What follows belongs to an exercise in optimizing a design on an open flow for small area; a production flow would make more cautious choices.
At most, simulation tests tie the RTL to the original design; equivalence was not proved.
Some runs may be left out. An edit can pass the tests and still lose a function that they never use.
The RTL of run 11 was laid out without a check of its function.

==> run_1/met3.png <==
Drawn at 1 px/um.
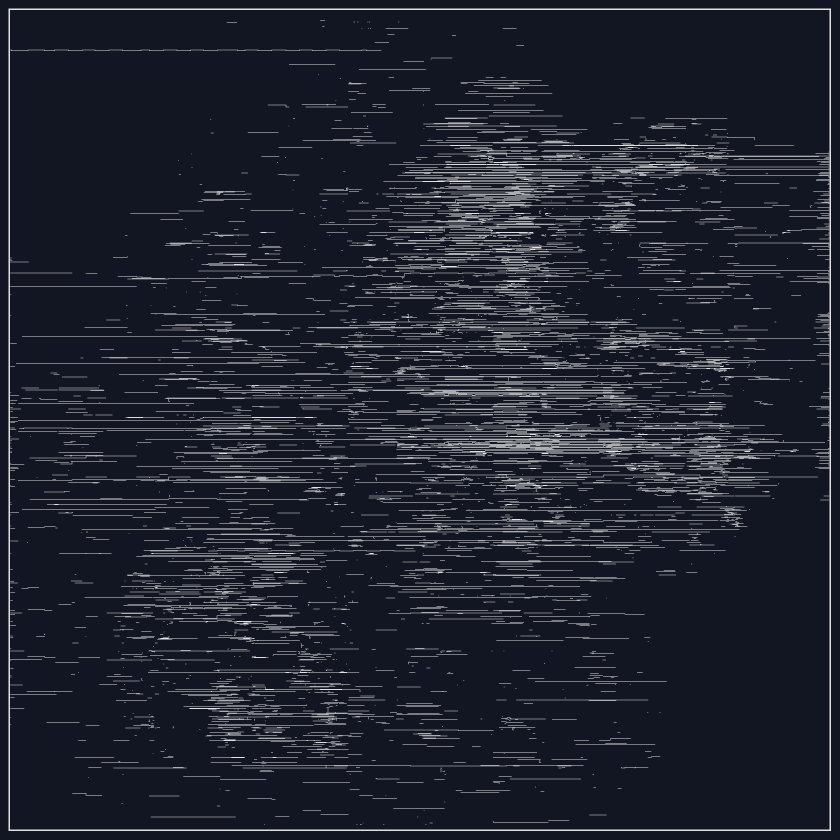
==> run_1/wire_density.png <==
Drawn at 0.5 px/um. The die is cut into 20 by 20 equal tiles; dark blue is low, red is high, scaled to the fullest tile. Values are wire area over tile area, all layers added.
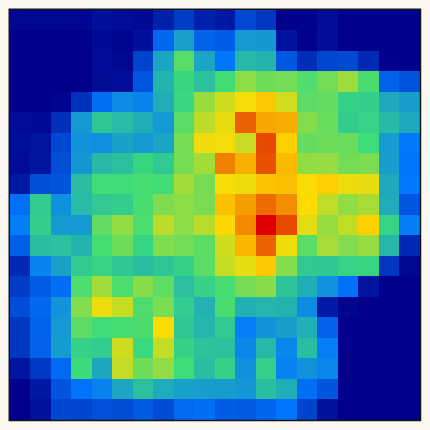
==> run_1/layout.png <==
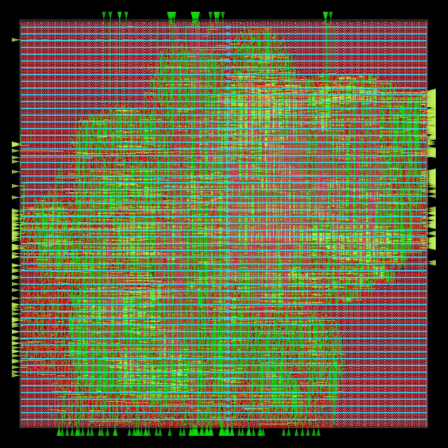
==> flow/constraint.sdc <==
create_clock -name core_clock -period 12.5 [get_ports {clock}]
set_input_delay 2.5000 -clock core_clock [delete_from_list [all_inputs] [get_ports {clock}]]
set_output_delay 2.5000 -clock core_clock [all_outputs]
set_load 0.01 [all_outputs]
==> flow/design.v <==
module fme_fa(input a, input b, input c, output s, output co);
assign {co, s} = a + b + c;
endmodule
module fme_ha(input a, input b, output s, output co);
assign {co, s} = a + b;
endmodule
module fme_vpos(input [63:0] x, input hsel, output [8:0] u);
wire v1;
wire v2;
wire v3;
wire v4;
wire v5;
wire v6;
wire v7;
wire v8;
wire v9;
wire v10;
wire v11;
wire v12;
wire v13;
wire v14;
wire v15;
wire v16;
wire v17;
wire v18;
wire v19;
wire v20;
wire v21;
wire v22;
wire v23;
wire v24;
wire v25;
wire v26;
wire v27;
wire v28;
wire v29;
wire v30;
wire v31;
wire v32;
wire v33;
wire v34;
wire v35;
wire v36;
wire v37;
wire v38;
wire v39;
wire v40;
wire v41;
wire v42;
wire v43;
wire v44;
wire v45;
wire v46;
wire v47;
wire v48;
wire v49;
wire v50;
wire v51;
wire v52;
wire v53;
wire v54;
wire v55;
wire v56;
wire v57;
wire v58;
wire v59;
wire v60;
wire v61;
wire v62;
wire v63;
wire v64;
wire v65;
wire v66;
wire v67;
wire v68;
wire v69;
wire v70;
wire v71;
wire v72;
wire v73;
wire v74;
wire v75;
wire v76;
wire v77;
wire v78;
wire v79;
wire v80;
wire v81;
wire v82;
wire v83;
wire v84;
wire v85;
wire v86;
wire v87;
wire v88;
wire v89;
wire v90;
wire v91;
wire v92;
wire v93;
wire v94;
wire v95;
wire v96;
wire v97;
wire v98;
wire v99;
wire v100;
wire v101;
wire v102;
wire v103;
wire v104;
wire v105;
wire v106;
wire v107;
wire v108;
wire v109;
wire v110;
wire v111;
wire v112;
wire v113;
wire v114;
wire v115;
wire v116;
wire v117;
wire v118;
wire v119;
wire v120;
wire v121;
wire v122;
wire v123;
wire v124;
wire v125;
wire v126;
wire v127;
wire v128;
wire v129;
wire v130;
wire v131;
wire v132;
wire v133;
wire v134;
wire v135;
wire v136;
wire v137;
wire v138;
wire v139;
wire v140;
wire v141;
wire v142;
wire v143;
wire v144;
wire v145;
wire v146;
wire v147;
wire v148;
wire v149;
wire v150;
wire v151;
wire v152;
wire v153;
wire v154;
wire v155;
wire v156;
wire v157;
wire v158;
wire v159;
wire v160;
wire v161;
wire v162;
wire v163;
wire v164;
wire v165;
wire v166;
wire v167;
wire v168;
wire v169;
wire v170;
wire v171;
wire v172;
wire v173;
wire v174;
wire v175;
wire v176;
wire v177;
wire v178;
wire v179;
wire v180;
wire v181;
wire v182;
wire v183;
wire v184;
wire v185;
wire v186;
wire v187;
wire v188;
wire v189;
wire v190;
wire v191;
wire v192;
wire v193;
wire v194;
wire v195;
wire v196;
wire v197;
wire v198;
wire v199;
wire v200;
wire v201;
wire v202;
wire v203;
wire v204;
wire v205;
wire v206;
wire v207;
wire v208;
wire v209;
wire v210;
wire v211;
wire v212;
wire v213;
wire v214;
wire v215;
wire v216;
wire v217;
wire v218;
wire v219;
wire v220;
wire v221;
wire v222;
wire v223;
wire v224;
wire v225;
wire v226;
wire v227;
wire v228;
wire v229;
wire v230;
wire v231;
wire v232;
wire v233;
wire v234;
wire v235;
wire v236;
wire v237;
wire v238;
wire v239;
wire v240;
wire v241;
wire v242;
wire v243;
wire v244;
wire v245;
wire v246;
wire v247;
wire v248;
wire v249;
wire v250;
wire v251;
wire v252;
wire v253;
wire v254;
wire v255;
wire v256;
wire v257;
wire v258;
wire v259;
wire v260;
wire v261;
wire v262;
wire v263;
wire v264;
wire v265;
wire v266;
wire v267;
wire v268;
wire v269;
wire v270;
wire v271;
wire v272;
wire v273;
wire v274;
wire v275;
wire v276;
wire v277;
wire v278;
wire v279;
wire v280;
wire v281;
wire v282;
wire v283;
wire v284;
wire v285;
wire v286;
wire v287;
wire v288;
wire v289;
wire v290;
wire v291;
wire v292;
wire v293;
wire v294;
wire v295;
wire v296;
wire v297;
wire v298;
wire v299;
wire v300;
wire v301;
wire v302;
wire v303;
wire v304;
wire v305;
wire v306;
wire v307;
wire v308;
wire v309;
wire v310;
wire v311;
wire v312;
wire v313;
wire v314;
wire v315;
wire v316;
wire v317;
wire v318;
wire v319;
wire v320;
wire v321;
wire v322;
wire v323;
wire v324;
wire v325;
wire v326;
wire v327;
wire v328;
wire v329;
wire v330;
wire v331;
wire v332;
wire v333;
wire v334;
wire v335;
wire v336;
wire v337;
wire v338;
wire v339;
wire v340;
wire v341;
wire v342;
wire v343;
wire v344;
wire v345;
wire v346;
wire v347;
wire v348;
wire v349;
wire v350;
wire v351;
wire v352;
wire v353;
wire v354;
wire v355;
wire v356;
wire v357;
wire v358;
wire v359;
wire v360;
wire v361;
wire v362;
wire v363;
wire v364;
wire v365;
wire v366;
wire v367;
wire v368;
wire v369;
wire v370;
wire v371;
wire v372;
wire v373;
wire v374;
wire v375;
wire v376;
wire v377;
wire v378;
wire v379;
wire v380;
wire v381;
wire v382;
wire v383;
wire v384;
wire v385;
wire v386;
wire v387;
wire v388;
wire v389;
wire v390;
wire v391;
wire v392;
wire v393;
wire v394;
wire v395;
wire v396;
wire v397;
wire v398;
wire v399;
wire v400;
wire v401;
wire v402;
wire v403;
wire v404;
wire v405;
wire v406;
wire v407;
wire v408;
wire v409;
wire v410;
wire v411;
wire v412;
wire v413;
wire v414;
wire v415;
wire v416;
assign v1 = ~x[16] & hsel;
assign v2 = ~x[17] & hsel;
assign v3 = ~x[18] & hsel;
assign v4 = ~x[19] & hsel;
assign v5 = ~x[20] & hsel;
assign v6 = ~x[21] & hsel;
assign v7 = ~x[22] & hsel;
assign v8 = ~x[23] & hsel;
assign v9 = x[24] & ~hsel;
assign v10 = x[25] & ~hsel;
assign v11 = x[26] & ~hsel;
assign v12 = x[27] & ~hsel;
assign v13 = x[28] & ~hsel;
assign v14 = x[29] & ~hsel;
assign v15 = x[30] & ~hsel;
assign v16 = x[31] & ~hsel;
assign v17 = x[24] & ~hsel;
assign v18 = x[25] & ~hsel;
assign v19 = x[26] & ~hsel;
assign v20 = x[27] & ~hsel;
assign v21 = x[28] & ~hsel;
assign v22 = x[29] & ~hsel;
assign v23 = x[30] & ~hsel;
assign v24 = x[31] & ~hsel;
assign v25 = x[32] & ~hsel;
assign v26 = x[33] & ~hsel;
assign v27 = x[34] & ~hsel;
assign v28 = x[35] & ~hsel;
assign v29 = x[36] & ~hsel;
assign v30 = x[37] & ~hsel;
assign v31 = x[38] & ~hsel;
assign v32 = x[39] & ~hsel;
assign v33 = x[32] & ~hsel;
assign v34 = x[33] & ~hsel;
assign v35 = x[34] & ~hsel;
assign v36 = x[35] & ~hsel;
assign v37 = x[36] & ~hsel;
assign v38 = x[37] & ~hsel;
assign v39 = x[38] & ~hsel;
assign v40 = x[39] & ~hsel;
assign v41 = x[32] & hsel;
assign v42 = x[33] & hsel;
assign v43 = x[34] & hsel;
assign v44 = x[35] & hsel;
assign v45 = x[36] & hsel;
assign v46 = x[37] & hsel;
assign v47 = x[38] & hsel;
assign v48 = x[39] & hsel;
assign v49 = x[32] & hsel;
assign v50 = x[33] & hsel;
assign v51 = x[34] & hsel;
assign v52 = x[35] & hsel;
assign v53 = x[36] & hsel;
assign v54 = x[37] & hsel;
assign v55 = x[38] & hsel;
assign v56 = x[39] & hsel;
assign v57 = ~x[40] & ~hsel;
assign v58 = ~x[41] & ~hsel;
assign v59 = ~x[42] & ~hsel;
assign v60 = ~x[43] & ~hsel;
assign v61 = ~x[44] & ~hsel;
assign v62 = ~x[45] & ~hsel;
assign v63 = ~x[46] & ~hsel;
assign v64 = ~x[47] & ~hsel;
assign v65 = ~x[40] & hsel;
assign v66 = ~x[41] & hsel;
assign v67 = ~x[42] & hsel;
assign v68 = ~x[43] & hsel;
assign v69 = ~x[44] & hsel;
assign v70 = ~x[45] & hsel;
assign v71 = ~x[46] & hsel;
assign v72 = ~x[47] & hsel;
assign v73 = ~x[40] & hsel;
assign v74 = ~x[41] & hsel;
assign v75 = ~x[42] & hsel;
assign v76 = ~x[43] & hsel;
assign v77 = ~x[44] & hsel;
assign v78 = ~x[45] & hsel;
assign v79 = ~x[46] & hsel;
assign v80 = ~x[47] & hsel;
assign v81 = x[48] & ~hsel;
assign v82 = x[49] & ~hsel;
assign v83 = x[50] & ~hsel;
assign v84 = x[51] & ~hsel;
assign v85 = x[52] & ~hsel;
assign v86 = x[53] & ~hsel;
assign v87 = x[54] & ~hsel;
assign v88 = x[55] & ~hsel;
assign v89 = x[48] & hsel;
assign v90 = x[49] & hsel;
assign v91 = x[50] & hsel;
assign v92 = x[51] & hsel;
assign v93 = x[52] & hsel;
assign v94 = x[53] & hsel;
assign v95 = x[54] & hsel;
assign v96 = x[55] & hsel;
assign v97 = ~x[56] & hsel;
assign v98 = ~x[57] & hsel;
assign v99 = ~x[58] & hsel;
assign v100 = ~x[59] & hsel;
assign v101 = ~x[60] & hsel;
assign v102 = ~x[61] & hsel;
assign v103 = ~x[62] & hsel;
assign v104 = ~x[63] & hsel;
fme_fa fv105(.a(v1), .b(v33), .c(v81), .s(v105), .co(v106));
fme_fa fv107(.a(x[0]), .b(x[40]), .c({~v97}), .s(v107), .co(v108));
assign v109 = v105 ^ v107;
assign v110 = v105 & ~v107;
fme_fa fv111(.a(x[1]), .b(x[16]), .c(x[41]), .s(v111), .co(v112));
fme_fa fv113(.a(v2), .b(v17), .c(v34), .s(v113), .co(v114));
fme_fa fv115(.a(v73), .b(v82), .c(v98), .s(v115), .co(v116));
fme_fa fv117(.a(v106), .b(v113), .c(v115), .s(v117), .co(v118));
fme_fa fv119(.a(v111), .b(v108), .c({~v110}), .s(v119), .co(v120));
assign v121 = v117 ^ v119;
assign v122 = v117 & ~v119;
fme_fa fv123(.a(x[2]), .b(x[17]), .c(x[42]), .s(v123), .co(v124));
fme_fa fv125(.a(x[8]), .b(v3), .c(v18), .s(v125), .co(v126));
fme_fa fv127(.a(v35), .b(v57), .c(v74), .s(v127), .co(v128));
fme_fa fv129(.a(v83), .b(v89), .c(v99), .s(v129), .co(v130));
fme_fa fv131(.a(v114), .b(v116), .c(v125), .s(v131), .co(v132));
fme_fa fv133(.a(v112), .b(v123), .c({~v127}), .s(v133), .co(v134));
fme_fa fv135(.a(v129), .b(v118), .c(v131), .s(v135), .co(v136));
fme_fa fv137(.a(v133), .b(v120), .c({~v135}), .s(v137), .co(v138));
assign v139 = v122 ^ v137;
assign v140 = v122 & ~v137;
fme_fa fv141(.a(x[3]), .b(x[16]), .c(x[18]), .s(v141), .co(v142));
fme_fa fv143(.a(x[9]), .b(x[24]), .c(hsel), .s(v143), .co(v144));
fme_fa fv145(.a(v4), .b(v19), .c(v36), .s(v145), .co(v146));
fme_fa fv147(.a(v49), .b(v58), .c(v65), .s(v147), .co(v148));
fme_fa fv149(.a(v75), .b(v84), .c(v90), .s(v149), .co(v150));
fme_fa fv151(.a(x[43]), .b(v124), .c(v141), .s(v151), .co(v152));
fme_fa fv153(.a(v100), .b(v143), .c(v126), .s(v153), .co(v154));
fme_fa fv155(.a(v128), .b(v130), .c(v145), .s(v155), .co(v156));
fme_fa fv157(.a(v147), .b(v149), .c(v132), .s(v157), .co(v158));
fme_fa fv159(.a({~v151}), .b(v153), .c(v155), .s(v159), .co(v160));
fme_fa fv161(.a(v136), .b(v157), .c(v159), .s(v161), .co(v162));
fme_fa fv163(.a(v134), .b(v138), .c({~v161}), .s(v163), .co(v164));
assign v165 = v140 ^ v163;
assign v166 = v140 & ~v163;
assign v167 = x[10] ^ x[4];
assign v168 = x[10] | ~x[4];
fme_fa fv169(.a(x[17]), .b(x[19]), .c(x[44]), .s(v169), .co(v170));
fme_fa fv171(.a(x[25]), .b(v5), .c(v9), .s(v171), .co(v172));
fme_fa fv173(.a(v20), .b(v25), .c(v37), .s(v173), .co(v174));
fme_fa fv175(.a(v50), .b(v59), .c(v66), .s(v175), .co(v176));
fme_fa fv177(.a(v76), .b(v85), .c(v91), .s(v177), .co(v178));
fme_fa fv179(.a(v101), .b(v167), .c(v144), .s(v179), .co(v180));
fme_fa fv181(.a(v146), .b(v148), .c(v150), .s(v181), .co(v182));
fme_fa fv183(.a(v171), .b(v173), .c(v175), .s(v183), .co(v184));
fme_fa fv185(.a(v142), .b(v169), .c(v152), .s(v185), .co(v186));
fme_fa fv187(.a(v177), .b(v179), .c(v154), .s(v187), .co(v188));
fme_fa fv189(.a(v156), .b(v181), .c(v183), .s(v189), .co(v190));
fme_fa fv191(.a(v187), .b(v158), .c(v189), .s(v191), .co(v192));
fme_fa fv193(.a(v160), .b(v191), .c(v162), .s(v193), .co(v194));
fme_fa fv195(.a(v185), .b({~v193}), .c(v164), .s(v195), .co(v196));
assign v197 = v166 ^ v195;
assign v198 = v166 & ~v195;
fme_fa fv199(.a(x[5]), .b(x[18]), .c(x[20]), .s(v199), .co(v200));
fme_fa fv201(.a(x[11]), .b(x[24]), .c(x[26]), .s(v201), .co(v202));
fme_fa fv203(.a(v6), .b(v10), .c(v21), .s(v203), .co(v204));
fme_fa fv205(.a(v26), .b(v38), .c(v41), .s(v205), .co(v206));
fme_fa fv207(.a(v51), .b(v60), .c(v67), .s(v207), .co(v208));
fme_fa fv209(.a(v77), .b(v86), .c(v92), .s(v209), .co(v210));
fme_fa fv211(.a(x[45]), .b(v170), .c(v199), .s(v211), .co(v212));
fme_fa fv213(.a(v102), .b(v168), .c(v201), .s(v213), .co(v214));
fme_fa fv215(.a(v172), .b(v174), .c(v176), .s(v215), .co(v216));
fme_fa fv217(.a(v178), .b(v203), .c(v205), .s(v217), .co(v218));
fme_fa fv219(.a(v207), .b(v209), .c(v180), .s(v219), .co(v220));
fme_fa fv221(.a(v213), .b(v182), .c(v184), .s(v221), .co(v222));
fme_fa fv223(.a(v215), .b(v217), .c(v219), .s(v223), .co(v224));
fme_fa fv225(.a(v188), .b(v190), .c(v221), .s(v225), .co(v226));
fme_fa fv227(.a(v223), .b(v225), .c(v192), .s(v227), .co(v228));
fme_fa fv229(.a(v211), .b(v186), .c({~v227}), .s(v229), .co(v230));
fme_fa fv231(.a({~v194}), .b(v229), .c(v196), .s(v231), .co(v232));
assign v233 = v198 ^ v231;
assign v234 = v198 & ~v231;
fme_fa fv235(.a(x[6]), .b(x[19]), .c(x[21]), .s(v235), .co(v236));
fme_fa fv237(.a(x[12]), .b(x[25]), .c(x[27]), .s(v237), .co(v238));
fme_fa fv239(.a(v7), .b(v11), .c(v22), .s(v239), .co(v240));
fme_fa fv241(.a(v27), .b(v39), .c(v42), .s(v241), .co(v242));
fme_fa fv243(.a(v52), .b(v61), .c(v68), .s(v243), .co(v244));
fme_fa fv245(.a(v78), .b(v87), .c(v93), .s(v245), .co(v246));
fme_fa fv247(.a(x[46]), .b(v200), .c(v235), .s(v247), .co(v248));
fme_fa fv249(.a(v103), .b(v202), .c(v237), .s(v249), .co(v250));
fme_fa fv251(.a(v204), .b(v206), .c(v208), .s(v251), .co(v252));
fme_fa fv253(.a(v210), .b(v239), .c(v241), .s(v253), .co(v254));
fme_fa fv255(.a(v243), .b(v245), .c(v214), .s(v255), .co(v256));
fme_fa fv257(.a(v249), .b(v216), .c(v218), .s(v257), .co(v258));
fme_fa fv259(.a(v251), .b(v253), .c(v220), .s(v259), .co(v260));
fme_fa fv261(.a(v255), .b(v222), .c(v257), .s(v261), .co(v262));
fme_fa fv263(.a(v224), .b(v259), .c(v226), .s(v263), .co(v264));
fme_fa fv265(.a(v212), .b(v247), .c({~v261}), .s(v265), .co(v266));
fme_fa fv267(.a(v228), .b(v263), .c({~v265}), .s(v267), .co(v268));
fme_fa fv269(.a(v230), .b({~v267}), .c(v232), .s(v269), .co(v270));
assign v271 = v234 ^ v269;
assign v272 = v234 & ~v269;
fme_fa fv273(.a(x[7]), .b(x[20]), .c(x[22]), .s(v273), .co(v274));
fme_fa fv275(.a(x[13]), .b(x[26]), .c(x[28]), .s(v275), .co(v276));
fme_fa fv277(.a(v8), .b(v12), .c(v23), .s(v277), .co(v278));
fme_fa fv279(.a(v28), .b(v40), .c(v43), .s(v279), .co(v280));
fme_fa fv281(.a(v53), .b(v62), .c(v69), .s(v281), .co(v282));
fme_fa fv283(.a(v79), .b(v88), .c(v94), .s(v283), .co(v284));
fme_fa fv285(.a(x[47]), .b(v236), .c(v273), .s(v285), .co(v286));
fme_fa fv287(.a(v104), .b(v238), .c(v275), .s(v287), .co(v288));
fme_fa fv289(.a(v240), .b(v242), .c(v244), .s(v289), .co(v290));
fme_fa fv291(.a(v246), .b(v277), .c(v279), .s(v291), .co(v292));
fme_fa fv293(.a(v281), .b(v283), .c(v250), .s(v293), .co(v294));
fme_fa fv295(.a(v287), .b(v252), .c(v254), .s(v295), .co(v296));
fme_fa fv297(.a(v289), .b(v291), .c(v256), .s(v297), .co(v298));
fme_fa fv299(.a(v293), .b(v258), .c(v295), .s(v299), .co(v300));
fme_fa fv301(.a(v248), .b(v285), .c({~v260}), .s(v301), .co(v302));
fme_fa fv303(.a(v297), .b(v262), .c(v299), .s(v303), .co(v304));
fme_fa fv305(.a({~v301}), .b(v264), .c(v303), .s(v305), .co(v306));
fme_fa fv307(.a({~v266}), .b(v305), .c(v268), .s(v307), .co(v308));
fme_fa fv309(.a(v307), .b({~v270}), .c(v272), .s(v309), .co(v310));
fme_fa fv311(.a(x[14]), .b(x[27]), .c(x[29]), .s(v311), .co(v312));
fme_fa fv313(.a(v13), .b(v24), .c(v29), .s(v313), .co(v314));
fme_fa fv315(.a(v44), .b(v54), .c(v63), .s(v315), .co(v316));
fme_fa fv317(.a(v70), .b(v80), .c(v95), .s(v317), .co(v318));
fme_fa fv319(.a(x[21]), .b(x[23]), .c(v274), .s(v319), .co(v320));
fme_fa fv321(.a(v276), .b(v311), .c(v278), .s(v321), .co(v322));
fme_fa fv323(.a(v280), .b(v282), .c(v284), .s(v323), .co(v324));
fme_fa fv325(.a(v313), .b(v315), .c(v317), .s(v325), .co(v326));
fme_fa fv327(.a(v288), .b(v290), .c(v292), .s(v327), .co(v328));
fme_fa fv329(.a(v321), .b(v323), .c(v325), .s(v329), .co(v330));
fme_fa fv331(.a(v294), .b(v296), .c(v327), .s(v331), .co(v332));
fme_fa fv333(.a(v286), .b(v319), .c({~v329}), .s(v333), .co(v334));
fme_fa fv335(.a(v298), .b(v300), .c(v331), .s(v335), .co(v336));
fme_fa fv337(.a(v302), .b(v333), .c({~v304}), .s(v337), .co(v338));
fme_fa fv339(.a(v335), .b(v306), .c({~v337}), .s(v339), .co(v340));
fme_fa fv341(.a(v339), .b(v308), .c(v310), .s(v341), .co(v342));
fme_fa fv343(.a(x[15]), .b(x[28]), .c(x[30]), .s(v343), .co(v344));
fme_fa fv345(.a(v14), .b(v30), .c(v45), .s(v345), .co(v346));
fme_fa fv347(.a(v55), .b(v64), .c(v71), .s(v347), .co(v348));
fme_fa fv349(.a(v96), .b(v312), .c(v343), .s(v349), .co(v350));
fme_fa fv351(.a(v314), .b(v316), .c(v318), .s(v351), .co(v352));
fme_fa fv353(.a(v345), .b(v347), .c(v349), .s(v353), .co(v354));
fme_fa fv355(.a(v322), .b(v324), .c(v326), .s(v355), .co(v356));
fme_fa fv357(.a(x[22]), .b(v320), .c({~v351}), .s(v357), .co(v358));
fme_fa fv359(.a(v353), .b(v328), .c(v330), .s(v359), .co(v360));
fme_fa fv361(.a(v355), .b(v332), .c(v359), .s(v361), .co(v362));
fme_fa fv363(.a(v357), .b(v334), .c({~v336}), .s(v363), .co(v364));
fme_fa fv365(.a({~v361}), .b(v338), .c(v363), .s(v365), .co(v366));
fme_fa fv367(.a(v340), .b({~v365}), .c(v342), .s(v367), .co(v368));
fme_fa fv369(.a(x[29]), .b(x[31]), .c(v15), .s(v369), .co(v370));
fme_fa fv371(.a(v31), .b(v46), .c(v56), .s(v371), .co(v372));
fme_fa fv373(.a(v72), .b(v344), .c(v346), .s(v373), .co(v374));
fme_fa fv375(.a(v348), .b(v369), .c(v371), .s(v375), .co(v376));
fme_fa fv377(.a(v350), .b(v352), .c(v373), .s(v377), .co(v378));
fme_fa fv379(.a(v375), .b(v354), .c(v356), .s(v379), .co(v380));
fme_fa fv381(.a(x[23]), .b({~v377}), .c(v358), .s(v381), .co(v382));
fme_fa fv383(.a(v360), .b(v379), .c(v362), .s(v383), .co(v384));
fme_fa fv385(.a(v381), .b({~v383}), .c(v364), .s(v385), .co(v386));
fme_fa fv387(.a(v366), .b(v385), .c({~v368}), .s(v387), .co(v388));
fme_fa fv389(.a(x[30]), .b(v16), .c(v32), .s(v389), .co(v390));
fme_fa fv391(.a(v47), .b(v370), .c(v372), .s(v391), .co(v392));
fme_fa fv393(.a(v389), .b(v374), .c(v376), .s(v393), .co(v394));
fme_fa fv395(.a(v391), .b(v378), .c(v393), .s(v395), .co(v396));
fme_fa fv397(.a({~hsel}), .b(v380), .c(v395), .s(v397), .co(v398));
fme_fa fv399(.a({~v382}), .b(v397), .c(v384), .s(v399), .co(v400));
fme_fa fv401(.a({~v399}), .b(v386), .c(v388), .s(v401), .co(v402));
fme_fa fv403(.a(x[31]), .b(v48), .c(v390), .s(v403), .co(v404));
fme_fa fv405(.a(v392), .b(v403), .c(v394), .s(v405), .co(v406));
fme_fa fv407(.a(v396), .b(v405), .c(v398), .s(v407), .co(v408));
fme_fa fv409(.a(v407), .b(v400), .c({~v402}), .s(v409), .co(v410));
fme_fa fv411(.a(v404), .b(v406), .c(v408), .s(v411), .co(v412));
fme_ha hv413(.a(v411), .b(v410), .s(v413), .co(v414));
fme_ha hv415(.a(v412), .b(v414), .s(v415), .co(v416));
assign u = {v415, v413, v409, ~v401, ~v387, v367, v341, v309, ~v271};
endmodule
module fme_hrow(input [71:0] x, input g1, output [23:0] d);
wire h1;
wire h2;
wire h3;
wire h4;
wire h5;
wire h6;
wire h7;
wire h8;
wire h9;
wire h10;
wire h11;
wire h12;
wire h13;
wire h14;
wire h15;
wire h16;
wire h17;
wire h18;
wire h19;
wire h20;
wire h21;
wire h22;
wire h23;
wire h24;
wire h25;
wire h26;
wire h27;
wire h28;
wire h29;
wire h30;
wire h31;
wire h32;
wire h33;
wire h34;
wire h35;
wire h36;
wire h37;
wire h38;
wire h39;
wire h40;
wire h41;
wire h42;
wire h43;
wire h44;
wire h45;
wire h46;
wire h47;
wire h48;
wire h49;
wire h50;
wire h51;
wire h52;
wire h53;
wire h54;
wire h55;
wire h56;
wire h57;
wire h58;
wire h59;
wire h60;
wire h61;
wire h62;
wire h63;
wire h64;
wire h65;
wire h66;
wire h67;
wire h68;
wire h69;
wire h70;
wire h71;
wire h72;
wire h73;
wire h74;
wire h75;
wire h76;
wire h77;
wire h78;
wire h79;
wire h80;
wire h81;
wire h82;
wire h83;
wire h84;
wire h85;
wire h86;
wire h87;
wire h88;
wire h89;
wire h90;
wire h91;
wire h92;
wire h93;
wire h94;
wire h95;
wire h96;
wire h97;
wire h98;
wire h99;
wire h100;
wire h101;
wire h102;
wire h103;
wire h104;
wire h105;
wire h106;
wire h107;
wire h108;
wire h109;
wire h110;
wire h111;
wire h112;
wire h113;
wire h114;
wire h115;
wire h116;
wire h117;
wire h118;
wire h119;
wire h120;
wire h121;
wire h122;
wire h123;
wire h124;
wire h125;
wire h126;
wire h127;
wire h128;
wire h129;
wire h130;
wire h131;
wire h132;
wire h133;
wire h134;
wire h135;
wire h136;
wire h137;
wire h138;
wire h139;
wire h140;
wire h141;
wire h142;
wire h143;
wire h144;
wire h145;
wire h146;
wire h147;
wire h148;
wire h149;
wire h150;
wire h151;
wire h152;
wire h153;
wire h154;
wire h155;
wire h156;
wire h157;
wire h158;
wire h159;
wire h160;
wire h161;
wire h162;
wire h163;
wire h164;
wire h165;
wire h166;
wire h167;
wire h168;
wire h169;
wire h170;
wire h171;
wire h172;
wire h173;
wire h174;
wire h175;
wire h176;
wire h177;
wire h178;
wire h179;
wire h180;
wire h181;
wire h182;
wire h183;
wire h184;
wire h185;
wire h186;
wire h187;
wire h188;
wire h189;
wire h190;
wire h191;
wire h192;
wire h193;
wire h194;
wire h195;
wire h196;
wire h197;
wire h198;
wire h199;
wire h200;
wire h201;
wire h202;
wire h203;
wire h204;
wire h205;
wire h206;
wire h207;
wire h208;
wire h209;
wire h210;
wire h211;
wire h212;
wire h213;
wire h214;
wire h215;
wire h216;
wire h217;
wire h218;
wire h219;
wire h220;
wire h221;
wire h222;
wire h223;
wire h224;
wire h225;
wire h226;
wire h227;
wire h228;
wire h229;
wire h230;
wire h231;
wire h232;
wire h233;
wire h234;
wire h235;
wire h236;
wire h237;
wire h238;
wire h239;
wire h240;
wire h241;
wire h242;
wire h243;
wire h244;
wire h245;
wire h246;
wire h247;
wire h248;
wire h249;
wire h250;
wire h251;
wire h252;
wire h253;
wire h254;
wire h255;
wire h256;
wire h257;
wire h258;
wire h259;
wire h260;
wire h261;
wire h262;
wire h263;
wire h264;
wire h265;
wire h266;
wire h267;
wire h268;
wire h269;
wire h270;
wire h271;
wire h272;
wire h273;
wire h274;
wire h275;
wire h276;
wire h277;
wire h278;
wire h279;
wire h280;
wire h281;
wire h282;
wire h283;
wire h284;
wire h285;
wire h286;
wire h287;
wire h288;
wire h289;
wire h290;
wire h291;
wire h292;
wire h293;
wire h294;
wire h295;
wire h296;
wire h297;
wire h298;
wire h299;
wire h300;
wire h301;
wire h302;
wire h303;
wire h304;
wire h305;
wire h306;
wire h307;
wire h308;
wire h309;
wire h310;
wire h311;
wire h312;
wire h313;
wire h314;
wire h315;
wire h316;
wire h317;
wire h318;
wire h319;
wire h320;
wire h321;
wire h322;
wire h323;
wire h324;
wire h325;
wire h326;
wire h327;
wire h328;
wire h329;
wire h330;
wire h331;
wire h332;
wire h333;
wire h334;
wire h335;
wire h336;
wire h337;
wire h338;
wire h339;
wire h340;
wire h341;
wire h342;
wire h343;
wire h344;
wire h345;
wire h346;
wire h347;
wire h348;
wire h349;
wire h350;
wire h351;
wire h352;
wire h353;
wire h354;
wire h355;
wire h356;
wire h357;
wire h358;
wire h359;
wire h360;
wire h361;
wire h362;
wire h363;
wire h364;
wire h365;
wire h366;
wire h367;
wire h368;
wire h369;
wire h370;
wire h371;
wire h372;
wire h373;
wire h374;
wire h375;
wire h376;
wire h377;
wire h378;
wire h379;
wire h380;
wire h381;
wire h382;
wire h383;
wire h384;
wire h385;
wire h386;
wire h387;
wire h388;
wire h389;
wire h390;
wire h391;
wire h392;
wire h393;
wire h394;
wire h395;
wire h396;
wire h397;
wire h398;
wire h399;
wire h400;
wire h401;
wire h402;
wire h403;
wire h404;
wire h405;
wire h406;
wire h407;
wire h408;
wire h409;
wire h410;
wire h411;
wire h412;
wire h413;
wire h414;
wire h415;
wire h416;
wire h417;
wire h418;
wire h419;
wire h420;
wire h421;
wire h422;
wire h423;
wire h424;
wire h425;
wire h426;
wire h427;
wire h428;
wire h429;
wire h430;
wire h431;
wire h432;
wire h433;
wire h434;
wire h435;
wire h436;
wire h437;
wire h438;
wire h439;
wire h440;
wire h441;
wire h442;
wire h443;
wire h444;
wire h445;
wire h446;
wire h447;
wire h448;
wire h449;
wire h450;
wire h451;
wire h452;
wire h453;
wire h454;
wire h455;
wire h456;
wire h457;
wire h458;
wire h459;
wire h460;
wire h461;
wire h462;
wire h463;
wire h464;
wire h465;
wire h466;
wire h467;
wire h468;
wire h469;
wire h470;
wire h471;
wire h472;
wire h473;
wire h474;
wire h475;
wire h476;
wire h477;
wire h478;
wire h479;
wire h480;
wire h481;
wire h482;
wire h483;
wire h484;
wire h485;
wire h486;
wire h487;
wire h488;
wire h489;
wire h490;
wire h491;
wire h492;
wire h493;
wire h494;
wire h495;
wire h496;
wire h497;
wire h498;
wire h499;
wire h500;
wire h501;
wire h502;
wire h503;
wire h504;
wire h505;
wire h506;
wire h507;
wire h508;
wire h509;
wire h510;
wire h511;
wire h512;
wire h513;
wire h514;
wire h515;
wire h516;
wire h517;
wire h518;
wire h519;
wire h520;
wire h521;
wire h522;
wire h523;
wire h524;
wire h525;
wire h526;
wire h527;
wire h528;
wire h529;
wire h530;
wire h531;
wire h532;
wire h533;
wire h534;
wire h535;
wire h536;
wire h537;
wire h538;
wire h539;
wire h540;
wire h541;
wire h542;
wire h543;
wire h544;
wire h545;
wire h546;
wire h547;
wire h548;
wire h549;
wire h550;
wire h551;
wire h552;
wire h553;
wire h554;
wire h555;
wire h556;
wire h557;
wire h558;
wire h559;
wire h560;
wire h561;
wire h562;
wire h563;
wire h564;
wire h565;
wire h566;
wire h567;
wire h568;
wire h569;
wire h570;
wire h571;
wire h572;
wire h573;
wire h574;
wire h575;
wire h576;
wire h577;
wire h578;
wire h579;
wire h580;
wire h581;
wire h582;
wire h583;
wire h584;
wire h585;
wire h586;
wire h587;
wire h588;
wire h589;
wire h590;
wire h591;
wire h592;
wire h593;
wire h594;
wire h595;
wire h596;
wire h597;
wire h598;
wire h599;
wire h600;
wire h601;
wire h602;
wire h603;
wire h604;
wire h605;
wire h606;
wire h607;
wire h608;
wire h609;
wire h610;
wire h611;
wire h612;
wire h613;
wire h614;
wire h615;
wire h616;
wire h617;
wire h618;
wire h619;
wire h620;
wire h621;
wire h622;
wire h623;
wire h624;
wire h625;
wire h626;
wire h627;
wire h628;
wire h629;
wire h630;
wire h631;
wire h632;
wire h633;
wire h634;
wire h635;
wire h636;
wire h637;
wire h638;
wire h639;
wire h640;
wire h641;
wire h642;
wire h643;
wire h644;
wire h645;
wire h646;
wire h647;
wire h648;
wire h649;
wire h650;
wire h651;
wire h652;
wire h653;
wire h654;
wire h655;
wire h656;
wire h657;
wire h658;
fme_fa fh1(.a(x[1]), .b(x[18]), .c(x[0]), .s(h1), .co(h2));
assign h3 = x[9] ^ x[2];
assign h4 = x[9] | ~x[2];
fme_fa fh5(.a(x[19]), .b({~h3}), .c(h2), .s(h5), .co(h6));
fme_fa fh7(.a(x[3]), .b(x[18]), .c(x[20]), .s(h7), .co(h8));
fme_fa fh9(.a(x[10]), .b(h4), .c({~h7}), .s(h9), .co(h10));
assign h11 = h9 ^ h6;
assign h12 = h9 & ~h6;
assign h13 = x[11] ^ x[4];
assign h14 = x[11] | ~x[4];
fme_fa fh15(.a(x[19]), .b(x[21]), .c(h8), .s(h15), .co(h16));
fme_fa fh17(.a(h13), .b({~h15}), .c(h10), .s(h17), .co(h18));
fme_ha hh19(.a(h12), .b(h17), .s(h19), .co(h20));
assign h21 = x[12] ^ x[5];
assign h22 = x[12] | ~x[5];
fme_fa fh23(.a(x[20]), .b(x[22]), .c({~h14}), .s(h23), .co(h24));
fme_fa fh25(.a({~h21}), .b(h16), .c(h23), .s(h25), .co(h26));
fme_fa fh27(.a({~h25}), .b(h18), .c(h20), .s(h27), .co(h28));
fme_fa fh29(.a(x[6]), .b(x[21]), .c(x[23]), .s(h29), .co(h30));
fme_fa fh31(.a(x[13]), .b(h22), .c({~h29}), .s(h31), .co(h32));
fme_fa fh33(.a(h24), .b({~h31}), .c(h26), .s(h33), .co(h34));
assign h35 = h28 ^ h33;
assign h36 = h28 & ~h33;
fme_fa fh37(.a(x[7]), .b(x[22]), .c(x[24]), .s(h37), .co(h38));
fme_fa fh39(.a({~x[14]}), .b(h30), .c(h37), .s(h39), .co(h40));
fme_fa fh41(.a({~h32}), .b(h39), .c(h34), .s(h41), .co(h42));
assign h43 = h36 ^ h41;
assign h44 = h36 & ~h41;
assign h45 = x[15] ^ x[8];
assign h46 = x[15] | ~x[8];
fme_fa fh47(.a(x[23]), .b(x[25]), .c(h38), .s(h47), .co(h48));
fme_fa fh49(.a({~h45}), .b(h47), .c(h40), .s(h49), .co(h50));
fme_fa fh51(.a(h49), .b(h42), .c({~h44}), .s(h51), .co(h52));
fme_fa fh53(.a({~x[16]}), .b(x[24]), .c(x[26]), .s(h53), .co(h54));
fme_fa fh55(.a({~h46}), .b(h53), .c(h48), .s(h55), .co(h56));
fme_fa fh57(.a(h55), .b(h50), .c(h52), .s(h57), .co(h58));
assign h59 = x[17] ^ x[25];
assign h60 = x[17] | ~x[25];
fme_fa fh61(.a({~h59}), .b(h54), .c(h56), .s(h61), .co(h62));
assign h63 = h61 ^ h58;
assign h64 = h61 | h58;
assign h65 = h60 ^ x[26];
assign h66 = h60 | ~x[26];
fme_fa fh67(.a({~h65}), .b(h62), .c(h64), .s(h67), .co(h68));
assign h69 = h66 ^ h68;
assign h70 = h66 | ~h68;
fme_fa fh71(.a(x[64]), .b(x[45]), .c(x[63]), .s(h71), .co(h72));
assign h73 = x[54] ^ x[65];
assign h74 = x[54] | ~x[65];
fme_fa fh75(.a(x[46]), .b({~h73}), .c(h72), .s(h75), .co(h76));
fme_fa fh77(.a(x[66]), .b(x[45]), .c(x[47]), .s(h77), .co(h78));
fme_fa fh79(.a(x[55]), .b(h74), .c({~h77}), .s(h79), .co(h80));
assign h81 = h79 ^ h76;
assign h82 = h79 & ~h76;
assign h83 = x[56] ^ x[67];
assign h84 = x[56] | ~x[67];
fme_fa fh85(.a(x[46]), .b(x[48]), .c(h78), .s(h85), .co(h86));
fme_fa fh87(.a(h83), .b({~h85}), .c(h80), .s(h87), .co(h88));
fme_ha hh89(.a(h82), .b(h87), .s(h89), .co(h90));
assign h91 = x[57] ^ x[68];
assign h92 = x[57] | ~x[68];
fme_fa fh93(.a(x[47]), .b(x[49]), .c({~h84}), .s(h93), .co(h94));
fme_fa fh95(.a({~h91}), .b(h86), .c(h93), .s(h95), .co(h96));
fme_fa fh97(.a({~h95}), .b(h88), .c(h90), .s(h97), .co(h98));
fme_fa fh99(.a(x[69]), .b(x[48]), .c(x[50]), .s(h99), .co(h100));
fme_fa fh101(.a(x[58]), .b(h92), .c({~h99}), .s(h101), .co(h102));
fme_fa fh103(.a(h94), .b({~h101}), .c(h96), .s(h103), .co(h104));
assign h105 = h98 ^ h103;
assign h106 = h98 & ~h103;
fme_fa fh107(.a(x[70]), .b(x[49]), .c(x[51]), .s(h107), .co(h108));
fme_fa fh109(.a({~x[59]}), .b(h100), .c(h107), .s(h109), .co(h110));
fme_fa fh111(.a({~h102}), .b(h109), .c(h104), .s(h111), .co(h112));
assign h113 = h106 ^ h111;
assign h114 = h106 & ~h111;
assign h115 = x[60] ^ x[71];
assign h116 = x[60] | ~x[71];
fme_fa fh117(.a(x[50]), .b(x[52]), .c(h108), .s(h117), .co(h118));
fme_fa fh119(.a({~h115}), .b(h117), .c(h110), .s(h119), .co(h120));
fme_fa fh121(.a(h119), .b(h112), .c({~h114}), .s(h121), .co(h122));
fme_fa fh123(.a({~x[61]}), .b(x[51]), .c(x[53]), .s(h123), .co(h124));
fme_fa fh125(.a({~h116}), .b(h123), .c(h118), .s(h125), .co(h126));
fme_fa fh127(.a(h125), .b(h120), .c(h122), .s(h127), .co(h128));
assign h129 = x[62] ^ x[52];
assign h130 = x[62] | ~x[52];
fme_fa fh131(.a({~h129}), .b(h124), .c(h126), .s(h131), .co(h132));
assign h133 = h131 ^ h128;
assign h134 = h131 | h128;
assign h135 = h130 ^ x[53];
assign h136 = h130 | ~x[53];
fme_fa fh137(.a({~h135}), .b(h132), .c(h134), .s(h137), .co(h138));
assign h139 = h136 ^ h138;
assign h140 = h136 | ~h138;
assign h141 = x[0] ^ x[36];
assign h142 = x[0] | x[36];
fme_fa fh143(.a(x[45]), .b({~x[54]}), .c(h141), .s(h143), .co(h144));
fme_fa fh145(.a(x[37]), .b(x[55]), .c(h142), .s(h145), .co(h146));
fme_fa fh147(.a(x[27]), .b(x[46]), .c(h1), .s(h147), .co(h148));
fme_fa fh149(.a({~h145}), .b(h144), .c(h147), .s(h149), .co(h150));
fme_fa fh151(.a(x[27]), .b(x[28]), .c(x[45]), .s(h151), .co(h152));
fme_fa fh153(.a(x[38]), .b({~x[47]}), .c(x[56]), .s(h153), .co(h154));
fme_fa fh155(.a({~h151}), .b(h153), .c(h146), .s(h155), .co(h156));
fme_fa fh157(.a(h148), .b(h5), .c(h150), .s(h157), .co(h158));
assign h159 = h155 ^ h157;
assign h160 = h155 & ~h157;
fme_fa fh161(.a(x[28]), .b(x[29]), .c(x[46]), .s(h161), .co(h162));
fme_fa fh163(.a(x[39]), .b({~x[48]}), .c(x[57]), .s(h163), .co(h164));
fme_fa fh165(.a(h152), .b(h161), .c({~h154}), .s(h165), .co(h166));
fme_fa fh167(.a(h163), .b({~h165}), .c(h156), .s(h167), .co(h168));
fme_fa fh169(.a(h11), .b({~h167}), .c(h158), .s(h169), .co(h170));
assign h171 = h160 ^ h169;
assign h172 = h160 & ~h169;
fme_fa fh173(.a(x[29]), .b(x[30]), .c(x[47]), .s(h173), .co(h174));
fme_fa fh175(.a(x[36]), .b(x[40]), .c(x[58]), .s(h175), .co(h176));
fme_fa fh177(.a(x[49]), .b(h162), .c(h173), .s(h177), .co(h178));
fme_fa fh179(.a(h175), .b(h164), .c({~h177}), .s(h179), .co(h180));
fme_fa fh181(.a(h179), .b(h168), .c(h19), .s(h181), .co(h182));
fme_fa fh183(.a(h166), .b({~h181}), .c(h170), .s(h183), .co(h184));
assign h185 = h172 ^ h183;
assign h186 = h172 & ~h183;
assign h187 = x[30] ^ x[31];
assign h188 = x[30] & x[31];
fme_fa fh189(.a(x[37]), .b(x[41]), .c(x[59]), .s(h189), .co(h190));
fme_fa fh191(.a(x[48]), .b(x[50]), .c(h187), .s(h191), .co(h192));
fme_fa fh193(.a({~h174}), .b(h176), .c(h189), .s(h193), .co(h194));
fme_fa fh195(.a(h191), .b(h178), .c({~h193}), .s(h195), .co(h196));
fme_fa fh197(.a(h180), .b(h182), .c(h27), .s(h197), .co(h198));
fme_fa fh199(.a(h195), .b({~h197}), .c(h184), .s(h199), .co(h200));
assign h201 = h186 ^ h199;
assign h202 = h186 & ~h199;
assign h203 = x[27] ^ x[31];
assign h204 = x[27] | ~x[31];
fme_fa fh205(.a(x[32]), .b(x[49]), .c(x[51]), .s(h205), .co(h206));
fme_fa fh207(.a(x[38]), .b(x[42]), .c(x[60]), .s(h207), .co(h208));
fme_fa fh209(.a(h203), .b(h190), .c(h207), .s(h209), .co(h210));
fme_fa fh211(.a(h188), .b(h205), .c(h192), .s(h211), .co(h212));
fme_fa fh213(.a(h209), .b(h194), .c({~h211}), .s(h213), .co(h214));
fme_fa fh215(.a(h196), .b({~h213}), .c(h35), .s(h215), .co(h216));
fme_fa fh217(.a({~h198}), .b(h215), .c(h200), .s(h217), .co(h218));
assign h219 = h202 ^ h217;
assign h220 = h202 & ~h217;
assign h221 = x[28] ^ x[32];
assign h222 = x[28] | ~x[32];
fme_fa fh223(.a(x[33]), .b(x[50]), .c(x[52]), .s(h223), .co(h224));
fme_fa fh225(.a(x[39]), .b(x[43]), .c(x[61]), .s(h225), .co(h226));
fme_fa fh227(.a(h204), .b(h221), .c(h208), .s(h227), .co(h228));
fme_fa fh229(.a(h206), .b(h223), .c({~h225}), .s(h229), .co(h230));
fme_fa fh231(.a(h210), .b(h227), .c({~h229}), .s(h231), .co(h232));
fme_fa fh233(.a({~h212}), .b(h231), .c(h214), .s(h233), .co(h234));
fme_fa fh235(.a({~h233}), .b(h43), .c(h216), .s(h235), .co(h236));
fme_fa fh237(.a(h235), .b(h218), .c({~h220}), .s(h237), .co(h238));
fme_fa fh239(.a(x[29]), .b(x[40]), .c(x[44]), .s(h239), .co(h240));
fme_fa fh241(.a(x[33]), .b(x[34]), .c(x[51]), .s(h241), .co(h242));
fme_fa fh243(.a(x[62]), .b(h222), .c(h226), .s(h243), .co(h244));
fme_fa fh245(.a(x[53]), .b(h224), .c(h241), .s(h245), .co(h246));
fme_fa fh247(.a(h239), .b(h228), .c(h243), .s(h247), .co(h248));
fme_fa fh249(.a(h245), .b(h230), .c({~h247}), .s(h249), .co(h250));
fme_fa fh251(.a(h232), .b({~h249}), .c(h234), .s(h251), .co(h252));
fme_fa fh253(.a({~h251}), .b(h51), .c(h236), .s(h253), .co(h254));
assign h255 = h253 ^ h238;
assign h256 = h253 | h238;
assign h257 = x[30] ^ x[34];
assign h258 = x[30] | ~x[34];
fme_fa fh259(.a(x[35]), .b({~x[41]}), .c(x[52]), .s(h259), .co(h260));
fme_fa fh261(.a(h257), .b(h240), .c({~h242}), .s(h261), .co(h262));
fme_fa fh263(.a(h259), .b({~h244}), .c(h246), .s(h263), .co(h264));
fme_fa fh265(.a(h261), .b(h248), .c({~h263}), .s(h265), .co(h266));
fme_fa fh267(.a({~h250}), .b(h265), .c(h252), .s(h267), .co(h268));
fme_fa fh269(.a({~h267}), .b(h57), .c(h254), .s(h269), .co(h270));
assign h271 = h269 ^ h256;
assign h272 = h269 | h256;
assign h273 = x[31] ^ x[35];
assign h274 = x[31] | ~x[35];
fme_fa fh275(.a(x[42]), .b(h258), .c(h273), .s(h275), .co(h276));
fme_fa fh277(.a(x[53]), .b(h260), .c({~h275}), .s(h277), .co(h278));
fme_fa fh279(.a({~h262}), .b(h277), .c(h264), .s(h279), .co(h280));
fme_fa fh281(.a({~h279}), .b(h266), .c(h268), .s(h281), .co(h282));
fme_fa fh283(.a(h281), .b(h63), .c({~h270}), .s(h283), .co(h284));
assign h285 = h283 ^ h272;
assign h286 = h283 & ~h272;
fme_fa fh287(.a(x[32]), .b(x[43]), .c(h274), .s(h287), .co(h288));
fme_fa fh289(.a({~g1}), .b(h276), .c(h287), .s(h289), .co(h290));
fme_fa fh291(.a(h278), .b({~h289}), .c(h280), .s(h291), .co(h292));
fme_fa fh293(.a(h291), .b({~h282}), .c(h67), .s(h293), .co(h294));
fme_fa fh295(.a({~h293}), .b(h284), .c(h286), .s(h295), .co(h296));
assign h297 = x[33] ^ x[44];
assign h298 = x[33] | x[44];
fme_fa fh299(.a({~h297}), .b(h288), .c(h290), .s(h299), .co(h300));
fme_fa fh301(.a(h299), .b({~h292}), .c(h69), .s(h301), .co(h302));
fme_fa fh303(.a({~h294}), .b(h301), .c(h296), .s(h303), .co(h304));
fme_fa fh305(.a(x[34]), .b({~g1}), .c(h298), .s(h305), .co(h306));
fme_fa fh307(.a(h305), .b(h300), .c(h302), .s(h307), .co(h308));
fme_ha hh309(.a(h307), .b(h304), .s(h309), .co(h310));
fme_fa fh311(.a(x[35]), .b(g1), .c(h306), .s(h311), .co(h312));
fme_fa fh313(.a(h311), .b(h308), .c(h310), .s(h313), .co(h314));
assign h315 = h312 ^ h314;
assign h316 = h312 | h314;
fme_fa fh317(.a(x[0]), .b(x[63]), .c({~x[18]}), .s(h317), .co(h318));
assign h319 = h317 ^ x[45];
assign h320 = h317 & ~x[45];
assign h321 = x[19] ^ x[46];
assign h322 = x[19] & x[46];
fme_fa fh323(.a(h321), .b(h1), .c(h71), .s(h323), .co(h324));
fme_fa fh325(.a(h318), .b(h320), .c({~h323}), .s(h325), .co(h326));
assign h327 = x[20] ^ x[47];
assign h328 = x[20] & x[47];
fme_fa fh329(.a(h322), .b(h327), .c(h324), .s(h329), .co(h330));
fme_fa fh331(.a(h5), .b(h75), .c(h329), .s(h331), .co(h332));
assign h333 = h326 ^ h331;
assign h334 = h326 & ~h331;
assign h335 = x[21] ^ x[48];
assign h336 = x[21] & x[48];
fme_fa fh337(.a(x[27]), .b(x[36]), .c({~h328}), .s(h337), .co(h338));
fme_fa fh339(.a(h335), .b(h330), .c(h11), .s(h339), .co(h340));
fme_fa fh341(.a(h81), .b(h332), .c(h339), .s(h341), .co(h342));
fme_fa fh343(.a(h337), .b(h334), .c({~h341}), .s(h343), .co(h344));
fme_fa fh345(.a(x[22]), .b(x[49]), .c(h336), .s(h345), .co(h346));
fme_fa fh347(.a(x[28]), .b(x[37]), .c(h338), .s(h347), .co(h348));
fme_fa fh349(.a(h347), .b(h19), .c(h89), .s(h349), .co(h350));
fme_fa fh351(.a(h345), .b(h340), .c(h342), .s(h351), .co(h352));
fme_fa fh353(.a(h349), .b({~h351}), .c(h344), .s(h353), .co(h354));
assign h355 = x[23] ^ x[50];
assign h356 = x[23] & x[50];
fme_fa fh357(.a(x[27]), .b(x[29]), .c(x[36]), .s(h357), .co(h358));
fme_fa fh359(.a(x[38]), .b({~h355}), .c(h357), .s(h359), .co(h360));
fme_fa fh361(.a({~h346}), .b(h359), .c(h348), .s(h361), .co(h362));
fme_fa fh363(.a(h361), .b(h350), .c(h27), .s(h363), .co(h364));
fme_fa fh365(.a(h97), .b({~h352}), .c(h363), .s(h365), .co(h366));
fme_ha hh367(.a(h354), .b(h365), .s(h367), .co(h368));
fme_fa fh369(.a(x[28]), .b(x[30]), .c(x[37]), .s(h369), .co(h370));
fme_fa fh371(.a(x[24]), .b(x[51]), .c(h356), .s(h371), .co(h372));
fme_fa fh373(.a(x[39]), .b(h358), .c(h369), .s(h373), .co(h374));
fme_fa fh375(.a({~h371}), .b(h373), .c(h360), .s(h375), .co(h376));
fme_fa fh377(.a(h375), .b(h362), .c(h364), .s(h377), .co(h378));
fme_fa fh379(.a(h35), .b(h105), .c({~h377}), .s(h379), .co(h380));
fme_fa fh381(.a(h366), .b(h368), .c({~h379}), .s(h381), .co(h382));
assign h383 = x[25] ^ x[52];
assign h384 = x[25] & x[52];
fme_fa fh385(.a(x[29]), .b(x[31]), .c(x[38]), .s(h385), .co(h386));
fme_fa fh387(.a(x[40]), .b(h370), .c(h385), .s(h387), .co(h388));
fme_fa fh389(.a(h383), .b(h372), .c({~h374}), .s(h389), .co(h390));
fme_fa fh391(.a(h387), .b({~h389}), .c(h376), .s(h391), .co(h392));
fme_fa fh393(.a({~h391}), .b(h43), .c(h113), .s(h393), .co(h394));
fme_fa fh395(.a({~h378}), .b(h393), .c(h380), .s(h395), .co(h396));
assign h397 = h382 ^ h395;
assign h398 = h382 & ~h395;
assign h399 = x[26] ^ x[53];
assign h400 = x[26] & x[53];
fme_fa fh401(.a(x[30]), .b(x[32]), .c(x[39]), .s(h401), .co(h402));
fme_fa fh403(.a(x[41]), .b(h386), .c(h401), .s(h403), .co(h404));
fme_fa fh405(.a(h384), .b(h399), .c({~h388}), .s(h405), .co(h406));
fme_fa fh407(.a({~h403}), .b(h390), .c(h405), .s(h407), .co(h408));
fme_fa fh409(.a(h407), .b(h394), .c(h51), .s(h409), .co(h410));
fme_fa fh411(.a({~h392}), .b(h121), .c(h409), .s(h411), .co(h412));
fme_fa fh413(.a(h396), .b(h411), .c({~h398}), .s(h413), .co(h414));
fme_fa fh415(.a(x[31]), .b(x[33]), .c(x[40]), .s(h415), .co(h416));
fme_fa fh417(.a(x[42]), .b(h402), .c(h415), .s(h417), .co(h418));
fme_fa fh419(.a({~h400}), .b(h404), .c(h417), .s(h419), .co(h420));
fme_fa fh421(.a(h406), .b({~h419}), .c(h408), .s(h421), .co(h422));
fme_fa fh423(.a(h421), .b(h57), .c(h127), .s(h423), .co(h424));
fme_fa fh425(.a(h410), .b(h423), .c(h412), .s(h425), .co(h426));
assign h427 = h425 ^ h414;
assign h428 = h425 | h414;
assign h429 = x[32] ^ x[34];
assign h430 = x[32] | x[34];
fme_fa fh431(.a(x[41]), .b(x[43]), .c(h416), .s(h431), .co(h432));
fme_fa fh433(.a({~h429}), .b(h418), .c(h431), .s(h433), .co(h434));
fme_fa fh435(.a(h420), .b(h433), .c({~h422}), .s(h435), .co(h436));
fme_fa fh437(.a(h435), .b(h63), .c(h133), .s(h437), .co(h438));
fme_fa fh439(.a(h424), .b({~h437}), .c(h426), .s(h439), .co(h440));
assign h441 = h428 ^ h439;
assign h442 = h428 | h439;
fme_fa fh443(.a(x[33]), .b(x[35]), .c(x[42]), .s(h443), .co(h444));
fme_fa fh445(.a(x[44]), .b(h430), .c(h443), .s(h445), .co(h446));
fme_fa fh447(.a({~g1}), .b(h432), .c(h445), .s(h447), .co(h448));
fme_fa fh449(.a(h434), .b(h447), .c(h436), .s(h449), .co(h450));
fme_fa fh451(.a(h449), .b(h438), .c({~h67}), .s(h451), .co(h452));
fme_fa fh453(.a(h137), .b({~h451}), .c(h440), .s(h453), .co(h454));
assign h455 = h442 ^ h453;
assign h456 = h442 | h453;
assign h457 = x[34] ^ x[43];
assign h458 = x[34] | x[43];
fme_fa fh459(.a({~h457}), .b(h444), .c(h446), .s(h459), .co(h460));
fme_fa fh461(.a(h448), .b(h459), .c(h450), .s(h461), .co(h462));
fme_fa fh463(.a(h461), .b(h69), .c(h139), .s(h463), .co(h464));
fme_fa fh465(.a(h452), .b(h463), .c({~h454}), .s(h465), .co(h466));
assign h467 = h465 ^ h456;
assign h468 = h465 & ~h456;
fme_fa fh469(.a(x[35]), .b(x[44]), .c(h458), .s(h469), .co(h470));
fme_fa fh471(.a({~g1}), .b(h469), .c(h460), .s(h471), .co(h472));
fme_fa fh473(.a(h471), .b(h462), .c(h464), .s(h473), .co(h474));
fme_fa fh475(.a(h473), .b(h466), .c(h468), .s(h475), .co(h476));
fme_fa fh477(.a(g1), .b(h470), .c(h472), .s(h477), .co(h478));
fme_fa fh479(.a(h477), .b(h474), .c(h476), .s(h479), .co(h480));
assign h481 = h478 ^ h480;
assign h482 = h478 | h480;
assign h483 = x[63] ^ x[9];
assign h484 = x[63] | x[9];
fme_fa fh485(.a(x[18]), .b({~x[27]}), .c(h483), .s(h485), .co(h486));
fme_fa fh487(.a(x[10]), .b(x[28]), .c(h484), .s(h487), .co(h488));
fme_fa fh489(.a(x[19]), .b(x[36]), .c(h71), .s(h489), .co(h490));
fme_fa fh491(.a({~h487}), .b(h486), .c(h489), .s(h491), .co(h492));
fme_fa fh493(.a(x[18]), .b(x[20]), .c(x[36]), .s(h493), .co(h494));
fme_fa fh495(.a(x[11]), .b(x[29]), .c({~x[37]}), .s(h495), .co(h496));
fme_fa fh497(.a({~h493}), .b(h495), .c(h488), .s(h497), .co(h498));
fme_fa fh499(.a(h490), .b(h75), .c(h492), .s(h499), .co(h500));
assign h501 = h497 ^ h499;
assign h502 = h497 & ~h499;
fme_fa fh503(.a(x[19]), .b(x[21]), .c(x[37]), .s(h503), .co(h504));
fme_fa fh505(.a(x[12]), .b(x[30]), .c({~x[38]}), .s(h505), .co(h506));
fme_fa fh507(.a(h494), .b(h503), .c({~h496}), .s(h507), .co(h508));
fme_fa fh509(.a(h505), .b({~h507}), .c(h498), .s(h509), .co(h510));
fme_fa fh511(.a(h81), .b({~h509}), .c(h500), .s(h511), .co(h512));
assign h513 = h502 ^ h511;
assign h514 = h502 & ~h511;
fme_fa fh515(.a(x[13]), .b(x[27]), .c(x[31]), .s(h515), .co(h516));
fme_fa fh517(.a(x[20]), .b(x[22]), .c(x[38]), .s(h517), .co(h518));
fme_fa fh519(.a(x[39]), .b(h504), .c(h517), .s(h519), .co(h520));
fme_fa fh521(.a(h515), .b(h506), .c({~h519}), .s(h521), .co(h522));
fme_fa fh523(.a(h521), .b(h510), .c(h89), .s(h523), .co(h524));
fme_fa fh525(.a(h508), .b({~h523}), .c(h512), .s(h525), .co(h526));
assign h527 = h514 ^ h525;
assign h528 = h514 & ~h525;
assign h529 = x[14] ^ x[21];
assign h530 = x[14] | ~x[21];
fme_fa fh531(.a(x[23]), .b(x[39]), .c(x[40]), .s(h531), .co(h532));
fme_fa fh533(.a(x[28]), .b(x[32]), .c(h529), .s(h533), .co(h534));
fme_fa fh535(.a({~h516}), .b(h518), .c(h531), .s(h535), .co(h536));
fme_fa fh537(.a({~h533}), .b(h520), .c(h535), .s(h537), .co(h538));
fme_fa fh539(.a(h522), .b(h524), .c(h97), .s(h539), .co(h540));
fme_fa fh541(.a(h537), .b({~h539}), .c(h526), .s(h541), .co(h542));
assign h543 = h528 ^ h541;
assign h544 = h528 & ~h541;
assign h545 = x[15] ^ x[22];
assign h546 = x[15] | ~x[22];
fme_fa fh547(.a(x[24]), .b(x[40]), .c(x[41]), .s(h547), .co(h548));
fme_fa fh549(.a(x[29]), .b(x[33]), .c(x[36]), .s(h549), .co(h550));
fme_fa fh551(.a(h530), .b(h545), .c(h549), .s(h551), .co(h552));
fme_fa fh553(.a(h532), .b(h547), .c(h536), .s(h553), .co(h554));
fme_fa fh555(.a(h534), .b(h551), .c({~h553}), .s(h555), .co(h556));
fme_fa fh557(.a(h538), .b({~h555}), .c(h105), .s(h557), .co(h558));
fme_fa fh559(.a({~h540}), .b(h557), .c(h542), .s(h559), .co(h560));
assign h561 = h544 ^ h559;
assign h562 = h544 & ~h559;
assign h563 = x[16] ^ x[23];
assign h564 = x[16] | ~x[23];
fme_fa fh565(.a(x[25]), .b(x[41]), .c(x[42]), .s(h565), .co(h566));
fme_fa fh567(.a(x[30]), .b(x[34]), .c(x[37]), .s(h567), .co(h568));
fme_fa fh569(.a(h546), .b(h563), .c(h550), .s(h569), .co(h570));
fme_fa fh571(.a(h548), .b(h565), .c({~h567}), .s(h571), .co(h572));
fme_fa fh573(.a(h552), .b(h569), .c({~h571}), .s(h573), .co(h574));
fme_fa fh575(.a({~h554}), .b(h573), .c(h556), .s(h575), .co(h576));
fme_fa fh577(.a({~h575}), .b(h113), .c(h558), .s(h577), .co(h578));
fme_fa fh579(.a(h577), .b(h560), .c({~h562}), .s(h579), .co(h580));
fme_fa fh581(.a(x[17]), .b(x[31]), .c(x[35]), .s(h581), .co(h582));
fme_fa fh583(.a(x[24]), .b(x[26]), .c(x[42]), .s(h583), .co(h584));
fme_fa fh585(.a(x[38]), .b(h564), .c(h568), .s(h585), .co(h586));
fme_fa fh587(.a(x[43]), .b(h566), .c(h583), .s(h587), .co(h588));
fme_fa fh589(.a(h581), .b(h570), .c(h585), .s(h589), .co(h590));
fme_fa fh591(.a(h587), .b(h572), .c({~h589}), .s(h591), .co(h592));
fme_fa fh593(.a(h574), .b({~h591}), .c(h576), .s(h593), .co(h594));
fme_fa fh595(.a({~h593}), .b(h121), .c(h578), .s(h595), .co(h596));
assign h597 = h595 ^ h580;
assign h598 = h595 | h580;
assign h599 = x[32] ^ x[25];
assign h600 = x[32] | ~x[25];
fme_fa fh601(.a({~x[39]}), .b(x[43]), .c(x[44]), .s(h601), .co(h602));
fme_fa fh603(.a(h599), .b(h582), .c({~h584}), .s(h603), .co(h604));
fme_fa fh605(.a(h601), .b({~h586}), .c(h588), .s(h605), .co(h606));
fme_fa fh607(.a(h603), .b(h590), .c({~h605}), .s(h607), .co(h608));
fme_fa fh609(.a({~h592}), .b(h607), .c(h594), .s(h609), .co(h610));
fme_fa fh611(.a({~h609}), .b(h127), .c(h596), .s(h611), .co(h612));
assign h613 = h611 ^ h598;
assign h614 = h611 | h598;
assign h615 = x[33] ^ x[26];
assign h616 = x[33] | ~x[26];
fme_fa fh617(.a(x[40]), .b(h600), .c(h615), .s(h617), .co(h618));
fme_fa fh619(.a(x[44]), .b(h602), .c({~h617}), .s(h619), .co(h620));
fme_fa fh621(.a({~h604}), .b(h619), .c(h606), .s(h621), .co(h622));
fme_fa fh623(.a({~h621}), .b(h608), .c(h610), .s(h623), .co(h624));
fme_fa fh625(.a(h133), .b(h623), .c({~h612}), .s(h625), .co(h626));
assign h627 = h625 ^ h614;
assign h628 = h625 & ~h614;
fme_fa fh629(.a(x[34]), .b(x[41]), .c(h616), .s(h629), .co(h630));
fme_fa fh631(.a({~g1}), .b(h618), .c(h629), .s(h631), .co(h632));
fme_fa fh633(.a(h620), .b({~h631}), .c(h622), .s(h633), .co(h634));
fme_fa fh635(.a(h633), .b({~h624}), .c(h137), .s(h635), .co(h636));
fme_fa fh637(.a({~h635}), .b(h626), .c(h628), .s(h637), .co(h638));
assign h639 = x[35] ^ x[42];
assign h640 = x[35] | x[42];
fme_fa fh641(.a({~h639}), .b(h630), .c(h632), .s(h641), .co(h642));
fme_fa fh643(.a(h641), .b({~h634}), .c(h139), .s(h643), .co(h644));
fme_fa fh645(.a({~h636}), .b(h643), .c(h638), .s(h645), .co(h646));
fme_fa fh647(.a(x[43]), .b({~g1}), .c(h640), .s(h647), .co(h648));
fme_fa fh649(.a(h647), .b(h642), .c(h644), .s(h649), .co(h650));
fme_ha hh651(.a(h649), .b(h646), .s(h651), .co(h652));
fme_fa fh653(.a(x[44]), .b(g1), .c(h648), .s(h653), .co(h654));
fme_fa fh655(.a(h653), .b(h650), .c(h652), .s(h655), .co(h656));
assign h657 = h654 ^ h656;
assign h658 = h654 | h656;
wire [16:0] s0 = {~h316, ~h315, h313, h309, h303, h295, ~h285, h271, h255, ~h237, ~h219, ~h201, ~h185, ~h171, ~h159, ~h149, ~h143};
assign d[7:0] = s0[16] ? 8'd0 : (s0[14] ? 8'd255 : s0[13:6]);
wire [16:0] s1 = {~h482, ~h481, h479, h475, ~h467, h455, h441, h427, ~h413, ~h397, h381, h367, h353, h343, ~h333, h325, ~h319};
assign d[15:8] = s1[16] ? 8'd0 : (s1[14] ? 8'd255 : s1[13:6]);
wire [16:0] s2 = {~h658, ~h657, h655, h651, h645, h637, ~h627, h613, h597, ~h579, ~h561, ~h543, ~h527, ~h513, ~h501, ~h491, ~h485};
assign d[23:16] = s2[16] ? 8'd0 : (s2[14] ? 8'd255 : s2[13:6]);
endmodule
module fme_lane(input [63:0] a, input [63:0] nb, input [16:0] base, output [16:0] s);
wire a1;
wire a2;
wire a3;
wire a4;
wire a5;
wire a6;
wire a7;
wire a8;
wire a9;
wire a10;
wire a11;
wire a12;
wire a13;
wire a14;
wire a15;
wire a16;
wire a17;
wire a18;
wire a19;
wire a20;
wire a21;
wire a22;
wire a23;
wire a24;
wire a25;
wire a26;
wire a27;
wire a28;
wire a29;
wire a30;
wire a31;
wire a32;
wire a33;
wire a34;
wire a35;
wire a36;
wire a37;
wire a38;
wire a39;
wire a40;
wire a41;
wire a42;
wire a43;
wire a44;
wire a45;
wire a46;
wire a47;
wire a48;
wire a49;
wire a50;
wire a51;
wire a52;
wire a53;
wire a54;
wire a55;
wire a56;
wire a57;
wire a58;
wire a59;
wire a60;
wire a61;
wire a62;
wire a63;
wire a64;
wire a65;
wire a66;
wire a67;
wire a68;
wire a69;
wire a70;
wire a71;
wire a72;
wire a73;
wire a74;
wire a75;
wire a76;
wire a77;
wire a78;
wire a79;
wire a80;
wire a81;
wire a82;
wire a83;
wire a84;
wire a85;
wire a86;
wire a87;
wire a88;
wire a89;
wire a90;
wire a91;
wire a92;
wire a93;
wire a94;
wire a95;
wire a96;
wire a97;
wire a98;
wire a99;
wire a100;
wire a101;
wire a102;
wire a103;
wire a104;
wire a105;
wire a106;
wire a107;
wire a108;
wire a109;
wire a110;
wire a111;
wire a112;
wire a113;
wire a114;
wire a115;
wire a116;
wire a117;
wire a118;
wire a119;
wire a120;
wire a121;
wire a122;
wire a123;
wire a124;
wire a125;
wire a126;
wire a127;
wire a128;
wire a129;
wire a130;
wire a131;
wire a132;
wire a133;
wire a134;
wire a135;
wire a136;
wire a137;
wire a138;
wire a139;
wire a140;
wire a141;
wire a142;
wire a143;
wire a144;
wire a145;
wire a146;
wire a147;
wire a148;
wire a149;
wire a150;
wire a151;
wire a152;
wire a153;
wire a154;
wire a155;
wire a156;
wire a157;
wire a158;
wire a159;
wire a160;
wire a161;
wire a162;
wire a163;
wire a164;
wire a165;
wire a166;
wire a167;
wire a168;
wire a169;
wire a170;
wire a171;
wire a172;
wire a173;
wire a174;
wire a175;
wire a176;
wire a177;
wire a178;
wire a179;
wire a180;
wire a181;
wire a182;
wire a183;
wire a184;
wire a185;
wire a186;
wire a187;
wire a188;
wire a189;
wire a190;
wire a191;
wire a192;
wire a193;
wire a194;
wire a195;
wire a196;
wire a197;
wire a198;
wire a199;
wire a200;
wire a201;
wire a202;
wire a203;
wire a204;
wire a205;
wire a206;
wire a207;
wire a208;
wire a209;
wire a210;
wire a211;
wire a212;
wire a213;
wire a214;
wire a215;
wire a216;
wire a217;
wire a218;
wire a219;
wire a220;
wire a221;
wire a222;
wire a223;
wire a224;
wire a225;
wire a226;
wire a227;
wire a228;
wire a229;
wire a230;
wire a231;
wire a232;
wire a233;
wire a234;
wire a235;
wire a236;
wire a237;
wire a238;
wire a239;
wire a240;
wire a241;
wire a242;
wire a243;
wire a244;
wire a245;
wire a246;
wire a247;
wire a248;
wire a249;
wire a250;
wire a251;
wire a252;
wire a253;
wire a254;
wire a255;
wire a256;
wire a257;
wire a258;
wire a259;
wire a260;
wire a261;
wire a262;
wire a263;
wire a264;
wire a265;
wire a266;
wire a267;
wire a268;
wire a269;
wire a270;
wire a271;
wire a272;
wire a273;
wire a274;
wire a275;
wire a276;
wire a277;
wire a278;
wire a279;
wire a280;
wire a281;
wire a282;
wire a283;
wire a284;
wire a285;
wire a286;
wire a287;
wire a288;
wire a289;
wire a290;
wire a291;
wire a292;
wire a293;
wire a294;
wire a295;
wire a296;
wire a297;
wire a298;
wire a299;
wire a300;
wire a301;
wire a302;
wire a303;
wire a304;
wire a305;
wire a306;
wire a307;
wire a308;
wire a309;
wire a310;
wire a311;
wire a312;
wire a313;
wire a314;
wire a315;
wire a316;
wire a317;
wire a318;
wire a319;
wire a320;
wire a321;
wire a322;
wire a323;
wire a324;
wire a325;
wire a326;
wire a327;
wire a328;
wire a329;
wire a330;
wire a331;
wire a332;
wire a333;
wire a334;
fme_ha ha1(.a(a[0]), .b(nb[0]), .s(a1), .co(a2));
fme_fa fa3(.a(a[1]), .b(nb[1]), .c(a2), .s(a3), .co(a4));
fme_fa fa5(.a(a[2]), .b(nb[2]), .c(a4), .s(a5), .co(a6));
fme_fa fa7(.a(a[3]), .b(nb[3]), .c(a6), .s(a7), .co(a8));
fme_fa fa9(.a(a[4]), .b(nb[4]), .c(a8), .s(a9), .co(a10));
fme_fa fa11(.a(a[5]), .b(nb[5]), .c(a10), .s(a11), .co(a12));
fme_fa fa13(.a(a[6]), .b(nb[6]), .c(a12), .s(a13), .co(a14));
fme_fa fa15(.a(a[7]), .b(nb[7]), .c(a14), .s(a15), .co(a16));
assign a17 = a1 ^ a16;
assign a18 = a3 ^ a16;
assign a19 = a5 ^ a16;
assign a20 = a7 ^ a16;
assign a21 = a9 ^ a16;
assign a22 = a11 ^ a16;
assign a23 = a13 ^ a16;
assign a24 = a15 ^ a16;
fme_ha ha25(.a(a[8]), .b(nb[8]), .s(a25), .co(a26));
fme_fa fa27(.a(a[9]), .b(nb[9]), .c(a26), .s(a27), .co(a28));
fme_fa fa29(.a(a[10]), .b(nb[10]), .c(a28), .s(a29), .co(a30));
fme_fa fa31(.a(a[11]), .b(nb[11]), .c(a30), .s(a31), .co(a32));
fme_fa fa33(.a(a[12]), .b(nb[12]), .c(a32), .s(a33), .co(a34));
fme_fa fa35(.a(a[13]), .b(nb[13]), .c(a34), .s(a35), .co(a36));
fme_fa fa37(.a(a[14]), .b(nb[14]), .c(a36), .s(a37), .co(a38));
fme_fa fa39(.a(a[15]), .b(nb[15]), .c(a38), .s(a39), .co(a40));
assign a41 = a25 ^ a40;
assign a42 = a27 ^ a40;
assign a43 = a29 ^ a40;
assign a44 = a31 ^ a40;
assign a45 = a33 ^ a40;
assign a46 = a35 ^ a40;
assign a47 = a37 ^ a40;
assign a48 = a39 ^ a40;
fme_ha ha49(.a(a[16]), .b(nb[16]), .s(a49), .co(a50));
fme_fa fa51(.a(a[17]), .b(nb[17]), .c(a50), .s(a51), .co(a52));
fme_fa fa53(.a(a[18]), .b(nb[18]), .c(a52), .s(a53), .co(a54));
fme_fa fa55(.a(a[19]), .b(nb[19]), .c(a54), .s(a55), .co(a56));
fme_fa fa57(.a(a[20]), .b(nb[20]), .c(a56), .s(a57), .co(a58));
fme_fa fa59(.a(a[21]), .b(nb[21]), .c(a58), .s(a59), .co(a60));
fme_fa fa61(.a(a[22]), .b(nb[22]), .c(a60), .s(a61), .co(a62));
fme_fa fa63(.a(a[23]), .b(nb[23]), .c(a62), .s(a63), .co(a64));
assign a65 = a49 ^ a64;
assign a66 = a51 ^ a64;
assign a67 = a53 ^ a64;
assign a68 = a55 ^ a64;
assign a69 = a57 ^ a64;
assign a70 = a59 ^ a64;
assign a71 = a61 ^ a64;
assign a72 = a63 ^ a64;
fme_ha ha73(.a(a[24]), .b(nb[24]), .s(a73), .co(a74));
fme_fa fa75(.a(a[25]), .b(nb[25]), .c(a74), .s(a75), .co(a76));
fme_fa fa77(.a(a[26]), .b(nb[26]), .c(a76), .s(a77), .co(a78));
fme_fa fa79(.a(a[27]), .b(nb[27]), .c(a78), .s(a79), .co(a80));
fme_fa fa81(.a(a[28]), .b(nb[28]), .c(a80), .s(a81), .co(a82));
fme_fa fa83(.a(a[29]), .b(nb[29]), .c(a82), .s(a83), .co(a84));
fme_fa fa85(.a(a[30]), .b(nb[30]), .c(a84), .s(a85), .co(a86));
fme_fa fa87(.a(a[31]), .b(nb[31]), .c(a86), .s(a87), .co(a88));
assign a89 = a73 ^ a88;
assign a90 = a75 ^ a88;
assign a91 = a77 ^ a88;
assign a92 = a79 ^ a88;
assign a93 = a81 ^ a88;
assign a94 = a83 ^ a88;
assign a95 = a85 ^ a88;
assign a96 = a87 ^ a88;
fme_ha ha97(.a(a[32]), .b(nb[32]), .s(a97), .co(a98));
fme_fa fa99(.a(a[33]), .b(nb[33]), .c(a98), .s(a99), .co(a100));
fme_fa fa101(.a(a[34]), .b(nb[34]), .c(a100), .s(a101), .co(a102));
fme_fa fa103(.a(a[35]), .b(nb[35]), .c(a102), .s(a103), .co(a104));
fme_fa fa105(.a(a[36]), .b(nb[36]), .c(a104), .s(a105), .co(a106));
fme_fa fa107(.a(a[37]), .b(nb[37]), .c(a106), .s(a107), .co(a108));
fme_fa fa109(.a(a[38]), .b(nb[38]), .c(a108), .s(a109), .co(a110));
fme_fa fa111(.a(a[39]), .b(nb[39]), .c(a110), .s(a111), .co(a112));
assign a113 = a97 ^ a112;
assign a114 = a99 ^ a112;
assign a115 = a101 ^ a112;
assign a116 = a103 ^ a112;
assign a117 = a105 ^ a112;
assign a118 = a107 ^ a112;
assign a119 = a109 ^ a112;
assign a120 = a111 ^ a112;
fme_ha ha121(.a(a[40]), .b(nb[40]), .s(a121), .co(a122));
fme_fa fa123(.a(a[41]), .b(nb[41]), .c(a122), .s(a123), .co(a124));
fme_fa fa125(.a(a[42]), .b(nb[42]), .c(a124), .s(a125), .co(a126));
fme_fa fa127(.a(a[43]), .b(nb[43]), .c(a126), .s(a127), .co(a128));
fme_fa fa129(.a(a[44]), .b(nb[44]), .c(a128), .s(a129), .co(a130));
fme_fa fa131(.a(a[45]), .b(nb[45]), .c(a130), .s(a131), .co(a132));
fme_fa fa133(.a(a[46]), .b(nb[46]), .c(a132), .s(a133), .co(a134));
fme_fa fa135(.a(a[47]), .b(nb[47]), .c(a134), .s(a135), .co(a136));
assign a137 = a121 ^ a136;
assign a138 = a123 ^ a136;
assign a139 = a125 ^ a136;
assign a140 = a127 ^ a136;
assign a141 = a129 ^ a136;
assign a142 = a131 ^ a136;
assign a143 = a133 ^ a136;
assign a144 = a135 ^ a136;
fme_ha ha145(.a(a[48]), .b(nb[48]), .s(a145), .co(a146));
fme_fa fa147(.a(a[49]), .b(nb[49]), .c(a146), .s(a147), .co(a148));
fme_fa fa149(.a(a[50]), .b(nb[50]), .c(a148), .s(a149), .co(a150));
fme_fa fa151(.a(a[51]), .b(nb[51]), .c(a150), .s(a151), .co(a152));
fme_fa fa153(.a(a[52]), .b(nb[52]), .c(a152), .s(a153), .co(a154));
fme_fa fa155(.a(a[53]), .b(nb[53]), .c(a154), .s(a155), .co(a156));
fme_fa fa157(.a(a[54]), .b(nb[54]), .c(a156), .s(a157), .co(a158));
fme_fa fa159(.a(a[55]), .b(nb[55]), .c(a158), .s(a159), .co(a160));
assign a161 = a145 ^ a160;
assign a162 = a147 ^ a160;
assign a163 = a149 ^ a160;
assign a164 = a151 ^ a160;
assign a165 = a153 ^ a160;
assign a166 = a155 ^ a160;
assign a167 = a157 ^ a160;
assign a168 = a159 ^ a160;
fme_ha ha169(.a(a[56]), .b(nb[56]), .s(a169), .co(a170));
fme_fa fa171(.a(a[57]), .b(nb[57]), .c(a170), .s(a171), .co(a172));
fme_fa fa173(.a(a[58]), .b(nb[58]), .c(a172), .s(a173), .co(a174));
fme_fa fa175(.a(a[59]), .b(nb[59]), .c(a174), .s(a175), .co(a176));
fme_fa fa177(.a(a[60]), .b(nb[60]), .c(a176), .s(a177), .co(a178));
fme_fa fa179(.a(a[61]), .b(nb[61]), .c(a178), .s(a179), .co(a180));
fme_fa fa181(.a(a[62]), .b(nb[62]), .c(a180), .s(a181), .co(a182));
fme_fa fa183(.a(a[63]), .b(nb[63]), .c(a182), .s(a183), .co(a184));
assign a185 = a169 ^ a184;
assign a186 = a171 ^ a184;
assign a187 = a173 ^ a184;
assign a188 = a175 ^ a184;
assign a189 = a177 ^ a184;
assign a190 = a179 ^ a184;
assign a191 = a181 ^ a184;
assign a192 = a183 ^ a184;
fme_fa fa193(.a(base[0]), .b(a16), .c(a40), .s(a193), .co(a194));
fme_fa fa195(.a(a64), .b(a88), .c(a112), .s(a195), .co(a196));
fme_fa fa197(.a(a136), .b(a160), .c(a184), .s(a197), .co(a198));
fme_fa fa199(.a(a17), .b(a41), .c(a65), .s(a199), .co(a200));
fme_fa fa201(.a(a89), .b(a113), .c(a137), .s(a201), .co(a202));
fme_fa fa203(.a(a193), .b(a195), .c(a197), .s(a203), .co(a204));
fme_fa fa205(.a(a161), .b(a185), .c(a199), .s(a205), .co(a206));
fme_fa fa207(.a(a201), .b({~a203}), .c(a205), .s(a207), .co(a208));
fme_fa fa209(.a(a18), .b(a42), .c(a66), .s(a209), .co(a210));
fme_fa fa211(.a(a90), .b(a114), .c(a138), .s(a211), .co(a212));
fme_fa fa213(.a(base[1]), .b(a194), .c(a196), .s(a213), .co(a214));
fme_fa fa215(.a(a162), .b(a186), .c(a200), .s(a215), .co(a216));
fme_fa fa217(.a(a202), .b(a209), .c(a211), .s(a217), .co(a218));
fme_fa fa219(.a(a198), .b(a204), .c(a213), .s(a219), .co(a220));
fme_fa fa221(.a(a215), .b(a206), .c(a217), .s(a221), .co(a222));
fme_fa fa223(.a({~a219}), .b(a221), .c(a208), .s(a223), .co(a224));
fme_fa fa225(.a(a19), .b(a43), .c(a67), .s(a225), .co(a226));
fme_fa fa227(.a(a91), .b(a115), .c(a139), .s(a227), .co(a228));
fme_fa fa229(.a({~base[2]}), .b(a163), .c(a187), .s(a229), .co(a230));
fme_fa fa231(.a(a210), .b(a212), .c(a225), .s(a231), .co(a232));
fme_fa fa233(.a(a227), .b(a229), .c(a216), .s(a233), .co(a234));
fme_fa fa235(.a({~a214}), .b(a218), .c(a231), .s(a235), .co(a236));
fme_fa fa237(.a(a233), .b(a222), .c(a235), .s(a237), .co(a238));
fme_fa fa239(.a({~a220}), .b(a224), .c(a237), .s(a239), .co(a240));
fme_fa fa241(.a(a20), .b(a44), .c(a68), .s(a241), .co(a242));
fme_fa fa243(.a(a92), .b(a116), .c(a140), .s(a243), .co(a244));
fme_fa fa245(.a({~base[3]}), .b(a164), .c(a188), .s(a245), .co(a246));
fme_fa fa247(.a(a226), .b(a228), .c(a241), .s(a247), .co(a248));
fme_fa fa249(.a(a243), .b(a230), .c(a245), .s(a249), .co(a250));
fme_fa fa251(.a(a232), .b(a247), .c(a249), .s(a251), .co(a252));
fme_fa fa253(.a(a234), .b(a236), .c(a251), .s(a253), .co(a254));
assign a255 = a238 ^ a253;
assign a256 = a238 | a253;
fme_fa fa257(.a(a21), .b(a45), .c(a69), .s(a257), .co(a258));
fme_fa fa259(.a(a93), .b(a117), .c(a141), .s(a259), .co(a260));
fme_fa fa261(.a({~base[4]}), .b(a165), .c(a189), .s(a261), .co(a262));
fme_fa fa263(.a(a242), .b(a244), .c(a257), .s(a263), .co(a264));
fme_fa fa265(.a(a259), .b(a246), .c(a261), .s(a265), .co(a266));
fme_fa fa267(.a(a248), .b(a263), .c(a250), .s(a267), .co(a268));
fme_fa fa269(.a(a265), .b(a252), .c(a267), .s(a269), .co(a270));
fme_fa fa271(.a(a254), .b(a269), .c(a256), .s(a271), .co(a272));
fme_fa fa273(.a(a22), .b(a46), .c(a70), .s(a273), .co(a274));
fme_fa fa275(.a(a94), .b(a118), .c(a142), .s(a275), .co(a276));
fme_fa fa277(.a({~base[5]}), .b(a166), .c(a190), .s(a277), .co(a278));
fme_fa fa279(.a(a258), .b(a260), .c(a273), .s(a279), .co(a280));
fme_fa fa281(.a(a275), .b(a262), .c(a277), .s(a281), .co(a282));
fme_fa fa283(.a(a264), .b(a279), .c(a266), .s(a283), .co(a284));
fme_fa fa285(.a(a281), .b(a268), .c(a283), .s(a285), .co(a286));
assign a287 = a270 ^ a285;
assign a288 = a270 | a285;
fme_fa fa289(.a(a23), .b(a47), .c(a71), .s(a289), .co(a290));
fme_fa fa291(.a(a95), .b(a119), .c(a143), .s(a291), .co(a292));
fme_fa fa293(.a({~base[6]}), .b(a167), .c(a191), .s(a293), .co(a294));
fme_fa fa295(.a(a274), .b(a276), .c(a289), .s(a295), .co(a296));
fme_fa fa297(.a(a291), .b(a278), .c(a293), .s(a297), .co(a298));
fme_fa fa299(.a(a280), .b(a295), .c(a282), .s(a299), .co(a300));
fme_fa fa301(.a(a297), .b(a284), .c(a299), .s(a301), .co(a302));
fme_fa fa303(.a(a286), .b(a301), .c(a288), .s(a303), .co(a304));
fme_fa fa305(.a(a24), .b(a48), .c(a72), .s(a305), .co(a306));
fme_fa fa307(.a(a96), .b(a120), .c(a144), .s(a307), .co(a308));
fme_fa fa309(.a({~base[7]}), .b(a168), .c(a192), .s(a309), .co(a310));
fme_fa fa311(.a(a290), .b(a292), .c(a294), .s(a311), .co(a312));
fme_fa fa313(.a(a305), .b(a307), .c(a309), .s(a313), .co(a314));
fme_fa fa315(.a(a296), .b(a298), .c(a311), .s(a315), .co(a316));
fme_fa fa317(.a(a313), .b(a300), .c(a315), .s(a317), .co(a318));
assign a319 = a302 ^ a317;
assign a320 = a302 | a317;
fme_fa fa321(.a(a306), .b(a308), .c(a310), .s(a321), .co(a322));
fme_fa fa323(.a(a312), .b(a321), .c(a314), .s(a323), .co(a324));
fme_fa fa325(.a({~base[8]}), .b(a316), .c(a323), .s(a325), .co(a326));
fme_fa fa327(.a(a318), .b(a325), .c(a320), .s(a327), .co(a328));
fme_fa fa329(.a({~base[9]}), .b(a322), .c(a324), .s(a329), .co(a330));
assign a331 = a326 ^ a329;
assign a332 = a326 | a329;
fme_fa fa333(.a({~base[10]}), .b(a330), .c(a332), .s(a333), .co(a334));
assign s = {base[16], base[15], base[14], base[13], base[12], base[11], ~a333, ~a328, ~a327, ~a304, ~a303, ~a272, ~a271, ~a240, ~a239, ~a223, ~a207} + {1'b0, 1'b0, 1'b0, 1'b0, 1'b0, ~a334, 1'b0, a331, 1'b0, a319, 1'b0, a287, 1'b0, a255, 1'b0, 1'b0, 1'b0};
endmodule
module fme(
	clock, reset, enable, best_sad_ime,
	in_0, in_1, in_2, in_3, in_4, in_5, in_6, in_7, in_8, in_9, in_10, in_11, in_12, in_13, in_14, in_15,
	original_0, original_1, original_2, original_3, original_4, original_5, original_6, original_7,
	lambda_r_SAD_0, lambda_r_SAD_1, lambda_r_SAD_2, lambda_r_SAD_3, lambda_r_SAD_4, lambda_r_SAD_5,
	address_best_sad, best_sad);
input clock, reset, enable;
input [16:0] best_sad_ime;
input [7:0] in_0, in_1, in_2, in_3, in_4, in_5, in_6, in_7, in_8, in_9, in_10, in_11, in_12, in_13, in_14, in_15;
input [7:0] original_0, original_1, original_2, original_3, original_4, original_5, original_6, original_7;
input [15:0] lambda_r_SAD_0, lambda_r_SAD_1, lambda_r_SAD_2, lambda_r_SAD_3, lambda_r_SAD_4, lambda_r_SAD_5;
output [5:0] address_best_sad;
output [16:0] best_sad;
reg [5:0] cnt;
wire [5:0] n = reset ? 6'd0 : ((cnt != 6'd0 || enable) ? ((cnt == 6'd63) ? 6'd63 : cnt + 6'd1) : 6'd0);
reg c_rload;
reg c_oload;
reg c_hsel;
reg c_tsel;
reg c_g1;
reg c_otA;
reg c_otB;
reg c_otC;
reg c_otg;
reg c_bv00;
reg c_bf00;
reg c_bl00;
reg c_bv01;
reg c_bf01;
reg c_bp01;
reg c_bv10;
reg c_bf10;
reg c_bv11;
reg c_bf11;
reg c_bl11;
reg c_park;
reg c_e7;
reg c_g0v0;
reg c_g0v1;
reg c_g0v2;
reg c_lr;
reg c_ev15;
reg c_ev27;
reg c_ev28;
reg c_ev31;
reg c_ev36;
reg c_ev37;
reg c_ev45;
reg c_ev49;
reg c_ev53;
reg c_ev54;
always @(posedge clock) begin
	cnt <= n;
	c_rload <= (n >= 6'd1 && n <= 6'd16);
	c_oload <= (n >= 6'd6 && n <= 6'd13);
	c_hsel <= (n >= 6'd18 && n <= 6'd33);
	c_tsel <= (n >= 6'd34);
	c_g1 <= (n >= 6'd35 && n <= 6'd43);
	c_otA <= (n <= 6'd35);
	c_otB <= (n >= 6'd36 && n <= 6'd44);
	c_otC <= (n >= 6'd45);
	c_otg <= (n >= 6'd40);
	c_bv00 <= ((n >= 6'd11 && n <= 6'd18) || (n >= 6'd27 && n <= 6'd34) || (n >= 6'd36 && n <= 6'd43) || (n >= 6'd45 && n <= 6'd52));
	c_bf00 <= ((n == 6'd11) || (n == 6'd27) || (n == 6'd36) || (n == 6'd45));
	c_bl00 <= (n == 6'd45);
	c_bv01 <= ((n >= 6'd12 && n <= 6'd19) || (n >= 6'd28 && n <= 6'd35) || (n >= 6'd37 && n <= 6'd44) || (n >= 6'd46 && n <= 6'd53));
	c_bf01 <= ((n == 6'd12) || (n == 6'd28) || (n == 6'd37));
	c_bp01 <= (n == 6'd45);
	c_bv10 <= ((n >= 6'd11 && n <= 6'd18) || (n >= 6'd27 && n <= 6'd34) || (n >= 6'd45 && n <= 6'd52));
	c_bf10 <= ((n == 6'd11) || (n == 6'd27) || (n == 6'd45));
	c_bv11 <= ((n >= 6'd12 && n <= 6'd19) || (n >= 6'd28 && n <= 6'd35) || (n >= 6'd46 && n <= 6'd53));
	c_bf11 <= ((n == 6'd12) || (n == 6'd28) || (n == 6'd46));
	c_bl11 <= (n == 6'd46);
	c_park <= (n == 6'd27);
	c_e7 <= (n == 6'd7);
	c_g0v0 <= (n >= 6'd7 && n <= 6'd14);
	c_g0v1 <= (n >= 6'd23 && n <= 6'd30);
	c_g0v2 <= (n >= 6'd41 && n <= 6'd48);
	c_lr <= ((n == 6'd19) || (n == 6'd46));
	c_ev15 <= (n == 6'd15);
	c_ev27 <= (n == 6'd27);
	c_ev28 <= (n == 6'd28);
	c_ev31 <= (n == 6'd31);
	c_ev36 <= (n == 6'd36);
	c_ev37 <= (n == 6'd37);
	c_ev45 <= (n == 6'd45);
	c_ev49 <= (n == 6'd49);
	c_ev53 <= (n == 6'd53);
	c_ev54 <= (n == 6'd54);
end
wire [127:0] win = {in_15, in_14, in_13, in_12, in_11, in_10, in_9, in_8, in_7, in_6, in_5, in_4, in_3, in_2, in_1, in_0};
wire [63:0] nori = ~{original_7, original_6, original_5, original_4, original_3, original_2, original_1, original_0};
wire [95:0] lamv = {lambda_r_SAD_5, lambda_r_SAD_4, lambda_r_SAD_3, lambda_r_SAD_2, lambda_r_SAD_1, lambda_r_SAD_0};
reg [2047:0] RING;
always @(posedge clock) RING <= {RING[1919:0], c_rload ? win : RING[2047:1920]};
reg [511:0] ORING;
always @(posedge clock) ORING <= {ORING[447:0], c_oload ? nori : ORING[511:448]};
wire [127:0] vin = c_tsel ? RING[383:256] : RING[127:0];
wire [127:0] vcol;
genvar gi, gj, gr;
generate for (gi = 0; gi < 16; gi = gi + 1) begin : mir
	assign vcol[8*gi +: 8] = c_tsel ? vin[8*(15-gi) +: 8] : vin[8*gi +: 8];
end endgenerate
wire [80:0] vbank;
generate for (gi = 0; gi < 9; gi = gi + 1) begin : vp
	fme_vpos u_vpos(.x(vcol[8*gi +: 64]), .hsel(c_hsel), .u(vbank[9*gi +: 9]));
end endgenerate
wire [80:0] vnew;
generate for (gi = 0; gi < 9; gi = gi + 1) begin : vo
	assign vnew[9*gi +: 9] = c_tsel ? vbank[9*(8-gi) +: 9] : vbank[9*gi +: 9];
end endgenerate
reg [647:0] VSR;
always @(posedge clock) VSR <= {VSR[566:0], vnew};
wire [215:0] dnew;
generate for (gi = 0; gi < 9; gi = gi + 1) begin : hb
	wire [71:0] hx;
	for (gj = 0; gj < 8; gj = gj + 1) begin : tp
		if (gi < 8) begin : g1m
			assign hx[9*gj +: 9] = c_g1 ? {1'b0, RING[128*((17-gj) % 16) + 8*(4+gi) +: 8]} : VSR[81*(7-gj) + 9*gi +: 9];
		end else begin : nm
			assign hx[9*gj +: 9] = VSR[81*(7-gj) + 9*gi +: 9];
		end
	end
	fme_hrow u_hrow(.x(hx), .g1(c_g1), .d(dnew[24*gi +: 24]));
end endgenerate
reg [215:0] DR;
always @(posedge clock) DR <= dnew;
wire [63:0] otap0 = ({64{c_otA}} & ORING[319:256]) | ({64{c_otB}} & ORING[383:320]) | ({64{c_otC}} & ORING[447:384]);
wire [63:0] otap1 = ({64{c_otA}} & ORING[383:320]) | ({64{c_otB}} & ORING[447:384]) | ({64{c_otC}} & ORING[511:448]);
wire [63:0] otg = c_otg ? ORING[191:128] : ORING[63:0];
reg [16:0] B_000;
wire [63:0] B_000_a;
generate for (gr = 0; gr < 8; gr = gr + 1) begin : B_000_r
	assign B_000_a[8*gr +: 8] = DR[24*(0+gr) + 0 +: 8];
end endgenerate
wire [16:0] B_000_s;
fme_lane u_B_000(.a(B_000_a), .nb(otap0), .base(c_bf00 ? (c_bl00 ? {1'b0, lamv[80 +: 16]} : 17'd0) : B_000), .s(B_000_s));
always @(posedge clock) if (c_bv00) B_000 <= B_000_s;
reg [16:0] B_010;
wire [63:0] B_010_a;
generate for (gr = 0; gr < 8; gr = gr + 1) begin : B_010_r
	assign B_010_a[8*gr +: 8] = DR[24*(0+gr) + 8 +: 8];
end endgenerate
wire [16:0] B_010_s;
fme_lane u_B_010(.a(B_010_a), .nb(otap0), .base(c_bf00 ? (c_bl00 ? {1'b0, lamv[64 +: 16]} : 17'd0) : B_010), .s(B_010_s));
always @(posedge clock) if (c_bv00) B_010 <= B_010_s;
reg [16:0] B_020;
wire [63:0] B_020_a;
generate for (gr = 0; gr < 8; gr = gr + 1) begin : B_020_r
	assign B_020_a[8*gr +: 8] = DR[24*(0+gr) + 16 +: 8];
end endgenerate
wire [16:0] B_020_s;
fme_lane u_B_020(.a(B_020_a), .nb(otap0), .base(c_bf00 ? (c_bl00 ? {1'b0, lamv[48 +: 16]} : 17'd0) : B_020), .s(B_020_s));
always @(posedge clock) if (c_bv00) B_020 <= B_020_s;
reg [16:0] B_001;
wire [63:0] B_001_a;
generate for (gr = 0; gr < 8; gr = gr + 1) begin : B_001_r
	assign B_001_a[8*gr +: 8] = DR[24*(0+gr) + 0 +: 8];
end endgenerate
wire [16:0] B_001_s;
fme_lane u_B_001(.a(B_001_a), .nb(otap1), .base(c_bf01 ? 17'd0 : B_001), .s(B_001_s));
always @(posedge clock) if (c_bv01) B_001 <= B_001_s; else if (c_bp01) B_001 <= {1'b0, lamv[32 +: 16]};
reg [16:0] B_011;
wire [63:0] B_011_a;
generate for (gr = 0; gr < 8; gr = gr + 1) begin : B_011_r
	assign B_011_a[8*gr +: 8] = DR[24*(0+gr) + 8 +: 8];
end endgenerate
wire [16:0] B_011_s;
fme_lane u_B_011(.a(B_011_a), .nb(otap1), .base(c_bf01 ? 17'd0 : B_011), .s(B_011_s));
always @(posedge clock) if (c_bv01) B_011 <= B_011_s; else if (c_bp01) B_011 <= {1'b0, lamv[16 +: 16]};
reg [16:0] B_021;
wire [63:0] B_021_a;
generate for (gr = 0; gr < 8; gr = gr + 1) begin : B_021_r
	assign B_021_a[8*gr +: 8] = DR[24*(0+gr) + 16 +: 8];
end endgenerate
wire [16:0] B_021_s;
fme_lane u_B_021(.a(B_021_a), .nb(otap1), .base(c_bf01 ? 17'd0 : B_021), .s(B_021_s));
always @(posedge clock) if (c_bv01) B_021 <= B_021_s; else if (c_bp01) B_021 <= {1'b0, lamv[0 +: 16]};
reg [16:0] B_100;
wire [63:0] B_100_a;
generate for (gr = 0; gr < 8; gr = gr + 1) begin : B_100_r
	assign B_100_a[8*gr +: 8] = DR[24*(1+gr) + 0 +: 8];
end endgenerate
wire [16:0] B_100_s;
fme_lane u_B_100(.a(B_100_a), .nb(otap0), .base(c_bf10 ? 17'd0 : B_100), .s(B_100_s));
always @(posedge clock) if (c_bv10) B_100 <= B_100_s;
reg [16:0] B_110;
wire [63:0] B_110_a;
generate for (gr = 0; gr < 8; gr = gr + 1) begin : B_110_r
	assign B_110_a[8*gr +: 8] = DR[24*(1+gr) + 8 +: 8];
end endgenerate
wire [16:0] B_110_s;
fme_lane u_B_110(.a(B_110_a), .nb(otap0), .base(c_bf10 ? 17'd0 : B_110), .s(B_110_s));
always @(posedge clock) if (c_bv10) B_110 <= B_110_s;
reg [16:0] B_120;
wire [63:0] B_120_a;
generate for (gr = 0; gr < 8; gr = gr + 1) begin : B_120_r
	assign B_120_a[8*gr +: 8] = DR[24*(1+gr) + 16 +: 8];
end endgenerate
wire [16:0] B_120_s;
fme_lane u_B_120(.a(B_120_a), .nb(otap0), .base(c_bf10 ? 17'd0 : B_120), .s(B_120_s));
always @(posedge clock) if (c_bv10) B_120 <= B_120_s;
reg [16:0] B_101;
wire [63:0] B_101_a;
generate for (gr = 0; gr < 8; gr = gr + 1) begin : B_101_r
	assign B_101_a[8*gr +: 8] = DR[24*(1+gr) + 0 +: 8];
end endgenerate
wire [16:0] B_101_s;
fme_lane u_B_101(.a(B_101_a), .nb(otap1), .base(c_bf11 ? (c_bl11 ? {1'b0, lamv[32 +: 16]} : 17'd0) : B_101), .s(B_101_s));
always @(posedge clock) if (c_bv11) B_101 <= B_101_s;
reg [16:0] B_111;
wire [63:0] B_111_a;
generate for (gr = 0; gr < 8; gr = gr + 1) begin : B_111_r
	assign B_111_a[8*gr +: 8] = DR[24*(1+gr) + 8 +: 8];
end endgenerate
wire [16:0] B_111_s;
fme_lane u_B_111(.a(B_111_a), .nb(otap1), .base(c_bf11 ? (c_bl11 ? {1'b0, lamv[16 +: 16]} : 17'd0) : B_111), .s(B_111_s));
always @(posedge clock) if (c_bv11) B_111 <= B_111_s;
reg [16:0] B_121;
wire [63:0] B_121_a;
generate for (gr = 0; gr < 8; gr = gr + 1) begin : B_121_r
	assign B_121_a[8*gr +: 8] = DR[24*(1+gr) + 16 +: 8];
end endgenerate
wire [16:0] B_121_s;
fme_lane u_B_121(.a(B_121_a), .nb(otap1), .base(c_bf11 ? (c_bl11 ? {1'b0, lamv[0 +: 16]} : 17'd0) : B_121), .s(B_121_s));
always @(posedge clock) if (c_bv11) B_121 <= B_121_s;
reg [16:0] P_0, P_1, P_2;
always @(posedge clock) if (c_park) begin P_0 <= B_100; P_1 <= B_110; P_2 <= B_120; end
wire [7:0] cv [0:8];
generate for (gi = 0; gi < 9; gi = gi + 1) begin : cl
	wire [8:0] uu = VSR[9*gi +: 9];
	wire [8:0] vm = uu - 9'd96;
	assign cv[gi] = (uu < 9'd96) ? 8'd0 : ((uu >= 9'd352) ? 8'd255 : vm[7:0]);
end endgenerate
wire [63:0] ga0;
generate for (gr = 0; gr < 8; gr = gr + 1) begin : ga0_r
	assign ga0[8*gr +: 8] = cv[0+gr];
end endgenerate
reg [16:0] G_00;
reg [16:0] G_10;
reg [16:0] G_20;
wire [16:0] gb0 = c_e7 ? {1'b0, lamv[0 +: 16]} : (({17{c_g0v0}} & G_00) | ({17{c_g0v1}} & G_10) | ({17{c_g0v2}} & G_20));
wire [16:0] gs0;
fme_lane u_g00(.a(ga0), .nb(otg), .base(gb0), .s(gs0));
always @(posedge clock) if (c_g0v0) G_00 <= gs0;
always @(posedge clock) if (c_g0v1) G_10 <= gs0; else if (c_e7) G_10 <= {1'b0, lamv[16 +: 16]};
always @(posedge clock) if (c_g0v2) G_20 <= gs0; else if (c_e7) G_20 <= {1'b0, lamv[32 +: 16]};
wire [63:0] ga1;
generate for (gr = 0; gr < 8; gr = gr + 1) begin : ga1_r
	assign ga1[8*gr +: 8] = cv[1+gr];
end endgenerate
reg [16:0] G_01;
reg [16:0] G_11;
reg [16:0] G_21;
wire [16:0] gb1 = c_e7 ? {1'b0, lamv[48 +: 16]} : (({17{c_g0v0}} & G_01) | ({17{c_g0v1}} & G_11) | ({17{c_g0v2}} & G_21));
wire [16:0] gs1;
fme_lane u_g01(.a(ga1), .nb(otg), .base(gb1), .s(gs1));
always @(posedge clock) if (c_g0v0) G_01 <= gs1;
always @(posedge clock) if (c_g0v1) G_11 <= gs1; else if (c_e7) G_11 <= {1'b0, lamv[64 +: 16]};
always @(posedge clock) if (c_g0v2) G_21 <= gs1; else if (c_e7) G_21 <= {1'b0, lamv[80 +: 16]};
reg [95:0] LR;
always @(posedge clock) if (c_lr) LR <= lamv;
wire [16:0] sx_0 = ({17{c_ev15}} & G_00) | ({17{c_ev27}} & B_000) | ({17{c_ev28}} & P_0) | ({17{c_ev36}} & B_000) | ({17{c_ev37}} & B_100) | ({17{c_ev45}} & B_000) | ({17{c_ev53}} & B_100) | ({17{c_ev54}} & B_001);
wire [15:0] sl_0 = ({16{c_ev27}} & lamv[80 +: 16]) | ({16{c_ev28}} & lamv[80 +: 16]) | ({16{c_ev36}} & lamv[80 +: 16]) | ({16{c_ev37}} & lamv[80 +: 16]) | ({16{c_ev45}} & LR[80 +: 16]) | ({16{c_ev53}} & LR[80 +: 16]);
wire [5:0] sa_0 = ({6{c_ev15}} & 6'd0) | ({6{c_ev27}} & 6'd29) | ({6{c_ev28}} & 6'd35) | ({6{c_ev36}} & 6'd41) | ({6{c_ev37}} & 6'd47) | ({6{c_ev45}} & 6'd17) | ({6{c_ev53}} & 6'd59) | ({6{c_ev54}} & 6'd50);
wire sv_0 = c_ev15 | c_ev27 | c_ev28 | c_ev36 | c_ev37 | c_ev45 | c_ev53 | c_ev54;
reg [16:0] c1_0; reg [5:0] a1_0; reg v1_0;
always @(posedge clock) begin c1_0 <= sx_0 + {1'b0, sl_0}; a1_0 <= sa_0; v1_0 <= sv_0 & !reset; end
wire [16:0] sx_1 = ({17{c_ev15}} & G_01) | ({17{c_ev27}} & B_001) | ({17{c_ev28}} & B_101) | ({17{c_ev36}} & B_001) | ({17{c_ev37}} & B_101) | ({17{c_ev45}} & B_001) | ({17{c_ev53}} & B_000) | ({17{c_ev54}} & B_101);
wire [15:0] sl_1 = ({16{c_ev27}} & lamv[32 +: 16]) | ({16{c_ev28}} & lamv[32 +: 16]) | ({16{c_ev36}} & lamv[32 +: 16]) | ({16{c_ev37}} & lamv[32 +: 16]) | ({16{c_ev45}} & LR[32 +: 16]);
wire [5:0] sa_1 = ({6{c_ev15}} & 6'd3) | ({6{c_ev27}} & 6'd26) | ({6{c_ev28}} & 6'd32) | ({6{c_ev36}} & 6'd38) | ({6{c_ev37}} & 6'd44) | ({6{c_ev45}} & 6'd14) | ({6{c_ev53}} & 6'd53) | ({6{c_ev54}} & 6'd56);
wire sv_1 = c_ev15 | c_ev27 | c_ev28 | c_ev36 | c_ev37 | c_ev45 | c_ev53 | c_ev54;
reg [16:0] c1_1; reg [5:0] a1_1; reg v1_1;
always @(posedge clock) begin c1_1 <= sx_1 + {1'b0, sl_1}; a1_1 <= sa_1; v1_1 <= sv_1 & !reset; end
wire [16:0] sx_2 = ({17{c_ev27}} & B_010) | ({17{c_ev28}} & P_1) | ({17{c_ev31}} & G_10) | ({17{c_ev36}} & B_010) | ({17{c_ev37}} & B_110) | ({17{c_ev45}} & B_010) | ({17{c_ev53}} & B_110) | ({17{c_ev54}} & B_011);
wire [15:0] sl_2 = ({16{c_ev27}} & lamv[64 +: 16]) | ({16{c_ev28}} & lamv[64 +: 16]) | ({16{c_ev36}} & lamv[64 +: 16]) | ({16{c_ev37}} & lamv[64 +: 16]) | ({16{c_ev45}} & LR[64 +: 16]) | ({16{c_ev53}} & LR[64 +: 16]);
wire [5:0] sa_2 = ({6{c_ev27}} & 6'd28) | ({6{c_ev28}} & 6'd34) | ({6{c_ev31}} & 6'd1) | ({6{c_ev36}} & 6'd40) | ({6{c_ev37}} & 6'd46) | ({6{c_ev45}} & 6'd16) | ({6{c_ev53}} & 6'd58) | ({6{c_ev54}} & 6'd49);
wire sv_2 = c_ev27 | c_ev28 | c_ev31 | c_ev36 | c_ev37 | c_ev45 | c_ev53 | c_ev54;
reg [16:0] c1_2; reg [5:0] a1_2; reg v1_2;
always @(posedge clock) begin c1_2 <= sx_2 + {1'b0, sl_2}; a1_2 <= sa_2; v1_2 <= sv_2 & !reset; end
wire [16:0] sx_3 = ({17{c_ev27}} & B_011) | ({17{c_ev28}} & B_111) | ({17{c_ev31}} & G_11) | ({17{c_ev36}} & B_011) | ({17{c_ev37}} & B_111) | ({17{c_ev45}} & B_011) | ({17{c_ev53}} & B_010) | ({17{c_ev54}} & B_111);
wire [15:0] sl_3 = ({16{c_ev27}} & lamv[16 +: 16]) | ({16{c_ev28}} & lamv[16 +: 16]) | ({16{c_ev36}} & lamv[16 +: 16]) | ({16{c_ev37}} & lamv[16 +: 16]) | ({16{c_ev45}} & LR[16 +: 16]);
wire [5:0] sa_3 = ({6{c_ev27}} & 6'd25) | ({6{c_ev28}} & 6'd31) | ({6{c_ev31}} & 6'd4) | ({6{c_ev36}} & 6'd37) | ({6{c_ev37}} & 6'd43) | ({6{c_ev45}} & 6'd13) | ({6{c_ev53}} & 6'd52) | ({6{c_ev54}} & 6'd55);
wire sv_3 = c_ev27 | c_ev28 | c_ev31 | c_ev36 | c_ev37 | c_ev45 | c_ev53 | c_ev54;
reg [16:0] c1_3; reg [5:0] a1_3; reg v1_3;
always @(posedge clock) begin c1_3 <= sx_3 + {1'b0, sl_3}; a1_3 <= sa_3; v1_3 <= sv_3 & !reset; end
wire [16:0] sx_4 = ({17{c_ev27}} & B_020) | ({17{c_ev28}} & P_2) | ({17{c_ev36}} & B_020) | ({17{c_ev37}} & B_120) | ({17{c_ev45}} & B_020) | ({17{c_ev49}} & G_20) | ({17{c_ev53}} & B_120) | ({17{c_ev54}} & B_021);
wire [15:0] sl_4 = ({16{c_ev27}} & lamv[48 +: 16]) | ({16{c_ev28}} & lamv[48 +: 16]) | ({16{c_ev36}} & lamv[48 +: 16]) | ({16{c_ev37}} & lamv[48 +: 16]) | ({16{c_ev45}} & LR[48 +: 16]) | ({16{c_ev53}} & LR[48 +: 16]);
wire [5:0] sa_4 = ({6{c_ev27}} & 6'd27) | ({6{c_ev28}} & 6'd33) | ({6{c_ev36}} & 6'd39) | ({6{c_ev37}} & 6'd45) | ({6{c_ev45}} & 6'd15) | ({6{c_ev49}} & 6'd2) | ({6{c_ev53}} & 6'd57) | ({6{c_ev54}} & 6'd48);
wire sv_4 = c_ev27 | c_ev28 | c_ev36 | c_ev37 | c_ev45 | c_ev49 | c_ev53 | c_ev54;
reg [16:0] c1_4; reg [5:0] a1_4; reg v1_4;
always @(posedge clock) begin c1_4 <= sx_4 + {1'b0, sl_4}; a1_4 <= sa_4; v1_4 <= sv_4 & !reset; end
wire [16:0] sx_5 = ({17{c_ev27}} & B_021) | ({17{c_ev28}} & B_121) | ({17{c_ev36}} & B_021) | ({17{c_ev37}} & B_121) | ({17{c_ev45}} & B_021) | ({17{c_ev49}} & G_21) | ({17{c_ev53}} & B_020) | ({17{c_ev54}} & B_121);
wire [15:0] sl_5 = ({16{c_ev27}} & lamv[0 +: 16]) | ({16{c_ev28}} & lamv[0 +: 16]) | ({16{c_ev36}} & lamv[0 +: 16]) | ({16{c_ev37}} & lamv[0 +: 16]) | ({16{c_ev45}} & LR[0 +: 16]);
wire [5:0] sa_5 = ({6{c_ev27}} & 6'd24) | ({6{c_ev28}} & 6'd30) | ({6{c_ev36}} & 6'd36) | ({6{c_ev37}} & 6'd42) | ({6{c_ev45}} & 6'd12) | ({6{c_ev49}} & 6'd5) | ({6{c_ev53}} & 6'd51) | ({6{c_ev54}} & 6'd54);
wire sv_5 = c_ev27 | c_ev28 | c_ev36 | c_ev37 | c_ev45 | c_ev49 | c_ev53 | c_ev54;
reg [16:0] c1_5; reg [5:0] a1_5; reg v1_5;
always @(posedge clock) begin c1_5 <= sx_5 + {1'b0, sl_5}; a1_5 <= sa_5; v1_5 <= sv_5 & !reset; end
function [23:0] pick;
	input [23:0] x; input vx; input [23:0] y; input vy;
	begin
		if (!vx) pick = y;
		else if (!vy) pick = x;
		else pick = (y[22:0] < x[22:0]) ? y : x;
	end
endfunction
wire [23:0] k0 = {1'b0, c1_0, a1_0}, k1 = {1'b0, c1_1, a1_1}, k2 = {1'b0, c1_2, a1_2};
wire [23:0] k3 = {1'b0, c1_3, a1_3}, k4 = {1'b0, c1_4, a1_4}, k5 = {1'b0, c1_5, a1_5};
wire w01 = v1_0 | v1_1, w23 = v1_2 | v1_3, w45 = v1_4 | v1_5;
wire [23:0] m01 = pick(k0, v1_0, k1, v1_1);
wire [23:0] m23 = pick(k2, v1_2, k3, v1_3);
wire [23:0] m45 = pick(k4, v1_4, k5, v1_5);
wire [23:0] m0123 = pick(m01, w01, m23, w23);
wire [23:0] mall = pick(m0123, w01 | w23, m45, w45);
wire anyv = w01 | w23 | w45;
reg [16:0] bcost; reg [5:0] baddr; reg bime;
wire better = anyv && ((mall[22:6] < bcost) || (mall[22:6] == bcost && !bime && mall[5:0] < baddr));
always @(posedge clock)
	if (reset) begin
		bcost <= best_sad_ime; baddr <= 6'd63; bime <= 1'b1;
	end else if (better) begin
		bcost <= mall[22:6]; baddr <= mall[5:0]; bime <= 1'b0;
	end
assign best_sad = bcost;
assign address_best_sad = baddr;
endmodule
==> flow/config.mk <==
export PLATFORM = sky130hd
export DESIGN_NAME = fme
export DESIGN_NICKNAME = fme
export VERILOG_FILES = /design/flow/design.v
export SDC_FILE = /design/flow/constraint.sdc
export NUM_CORES = 8
export LEC_CHECK = 0
export CAP_MARGIN = 20
export CORE_MARGIN = 2
export CORE_UTILIZATION = 40
export SETUP_SLACK_MARGIN = 0.5
export SLEW_MARGIN = 20
export SYNTH_HIERARCHICAL = 1
export SYNTH_MINIMUM_KEEP_SIZE = 0
==> flow/run.sh <==
#!/bin/bash
# synth_recipe.tcl (not shown) runs the flow's synth.tcl, then flattens the netlist and writes it again
# the make line also repeats each setting of config.mk as NAME=value (left out here)
make -C /OpenROAD-flow-scripts/flow DESIGN_CONFIG=/design/flow/config.mk WORK_HOME=/design/flow/orfs CLKGATE_MAP_FILE= SYNTH_SCRIPT=/design/flow/synth_recipe.tcl finish
==> impl_metrics.yaml, run 1 <==
synthesis:
  synth_cell_types: 93
  synth_ff_type: "dfxtp_1"
  avgSynthCellArea_um2: 13.1
finish:
  buf_share_pct: 1.76
  clk_share_pct: 5.08
  largest_class: "multi-input gates"
  drive_above_1_share_pct: 10.9
  design_area_um2: 295000
  regArea_um2: 86200
floorplanning:
  core_area_um2: 663000
critical_path:
  r2r-end: "bcost[9]"
  start_kind: "flip-flop"
  crit_family: "compound AO/OA/AOI/OAI gates"
  cp-endpoint: "bcost[9]"
cts:
  numCtsBuffers: 419
  ctsLongestPathBuffers: 4
outcome:
  status: "complete, no violations"
timing:
  slew_viol_final: 0
  grt_setup_unrepaired: "no"
run:
  maxCapViolCount: 0
min_path:
  hold_path_class: "flip-flop to flip-flop"
Notes on met3.png above:
- wire length on this layer: 82.5 mm
- share of all routed wire: 9.0%
- nets with wire on the layer: 2432
- main direction: horizontal
Vias: 155000
GR Util met3: 6.95%
DRT Wirelength: 915 mm

Notes on wire_density.png above:
- emptiest ninth of the die: north-west
- fullest tile: 0.66
- tiles over half the peak: 32%
- mean over tiles: 0.23
- nearly empty tiles: 16%
Global Route Usage Sum: 27.3%
wire per inst: 30.4 um

Notes on layout.png above:
DIE WIDTH: 820 um
# IOs: 331

==> run_1/port_nets.png <==
Drawn at 1 px/um.
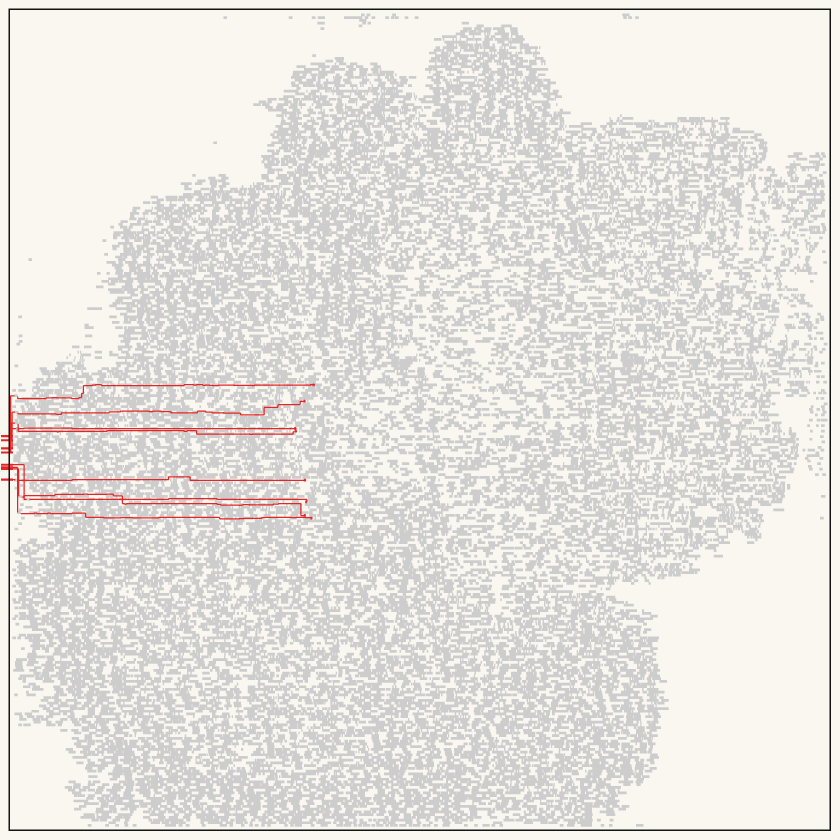

## Run 2: large edit since run 1, in outline
flow/design.v: 2624 -> 2629 lines; modules unchanged: 3
  fme_vpos: edited, 687 -> 689 lines
  fme_hrow: edited, 1065 -> 1068 lines
  fme_lane: edited, 540 -> 540 lines
==> module fme_lane as of run 2 <==
module fme_lane(input [63:0] a, input [63:0] nb, input [16:0] base, output [16:0] s);
wire a1;
wire a2;
wire a3;
wire a4;
wire a5;
wire a6;
wire a7;
wire a8;
wire a9;
wire a10;
wire a11;
wire a12;
wire a13;
wire a14;
wire a15;
wire a16;
wire a17;
wire a18;
wire a19;
wire a20;
wire a21;
wire a22;
wire a23;
wire a24;
wire a25;
wire a26;
wire a27;
wire a28;
wire a29;
wire a30;
wire a31;
wire a32;
wire a33;
wire a34;
wire a35;
wire a36;
wire a37;
wire a38;
wire a39;
wire a40;
wire a41;
wire a42;
wire a43;
wire a44;
wire a45;
wire a46;
wire a47;
wire a48;
wire a49;
wire a50;
wire a51;
wire a52;
wire a53;
wire a54;
wire a55;
wire a56;
wire a57;
wire a58;
wire a59;
wire a60;
wire a61;
wire a62;
wire a63;
wire a64;
wire a65;
wire a66;
wire a67;
wire a68;
wire a69;
wire a70;
wire a71;
wire a72;
wire a73;
wire a74;
wire a75;
wire a76;
wire a77;
wire a78;
wire a79;
wire a80;
wire a81;
wire a82;
wire a83;
wire a84;
wire a85;
wire a86;
wire a87;
wire a88;
wire a89;
wire a90;
wire a91;
wire a92;
wire a93;
wire a94;
wire a95;
wire a96;
wire a97;
wire a98;
wire a99;
wire a100;
wire a101;
wire a102;
wire a103;
wire a104;
wire a105;
wire a106;
wire a107;
wire a108;
wire a109;
wire a110;
wire a111;
wire a112;
wire a113;
wire a114;
wire a115;
wire a116;
wire a117;
wire a118;
wire a119;
wire a120;
wire a121;
wire a122;
wire a123;
wire a124;
wire a125;
wire a126;
wire a127;
wire a128;
wire a129;
wire a130;
wire a131;
wire a132;
wire a133;
wire a134;
wire a135;
wire a136;
wire a137;
wire a138;
wire a139;
wire a140;
wire a141;
wire a142;
wire a143;
wire a144;
wire a145;
wire a146;
wire a147;
wire a148;
wire a149;
wire a150;
wire a151;
wire a152;
wire a153;
wire a154;
wire a155;
wire a156;
wire a157;
wire a158;
wire a159;
wire a160;
wire a161;
wire a162;
wire a163;
wire a164;
wire a165;
wire a166;
wire a167;
wire a168;
wire a169;
wire a170;
wire a171;
wire a172;
wire a173;
wire a174;
wire a175;
wire a176;
wire a177;
wire a178;
wire a179;
wire a180;
wire a181;
wire a182;
wire a183;
wire a184;
wire a185;
wire a186;
wire a187;
wire a188;
wire a189;
wire a190;
wire a191;
wire a192;
wire a193;
wire a194;
wire a195;
wire a196;
wire a197;
wire a198;
wire a199;
wire a200;
wire a201;
wire a202;
wire a203;
wire a204;
wire a205;
wire a206;
wire a207;
wire a208;
wire a209;
wire a210;
wire a211;
wire a212;
wire a213;
wire a214;
wire a215;
wire a216;
wire a217;
wire a218;
wire a219;
wire a220;
wire a221;
wire a222;
wire a223;
wire a224;
wire a225;
wire a226;
wire a227;
wire a228;
wire a229;
wire a230;
wire a231;
wire a232;
wire a233;
wire a234;
wire a235;
wire a236;
wire a237;
wire a238;
wire a239;
wire a240;
wire a241;
wire a242;
wire a243;
wire a244;
wire a245;
wire a246;
wire a247;
wire a248;
wire a249;
wire a250;
wire a251;
wire a252;
wire a253;
wire a254;
wire a255;
wire a256;
wire a257;
wire a258;
wire a259;
wire a260;
wire a261;
wire a262;
wire a263;
wire a264;
wire a265;
wire a266;
wire a267;
wire a268;
wire a269;
wire a270;
wire a271;
wire a272;
wire a273;
wire a274;
wire a275;
wire a276;
wire a277;
wire a278;
wire a279;
wire a280;
wire a281;
wire a282;
wire a283;
wire a284;
wire a285;
wire a286;
wire a287;
wire a288;
wire a289;
wire a290;
wire a291;
wire a292;
wire a293;
wire a294;
wire a295;
wire a296;
wire a297;
wire a298;
wire a299;
wire a300;
wire a301;
wire a302;
wire a303;
wire a304;
wire a305;
wire a306;
wire a307;
wire a308;
wire a309;
wire a310;
wire a311;
wire a312;
wire a313;
wire a314;
wire a315;
wire a316;
wire a317;
wire a318;
wire a319;
wire a320;
wire a321;
wire a322;
wire a323;
wire a324;
wire a325;
wire a326;
wire a327;
wire a328;
wire a329;
wire a330;
wire a331;
wire a332;
wire a333;
wire a334;
fme_ha ha1(.a(a[0]), .b(nb[0]), .s(a1), .co(a2));
fme_fa fa3(.a(a[1]), .b(nb[1]), .c(a2), .s(a3), .co(a4));
fme_fa fa5(.a(a[2]), .b(nb[2]), .c(a4), .s(a5), .co(a6));
fme_fa fa7(.a(a[3]), .b(nb[3]), .c(a6), .s(a7), .co(a8));
fme_fa fa9(.a(a[4]), .b(nb[4]), .c(a8), .s(a9), .co(a10));
fme_fa fa11(.a(a[5]), .b(nb[5]), .c(a10), .s(a11), .co(a12));
fme_fa fa13(.a(a[6]), .b(nb[6]), .c(a12), .s(a13), .co(a14));
fme_fa fa15(.a(a[7]), .b(nb[7]), .c(a14), .s(a15), .co(a16));
assign a17 = a1 ^ a16;
assign a18 = a3 ^ a16;
assign a19 = a5 ^ a16;
assign a20 = a7 ^ a16;
assign a21 = a9 ^ a16;
assign a22 = a11 ^ a16;
assign a23 = a13 ^ a16;
assign a24 = a15 ^ a16;
fme_ha ha25(.a(a[8]), .b(nb[8]), .s(a25), .co(a26));
fme_fa fa27(.a(a[9]), .b(nb[9]), .c(a26), .s(a27), .co(a28));
fme_fa fa29(.a(a[10]), .b(nb[10]), .c(a28), .s(a29), .co(a30));
fme_fa fa31(.a(a[11]), .b(nb[11]), .c(a30), .s(a31), .co(a32));
fme_fa fa33(.a(a[12]), .b(nb[12]), .c(a32), .s(a33), .co(a34));
fme_fa fa35(.a(a[13]), .b(nb[13]), .c(a34), .s(a35), .co(a36));
fme_fa fa37(.a(a[14]), .b(nb[14]), .c(a36), .s(a37), .co(a38));
fme_fa fa39(.a(a[15]), .b(nb[15]), .c(a38), .s(a39), .co(a40));
assign a41 = a25 ^ a40;
assign a42 = a27 ^ a40;
assign a43 = a29 ^ a40;
assign a44 = a31 ^ a40;
assign a45 = a33 ^ a40;
assign a46 = a35 ^ a40;
assign a47 = a37 ^ a40;
assign a48 = a39 ^ a40;
fme_ha ha49(.a(a[16]), .b(nb[16]), .s(a49), .co(a50));
fme_fa fa51(.a(a[17]), .b(nb[17]), .c(a50), .s(a51), .co(a52));
fme_fa fa53(.a(a[18]), .b(nb[18]), .c(a52), .s(a53), .co(a54));
fme_fa fa55(.a(a[19]), .b(nb[19]), .c(a54), .s(a55), .co(a56));
fme_fa fa57(.a(a[20]), .b(nb[20]), .c(a56), .s(a57), .co(a58));
fme_fa fa59(.a(a[21]), .b(nb[21]), .c(a58), .s(a59), .co(a60));
fme_fa fa61(.a(a[22]), .b(nb[22]), .c(a60), .s(a61), .co(a62));
fme_fa fa63(.a(a[23]), .b(nb[23]), .c(a62), .s(a63), .co(a64));
assign a65 = a49 ^ a64;
assign a66 = a51 ^ a64;
assign a67 = a53 ^ a64;
assign a68 = a55 ^ a64;
assign a69 = a57 ^ a64;
assign a70 = a59 ^ a64;
assign a71 = a61 ^ a64;
assign a72 = a63 ^ a64;
fme_ha ha73(.a(a[24]), .b(nb[24]), .s(a73), .co(a74));
fme_fa fa75(.a(a[25]), .b(nb[25]), .c(a74), .s(a75), .co(a76));
fme_fa fa77(.a(a[26]), .b(nb[26]), .c(a76), .s(a77), .co(a78));
fme_fa fa79(.a(a[27]), .b(nb[27]), .c(a78), .s(a79), .co(a80));
fme_fa fa81(.a(a[28]), .b(nb[28]), .c(a80), .s(a81), .co(a82));
fme_fa fa83(.a(a[29]), .b(nb[29]), .c(a82), .s(a83), .co(a84));
fme_fa fa85(.a(a[30]), .b(nb[30]), .c(a84), .s(a85), .co(a86));
fme_fa fa87(.a(a[31]), .b(nb[31]), .c(a86), .s(a87), .co(a88));
assign a89 = a73 ^ a88;
assign a90 = a75 ^ a88;
assign a91 = a77 ^ a88;
assign a92 = a79 ^ a88;
assign a93 = a81 ^ a88;
assign a94 = a83 ^ a88;
assign a95 = a85 ^ a88;
assign a96 = a87 ^ a88;
fme_ha ha97(.a(a[32]), .b(nb[32]), .s(a97), .co(a98));
fme_fa fa99(.a(a[33]), .b(nb[33]), .c(a98), .s(a99), .co(a100));
fme_fa fa101(.a(a[34]), .b(nb[34]), .c(a100), .s(a101), .co(a102));
fme_fa fa103(.a(a[35]), .b(nb[35]), .c(a102), .s(a103), .co(a104));
fme_fa fa105(.a(a[36]), .b(nb[36]), .c(a104), .s(a105), .co(a106));
fme_fa fa107(.a(a[37]), .b(nb[37]), .c(a106), .s(a107), .co(a108));
fme_fa fa109(.a(a[38]), .b(nb[38]), .c(a108), .s(a109), .co(a110));
fme_fa fa111(.a(a[39]), .b(nb[39]), .c(a110), .s(a111), .co(a112));
assign a113 = a97 ^ a112;
assign a114 = a99 ^ a112;
assign a115 = a101 ^ a112;
assign a116 = a103 ^ a112;
assign a117 = a105 ^ a112;
assign a118 = a107 ^ a112;
assign a119 = a109 ^ a112;
assign a120 = a111 ^ a112;
fme_ha ha121(.a(a[40]), .b(nb[40]), .s(a121), .co(a122));
fme_fa fa123(.a(a[41]), .b(nb[41]), .c(a122), .s(a123), .co(a124));
fme_fa fa125(.a(a[42]), .b(nb[42]), .c(a124), .s(a125), .co(a126));
fme_fa fa127(.a(a[43]), .b(nb[43]), .c(a126), .s(a127), .co(a128));
fme_fa fa129(.a(a[44]), .b(nb[44]), .c(a128), .s(a129), .co(a130));
fme_fa fa131(.a(a[45]), .b(nb[45]), .c(a130), .s(a131), .co(a132));
fme_fa fa133(.a(a[46]), .b(nb[46]), .c(a132), .s(a133), .co(a134));
fme_fa fa135(.a(a[47]), .b(nb[47]), .c(a134), .s(a135), .co(a136));
assign a137 = a121 ^ a136;
assign a138 = a123 ^ a136;
assign a139 = a125 ^ a136;
assign a140 = a127 ^ a136;
assign a141 = a129 ^ a136;
assign a142 = a131 ^ a136;
assign a143 = a133 ^ a136;
assign a144 = a135 ^ a136;
fme_ha ha145(.a(a[48]), .b(nb[48]), .s(a145), .co(a146));
fme_fa fa147(.a(a[49]), .b(nb[49]), .c(a146), .s(a147), .co(a148));
fme_fa fa149(.a(a[50]), .b(nb[50]), .c(a148), .s(a149), .co(a150));
fme_fa fa151(.a(a[51]), .b(nb[51]), .c(a150), .s(a151), .co(a152));
fme_fa fa153(.a(a[52]), .b(nb[52]), .c(a152), .s(a153), .co(a154));
fme_fa fa155(.a(a[53]), .b(nb[53]), .c(a154), .s(a155), .co(a156));
fme_fa fa157(.a(a[54]), .b(nb[54]), .c(a156), .s(a157), .co(a158));
fme_fa fa159(.a(a[55]), .b(nb[55]), .c(a158), .s(a159), .co(a160));
assign a161 = a145 ^ a160;
assign a162 = a147 ^ a160;
assign a163 = a149 ^ a160;
assign a164 = a151 ^ a160;
assign a165 = a153 ^ a160;
assign a166 = a155 ^ a160;
assign a167 = a157 ^ a160;
assign a168 = a159 ^ a160;
fme_ha ha169(.a(a[56]), .b(nb[56]), .s(a169), .co(a170));
fme_fa fa171(.a(a[57]), .b(nb[57]), .c(a170), .s(a171), .co(a172));
fme_fa fa173(.a(a[58]), .b(nb[58]), .c(a172), .s(a173), .co(a174));
fme_fa fa175(.a(a[59]), .b(nb[59]), .c(a174), .s(a175), .co(a176));
fme_fa fa177(.a(a[60]), .b(nb[60]), .c(a176), .s(a177), .co(a178));
fme_fa fa179(.a(a[61]), .b(nb[61]), .c(a178), .s(a179), .co(a180));
fme_fa fa181(.a(a[62]), .b(nb[62]), .c(a180), .s(a181), .co(a182));
fme_fa fa183(.a(a[63]), .b(nb[63]), .c(a182), .s(a183), .co(a184));
assign a185 = a169 ^ a184;
assign a186 = a171 ^ a184;
assign a187 = a173 ^ a184;
assign a188 = a175 ^ a184;
assign a189 = a177 ^ a184;
assign a190 = a179 ^ a184;
assign a191 = a181 ^ a184;
assign a192 = a183 ^ a184;
fme_fa fa193(.a(base[0]), .b(a16), .c(a40), .s(a193), .co(a194));
fme_fa fa195(.a(a64), .b(a88), .c(a112), .s(a195), .co(a196));
fme_fa fa197(.a(a136), .b(a160), .c(a184), .s(a197), .co(a198));
fme_fa fa199(.a(a17), .b(a41), .c(a65), .s(a199), .co(a200));
fme_fa fa201(.a(a89), .b(a113), .c(a137), .s(a201), .co(a202));
fme_fa fa203(.a(a193), .b(a195), .c(a197), .s(a203), .co(a204));
fme_fa fa205(.a(a161), .b(a185), .c(a199), .s(a205), .co(a206));
fme_fa fa207(.a(a201), .b({~a203}), .c(a205), .s(a207), .co(a208));
fme_fa fa209(.a(a18), .b(a42), .c(a66), .s(a209), .co(a210));
fme_fa fa211(.a(a90), .b(a114), .c(a138), .s(a211), .co(a212));
fme_fa fa213(.a(base[1]), .b(a194), .c(a196), .s(a213), .co(a214));
fme_fa fa215(.a(a162), .b(a186), .c(a200), .s(a215), .co(a216));
fme_fa fa217(.a(a202), .b(a209), .c(a211), .s(a217), .co(a218));
fme_fa fa219(.a(a198), .b(a204), .c(a213), .s(a219), .co(a220));
fme_fa fa221(.a(a215), .b(a206), .c(a217), .s(a221), .co(a222));
fme_fa fa223(.a({~a219}), .b(a221), .c(a208), .s(a223), .co(a224));
fme_fa fa225(.a(a19), .b(a43), .c(a67), .s(a225), .co(a226));
fme_fa fa227(.a(a91), .b(a115), .c(a139), .s(a227), .co(a228));
fme_fa fa229(.a(a163), .b(a187), .c(a210), .s(a229), .co(a230));
fme_fa fa231(.a(a212), .b(a225), .c(a227), .s(a231), .co(a232));
fme_fa fa233(.a(a216), .b(a229), .c(a218), .s(a233), .co(a234));
fme_fa fa235(.a(base[2]), .b(a214), .c(a220), .s(a235), .co(a236));
fme_fa fa237(.a(a231), .b(a222), .c(a233), .s(a237), .co(a238));
fme_fa fa239(.a({~a235}), .b(a237), .c(a224), .s(a239), .co(a240));
fme_fa fa241(.a(a20), .b(a44), .c(a68), .s(a241), .co(a242));
fme_fa fa243(.a(a92), .b(a116), .c(a140), .s(a243), .co(a244));
fme_fa fa245(.a(a164), .b(a188), .c(a226), .s(a245), .co(a246));
fme_fa fa247(.a(a228), .b(a241), .c(a243), .s(a247), .co(a248));
fme_fa fa249(.a(a230), .b(a245), .c(a232), .s(a249), .co(a250));
fme_fa fa251(.a(a247), .b(a234), .c(a249), .s(a251), .co(a252));
fme_fa fa253(.a(base[3]), .b(a236), .c({~a238}), .s(a253), .co(a254));
fme_fa fa255(.a(a251), .b({~a253}), .c(a240), .s(a255), .co(a256));
fme_fa fa257(.a(a21), .b(a45), .c(a69), .s(a257), .co(a258));
fme_fa fa259(.a(a93), .b(a117), .c(a141), .s(a259), .co(a260));
fme_fa fa261(.a(a165), .b(a189), .c(a242), .s(a261), .co(a262));
fme_fa fa263(.a(a244), .b(a257), .c(a259), .s(a263), .co(a264));
fme_fa fa265(.a(a246), .b(a261), .c(a248), .s(a265), .co(a266));
fme_fa fa267(.a(a263), .b(a250), .c(a265), .s(a267), .co(a268));
fme_fa fa269(.a({~base[4]}), .b(a252), .c(a267), .s(a269), .co(a270));
assign a271 = a254 ^ a269;
assign a272 = a254 & ~a269;
fme_fa fa273(.a(a22), .b(a46), .c(a70), .s(a273), .co(a274));
fme_fa fa275(.a(a94), .b(a118), .c(a142), .s(a275), .co(a276));
fme_fa fa277(.a(a166), .b(a190), .c(a258), .s(a277), .co(a278));
fme_fa fa279(.a(a260), .b(a273), .c(a275), .s(a279), .co(a280));
fme_fa fa281(.a(a262), .b(a277), .c(a264), .s(a281), .co(a282));
fme_fa fa283(.a(a279), .b(a266), .c(a281), .s(a283), .co(a284));
fme_fa fa285(.a({~base[5]}), .b(a268), .c(a283), .s(a285), .co(a286));
fme_fa fa287(.a(a270), .b(a285), .c({~a272}), .s(a287), .co(a288));
fme_fa fa289(.a(a23), .b(a47), .c(a71), .s(a289), .co(a290));
fme_fa fa291(.a(a95), .b(a119), .c(a143), .s(a291), .co(a292));
fme_fa fa293(.a(a167), .b(a191), .c(a274), .s(a293), .co(a294));
fme_fa fa295(.a(a276), .b(a289), .c(a291), .s(a295), .co(a296));
fme_fa fa297(.a(a278), .b(a293), .c(a280), .s(a297), .co(a298));
fme_fa fa299(.a(a295), .b(a282), .c(a297), .s(a299), .co(a300));
fme_fa fa301(.a({~base[6]}), .b(a284), .c(a299), .s(a301), .co(a302));
assign a303 = a286 ^ a301;
assign a304 = a286 | a301;
fme_fa fa305(.a(a24), .b(a48), .c(a72), .s(a305), .co(a306));
fme_fa fa307(.a(a96), .b(a120), .c(a144), .s(a307), .co(a308));
fme_fa fa309(.a(a168), .b(a192), .c(a290), .s(a309), .co(a310));
fme_fa fa311(.a(a292), .b(a305), .c(a307), .s(a311), .co(a312));
fme_fa fa313(.a(a294), .b(a309), .c(a296), .s(a313), .co(a314));
fme_fa fa315(.a(a311), .b(a298), .c(a313), .s(a315), .co(a316));
fme_fa fa317(.a({~base[7]}), .b(a300), .c(a315), .s(a317), .co(a318));
fme_fa fa319(.a(a302), .b(a317), .c(a304), .s(a319), .co(a320));
fme_fa fa321(.a(a306), .b(a308), .c(a310), .s(a321), .co(a322));
fme_fa fa323(.a(a312), .b(a321), .c(a314), .s(a323), .co(a324));
fme_fa fa325(.a({~base[8]}), .b(a316), .c(a323), .s(a325), .co(a326));
assign a327 = a318 ^ a325;
assign a328 = a318 | a325;
fme_fa fa329(.a({~base[9]}), .b(a322), .c(a324), .s(a329), .co(a330));
fme_fa fa331(.a(a326), .b(a329), .c(a328), .s(a331), .co(a332));
assign a333 = base[10] ^ a330;
assign a334 = base[10] & ~a330;
assign s = {base[16], base[15], base[14], base[13], base[12], base[11], ~a332, ~a331, ~a320, ~a319, ~a288, ~a287, ~a256, ~a255, ~a239, ~a223, ~a207} + {1'b0, 1'b0, 1'b0, 1'b0, 1'b0, a334, ~a333, 1'b0, a327, 1'b0, a303, 1'b0, ~a271, 1'b0, 1'b0, 1'b0, 1'b0};
endmodule
--- a/flow/config.mk
+++ b/flow/config.mk
@@ -8,6 +8,7 @@
 export CAP_MARGIN = 20
 export CORE_MARGIN = 2
-export CORE_UTILIZATION = 40
-export SETUP_SLACK_MARGIN = 0.5
+export CORE_UTILIZATION = 60
+export CTS_BUF_LIST = sky130_fd_sc_hd__clkbuf_4 sky130_fd_sc_hd__clkbuf_8
+export SETUP_SLACK_MARGIN = 0.2
 export SLEW_MARGIN = 20
 export SYNTH_HIERARCHICAL = 1
==> run_2/port_nets.png <==
Drawn at 1 px/um.
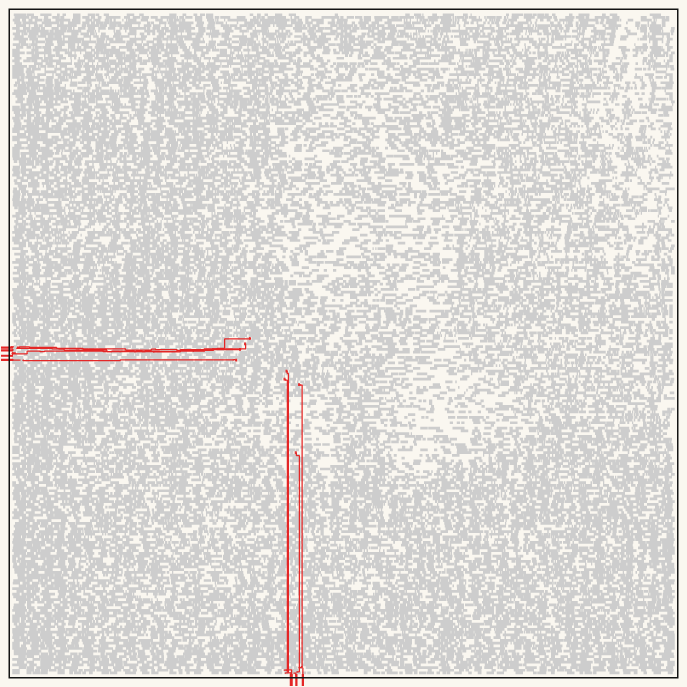
- red: `original_1` (bits 8; direction input; edge 4 west, 4 south; end cells 8; buffers 8; wire 2130 um)
Port Buffers: 330

==> run_2/met3.png <==
Drawn at 1 px/um.
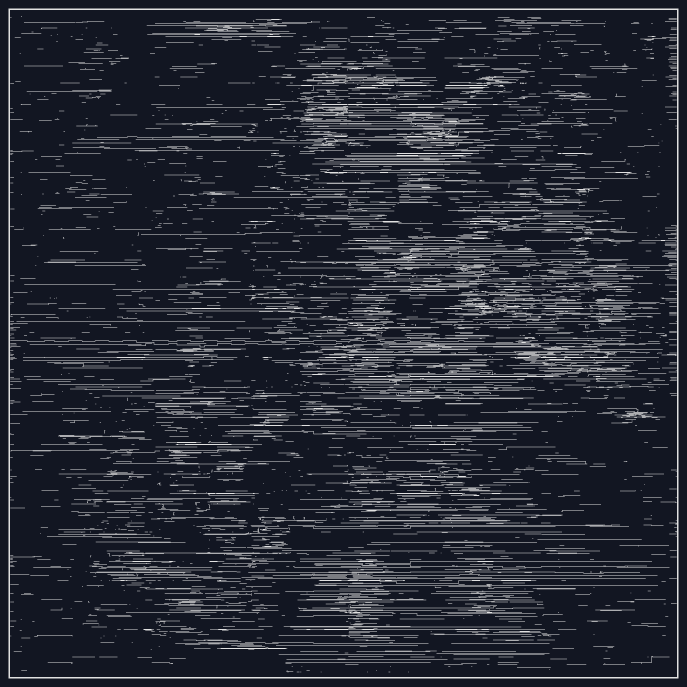
- longest straight run: 388 um
- share of all routed wire: 9.4%
- nets with wire on the layer: 2582
- wire length on this layer: 81.3 mm
DRT Wirelength: 861 mm
Vias: 153000

==> run_2/wire_density.png <==
Drawn at 0.5 px/um. The die is cut into 33 by 33 equal tiles; dark blue is low, red is high, scaled to the fullest tile. Values are wire area over tile area, all layers added.
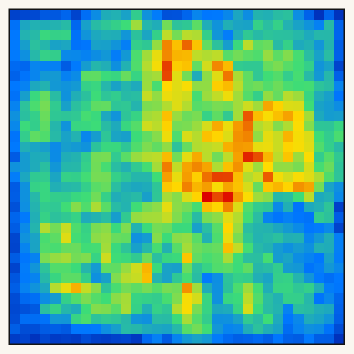
- densest ninth of the die: center
- fullest tile: 0.71
- tiles over half the peak: 40%
- mean over tiles: 0.34
wire per inst: 32.6 um
Global Route Usage Sum: 39.6%

==> run 2 against run 1 <==
Effect of this change: worst setup slack improved by 0.24 ns; area after synthesis shrank 0.85%; via count shrank 1.2%; largest cell class unchanged; final cell count decreased by 12%; still clean; synthesized cell count shrank 3.8%.
==> impl_metrics.yaml, run 2 <==
synthesis:
  avgSynthCellArea_um2: 13.5
  synth_cell_types: 84
  synthCells: 19600
  synth_xor_area_share_pct: 3.69
  synthesis.nets: 26300
  synth_ff_type: "dfxtp_1"
finish:
  multi_input_cells: 12300
  drive_above_1_share_pct: 12.1
  multi_input_area_um2: 165000
  utilization_pct: 65.6
  fill_cells: 32900
  final_cell_mix: "fa_1 (5328), dfxtp_1 (3571), inv_1 (2607)"
  design_area_um2: 287000
  regArea_um2: 86200
  largest_class: "multi-input gates"
  buf_share_pct: 1.65
  clk_share_pct: 5.04
critical_path:
  crit_family: "adder cells"
  crit_slowest_cell: "fa_1"
  r2r-end: "G_11[13]"
  cp-endpoint: "G_11[13]"
  worstSetupPathType: "flip-flop to flip-flop"
  start_kind: "flip-flop"
run:
  maxCapViolCount: 0
drt:
  drtIter0Drc: 15700
cts:
  numCtsBuffers: 650
  cts_resized: 0
  h-tree-depth: 6
outcome:
  status: "complete, no violations"
global_route:
  met3_usage_pct: 9.99
min_path:
  hold_path_class: "flip-flop to flip-flop"
  min_from: "RING[439]"
floorplanning:
  die_w_um: 667
  num_io_pins: 331
  core_area_um2: 438000
timing:
  grt_setup_unrepaired: "no"
  slew_viol_final: 0
==> run_2/zoom.png <==
Window x 314 to 354, y 180 to 220 um. Cells in gray, sequential cells in the stronger gray; small squares are vias.
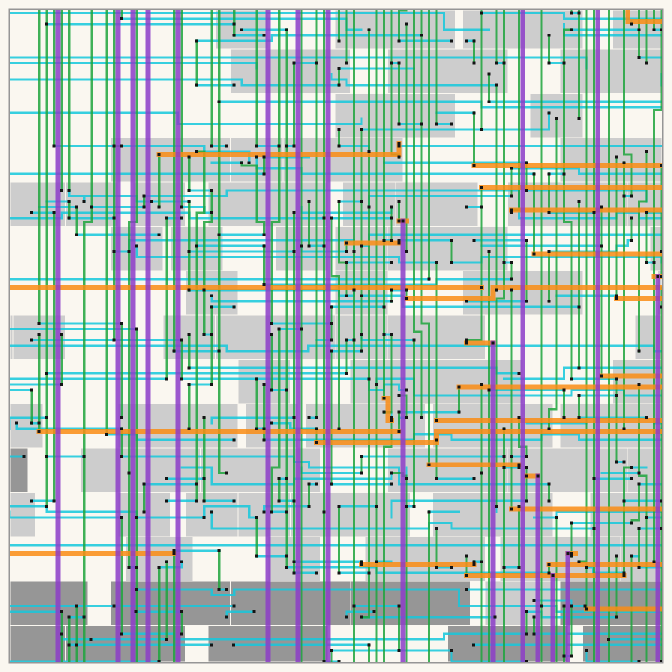

==> run 2 -> run 3 <==
--- a/flow/design.v
+++ b/flow/design.v
@@ -2399,9 +2399,8 @@
 reg [511:0] ORING;
 always @(posedge clock) ORING <= {ORING[447:0], c_oload ? nori : ORING[511:448]};
-wire [127:0] vin = c_tsel ? RING[383:256] : RING[127:0];
 wire [127:0] vcol;
 genvar gi, gj, gr;
 generate for (gi = 0; gi < 16; gi = gi + 1) begin : mir
-	assign vcol[8*gi +: 8] = c_tsel ? vin[8*(15-gi) +: 8] : vin[8*gi +: 8];
+	assign vcol[8*gi +: 8] = c_tsel ? RING[256 + 8*(15-gi) +: 8] : RING[8*gi +: 8];
 end endgenerate
 wire [80:0] vbank;
--- a/flow/config.mk
+++ b/flow/config.mk
@@ -8,6 +8,8 @@
 export CAP_MARGIN = 20
 export CORE_MARGIN = 2
-export CORE_UTILIZATION = 60
-export CTS_BUF_LIST = sky130_fd_sc_hd__clkbuf_4 sky130_fd_sc_hd__clkbuf_8
+export CORE_UTILIZATION = 70
+export CTS_BUF_LIST = sky130_fd_sc_hd__clkbuf_8 sky130_fd_sc_hd__clkbuf_16
+export CTS_CLUSTER_DIAMETER = 60
+export CTS_CLUSTER_SIZE = 16
 export SETUP_SLACK_MARGIN = 0.2
 export SLEW_MARGIN = 20
==> run_3/zoom.png <==
Window x 289 to 329, y 165 to 205 um. Cells in gray, sequential cells in the stronger gray; small squares are vias.
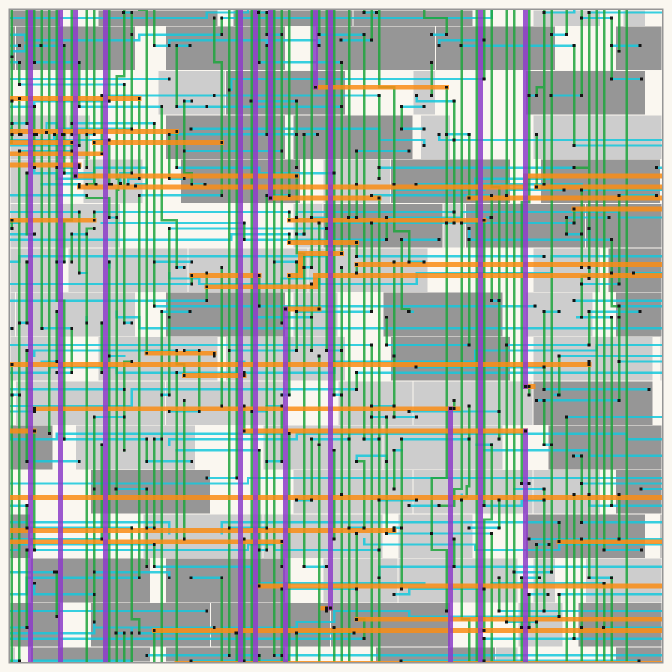
- purple: met4
- green: met2
- cyan: met1
- orange: met3
- most frequent: dfxtp_1 (27), fa_1 (17), mux2_2 (5)
- cells with their middle in the window: 66
- sequential cells in the window: 27
- netlist names of flops here include: `ORING` (21), `DR` (6)

==> run_3/wire_density.png <==
Drawn at 0.5 px/um. The die is cut into 31 by 31 equal tiles; dark blue is low, red is high, scaled to the fullest tile. Values are wire area over tile area, all layers added.
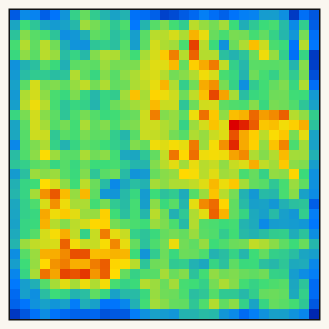
- fullest tile: 0.82
- tiles over half the peak: 60%
- mean over tiles: 0.44
wire per inst: 36.9 um
DRT Wirelength: 922 mm
Vias: 160000
Global Route Usage Sum: 49.5%

==> run 3 against run 2 <==
Effect of this change: fmax shrank 0.52%; worst hold slack improved by 0.052 ns; critical path depth increased by 7; still clean on timing, DRC and antenna; sequential cell count did not move; cell area fell by 1.6%; die area shrank 14%; synthesized cell count shrank 0.29%; via count rose by 4.8%; register-to-register slack got worse by 0.06 ns.
==> impl_metrics.yaml, run 3 <==
run:
  maxCapViolCount: 0
floorplanning:
  num_io_pins: 331
  core_area_um2: 375000
cts:
  cts_resized: 0
  h-tree-depth: 5
  numCtsBuffers: 344
finish:
  regArea_um2: 86200
  design_area_um2: 282000
  buf_share_pct: 1.74
  final_cell_mix: "fa_1 (5328), dfxtp_1 (3570), inv_1 (2654)"
  multi_input_area_um2: 164000
  clk_share_pct: 3.73
  utilization_pct: 75.2
drt:
  drtIter0Drc: 20300
critical_path:
  crit_family: "compound AO/OA/AOI/OAI gates"
  crit_slowest_cell: "a31oi_4"
  worstSetupPathType: "flip-flop to flip-flop"
  r2r-end: "bcost[12]"
min_path:
  hold_path_class: "flip-flop to flip-flop"
  min_from: "RING[386]"
outcome:
  status: "complete, no violations"
synthesis:
  synthCells: 19600
  synth_cell_types: 91
  avgSynthCellArea_um2: 13.5
  synth_ff_type: "dfxtp_1"
placed_design:
  port_buffers: 330
==> run_3/port_nets.png <==
Drawn at 1 px/um.
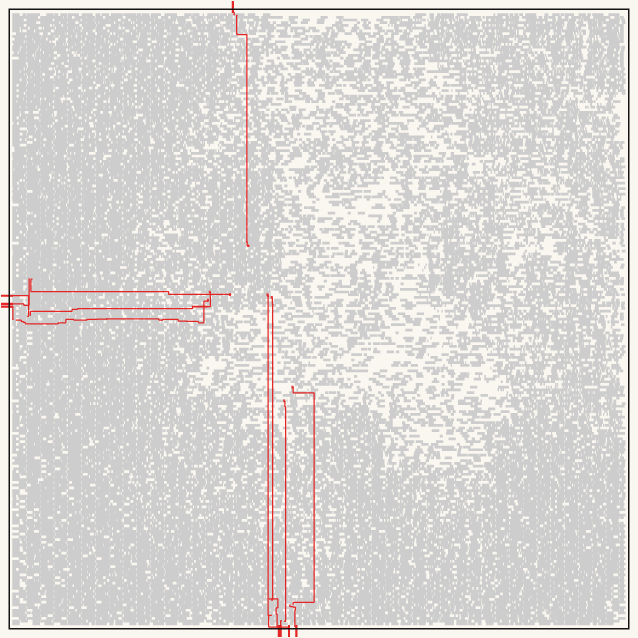
- red: `original_1` (bits 8; direction input; edge 4 south, 3 west, 1 north; end cells 8; buffers 8; wire 2230 um)

==> run_3/met3.png <==
Drawn at 1 px/um.
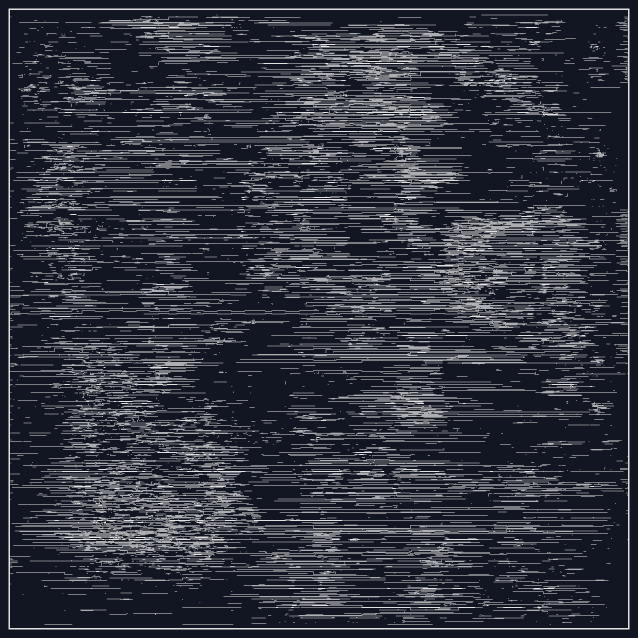

==> run 3 -> run 4 <==
--- a/flow/config.mk
+++ b/flow/config.mk
@@ -8,8 +8,8 @@
 export CAP_MARGIN = 20
 export CORE_MARGIN = 2
-export CORE_UTILIZATION = 70
+export CORE_UTILIZATION = 65
 export CTS_BUF_LIST = sky130_fd_sc_hd__clkbuf_8 sky130_fd_sc_hd__clkbuf_16
-export CTS_CLUSTER_DIAMETER = 60
-export CTS_CLUSTER_SIZE = 16
+export CTS_CLUSTER_DIAMETER = 80
+export CTS_CLUSTER_SIZE = 28
 export SETUP_SLACK_MARGIN = 0.2
 export SLEW_MARGIN = 20
==> run_4/met3.png <==
Drawn at 1 px/um.
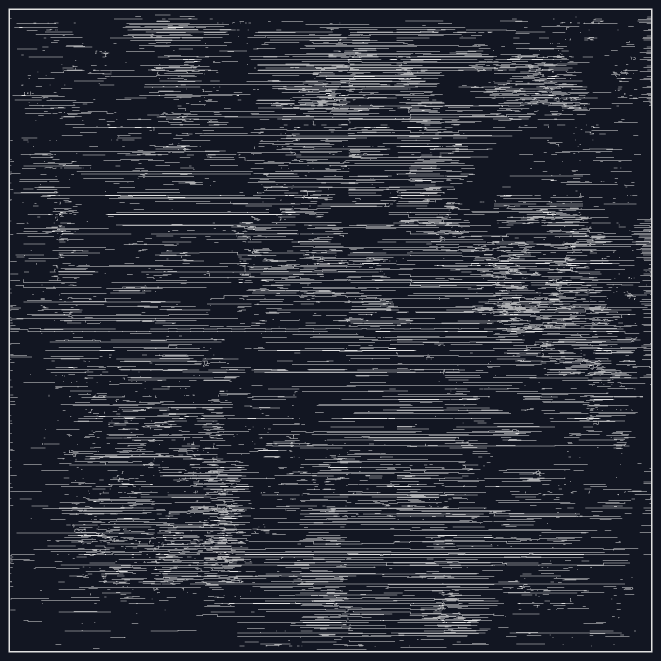
- main direction: horizontal
- wire length on this layer: 98.8 mm
- share of all routed wire: 11%
- longest straight run: 435 um
- nets with wire on the layer: 3243
GR Util met3: 13.1%
DRT Wirelength: 908 mm

==> run_4/zoom.png <==
Window x 301 to 341, y 172 to 212 um. Cells in gray, sequential cells in the stronger gray; small squares are vias.
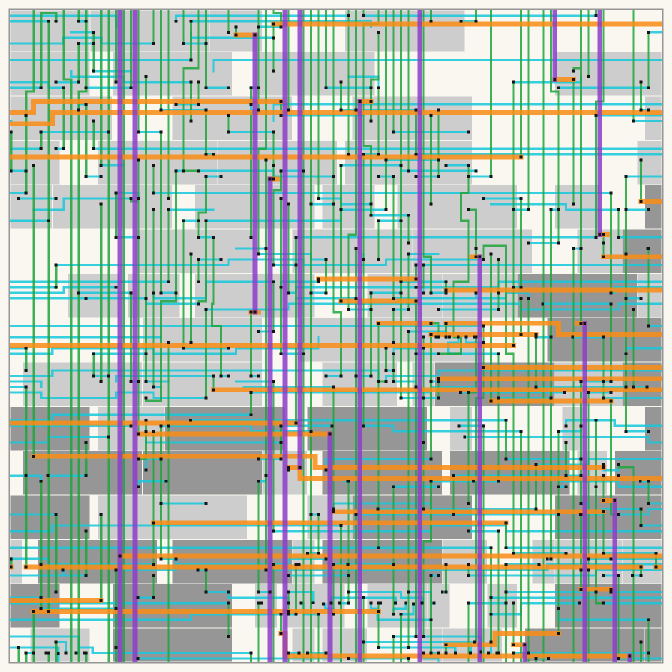
- cyan: met1
- green: met2
- purple: met4
- orange: met3
- sequential cells in the window: 20
- most frequent: fa_1 (23), dfxtp_1 (20)
- cells with their middle in the window: 79
- netlist names of flops here include: `ORING` (20)

==> run 4 against run 3 <==
Effect of this change: critical path depth is 7 lower; cell area is 1.1% lower; still clean on timing, DRC and antenna; die area is 7.6% higher; critical path type unchanged; fmax is 0.51% lower.
==> impl_metrics.yaml, run 4 <==
finish:
  multi_input_area_um2: 164000
  regArea_um2: 86200
  drive_above_1_share_pct: 8.65
  final_cell_mix: "fa_1 (5328), dfxtp_1 (3571), inv_1 (2641)"
  buf_share_pct: 1.85
  largest_class: "multi-input gates"
  clkbuf_count: 206
  seq_cells: 4069
  fill_cells: 27400
  design_area_um2: 279000
  multi_input_area_share_pct: 58.9
  multi_input_cells: 12200
  clk_share_pct: 2.35
critical_path:
  cp-endpoint: "G_20[13]"
  worstSetupPathType: "flip-flop to flip-flop"
  crit_family: "adder cells"
  r2r-end: "G_20[13]"
  crit_slowest_cell: "nor3_1"
  critPathBufInv: 3
  start_kind: "flip-flop"
placed_design:
  port_buffers: 330
min_path:
  hold_path_class: "flip-flop to flip-flop"
  min_from: "VSR[538]"
synthesis:
  synthesis.nets: 26200
  synthCells: 19600
  ys_seq_area_share_pct: 32.7
  post-synth-top-count-cell: "fa_1"
  synthTopCellsByArea: "fa_1 (40%), dfxtp_1 (27%), edfxtp_1 (5.3%), ha_1 (5.0%), mux2_2 (4.4%)"
  synth_ff_type: "dfxtp_1"
  synth_cell_types: 91
  synth_xor_area_share_pct: 3.69
  avgSynthCellArea_um2: 13.5
outcome:
  status: "complete, no violations"
cts:
  numCtsBuffers: 201
  ctsLongestPathBuffers: 4
  h-tree-depth: 4
  cts_resized: 0
floorplanning:
  core_area_um2: 403000
  die_w_um: 641
  num_io_pins: 331
timing:
  worstMarginPinSlew_ns: 1.29
  grt_setup_unrepaired: "no"
  slew_viol_final: 0
drt:
  drtIter0Drc: 18700
  drt-vias-per-instance: 6.15
global_route:
  use_met2_pct: 65.4
  grt_pass1_vias: 167000
  top_usage_layer: "met2"
run:
  maxCapViolCount: 0
==> run_4/wire_density.png <==
Drawn at 0.5 px/um. The die is cut into 32 by 32 equal tiles; dark blue is low, red is high, scaled to the fullest tile. Values are wire area over tile area, all layers added.
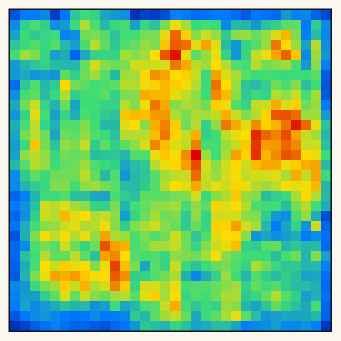
- fullest tile: 0.72
- tiles over half the peak: 60%
- mean over tiles: 0.39
Global Route Usage Sum: 45.2%
wire per inst: 36.0 um
Vias: 155000

==> run_4/port_nets.png <==
Drawn at 1 px/um.
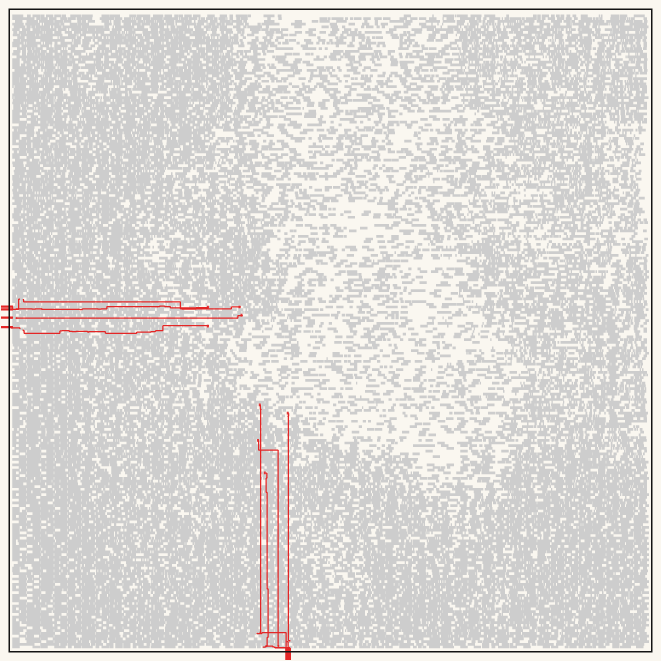

==> run 4 -> run 5 <==
--- a/flow/config.mk
+++ b/flow/config.mk
@@ -10,6 +10,6 @@
 export CORE_UTILIZATION = 65
 export CTS_BUF_LIST = sky130_fd_sc_hd__clkbuf_8 sky130_fd_sc_hd__clkbuf_16
-export CTS_CLUSTER_DIAMETER = 80
-export CTS_CLUSTER_SIZE = 28
+export CTS_CLUSTER_DIAMETER = 70
+export CTS_CLUSTER_SIZE = 22
 export SETUP_SLACK_MARGIN = 0.2
 export SLEW_MARGIN = 20
==> run_5/port_nets.png <==
Drawn at 1 px/um.
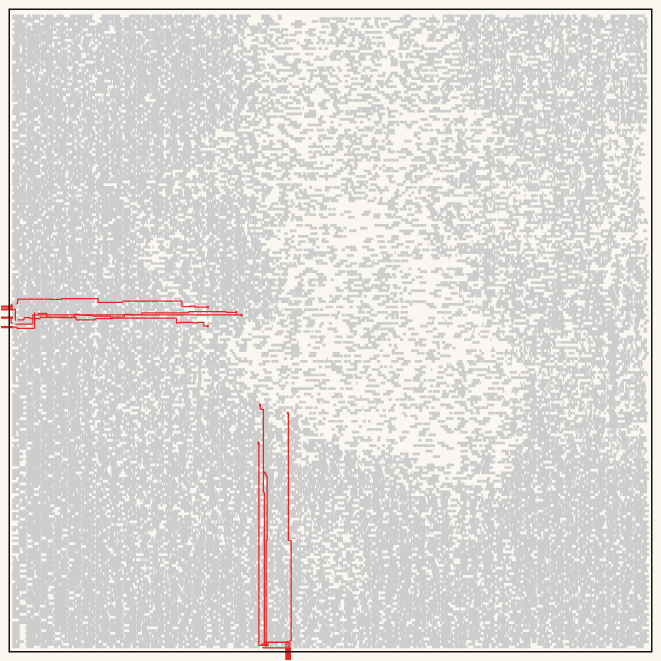
- red: `original_1` (bits 8; direction input; edge 4 west, 4 south; end cells 8; buffers 8; wire 1920 um)

==> run_5/met3.png <==
Drawn at 1 px/um.
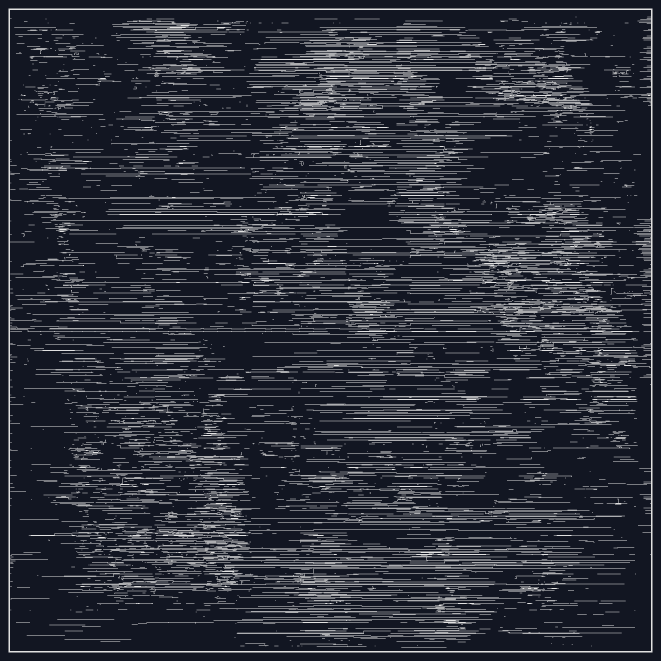
- share of all routed wire: 11%
- main direction: horizontal
- nets with wire on the layer: 3217
- wire length on this layer: 100 mm
Vias: 156000
GR Util met3: 13.7%
DRT Wirelength: 915 mm

==> run 5 against run 4 <==
Effect of this change: wire length up 0.72%; first-iteration DRC count about the same; largest cell class unchanged; critical path depth unchanged; synthesized cell count unchanged; via count up 0.50%; critical endpoint unchanged; still clean.
==> impl_metrics.yaml, run 5 <==
min_path:
  min_from: "ORING[105]"
  hold_path_class: "flip-flop to flip-flop"
global_route:
  use_met2_pct: 65.9
  grt_pass1_vias: 169000
  top_usage_layer: "met2"
critical_path:
  cp-endpoint: "G_20[13]"
  worstSetupPathType: "flip-flop to flip-flop"
  crit_slowest_cell: "fa_1"
  start_kind: "flip-flop"
finish:
  seq_cells: 4069
  final_cell_mix: "fa_1 (5328), dfxtp_1 (3571), inv_1 (2649)"
  drive_above_1_share_pct: 9.13
  multi_input_area_um2: 164000
  utilization_pct: 69.7
  clk_share_pct: 3.07
  largest_class: "multi-input gates"
  fill_cells: 27000
floorplanning:
  num_io_pins: 331
  core_area_um2: 403000
synthesis:
  ys_seq_area_share_pct: 32.7
  synthCells: 19600
  synth_ff_type: "dfxtp_1"
  post-synth-top-count-cell: "fa_1"
outcome:
  status: "complete, no violations"
cts:
  numCtsBuffers: 269
  cts_resized: 0
  ctsLongestPathBuffers: 4
drt:
  drtIter0Drc: 18800
timing:
  slew_viol_final: 0
  grt_setup_unrepaired: "no"
placed_design:
  port_buffers: 330
==> run_5/zoom.png <==
Window x 301 to 341, y 172 to 212 um. Cells in gray, sequential cells in the stronger gray; small squares are vias.
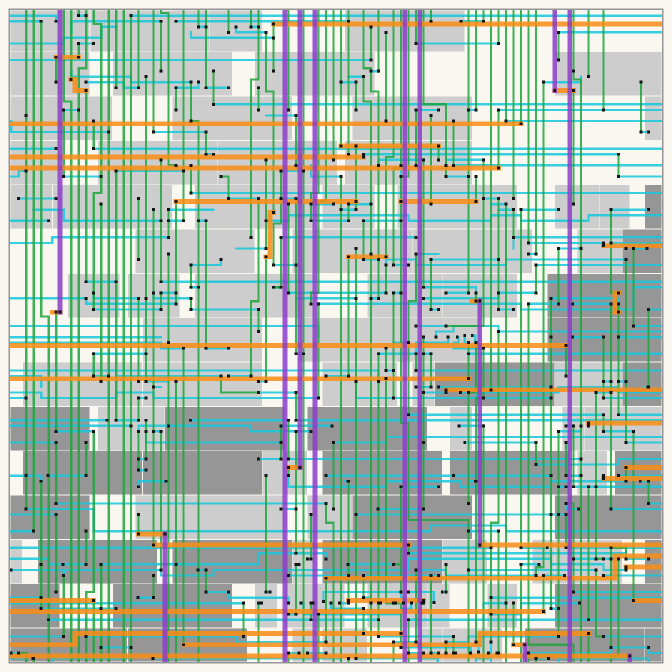
- purple: met4
- cyan: met1
- green: met2
- orange: met3
- most frequent: fa_1 (23), dfxtp_1 (21)
- cells with their middle in the window: 80
- netlist names of flops here include: `ORING` (20), `DR` (1)
- sequential cells in the window: 21

==> run_5/layout.png <==
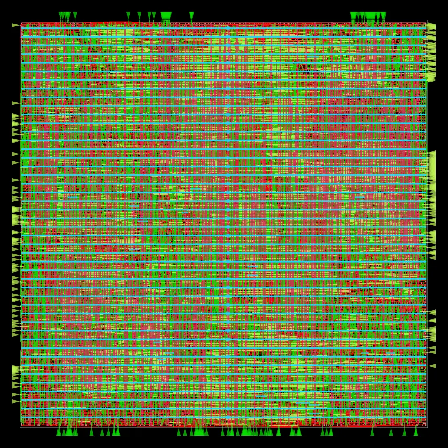

==> run 5 -> run 6 <==
--- a/flow/config.mk
+++ b/flow/config.mk
@@ -10,7 +10,8 @@
 export CORE_UTILIZATION = 65
 export CTS_BUF_LIST = sky130_fd_sc_hd__clkbuf_8 sky130_fd_sc_hd__clkbuf_16
-export CTS_CLUSTER_DIAMETER = 70
-export CTS_CLUSTER_SIZE = 22
-export SETUP_SLACK_MARGIN = 0.2
+export CTS_CLUSTER_DIAMETER = 75
+export CTS_CLUSTER_SIZE = 25
+export GPL_TIMING_DRIVEN = 0
+export SETUP_SLACK_MARGIN = 0
 export SLEW_MARGIN = 20
 export SYNTH_HIERARCHICAL = 1
==> run_6/layout.png <==
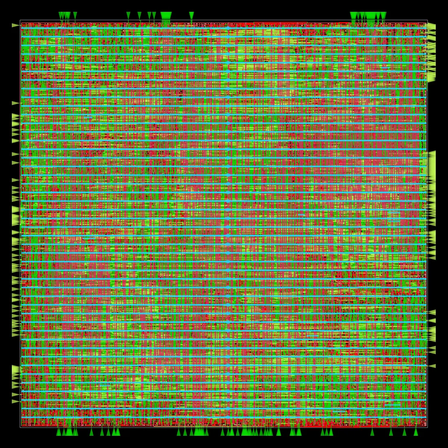
fin cells: 25700
final instance area: 282000 um^2

==> run_6/wire_density.png <==
Drawn at 0.5 px/um. The die is cut into 32 by 32 equal tiles; dark blue is low, red is high, scaled to the fullest tile. Values are wire area over tile area, all layers added.
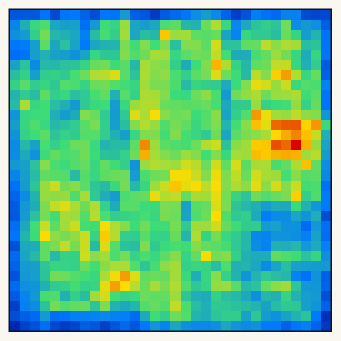
- tiles over half the peak: 47%
- fullest tile: 0.84
- mean over tiles: 0.40
Vias: 157000
Global Route Usage Sum: 45.8%
DRT Wirelength: 917 mm

==> run 6 against run 5 <==
Effect of this change: sequential cell count is the same; still clean; sequential share of layout area shrank 0.11 points; clock-buffer cell count shrank 43; global-route usage grew 0.19 points; non-clock buffer count grew 422; critical path depth grew 1; register-to-register slack lost 0.90 ns; area after synthesis is the same; die area is the same; clock skew shrank 0.034 ns; via count grew 0.49%.
==> impl_metrics.yaml, run 6 <==
floorplanning:
  num_io_pins: 331
  die_w_um: 641
global_route:
  met3_usage_pct: 13.4
  top_usage_layer: "met2"
  use_met2_pct: 67.5
  grt_pass1_vias: 170000
min_path:
  hold_path_class: "flip-flop to flip-flop"
drt:
  drt-vias-per-instance: 6.10
  routedWlPerCell_um: 35.7
  drtIter0Drc: 17000
finish:
  seq_cells: 4069
  buf_share_pct: 2.59
  drive_above_1_share_pct: 8.65
  clkbuf_count: 235
  largest_class: "multi-input gates"
  multi_input_area_um2: 164000
  regArea_um2: 86200
  clk_share_pct: 2.64
  multi_input_area_share_pct: 58.3
timing:
  grt_setup_unrepaired: "no"
  worstMarginPinSlew_ns: 1.34
critical_path:
  r2r-end: "DR[182]"
  crit_slowest_cell: "clkbuf_1"
  worstSetupPathType: "flip-flop to flip-flop"
synthesis:
  synth_cell_types: 91
  ys_seq_area_share_pct: 32.7
  synth_xor_area_share_pct: 3.69
  synthTopCellsByArea: "fa_1 (40%), dfxtp_1 (27%), edfxtp_1 (5.3%), ha_1 (5.0%), mux2_2 (4.4%)"
  synthCells: 19600
cts:
  cts_resized: 0
  numCtsBuffers: 229
  h-tree-depth: 4
run:
  maxCapViolCount: 0
outcome:
  status: "complete, no violations"
==> run_6/port_nets.png <==
Drawn at 1 px/um.
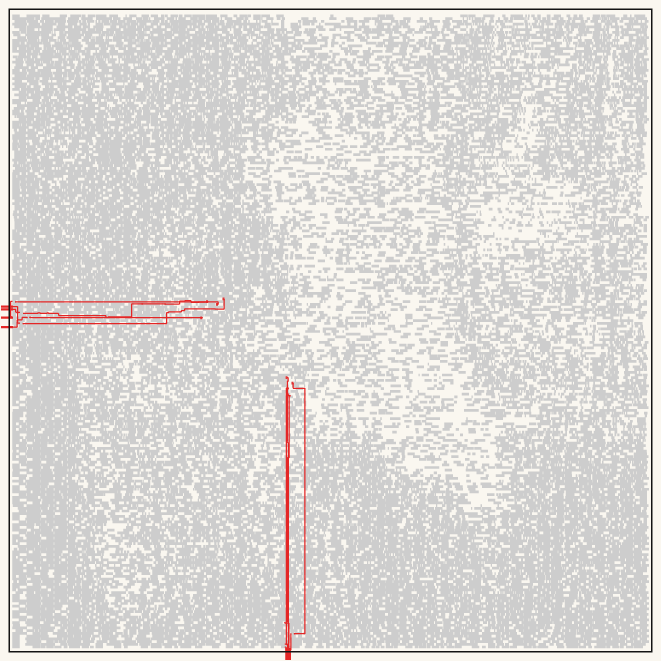
- red: `original_1` (bits 8; direction input; edge 4 west, 4 south; end cells 8; buffers 8; wire 2000 um)
Port Buffers: 329

==> run_6/zoom.png <==
Window x 301 to 341, y 172 to 212 um. Cells in gray, sequential cells in the stronger gray; small squares are vias.
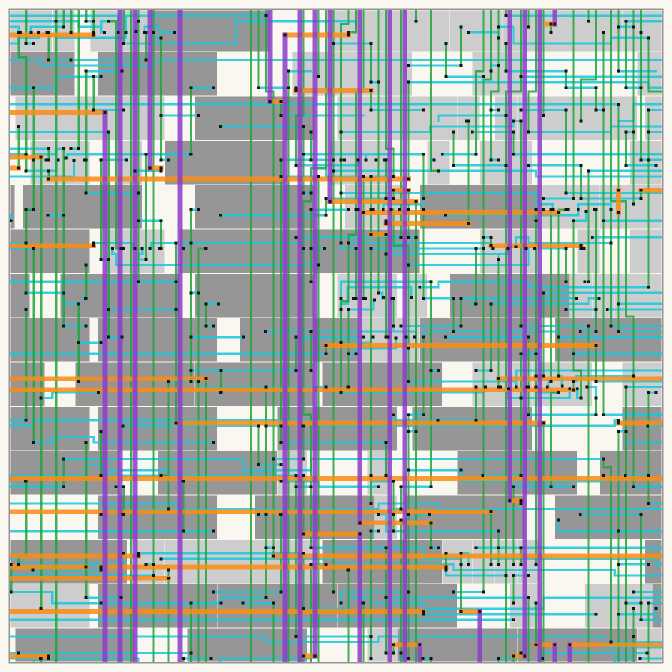

==> run 6 -> run 7 <==
--- a/flow/design.v
+++ b/flow/design.v
@@ -2344,13 +2344,23 @@
 reg c_lr;
 reg c_ev15;
+reg c_dv15;
 reg c_ev27;
+reg c_dv27;
 reg c_ev28;
+reg c_dv28;
 reg c_ev31;
+reg c_dv31;
 reg c_ev36;
+reg c_dv36;
 reg c_ev37;
+reg c_dv37;
 reg c_ev45;
+reg c_dv45;
 reg c_ev49;
+reg c_dv49;
 reg c_ev53;
+reg c_dv53;
 reg c_ev54;
+reg c_dv54;
 always @(posedge clock) begin
 	cnt <= n;
@@ -2382,13 +2392,23 @@
 	c_lr <= ((n == 6'd19) || (n == 6'd46));
 	c_ev15 <= (n == 6'd15);
+	c_dv15 <= (n == 6'd16);
 	c_ev27 <= (n == 6'd27);
+	c_dv27 <= (n == 6'd28);
 	c_ev28 <= (n == 6'd28);
+	c_dv28 <= (n == 6'd29);
 	c_ev31 <= (n == 6'd31);
+	c_dv31 <= (n == 6'd32);
 	c_ev36 <= (n == 6'd36);
+	c_dv36 <= (n == 6'd37);
 	c_ev37 <= (n == 6'd37);
+	c_dv37 <= (n == 6'd38);
 	c_ev45 <= (n == 6'd45);
+	c_dv45 <= (n == 6'd46);
 	c_ev49 <= (n == 6'd49);
+	c_dv49 <= (n == 6'd50);
 	c_ev53 <= (n == 6'd53);
+	c_dv53 <= (n == 6'd54);
 	c_ev54 <= (n == 6'd54);
+	c_dv54 <= (n == 6'd55);
 end
 wire [127:0] win = {in_15, in_14, in_13, in_12, in_11, in_10, in_9, in_8, in_7, in_6, in_5, in_4, in_3, in_2, in_1, in_0};
@@ -2565,38 +2585,38 @@
 wire [16:0] sx_0 = ({17{c_ev15}} & G_00) | ({17{c_ev27}} & B_000) | ({17{c_ev28}} & P_0) | ({17{c_ev36}} & B_000) | ({17{c_ev37}} & B_100) | ({17{c_ev45}} & B_000) | ({17{c_ev53}} & B_100) | ({17{c_ev54}} & B_001);
 wire [15:0] sl_0 = ({16{c_ev27}} & lamv[80 +: 16]) | ({16{c_ev28}} & lamv[80 +: 16]) | ({16{c_ev36}} & lamv[80 +: 16]) | ({16{c_ev37}} & lamv[80 +: 16]) | ({16{c_ev45}} & LR[80 +: 16]) | ({16{c_ev53}} & LR[80 +: 16]);
-wire [5:0] sa_0 = ({6{c_ev15}} & 6'd0) | ({6{c_ev27}} & 6'd29) | ({6{c_ev28}} & 6'd35) | ({6{c_ev36}} & 6'd41) | ({6{c_ev37}} & 6'd47) | ({6{c_ev45}} & 6'd17) | ({6{c_ev53}} & 6'd59) | ({6{c_ev54}} & 6'd50);
-wire sv_0 = c_ev15 | c_ev27 | c_ev28 | c_ev36 | c_ev37 | c_ev45 | c_ev53 | c_ev54;
-reg [16:0] c1_0; reg [5:0] a1_0; reg v1_0;
-always @(posedge clock) begin c1_0 <= sx_0 + {1'b0, sl_0}; a1_0 <= sa_0; v1_0 <= sv_0 & !reset; end
+wire [5:0] a1_0 = ({6{c_dv15}} & 6'd0) | ({6{c_dv27}} & 6'd29) | ({6{c_dv28}} & 6'd35) | ({6{c_dv36}} & 6'd41) | ({6{c_dv37}} & 6'd47) | ({6{c_dv45}} & 6'd17) | ({6{c_dv53}} & 6'd59) | ({6{c_dv54}} & 6'd50);
+wire v1_0 = c_dv15 | c_dv27 | c_dv28 | c_dv36 | c_dv37 | c_dv45 | c_dv53 | c_dv54;
+reg [16:0] c1_0;
+always @(posedge clock) c1_0 <= sx_0 + {1'b0, sl_0};
 wire [16:0] sx_1 = ({17{c_ev15}} & G_01) | ({17{c_ev27}} & B_001) | ({17{c_ev28}} & B_101) | ({17{c_ev36}} & B_001) | ({17{c_ev37}} & B_101) | ({17{c_ev45}} & B_001) | ({17{c_ev53}} & B_000) | ({17{c_ev54}} & B_101);
 wire [15:0] sl_1 = ({16{c_ev27}} & lamv[32 +: 16]) | ({16{c_ev28}} & lamv[32 +: 16]) | ({16{c_ev36}} & lamv[32 +: 16]) | ({16{c_ev37}} & lamv[32 +: 16]) | ({16{c_ev45}} & LR[32 +: 16]);
-wire [5:0] sa_1 = ({6{c_ev15}} & 6'd3) | ({6{c_ev27}} & 6'd26) | ({6{c_ev28}} & 6'd32) | ({6{c_ev36}} & 6'd38) | ({6{c_ev37}} & 6'd44) | ({6{c_ev45}} & 6'd14) | ({6{c_ev53}} & 6'd53) | ({6{c_ev54}} & 6'd56);
-wire sv_1 = c_ev15 | c_ev27 | c_ev28 | c_ev36 | c_ev37 | c_ev45 | c_ev53 | c_ev54;
-reg [16:0] c1_1; reg [5:0] a1_1; reg v1_1;
-always @(posedge clock) begin c1_1 <= sx_1 + {1'b0, sl_1}; a1_1 <= sa_1; v1_1 <= sv_1 & !reset; end
+wire [5:0] a1_1 = ({6{c_dv15}} & 6'd3) | ({6{c_dv27}} & 6'd26) | ({6{c_dv28}} & 6'd32) | ({6{c_dv36}} & 6'd38) | ({6{c_dv37}} & 6'd44) | ({6{c_dv45}} & 6'd14) | ({6{c_dv53}} & 6'd53) | ({6{c_dv54}} & 6'd56);
+wire v1_1 = c_dv15 | c_dv27 | c_dv28 | c_dv36 | c_dv37 | c_dv45 | c_dv53 | c_dv54;
+reg [16:0] c1_1;
+always @(posedge clock) c1_1 <= sx_1 + {1'b0, sl_1};
 wire [16:0] sx_2 = ({17{c_ev27}} & B_010) | ({17{c_ev28}} & P_1) | ({17{c_ev31}} & G_10) | ({17{c_ev36}} & B_010) | ({17{c_ev37}} & B_110) | ({17{c_ev45}} & B_010) | ({17{c_ev53}} & B_110) | ({17{c_ev54}} & B_011);
 wire [15:0] sl_2 = ({16{c_ev27}} & lamv[64 +: 16]) | ({16{c_ev28}} & lamv[64 +: 16]) | ({16{c_ev36}} & lamv[64 +: 16]) | ({16{c_ev37}} & lamv[64 +: 16]) | ({16{c_ev45}} & LR[64 +: 16]) | ({16{c_ev53}} & LR[64 +: 16]);
-wire [5:0] sa_2 = ({6{c_ev27}} & 6'd28) | ({6{c_ev28}} & 6'd34) | ({6{c_ev31}} & 6'd1) | ({6{c_ev36}} & 6'd40) | ({6{c_ev37}} & 6'd46) | ({6{c_ev45}} & 6'd16) | ({6{c_ev53}} & 6'd58) | ({6{c_ev54}} & 6'd49);
-wire sv_2 = c_ev27 | c_ev28 | c_ev31 | c_ev36 | c_ev37 | c_ev45 | c_ev53 | c_ev54;
-reg [16:0] c1_2; reg [5:0] a1_2; reg v1_2;
-always @(posedge clock) begin c1_2 <= sx_2 + {1'b0, sl_2}; a1_2 <= sa_2; v1_2 <= sv_2 & !reset; end
+wire [5:0] a1_2 = ({6{c_dv27}} & 6'd28) | ({6{c_dv28}} & 6'd34) | ({6{c_dv31}} & 6'd1) | ({6{c_dv36}} & 6'd40) | ({6{c_dv37}} & 6'd46) | ({6{c_dv45}} & 6'd16) | ({6{c_dv53}} & 6'd58) | ({6{c_dv54}} & 6'd49);
+wire v1_2 = c_dv27 | c_dv28 | c_dv31 | c_dv36 | c_dv37 | c_dv45 | c_dv53 | c_dv54;
+reg [16:0] c1_2;
+always @(posedge clock) c1_2 <= sx_2 + {1'b0, sl_2};
 wire [16:0] sx_3 = ({17{c_ev27}} & B_011) | ({17{c_ev28}} & B_111) | ({17{c_ev31}} & G_11) | ({17{c_ev36}} & B_011) | ({17{c_ev37}} & B_111) | ({17{c_ev45}} & B_011) | ({17{c_ev53}} & B_010) | ({17{c_ev54}} & B_111);
 wire [15:0] sl_3 = ({16{c_ev27}} & lamv[16 +: 16]) | ({16{c_ev28}} & lamv[16 +: 16]) | ({16{c_ev36}} & lamv[16 +: 16]) | ({16{c_ev37}} & lamv[16 +: 16]) | ({16{c_ev45}} & LR[16 +: 16]);
-wire [5:0] sa_3 = ({6{c_ev27}} & 6'd25) | ({6{c_ev28}} & 6'd31) | ({6{c_ev31}} & 6'd4) | ({6{c_ev36}} & 6'd37) | ({6{c_ev37}} & 6'd43) | ({6{c_ev45}} & 6'd13) | ({6{c_ev53}} & 6'd52) | ({6{c_ev54}} & 6'd55);
-wire sv_3 = c_ev27 | c_ev28 | c_ev31 | c_ev36 | c_ev37 | c_ev45 | c_ev53 | c_ev54;
-reg [16:0] c1_3; reg [5:0] a1_3; reg v1_3;
-always @(posedge clock) begin c1_3 <= sx_3 + {1'b0, sl_3}; a1_3 <= sa_3; v1_3 <= sv_3 & !reset; end
+wire [5:0] a1_3 = ({6{c_dv27}} & 6'd25) | ({6{c_dv28}} & 6'd31) | ({6{c_dv31}} & 6'd4) | ({6{c_dv36}} & 6'd37) | ({6{c_dv37}} & 6'd43) | ({6{c_dv45}} & 6'd13) | ({6{c_dv53}} & 6'd52) | ({6{c_dv54}} & 6'd55);
+wire v1_3 = c_dv27 | c_dv28 | c_dv31 | c_dv36 | c_dv37 | c_dv45 | c_dv53 | c_dv54;
+reg [16:0] c1_3;
+always @(posedge clock) c1_3 <= sx_3 + {1'b0, sl_3};
 wire [16:0] sx_4 = ({17{c_ev27}} & B_020) | ({17{c_ev28}} & P_2) | ({17{c_ev36}} & B_020) | ({17{c_ev37}} & B_120) | ({17{c_ev45}} & B_020) | ({17{c_ev49}} & G_20) | ({17{c_ev53}} & B_120) | ({17{c_ev54}} & B_021);
 wire [15:0] sl_4 = ({16{c_ev27}} & lamv[48 +: 16]) | ({16{c_ev28}} & lamv[48 +: 16]) | ({16{c_ev36}} & lamv[48 +: 16]) | ({16{c_ev37}} & lamv[48 +: 16]) | ({16{c_ev45}} & LR[48 +: 16]) | ({16{c_ev53}} & LR[48 +: 16]);
-wire [5:0] sa_4 = ({6{c_ev27}} & 6'd27) | ({6{c_ev28}} & 6'd33) | ({6{c_ev36}} & 6'd39) | ({6{c_ev37}} & 6'd45) | ({6{c_ev45}} & 6'd15) | ({6{c_ev49}} & 6'd2) | ({6{c_ev53}} & 6'd57) | ({6{c_ev54}} & 6'd48);
-wire sv_4 = c_ev27 | c_ev28 | c_ev36 | c_ev37 | c_ev45 | c_ev49 | c_ev53 | c_ev54;
-reg [16:0] c1_4; reg [5:0] a1_4; reg v1_4;
-always @(posedge clock) begin c1_4 <= sx_4 + {1'b0, sl_4}; a1_4 <= sa_4; v1_4 <= sv_4 & !reset; end
+wire [5:0] a1_4 = ({6{c_dv27}} & 6'd27) | ({6{c_dv28}} & 6'd33) | ({6{c_dv36}} & 6'd39) | ({6{c_dv37}} & 6'd45) | ({6{c_dv45}} & 6'd15) | ({6{c_dv49}} & 6'd2) | ({6{c_dv53}} & 6'd57) | ({6{c_dv54}} & 6'd48);
+wire v1_4 = c_dv27 | c_dv28 | c_dv36 | c_dv37 | c_dv45 | c_dv49 | c_dv53 | c_dv54;
+reg [16:0] c1_4;
+always @(posedge clock) c1_4 <= sx_4 + {1'b0, sl_4};
 wire [16:0] sx_5 = ({17{c_ev27}} & B_021) | ({17{c_ev28}} & B_121) | ({17{c_ev36}} & B_021) | ({17{c_ev37}} & B_121) | ({17{c_ev45}} & B_021) | ({17{c_ev49}} & G_21) | ({17{c_ev53}} & B_020) | ({17{c_ev54}} & B_121);
 wire [15:0] sl_5 = ({16{c_ev27}} & lamv[0 +: 16]) | ({16{c_ev28}} & lamv[0 +: 16]) | ({16{c_ev36}} & lamv[0 +: 16]) | ({16{c_ev37}} & lamv[0 +: 16]) | ({16{c_ev45}} & LR[0 +: 16]);
-wire [5:0] sa_5 = ({6{c_ev27}} & 6'd24) | ({6{c_ev28}} & 6'd30) | ({6{c_ev36}} & 6'd36) | ({6{c_ev37}} & 6'd42) | ({6{c_ev45}} & 6'd12) | ({6{c_ev49}} & 6'd5) | ({6{c_ev53}} & 6'd51) | ({6{c_ev54}} & 6'd54);
-wire sv_5 = c_ev27 | c_ev28 | c_ev36 | c_ev37 | c_ev45 | c_ev49 | c_ev53 | c_ev54;
-reg [16:0] c1_5; reg [5:0] a1_5; reg v1_5;
-always @(posedge clock) begin c1_5 <= sx_5 + {1'b0, sl_5}; a1_5 <= sa_5; v1_5 <= sv_5 & !reset; end
+wire [5:0] a1_5 = ({6{c_dv27}} & 6'd24) | ({6{c_dv28}} & 6'd30) | ({6{c_dv36}} & 6'd36) | ({6{c_dv37}} & 6'd42) | ({6{c_dv45}} & 6'd12) | ({6{c_dv49}} & 6'd5) | ({6{c_dv53}} & 6'd51) | ({6{c_dv54}} & 6'd54);
+wire v1_5 = c_dv27 | c_dv28 | c_dv36 | c_dv37 | c_dv45 | c_dv49 | c_dv53 | c_dv54;
+reg [16:0] c1_5;
+always @(posedge clock) c1_5 <= sx_5 + {1'b0, sl_5};
 function [23:0] pick;
 	input [23:0] x; input vx; input [23:0] y; input vy;
--- a/flow/config.mk
+++ b/flow/config.mk
@@ -10,8 +10,7 @@
 export CORE_UTILIZATION = 65
 export CTS_BUF_LIST = sky130_fd_sc_hd__clkbuf_8 sky130_fd_sc_hd__clkbuf_16
-export CTS_CLUSTER_DIAMETER = 75
-export CTS_CLUSTER_SIZE = 25
-export GPL_TIMING_DRIVEN = 0
-export SETUP_SLACK_MARGIN = 0
+export CTS_CLUSTER_DIAMETER = 70
+export CTS_CLUSTER_SIZE = 22
+export SETUP_SLACK_MARGIN = 0.2
 export SLEW_MARGIN = 20
 export SYNTH_HIERARCHICAL = 1
==> run_7/zoom.png <==
Window x 300 to 340, y 172 to 212 um. Cells in gray, sequential cells in the stronger gray; small squares are vias.
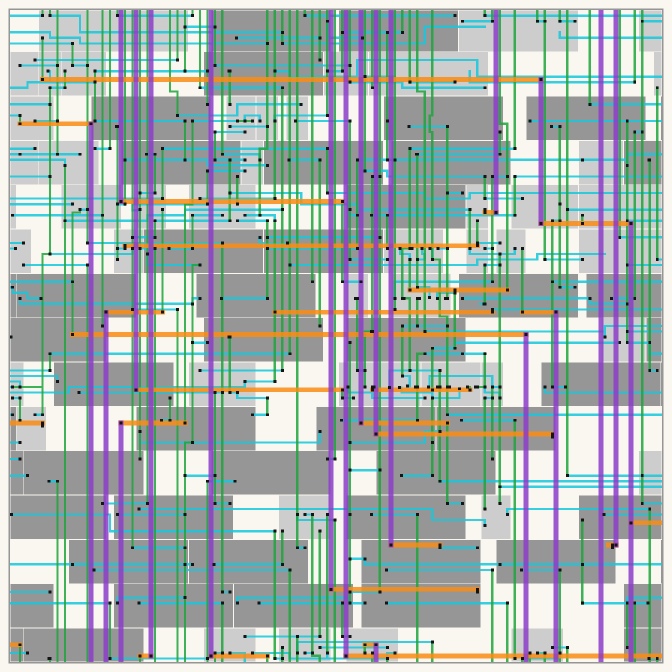
- green: met2
- cyan: met1
- purple: met4
- orange: met3
- sequential cells in the window: 39
- most frequent: dfxtp_1 (39), nor2_1 (6), a21oi_1 (6)
- cells with their middle in the window: 81
- netlist names of flops here include: `ORING` (24), `DR` (14)

==> run_7/port_nets.png <==
Drawn at 1 px/um.
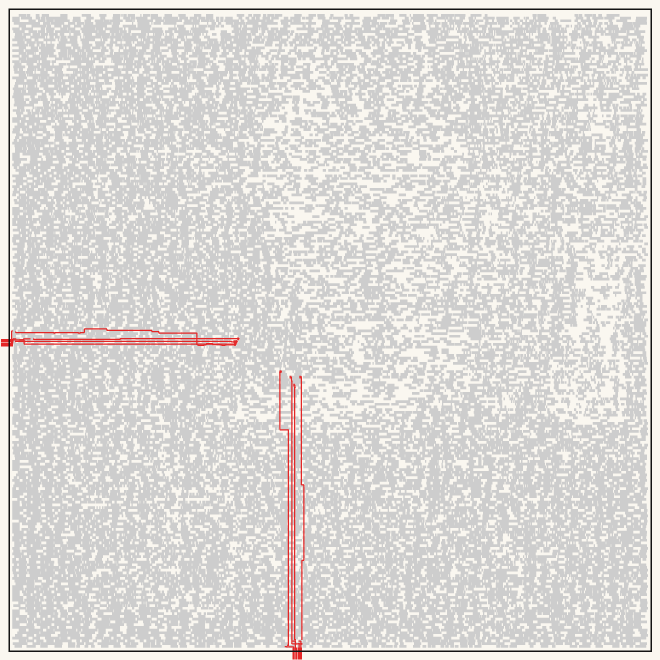
- red: `original_1` (bits 8; direction input; edge 4 west, 4 south; end cells 8; buffers 8; wire 2080 um)
Port Buffers: 330

==> run_7/met3.png <==
Drawn at 1 px/um.
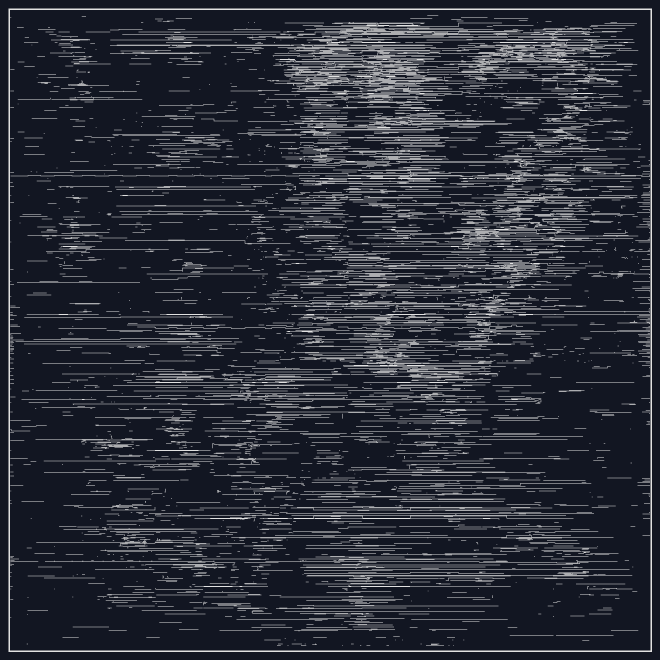
- longest straight run: 325 um
- main direction: horizontal
- nets with wire on the layer: 2867
- wire length on this layer: 90.2 mm
- share of all routed wire: 11%
DRT Wirelength: 840 mm
Vias: 151000
GR Util met3: 12.0%

==> run 7 against run 6 <==
Effect of this change: global-route usage fell by 3.8 points; non-clock buffer count is 505 lower; worst setup slack better by 0.14 ns; worst hold slack improved by 0.0051 ns; die area fell by 0.21%; clock-buffer cell count grew 45; cell area fell by 0.77%; sequential cell count fell by 21; area after synthesis fell by 0.21%; fmax is 1.2% higher; via count shrank 3.9%.
==> impl_metrics.yaml, run 7 <==
finish:
  design_area_um2: 280000
  multi_input_area_um2: 164000
  final_cell_mix: "fa_1 (5328), dfxtp_1 (3547), inv_1 (2702)"
  drive_above_1_share_pct: 8.76
  seq_cells: 4048
  multi_input_cells: 12100
  fin_cells: 25100
  buf_share_pct: 1.62
  multi_input_area_share_pct: 58.6
timing:
  slew_viol_final: 0
  worstMarginPinSlew_ns: 1.28
  grt_setup_unrepaired: "no"
drt:
  drt-vias-per-instance: 5.99
  routedWlPerCell_um: 33.4
critical_path:
  worstSetupPathType: "flip-flop to flip-flop"
  start_kind: "flip-flop"
  crit_family: "compound AO/OA/AOI/OAI gates"
  critPathBufInv: 7
  cp-endpoint: "bcost[7]"
  r2r-end: "bcost[7]"
synthesis:
  avgSynthCellArea_um2: 13.5
  synthesis.nets: 26100
  synth_cell_types: 81
  post-synth-top-count-cell: "fa_1"
  ys_seq_area_share_pct: 32.6
  synthCells: 19400
outcome:
  status: "complete, no violations"
cts:
  cts_resized: 0
  h-tree-depth: 5
  numCtsBuffers: 269
floorplanning:
  core_area_um2: 403000
  die_w_um: 640
global_route:
  grt_usage_pct: 42.0
==> run_7/layout.png <==
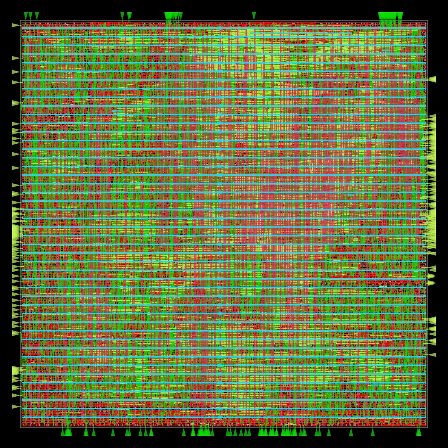

==> run 7 -> run 8 <==
--- a/flow/config.mk
+++ b/flow/config.mk
@@ -10,6 +10,6 @@
 export CORE_UTILIZATION = 65
 export CTS_BUF_LIST = sky130_fd_sc_hd__clkbuf_8 sky130_fd_sc_hd__clkbuf_16
-export CTS_CLUSTER_DIAMETER = 70
-export CTS_CLUSTER_SIZE = 22
+export CTS_CLUSTER_DIAMETER = 76
+export CTS_CLUSTER_SIZE = 26
 export SETUP_SLACK_MARGIN = 0.2
 export SLEW_MARGIN = 20
==> run_8/layout.png <==
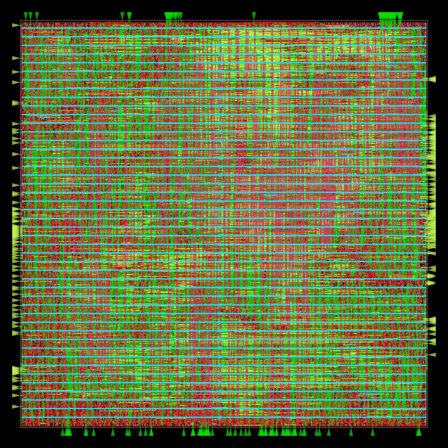
DRT Wirelength: 836 mm
die height: 640 um
DIE WIDTH: 640 um
die area: 410000 um^2
final instance area: 278000 um^2

==> run_8/wire_density.png <==
Drawn at 0.5 px/um. The die is cut into 32 by 32 equal tiles; dark blue is low, red is high, scaled to the fullest tile. Values are wire area over tile area, all layers added.
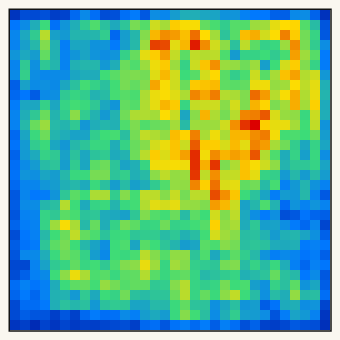
- fullest tile: 0.76
- tiles over half the peak: 41%
- mean over tiles: 0.36
Vias: 150000
Global Route Usage Sum: 41.8%
wire per inst: 33.4 um

==> run_8/zoom.png <==
Window x 300 to 340, y 172 to 212 um. Cells in gray, sequential cells in the stronger gray; small squares are vias.
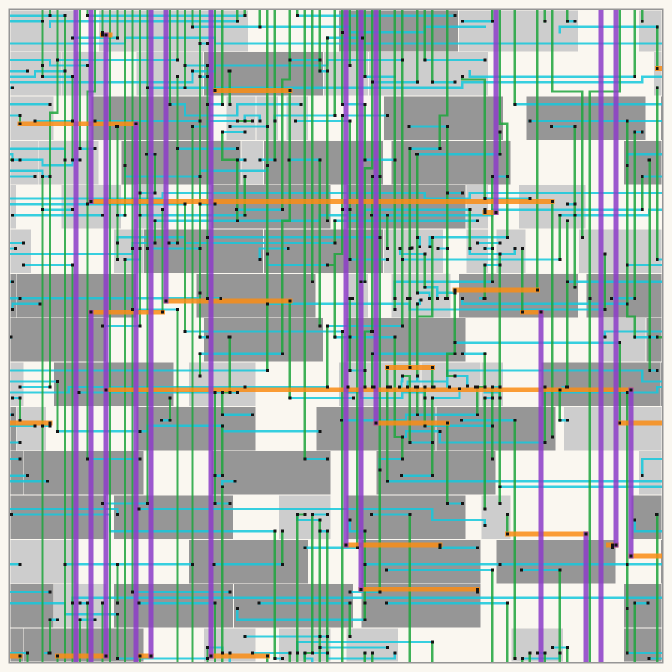
- purple: met4
- orange: met3
- cyan: met1
- green: met2
- sequential cells in the window: 37
- most frequent: dfxtp_1 (37)
- netlist names of flops here include: `ORING` (24), `DR` (12)
- cells with their middle in the window: 81

==> run 8 against run 7 <==
Effect of this change: cell area decreased by 0.73%; final cell count shrank 0.42%; synthesized cell count unchanged; worst setup slack better by 0.030 ns.
==> impl_metrics.yaml, run 8 <==
drt:
  drtIter0Drc: 17100
finish:
  fill_cells: 28600
  utilization_pct: 69.0
  clkbuf_count: 220
  multi_input_area_um2: 164000
  buf_share_pct: 1.64
  regArea_um2: 85800
global_route:
  use_met2_pct: 60.5
  top_usage_layer: "met2"
  grt_pass1_vias: 161000
critical_path:
  crit_family: "compound AO/OA/AOI/OAI gates"
  start_kind: "flip-flop"
  r2r-end: "bcost[10]"
  cp-endpoint: "bcost[10]"
  critPathBufInv: 7
outcome:
  status: "complete, no violations"
synthesis:
  synthesis.nets: 26100
  synth_ff_type: "dfxtp_1"
  synth_xor_area_share_pct: 3.81
  avgSynthCellArea_um2: 13.5
  synth_cell_types: 81
floorplanning:
  core_area_um2: 403000
  num_io_pins: 331
timing:
  grt_setup_unrepaired: "no"
==> run_8/port_nets.png <==
Drawn at 1 px/um.
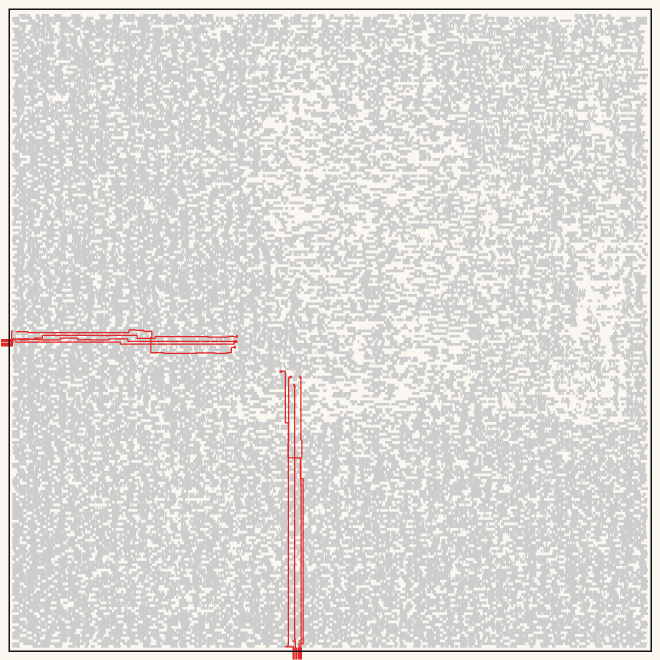

==> run 8 -> run 9 <==
--- a/flow/design.v
+++ b/flow/design.v
@@ -2499,5 +2499,5 @@
 fme_lane u_B_021(.a(B_021_a), .nb(otap1), .base(c_bf01 ? 17'd0 : B_021), .s(B_021_s));
 always @(posedge clock) if (c_bv01) B_021 <= B_021_s; else if (c_bp01) B_021 <= {1'b0, lamv[0 +: 16]};
-reg [16:0] B_100;
+reg [13:0] B_100;
 wire [63:0] B_100_a;
 generate for (gr = 0; gr < 8; gr = gr + 1) begin : B_100_r
@@ -2507,5 +2507,5 @@
 fme_lane u_B_100(.a(B_100_a), .nb(otap0), .base(c_bf10 ? 17'd0 : B_100), .s(B_100_s));
 always @(posedge clock) if (c_bv10) B_100 <= B_100_s;
-reg [16:0] B_110;
+reg [13:0] B_110;
 wire [63:0] B_110_a;
 generate for (gr = 0; gr < 8; gr = gr + 1) begin : B_110_r
@@ -2515,5 +2515,5 @@
 fme_lane u_B_110(.a(B_110_a), .nb(otap0), .base(c_bf10 ? 17'd0 : B_110), .s(B_110_s));
 always @(posedge clock) if (c_bv10) B_110 <= B_110_s;
-reg [16:0] B_120;
+reg [13:0] B_120;
 wire [63:0] B_120_a;
 generate for (gr = 0; gr < 8; gr = gr + 1) begin : B_120_r
@@ -2547,5 +2547,5 @@
 fme_lane u_B_121(.a(B_121_a), .nb(otap1), .base(c_bf11 ? (c_bl11 ? {1'b0, lamv[0 +: 16]} : 17'd0) : B_121), .s(B_121_s));
 always @(posedge clock) if (c_bv11) B_121 <= B_121_s;
-reg [16:0] P_0, P_1, P_2;
+reg [13:0] P_0, P_1, P_2;
 always @(posedge clock) if (c_park) begin P_0 <= B_100; P_1 <= B_110; P_2 <= B_120; end
 wire [7:0] cv [0:8];
==> run_9/port_nets.png <==
Drawn at 1 px/um.
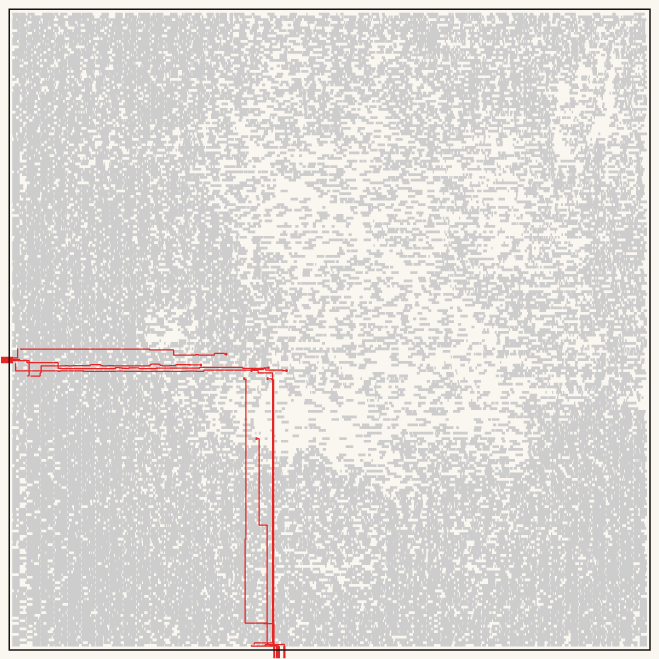
- red: `original_1` (bits 8; direction input; edge 4 west, 4 south; end cells 8; buffers 8; wire 2190 um)

==> run_9/zoom.png <==
Window x 300 to 340, y 172 to 212 um. Cells in gray, sequential cells in the stronger gray; small squares are vias.
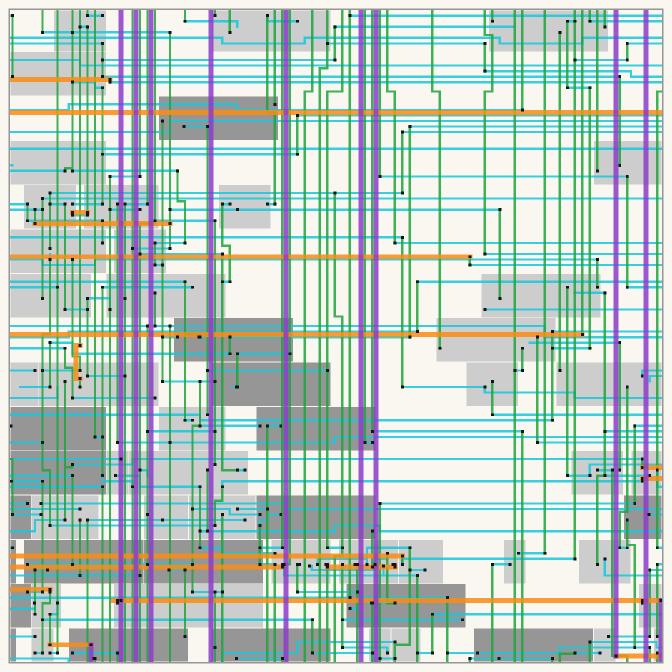
- cyan: met1
- purple: met4
- green: met2
- orange: met3
- cells with their middle in the window: 50
- sequential cells in the window: 13
- most frequent: dfxtp_1 (13), fa_1 (13), xor2_1 (8)
- netlist names of flops here include: `ORING` (13)

==> run 9 against run 8 <==
Effect of this change: synthesized cell count down 0.14%; die area is 0.34% lower; fmax shrank 0.44%; register-to-register slack lost 0.05 ns; clock-buffer cell count up 4; sequential share of layout area is 0.18 points lower; cell area about the same; critical path type unchanged.
==> impl_metrics.yaml, run 9 <==
outcome:
  status: "complete, no violations"
critical_path:
  r2r-end: "bcost[16]"
  critPathBufInv: 3
  crit_slowest_cell: "a21oi_1"
  start_kind: "flip-flop"
  crit_family: "compound AO/OA/AOI/OAI gates"
  cp-endpoint: "bcost[16]"
  worstSetupPathType: "flip-flop to flip-flop"
finish:
  utilization_pct: 69.1
  clkbuf_count: 224
  fill_cells: 26600
  largest_class: "multi-input gates"
  seq_cells: 4030
  fin_cells: 24900
  multi_input_area_um2: 164000
  final_cell_mix: "fa_1 (5328), dfxtp_1 (3550), inv_1 (2684)"
  drive_above_1_share_pct: 8.60
  design_area_um2: 278000
min_path:
  hold_path_class: "flip-flop to flip-flop"
  min_from: "RING[419]"
floorplanning:
  die_w_um: 639
  fp.dieH_um: 639
  die_area_um2: 409000
timing:
  slew_viol_final: 0
  grt_setup_unrepaired: "no"
global_route:
  grt_pass1_vias: 169000
  use_met2_pct: 66.2
cts:
  cts_resized: 0
  ctsLongestPathBuffers: 4
  h-tree-depth: 4
  numCtsBuffers: 219
drt:
  drt-vias-per-instance: 6.24
  routedWlPerCell_um: 36.8
synthesis:
  avgSynthCellArea_um2: 13.5
  synthesis.nets: 26100
==> run_9/met3.png <==
Drawn at 1 px/um.
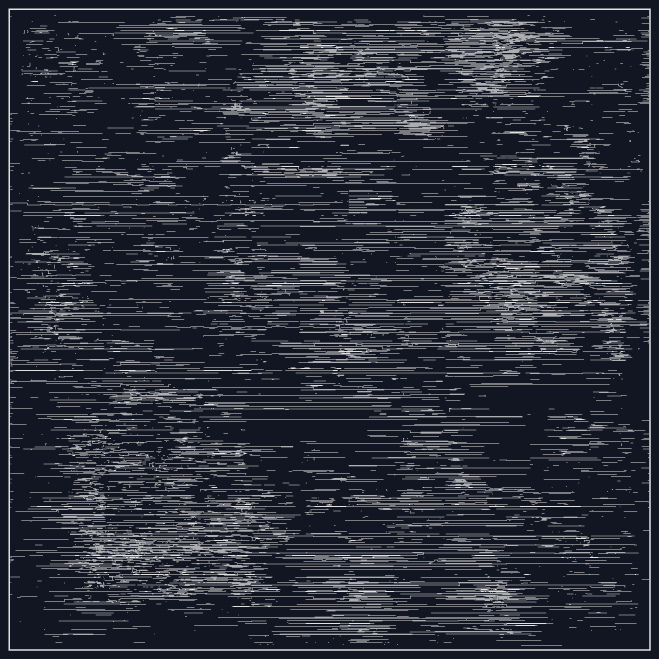
- main direction: horizontal
- wire length on this layer: 106 mm
DRT Wirelength: 919 mm
Vias: 156000
GR Util met3: 14.4%

==> run_9/layout.png <==
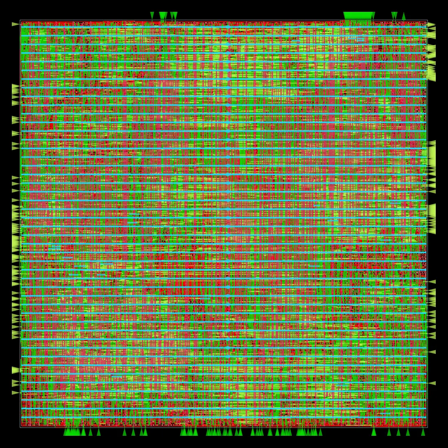

==> run 9 -> run 10 <==
--- a/flow/config.mk
+++ b/flow/config.mk
@@ -10,6 +10,6 @@
 export CORE_UTILIZATION = 65
 export CTS_BUF_LIST = sky130_fd_sc_hd__clkbuf_8 sky130_fd_sc_hd__clkbuf_16
-export CTS_CLUSTER_DIAMETER = 76
-export CTS_CLUSTER_SIZE = 26
+export CTS_CLUSTER_DIAMETER = 70
+export CTS_CLUSTER_SIZE = 22
 export SETUP_SLACK_MARGIN = 0.2
 export SLEW_MARGIN = 20
==> run_10/layout.png <==
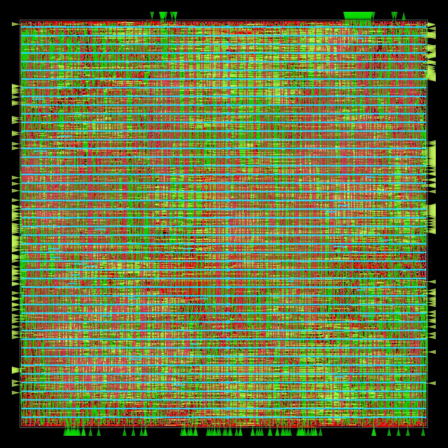
final instance area: 280000 um^2
DIE WIDTH: 639 um
fin cells: 25100

==> run_10/port_nets.png <==
Drawn at 1 px/um.
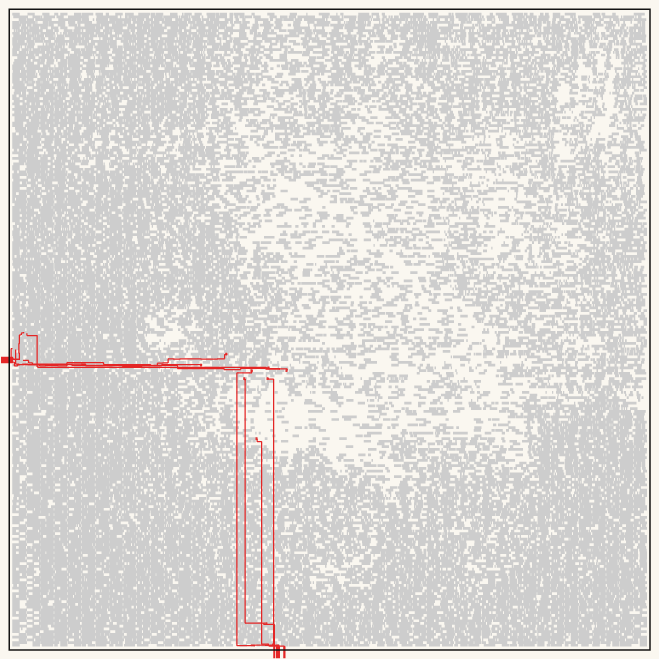
- red: `original_1` (bits 8; direction input; edge 4 west, 4 south; end cells 8; buffers 8; wire 2230 um)

==> run_10/zoom.png <==
Window x 300 to 340, y 172 to 212 um. Cells in gray, sequential cells in the stronger gray; small squares are vias.
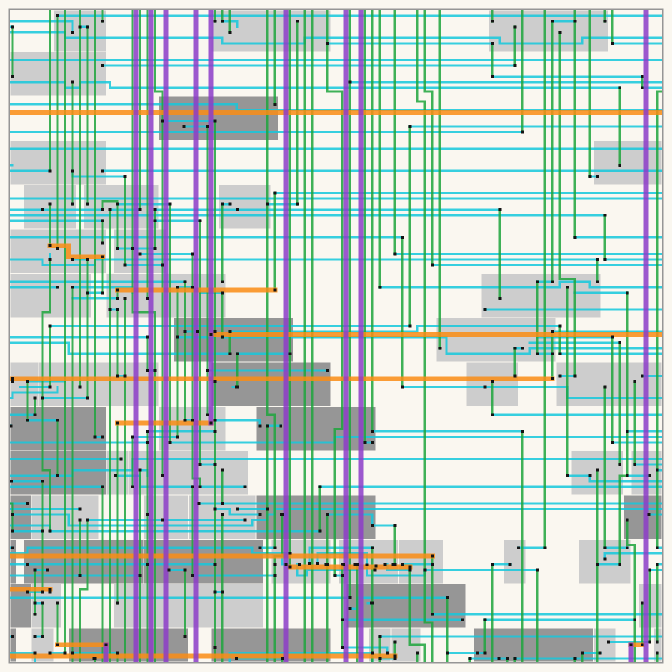
- green: met2
- cyan: met1
- orange: met3
- purple: met4
- netlist names of flops here include: `ORING` (13)
- most frequent: dfxtp_1 (13), fa_1 (13), xor2_1 (8)
- cells with their middle in the window: 50
- sequential cells in the window: 13

==> run 10 against run 9 <==
Effect of this change: still clean; area after synthesis unchanged; register-to-register slack improved by 0.16 ns; largest cell class unchanged; worst setup slack improved by 0.16 ns; critical path type unchanged; fmax increased by 1.4%.
==> impl_metrics.yaml, run 10 <==
timing:
  worstMarginPinSlew_ns: 1.26
  grt_setup_unrepaired: "no"
  slew_viol_final: 0
finish:
  multi_input_area_share_pct: 58.6
  multi_input_cells: 12100
  regArea_um2: 85300
  utilization_pct: 69.5
  buf_share_pct: 1.75
  seq_cells: 4030
  clk_share_pct: 3.16
  clkbuf_count: 289
min_path:
  min_from: "RING[1077]"
synthesis:
  avgSynthCellArea_um2: 13.5
  synthesis.nets: 26100
  synthCells: 19400
critical_path:
  cp-endpoint: "bcost[13]"
  crit_family: "compound AO/OA/AOI/OAI gates"
  worstSetupPathType: "flip-flop to flip-flop"
  start_kind: "flip-flop"
  crit_slowest_cell: "a21oi_1"
  r2r-end: "bcost[13]"
global_route:
  grt_pass1_vias: 171000
  use_met2_pct: 66.9
  grt_usage_pct: 46.5
  met3_usage_pct: 15.3
floorplanning:
  core_area_um2: 402000
  die_area_um2: 409000
  num_io_pins: 331
cts:
  ctsLongestPathBuffers: 4
  numCtsBuffers: 272
  cts_resized: 0
outcome:
  status: "complete, no violations"
drt:
  wl_mm: 933
  via_count: 157000
placed_design:
  port_buffers: 330
==> run_10/met3.png <==
Drawn at 1 px/um.
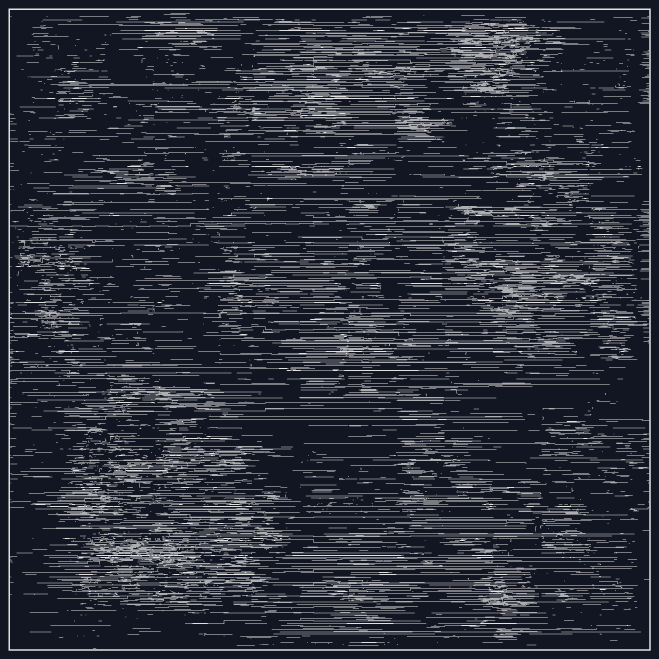

==> run 11: too many edits to list; what changed since run 10 <==
flow/design.v: 2648 -> 3162 lines; modules unchanged: 0
  fme: edited, 345 -> 67 lines
  interpolation: new, 56 lines
  interpolation_control: new, 119 lines
  interpolation_operative: new, 124 lines
  reg_int: new, 58 lines
  register: new, 18 lines
  TB_int: new, 180 lines
  TB_PH: new, 503 lines
  transpose_buffer_cell: new, 23 lines
  mux3x1_48inputs: new, 89 lines
  arithmetic: new, 136 lines
  datapath1: new, 14 lines
  datapath2: new, 23 lines
  datapath5: new, 49 lines
  datapath8: new, 71 lines
  clipper: new, 91 lines
  clip10: new, 24 lines
  clip11: new, 24 lines
  search: new, 60 lines
  search_control: new, 826 lines
  search_operative: new, 85 lines
  reg_barrier: new, 34 lines
  TB_original: new, 116 lines
  SAD_tree: new, 97 lines
  SAD: new, 46 lines
  AbsoluteDifference: new, 38 lines
  AbsoluteDifference_cell: new, 10 lines
  Adder: new, 26 lines
  Adder_cell: new, 10 lines
  Accumulator: new, 28 lines
  and 3 more new or edited modules
  removed: fme_fa, fme_ha, fme_vpos, fme_hrow, fme_lane
==> module address_finder as of run 11 <==
module address_finder (
	msb_01,
	msb_23,
	msb_45,
	msb_01_23,
	msb_0123_45,
	address_best_sad_cicle
	);
input msb_01,msb_23,msb_45,msb_01_23,msb_0123_45;
output [2:0] address_best_sad_cicle;
wire [5:0] wire_add_0,wire_add_1,wire_add_2,wire_add_3,wire_add_4,wire_add_5,wire_01,wire_23, wire_45,wire_0123;
assign wire_add_0 = 3'b000;  
assign wire_add_1 = 3'b001;
assign wire_add_2 = 3'b010;
assign wire_add_3 = 3'b011;
assign wire_add_4 = 3'b100;
assign wire_add_5 = 3'b101;
assign wire_01 = (msb_01) ? wire_add_1 : wire_add_0;
assign wire_23 = (msb_23) ? wire_add_3 : wire_add_2;
assign wire_45 = (msb_45) ? wire_add_5 : wire_add_4;
assign wire_0123 = (msb_01_23) ? wire_23 : wire_01;
assign address_best_sad_cicle = (msb_0123_45) ? wire_45 : wire_0123;
endmodule
==> module interpolation_control as of run 11 <==
module interpolation_control(
	clock,
	reset,
	enable,
	PH_INTERPOLATION_finished,
	PVPO_INTERPOLATION_finished,
	PVSO_INTERPOLATION_finished,
	enable_reg_int,
	enable_TB_int,
	enable_TB_PH,
	direction_int, 
	direction_PH,
	mux_c0,
	mux_c1,
	enable_clip
	);
parameter DATAWIDTH = 8;
input clock, reset, enable, PH_INTERPOLATION_finished, PVPO_INTERPOLATION_finished, PVSO_INTERPOLATION_finished;
output reg enable_reg_int,enable_TB_int,enable_TB_PH,direction_int,direction_PH,mux_c0,mux_c1,enable_clip;
reg [2:0] state;
parameter
IDLE = 0,
BEGINNING = 1,
PH_INTERPOLATION = 2,
PVPO_INTERPOLATION_SETUP = 3,
PVPO_INTERPOLATION = 4,
PVSO_INTERPOLATION = 5;
always @ (state) begin
	case (state)
		IDLE:begin  
			enable_reg_int = 1'b0;
			enable_TB_int = 1'b0;
			enable_TB_PH = 1'b0;
			direction_int = 1'b0;
			direction_PH = 1'b0;
			mux_c0 = 1'b0;
			mux_c1 = 1'b0;
			enable_clip = 1'b0;
		end
		BEGINNING:begin  
			enable_reg_int = 1'b1;
			enable_TB_int = 1'b1;
			enable_TB_PH = 1'b0;
			direction_int = 1'b0; 
			direction_PH = 1'b0;
			mux_c0 = 1'b0;
			mux_c1 = 1'b0;
			enable_clip = 1'b0;
		end
		PH_INTERPOLATION:begin  
			enable_reg_int = 1'b1;
			enable_TB_int = 1'b1;
			enable_TB_PH = 1'b1;
			direction_int = 1'b0;
			direction_PH = 1'b0;
			mux_c0 = 1'b0;
			mux_c1 = 1'b0;
			enable_clip = 1'b1;
		end
		PVPO_INTERPOLATION_SETUP:begin  
			enable_reg_int = 1'b1;
			enable_TB_int = 1'b1;
			enable_TB_PH = 1'b1;
			direction_int = 1'b0;
			direction_PH = 1'b0;
			mux_c0 = 1'b0;
			mux_c1 = 1'b0;
			enable_clip = 1'b1;
		end
		PVPO_INTERPOLATION:begin  
			enable_reg_int = 1'b0;
			enable_TB_int = 1'b1;
			enable_TB_PH = 1'b0;
			direction_int = 1'b1;
			direction_PH = 1'b1;
			mux_c0 = 1'b0;
			mux_c1 = 1'b1;
			enable_clip = 1'b1;
		end
		PVSO_INTERPOLATION:begin  
			enable_reg_int = 1'b0;
			enable_TB_int = 1'b0;
			enable_TB_PH = 1'b1;
			direction_int = 1'b1;
			direction_PH = 1'b1;
			mux_c0 = 1'b1;
			mux_c1 = 1'b1;
			enable_clip = 1'b1;
		end
		default:begin 
			enable_reg_int = 1'b0;
			enable_TB_int = 1'b0;
			enable_TB_PH = 1'b0;
			direction_int = 1'b0;
			direction_PH = 1'b0;
			mux_c0 = 1'b0;
			mux_c1 = 1'b0;
			enable_clip = 1'b0;
		end
	endcase
end
always @ (posedge clock or posedge reset) begin
	if (reset)
		state <= IDLE;
	else
	case (state)
		IDLE: if(enable)
				state <= BEGINNING;
		BEGINNING: state <= PH_INTERPOLATION;
		PH_INTERPOLATION: if (PH_INTERPOLATION_finished)
				state <= PVPO_INTERPOLATION_SETUP;
		PVPO_INTERPOLATION_SETUP: state <= PVPO_INTERPOLATION;
		PVPO_INTERPOLATION: if (PVPO_INTERPOLATION_finished)
			state <= PVSO_INTERPOLATION;
		PVSO_INTERPOLATION: if (PVSO_INTERPOLATION_finished)
			state <= IDLE;
	endcase
end
endmodule
==> module clipper as of run 11 <==
module clipper(
	clock,
	enable,
	in_0,
	in_1,
	in_2,
	in_3,
	in_4,
	in_5,
	in_6,
	in_7,
	in_8,
	in_9,
	in_10,
	in_11,
	in_12,
	in_13,
	in_14,
	in_15,
	in_16,
	in_17,
	in_18,
	in_19,
	in_20,
	in_21,
	in_22,
	in_23,
	in_24,
	in_25,
	in_26,
	out_0,
	out_1,
	out_2,
	out_3,
	out_4,
	out_5,
	out_6,
	out_7,
	out_8,
	out_9,
	out_10,
	out_11,
	out_12,
	out_13,
	out_14,
	out_15,
	out_16,
	out_17,
	out_18,
	out_19,
	out_20,
	out_21,
	out_22,
	out_23,
	out_24,
	out_25,
	out_26
	);
parameter DATAWIDTH = 8;
input clock, enable;
input signed [DATAWIDTH+1:0] in_0,in_1,in_2,in_3,in_4,in_5,in_6,in_7,in_8,in_18,in_19,in_20,in_21,in_22,in_23,in_24,in_25,in_26;
input signed [DATAWIDTH+2:0] in_9,in_10,in_11,in_12,in_13,in_14,in_15,in_16,in_17;
output [DATAWIDTH-1:0] out_0,out_1,out_2,out_3,out_4,out_5,out_6,out_7,out_8,out_9,out_10,out_11,out_12,out_13,out_14,out_15,out_16,out_17,out_18,out_19,out_20,out_21,out_22,out_23,out_24,out_25,out_26;
clip10 #(DATAWIDTH) cell_00(clock,enable,in_0,out_0);
clip10 #(DATAWIDTH) cell_01(clock,enable,in_1,out_1);
clip10 #(DATAWIDTH) cell_02(clock,enable,in_2,out_2);
clip10 #(DATAWIDTH) cell_03(clock,enable,in_3,out_3);
clip10 #(DATAWIDTH) cell_04(clock,enable,in_4,out_4);
clip10 #(DATAWIDTH) cell_05(clock,enable,in_5,out_5);
clip10 #(DATAWIDTH) cell_06(clock,enable,in_6,out_6);
clip10 #(DATAWIDTH) cell_07(clock,enable,in_7,out_7);
clip10 #(DATAWIDTH) cell_08(clock,enable,in_8,out_8);
clip11 #(DATAWIDTH) cell_09(clock,enable,in_9,out_9);
clip11 #(DATAWIDTH) cell_10(clock,enable,in_10,out_10);
clip11 #(DATAWIDTH) cell_11(clock,enable,in_11,out_11);
clip11 #(DATAWIDTH) cell_12(clock,enable,in_12,out_12);
clip11 #(DATAWIDTH) cell_13(clock,enable,in_13,out_13);
clip11 #(DATAWIDTH) cell_14(clock,enable,in_14,out_14);
clip11 #(DATAWIDTH) cell_15(clock,enable,in_15,out_15);
clip11 #(DATAWIDTH) cell_16(clock,enable,in_16,out_16);
clip11 #(DATAWIDTH) cell_17(clock,enable,in_17,out_17);
clip10 #(DATAWIDTH) cell_18(clock,enable,in_18,out_18);
clip10 #(DATAWIDTH) cell_19(clock,enable,in_19,out_19);
clip10 #(DATAWIDTH) cell_20(clock,enable,in_20,out_20);
clip10 #(DATAWIDTH) cell_21(clock,enable,in_21,out_21);
clip10 #(DATAWIDTH) cell_22(clock,enable,in_22,out_22);
clip10 #(DATAWIDTH) cell_23(clock,enable,in_23,out_23);
clip10 #(DATAWIDTH) cell_24(clock,enable,in_24,out_24);
clip10 #(DATAWIDTH) cell_25(clock,enable,in_25,out_25);
clip10 #(DATAWIDTH) cell_26(clock,enable,in_26,out_26);
endmodule
==> module AbsoluteDifference as of run 11 <==
module AbsoluteDifference(
	original_0,
	original_1,
	original_2,
	original_3,
	original_4,
	original_5,
	original_6,
	original_7,
	candidate_0,
	candidate_1,
	candidate_2,
	candidate_3,
	candidate_4,
	candidate_5,
	candidate_6,
	candidate_7,
	out_0,
	out_1,
	out_2,
	out_3,
	out_4,
	out_5,
	out_6,
	out_7
	);
parameter DATAWIDTH = 8;
input [DATAWIDTH-1:0] original_0,original_1,original_2,original_3,original_4,original_5,original_6,original_7,candidate_0,candidate_1,candidate_2,candidate_3,candidate_4,candidate_5,candidate_6,candidate_7;
output [DATAWIDTH-1:0] out_0, out_1, out_2, out_3, out_4, out_5, out_6, out_7;
AbsoluteDifference_cell #(DATAWIDTH) AbsoluteDifference_cell_0 (original_0,candidate_0,out_0);
AbsoluteDifference_cell #(DATAWIDTH) AbsoluteDifference_cell_1 (original_1,candidate_1,out_1);
AbsoluteDifference_cell #(DATAWIDTH) AbsoluteDifference_cell_2 (original_2,candidate_2,out_2);
AbsoluteDifference_cell #(DATAWIDTH) AbsoluteDifference_cell_3 (original_3,candidate_3,out_3);
AbsoluteDifference_cell #(DATAWIDTH) AbsoluteDifference_cell_4 (original_4,candidate_4,out_4);
AbsoluteDifference_cell #(DATAWIDTH) AbsoluteDifference_cell_5 (original_5,candidate_5,out_5);
AbsoluteDifference_cell #(DATAWIDTH) AbsoluteDifference_cell_6 (original_6,candidate_6,out_6);
AbsoluteDifference_cell #(DATAWIDTH) AbsoluteDifference_cell_7 (original_7,candidate_7,out_7);
endmodule
==> module difference_finder as of run 11 <==
module difference_finder (
	sad_0,
	sad_1,
	best_sad,
	msb
	);
parameter DATAWIDTH = 8;
input [DATAWIDTH+8:0] sad_0,sad_1;
output [DATAWIDTH+8:0] best_sad;
output msb;
wire [DATAWIDTH+9:0] wire_0; 
assign wire_0 = sad_1 - sad_0;  
assign msb = wire_0[17];  
assign best_sad = (msb) ? sad_1 : sad_0;  
endmodule
==> module register as of run 11 <==
module register(
	clock,
	reset,
	enable,
	in,
	out
	);
	parameter DATAWIDTH = 8;
	input clock, enable, reset;
	input  [DATAWIDTH-1:0] in;
	output reg [DATAWIDTH-1:0] out;
	always @ (posedge clock or posedge reset)
	if (reset) begin
 		out <= 8'b0;
	end else if (enable) begin
  		out <= in;
	end 
endmodule
==> module datapath8 as of run 11 <==
module datapath8 (
    X,
    Y1,
    Y2,
    Y3,
    Y4,
    Y5,
    Y6,
    Y7,
    Y8
);
parameter DATAWIDTH = 8;
  input  signed  [DATAWIDTH+1:0] X;
  output signed  [DATAWIDTH+10:0]
    Y1,
    Y2,
    Y3,
    Y4,
    Y5,
    Y6,
    Y7,
    Y8;
  wire signed [DATAWIDTH+10:0] Y [0:7];
  assign Y1 = Y[0];
  assign Y2 = Y[1];
  assign Y3 = Y[2];
  assign Y4 = Y[3];
  assign Y5 = Y[4];
  assign Y6 = Y[5];
  assign Y7 = Y[6];
  assign Y8 = Y[7];
  wire signed [DATAWIDTH+10:0]
    w1,
    w4,
    w5,
    w16,
    w17,
    w11,
    w34,
    w29,
    w1_,
    w5_,
    w10,
    w10_,
    w11_,
    w40,
    w58;
  assign w1 = X;
  assign w4 = w1 << 2;
  assign w5 = w1 + w4;
  assign w16 = w1 << 4;
  assign w17 = w1 + w16;
  assign w11 = w16 - w5;
  assign w34 = w17 << 1;
  assign w29 = w34 - w5;
  assign w1_ = -1 * w1;
  assign w5_ = -1 * w5;
  assign w10 = w5 << 1;
  assign w10_ = -1 * w10;
  assign w11_ = -1 * w11;
  assign w40 = w5 << 3;
  assign w58 = w29 << 1;
  assign Y[0] = w1_;
  assign Y[1] = w4;
  assign Y[2] = w5_;
  assign Y[3] = w10_;
  assign Y[4] = w11_;
  assign Y[5] = w17;
  assign Y[6] = w40;
  assign Y[7] = w58;
endmodule
==> module SAD as of run 11 <==
module SAD(
	clock,
	reset,
	enable_calculation,
	enable_out,
	clear,
	sel,
	original_0,
	original_1,
	original_2,
	original_3,
	original_4,
	original_5,
	original_6,
	original_7,
	candidate_0,
	candidate_1,
	candidate_2,
	candidate_3,
	candidate_4,
	candidate_5,
	candidate_6,
	candidate_7,
	lambda_r,
	sad
	);
parameter DATAWIDTH = 8;
input clock, reset, enable_calculation, enable_out, clear, sel;
input [DATAWIDTH-1:0] original_0,original_1,original_2,original_3,original_4,original_5,original_6,original_7,candidate_0,candidate_1,candidate_2,candidate_3,candidate_4,candidate_5,candidate_6,candidate_7;
input [DATAWIDTH+7:0] lambda_r;
output reg [DATAWIDTH+8:0] sad;
wire [DATAWIDTH-1:0] ad_0,ad_1,ad_2,ad_3,ad_4,ad_5,ad_6,ad_7;
wire [DATAWIDTH+2:0] aad;
wire [DATAWIDTH+8:0] pre_sad;
AbsoluteDifference #(DATAWIDTH) AbsoluteDifference0 (original_0,original_1,original_2,original_3,original_4,original_5,original_6,original_7,candidate_0,candidate_1,candidate_2,candidate_3,candidate_4,candidate_5,candidate_6,candidate_7,ad_0,ad_1,ad_2,ad_3,ad_4,ad_5,ad_6,ad_7);
Adder #(DATAWIDTH) Adder0 (ad_0,ad_1,ad_2,ad_3,ad_4,ad_5,ad_6,ad_7,aad);
Accumulator #(DATAWIDTH) Accumulator0(clock,reset,enable_calculation,clear,sel,aad,lambda_r,pre_sad);
always @(posedge clock or posedge reset)
		if (reset)begin
			sad <= 0;
		end else if (clear) begin
			sad <= 0;
		end else if (enable_out) begin
			sad <= pre_sad;  
		end
endmodule
==> module AbsoluteDifference_cell as of run 11 <==
module AbsoluteDifference_cell(
	in_a,
	in_b,
	out
	);
parameter DATAWIDTH = 8;
input [DATAWIDTH-1:0] in_a, in_b;
output [DATAWIDTH-1:0]  out;
	assign out = (in_a < in_b ) ? in_b - in_a : in_a - in_b;
endmodule
==> module Adder_cell as of run 11 <==
module Adder_cell(
	in_a,
	in_b,
	out
	);
parameter DATAWIDTH = 8;
input [DATAWIDTH-1:0] in_a, in_b;
output [DATAWIDTH:0]  out;
assign out = in_a + in_b;
endmodule
==> flow/config.mk (replaced) <==
export PLATFORM = sky130hd
export DESIGN_NAME = fme
export DESIGN_NICKNAME = fme
export VERILOG_FILES = /design/flow/design.v
export SDC_FILE = /design/flow/constraint.sdc
export NUM_CORES = 8
export LEC_CHECK = 0
export CAP_MARGIN = 20
export CORE_MARGIN = 2
export CORE_UTILIZATION = 40
export SETUP_SLACK_MARGIN = 0.5
export SLEW_MARGIN = 20
==> run_11/met3.png <==
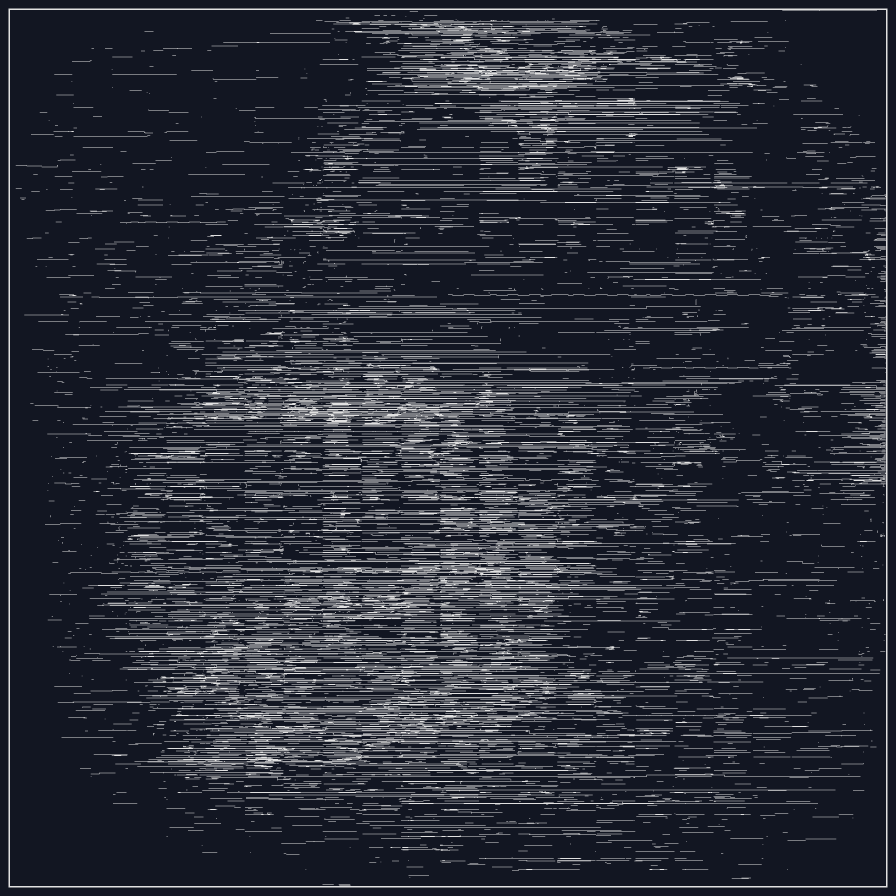
- share of all routed wire: 9.7%
- wire length on this layer: 209 mm
- longest straight run: 566 um
DRT Wirelength: 2160 mm
Vias: 371000
GR Util met3: 10.1%

==> run_11/wire_density.png <==
The die is cut into 27 by 27 equal tiles; dark blue is low, red is high, scaled to the fullest tile. Values are wire area over tile area, all layers added.
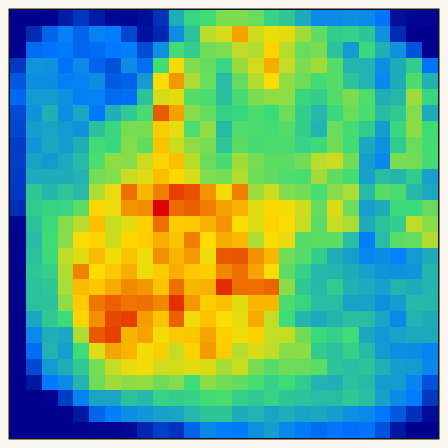
- emptiest ninth of the die: north-west
- nearly empty tiles: 5.5%
- densest ninth of the die: center
- tiles over half the peak: 48%
Global Route Usage Sum: 36.0%
wire per inst: 32.9 um

==> run 11 against run 10 <==
Effect of this change: global-route usage is 11 points lower; via count is 140% higher; sequential cell count is 2722 higher; utilization is 24 points lower; clock-buffer cell count is 848 higher.
==> impl_metrics.yaml, run 11 <==
outcome:
  status: "complete, no violations"
finish:
  largest_class: "multi-input gates"
  utilization_pct: 45.3
  final_cell_mix: "nand2_1 (6831), dfrtp_1 (6273), mux2i_1 (5551)"
  buf_share_pct: 4.11
  fill_cells: 112000
  multi_input_area_um2: 274000
  multi_input_cells: 35300
  clk_share_pct: 5.02
  clkbuf_count: 1137
  fin_cells: 65700
  seq_cells: 6752
  drive_above_1_share_pct: 9.11
  regArea_um2: 169000
  design_area_um2: 526000
  multi_input_area_share_pct: 52.1
synthesis:
  synthesis.nets: 54000
  ys_seq_area_share_pct: 36.3
  post-synth-top-count-cell: "nand2_1"
  synth_area_leader_cell: "dfrtp_1"
  synth_ff_type: "dfrtp_1"
  avgSynthCellArea_um2: 9.62
  synthTopCellsByArea: "dfrtp_1 (34%), mux2i_1 (12%), fa_1 (11%), ha_1 (7.3%), nand2_1 (5.5%)"
  synth_xor_area_share_pct: 3.51
  synth_cell_types: 124
  async_reset_ff_share_pct: 93.4
  netlist_area_um2: 465000
timing:
  worstMarginPinSlew_ns: 1.36
  slew_viol_final: 0
  grt_setup_unrepaired: "yes"
cts:
  cts_resized: 0
  numCtsBuffers: 769
  h-tree-depth: 6
  clk_pin_slew_ns: 0.06
floorplanning:
  die_w_mm: 1.08
  core_area_um2: 1160000
  fp.dieH_mm: 1.08
  die_area_um2: 1170000
  num_io_pins: 331
critical_path:
  crit_family: "adder cells"
  crit_slowest_cell: "and3b_4"
  worstSetupPathType: "flip-flop to flip-flop"
  critPathBufInv: 9
  start_kind: "flip-flop"
run:
  maxCapViolCount: 0
min_path:
  hold_path_class: "flip-flop to flip-flop"
global_route:
  use_met2_pct: 50.5
  grt_pass1_vias: 352000
  top_usage_layer: "met2"
drt:
  drtIter0Drc: 43700
==> run_11/port_nets.png <==
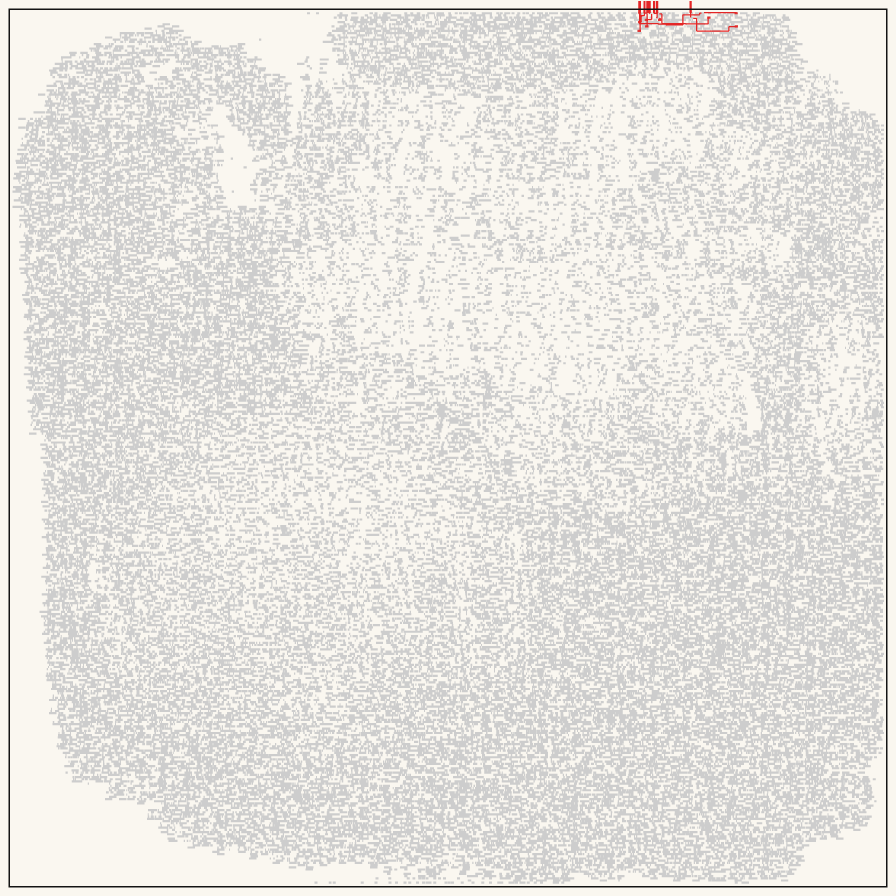
- red: `original_1` (bits 8; direction input; edge north; end cells 8; buffers 8; wire 424 um)


==> notes/layouts.md <==
Pictures saved along the way, in no particular order.

Full-chip view from the flow's report step.
image #1
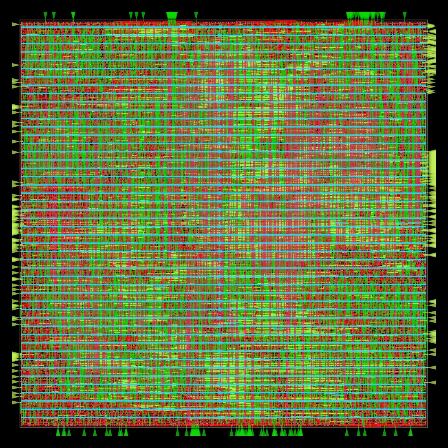
image #2
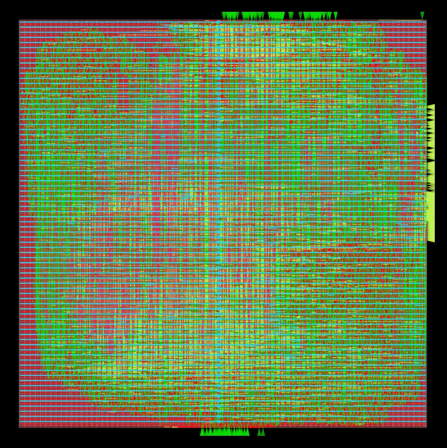
| picture | from |
|---|---|
| image #2 | run 11 |
| image #1 | run 2 |
The one with the highest utilization is image #1.
The one with the most cells is image #2.


==> gallery <==
Signal metal coverage by tile.
Drawn at 0.5 px/um. The die is cut into 32 by 32 equal tiles; dark blue is low, red is high, scaled to the fullest tile. Values are wire area over tile area, all layers added.
shot_01.png
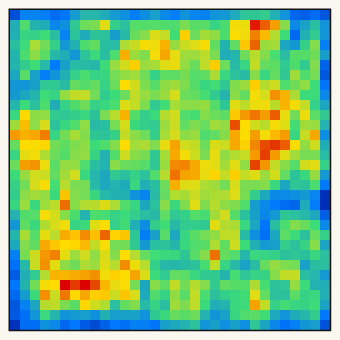
shot_02.png
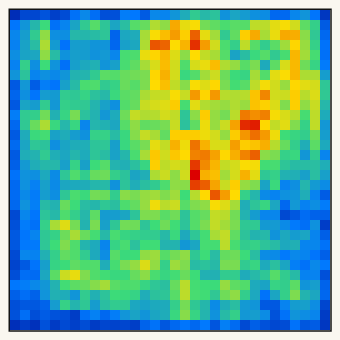
| from | picture |
|---|---|
| run 7 | shot_02.png |
| run 10 | shot_01.png |

Key to shot_01.png:
- tiles over half the peak: 57%
- mean over tiles: 0.41
- fullest tile: 0.76

-- static timing again, ports no longer ideal --
The flow's constraints put no driver on any port. The routed layouts listed below were extracted and timed again, unchanged, in two steps. Step 1: set_driving_cell puts a clkbuf_16 on clock and a buf_2 on each other input, an assumption about the parent block. Step 2 adds t to the input delays and takes it off the output delays; t is the mean of the earliest and latest rising clock arrival at the registers after step 1. Input paths then give back, and output paths get back, about the clock's delay inside the block. Slacks: no drivers / after step 1 / after step 2; pairs: no drivers / after step 1.
| run | shift t [ns] | setup WS [ns] | worst hold slack (ns) |
|---|---|---|---|
| run 1 | 1.177 | 1.576 / 1.576 / 1.576 | 0.267 / 0.267 / 0.267 |
| run 2 | 1.391 | 1.813 / 1.813 / 1.813 | 0.249 / 0.249 / 0.249 |
| run 3 | 1.099 | 1.757 / 1.757 / 1.757 | 0.301 / 0.301 / 0.301 |
| run 4 | 1.100 | 1.702 / 1.702 / 1.702 | 0.295 / 0.295 / 0.295 |
| run 5 | 1.080 | 1.667 / 1.667 / 1.667 | 0.278 / 0.278 / 0.278 |
| run 6 | 1.119 | 0.768 / 0.768 / 0.768 | 0.295 / 0.295 / 0.295 |
| run 7 | 1.095 | 0.907 / 0.907 / 0.907 | 0.300 / 0.300 / 0.300 |
| run 8 | 1.093 | 0.937 / 0.937 / 0.937 | 0.279 / 0.279 / 0.279 |
| run 9 | 1.133 | 0.886 / 0.886 / 0.886 | 0.273 / 0.273 / 0.273 |
| run 10 | 1.117 | 1.049 / 1.049 / 1.049 | 0.303 / 0.303 / 0.303 |
| run 11 | 1.385 | 0.680 / 0.680 / 0.680 | 0.445 / 0.445 / 0.445 |
After both steps every run listed still meets setup and hold.
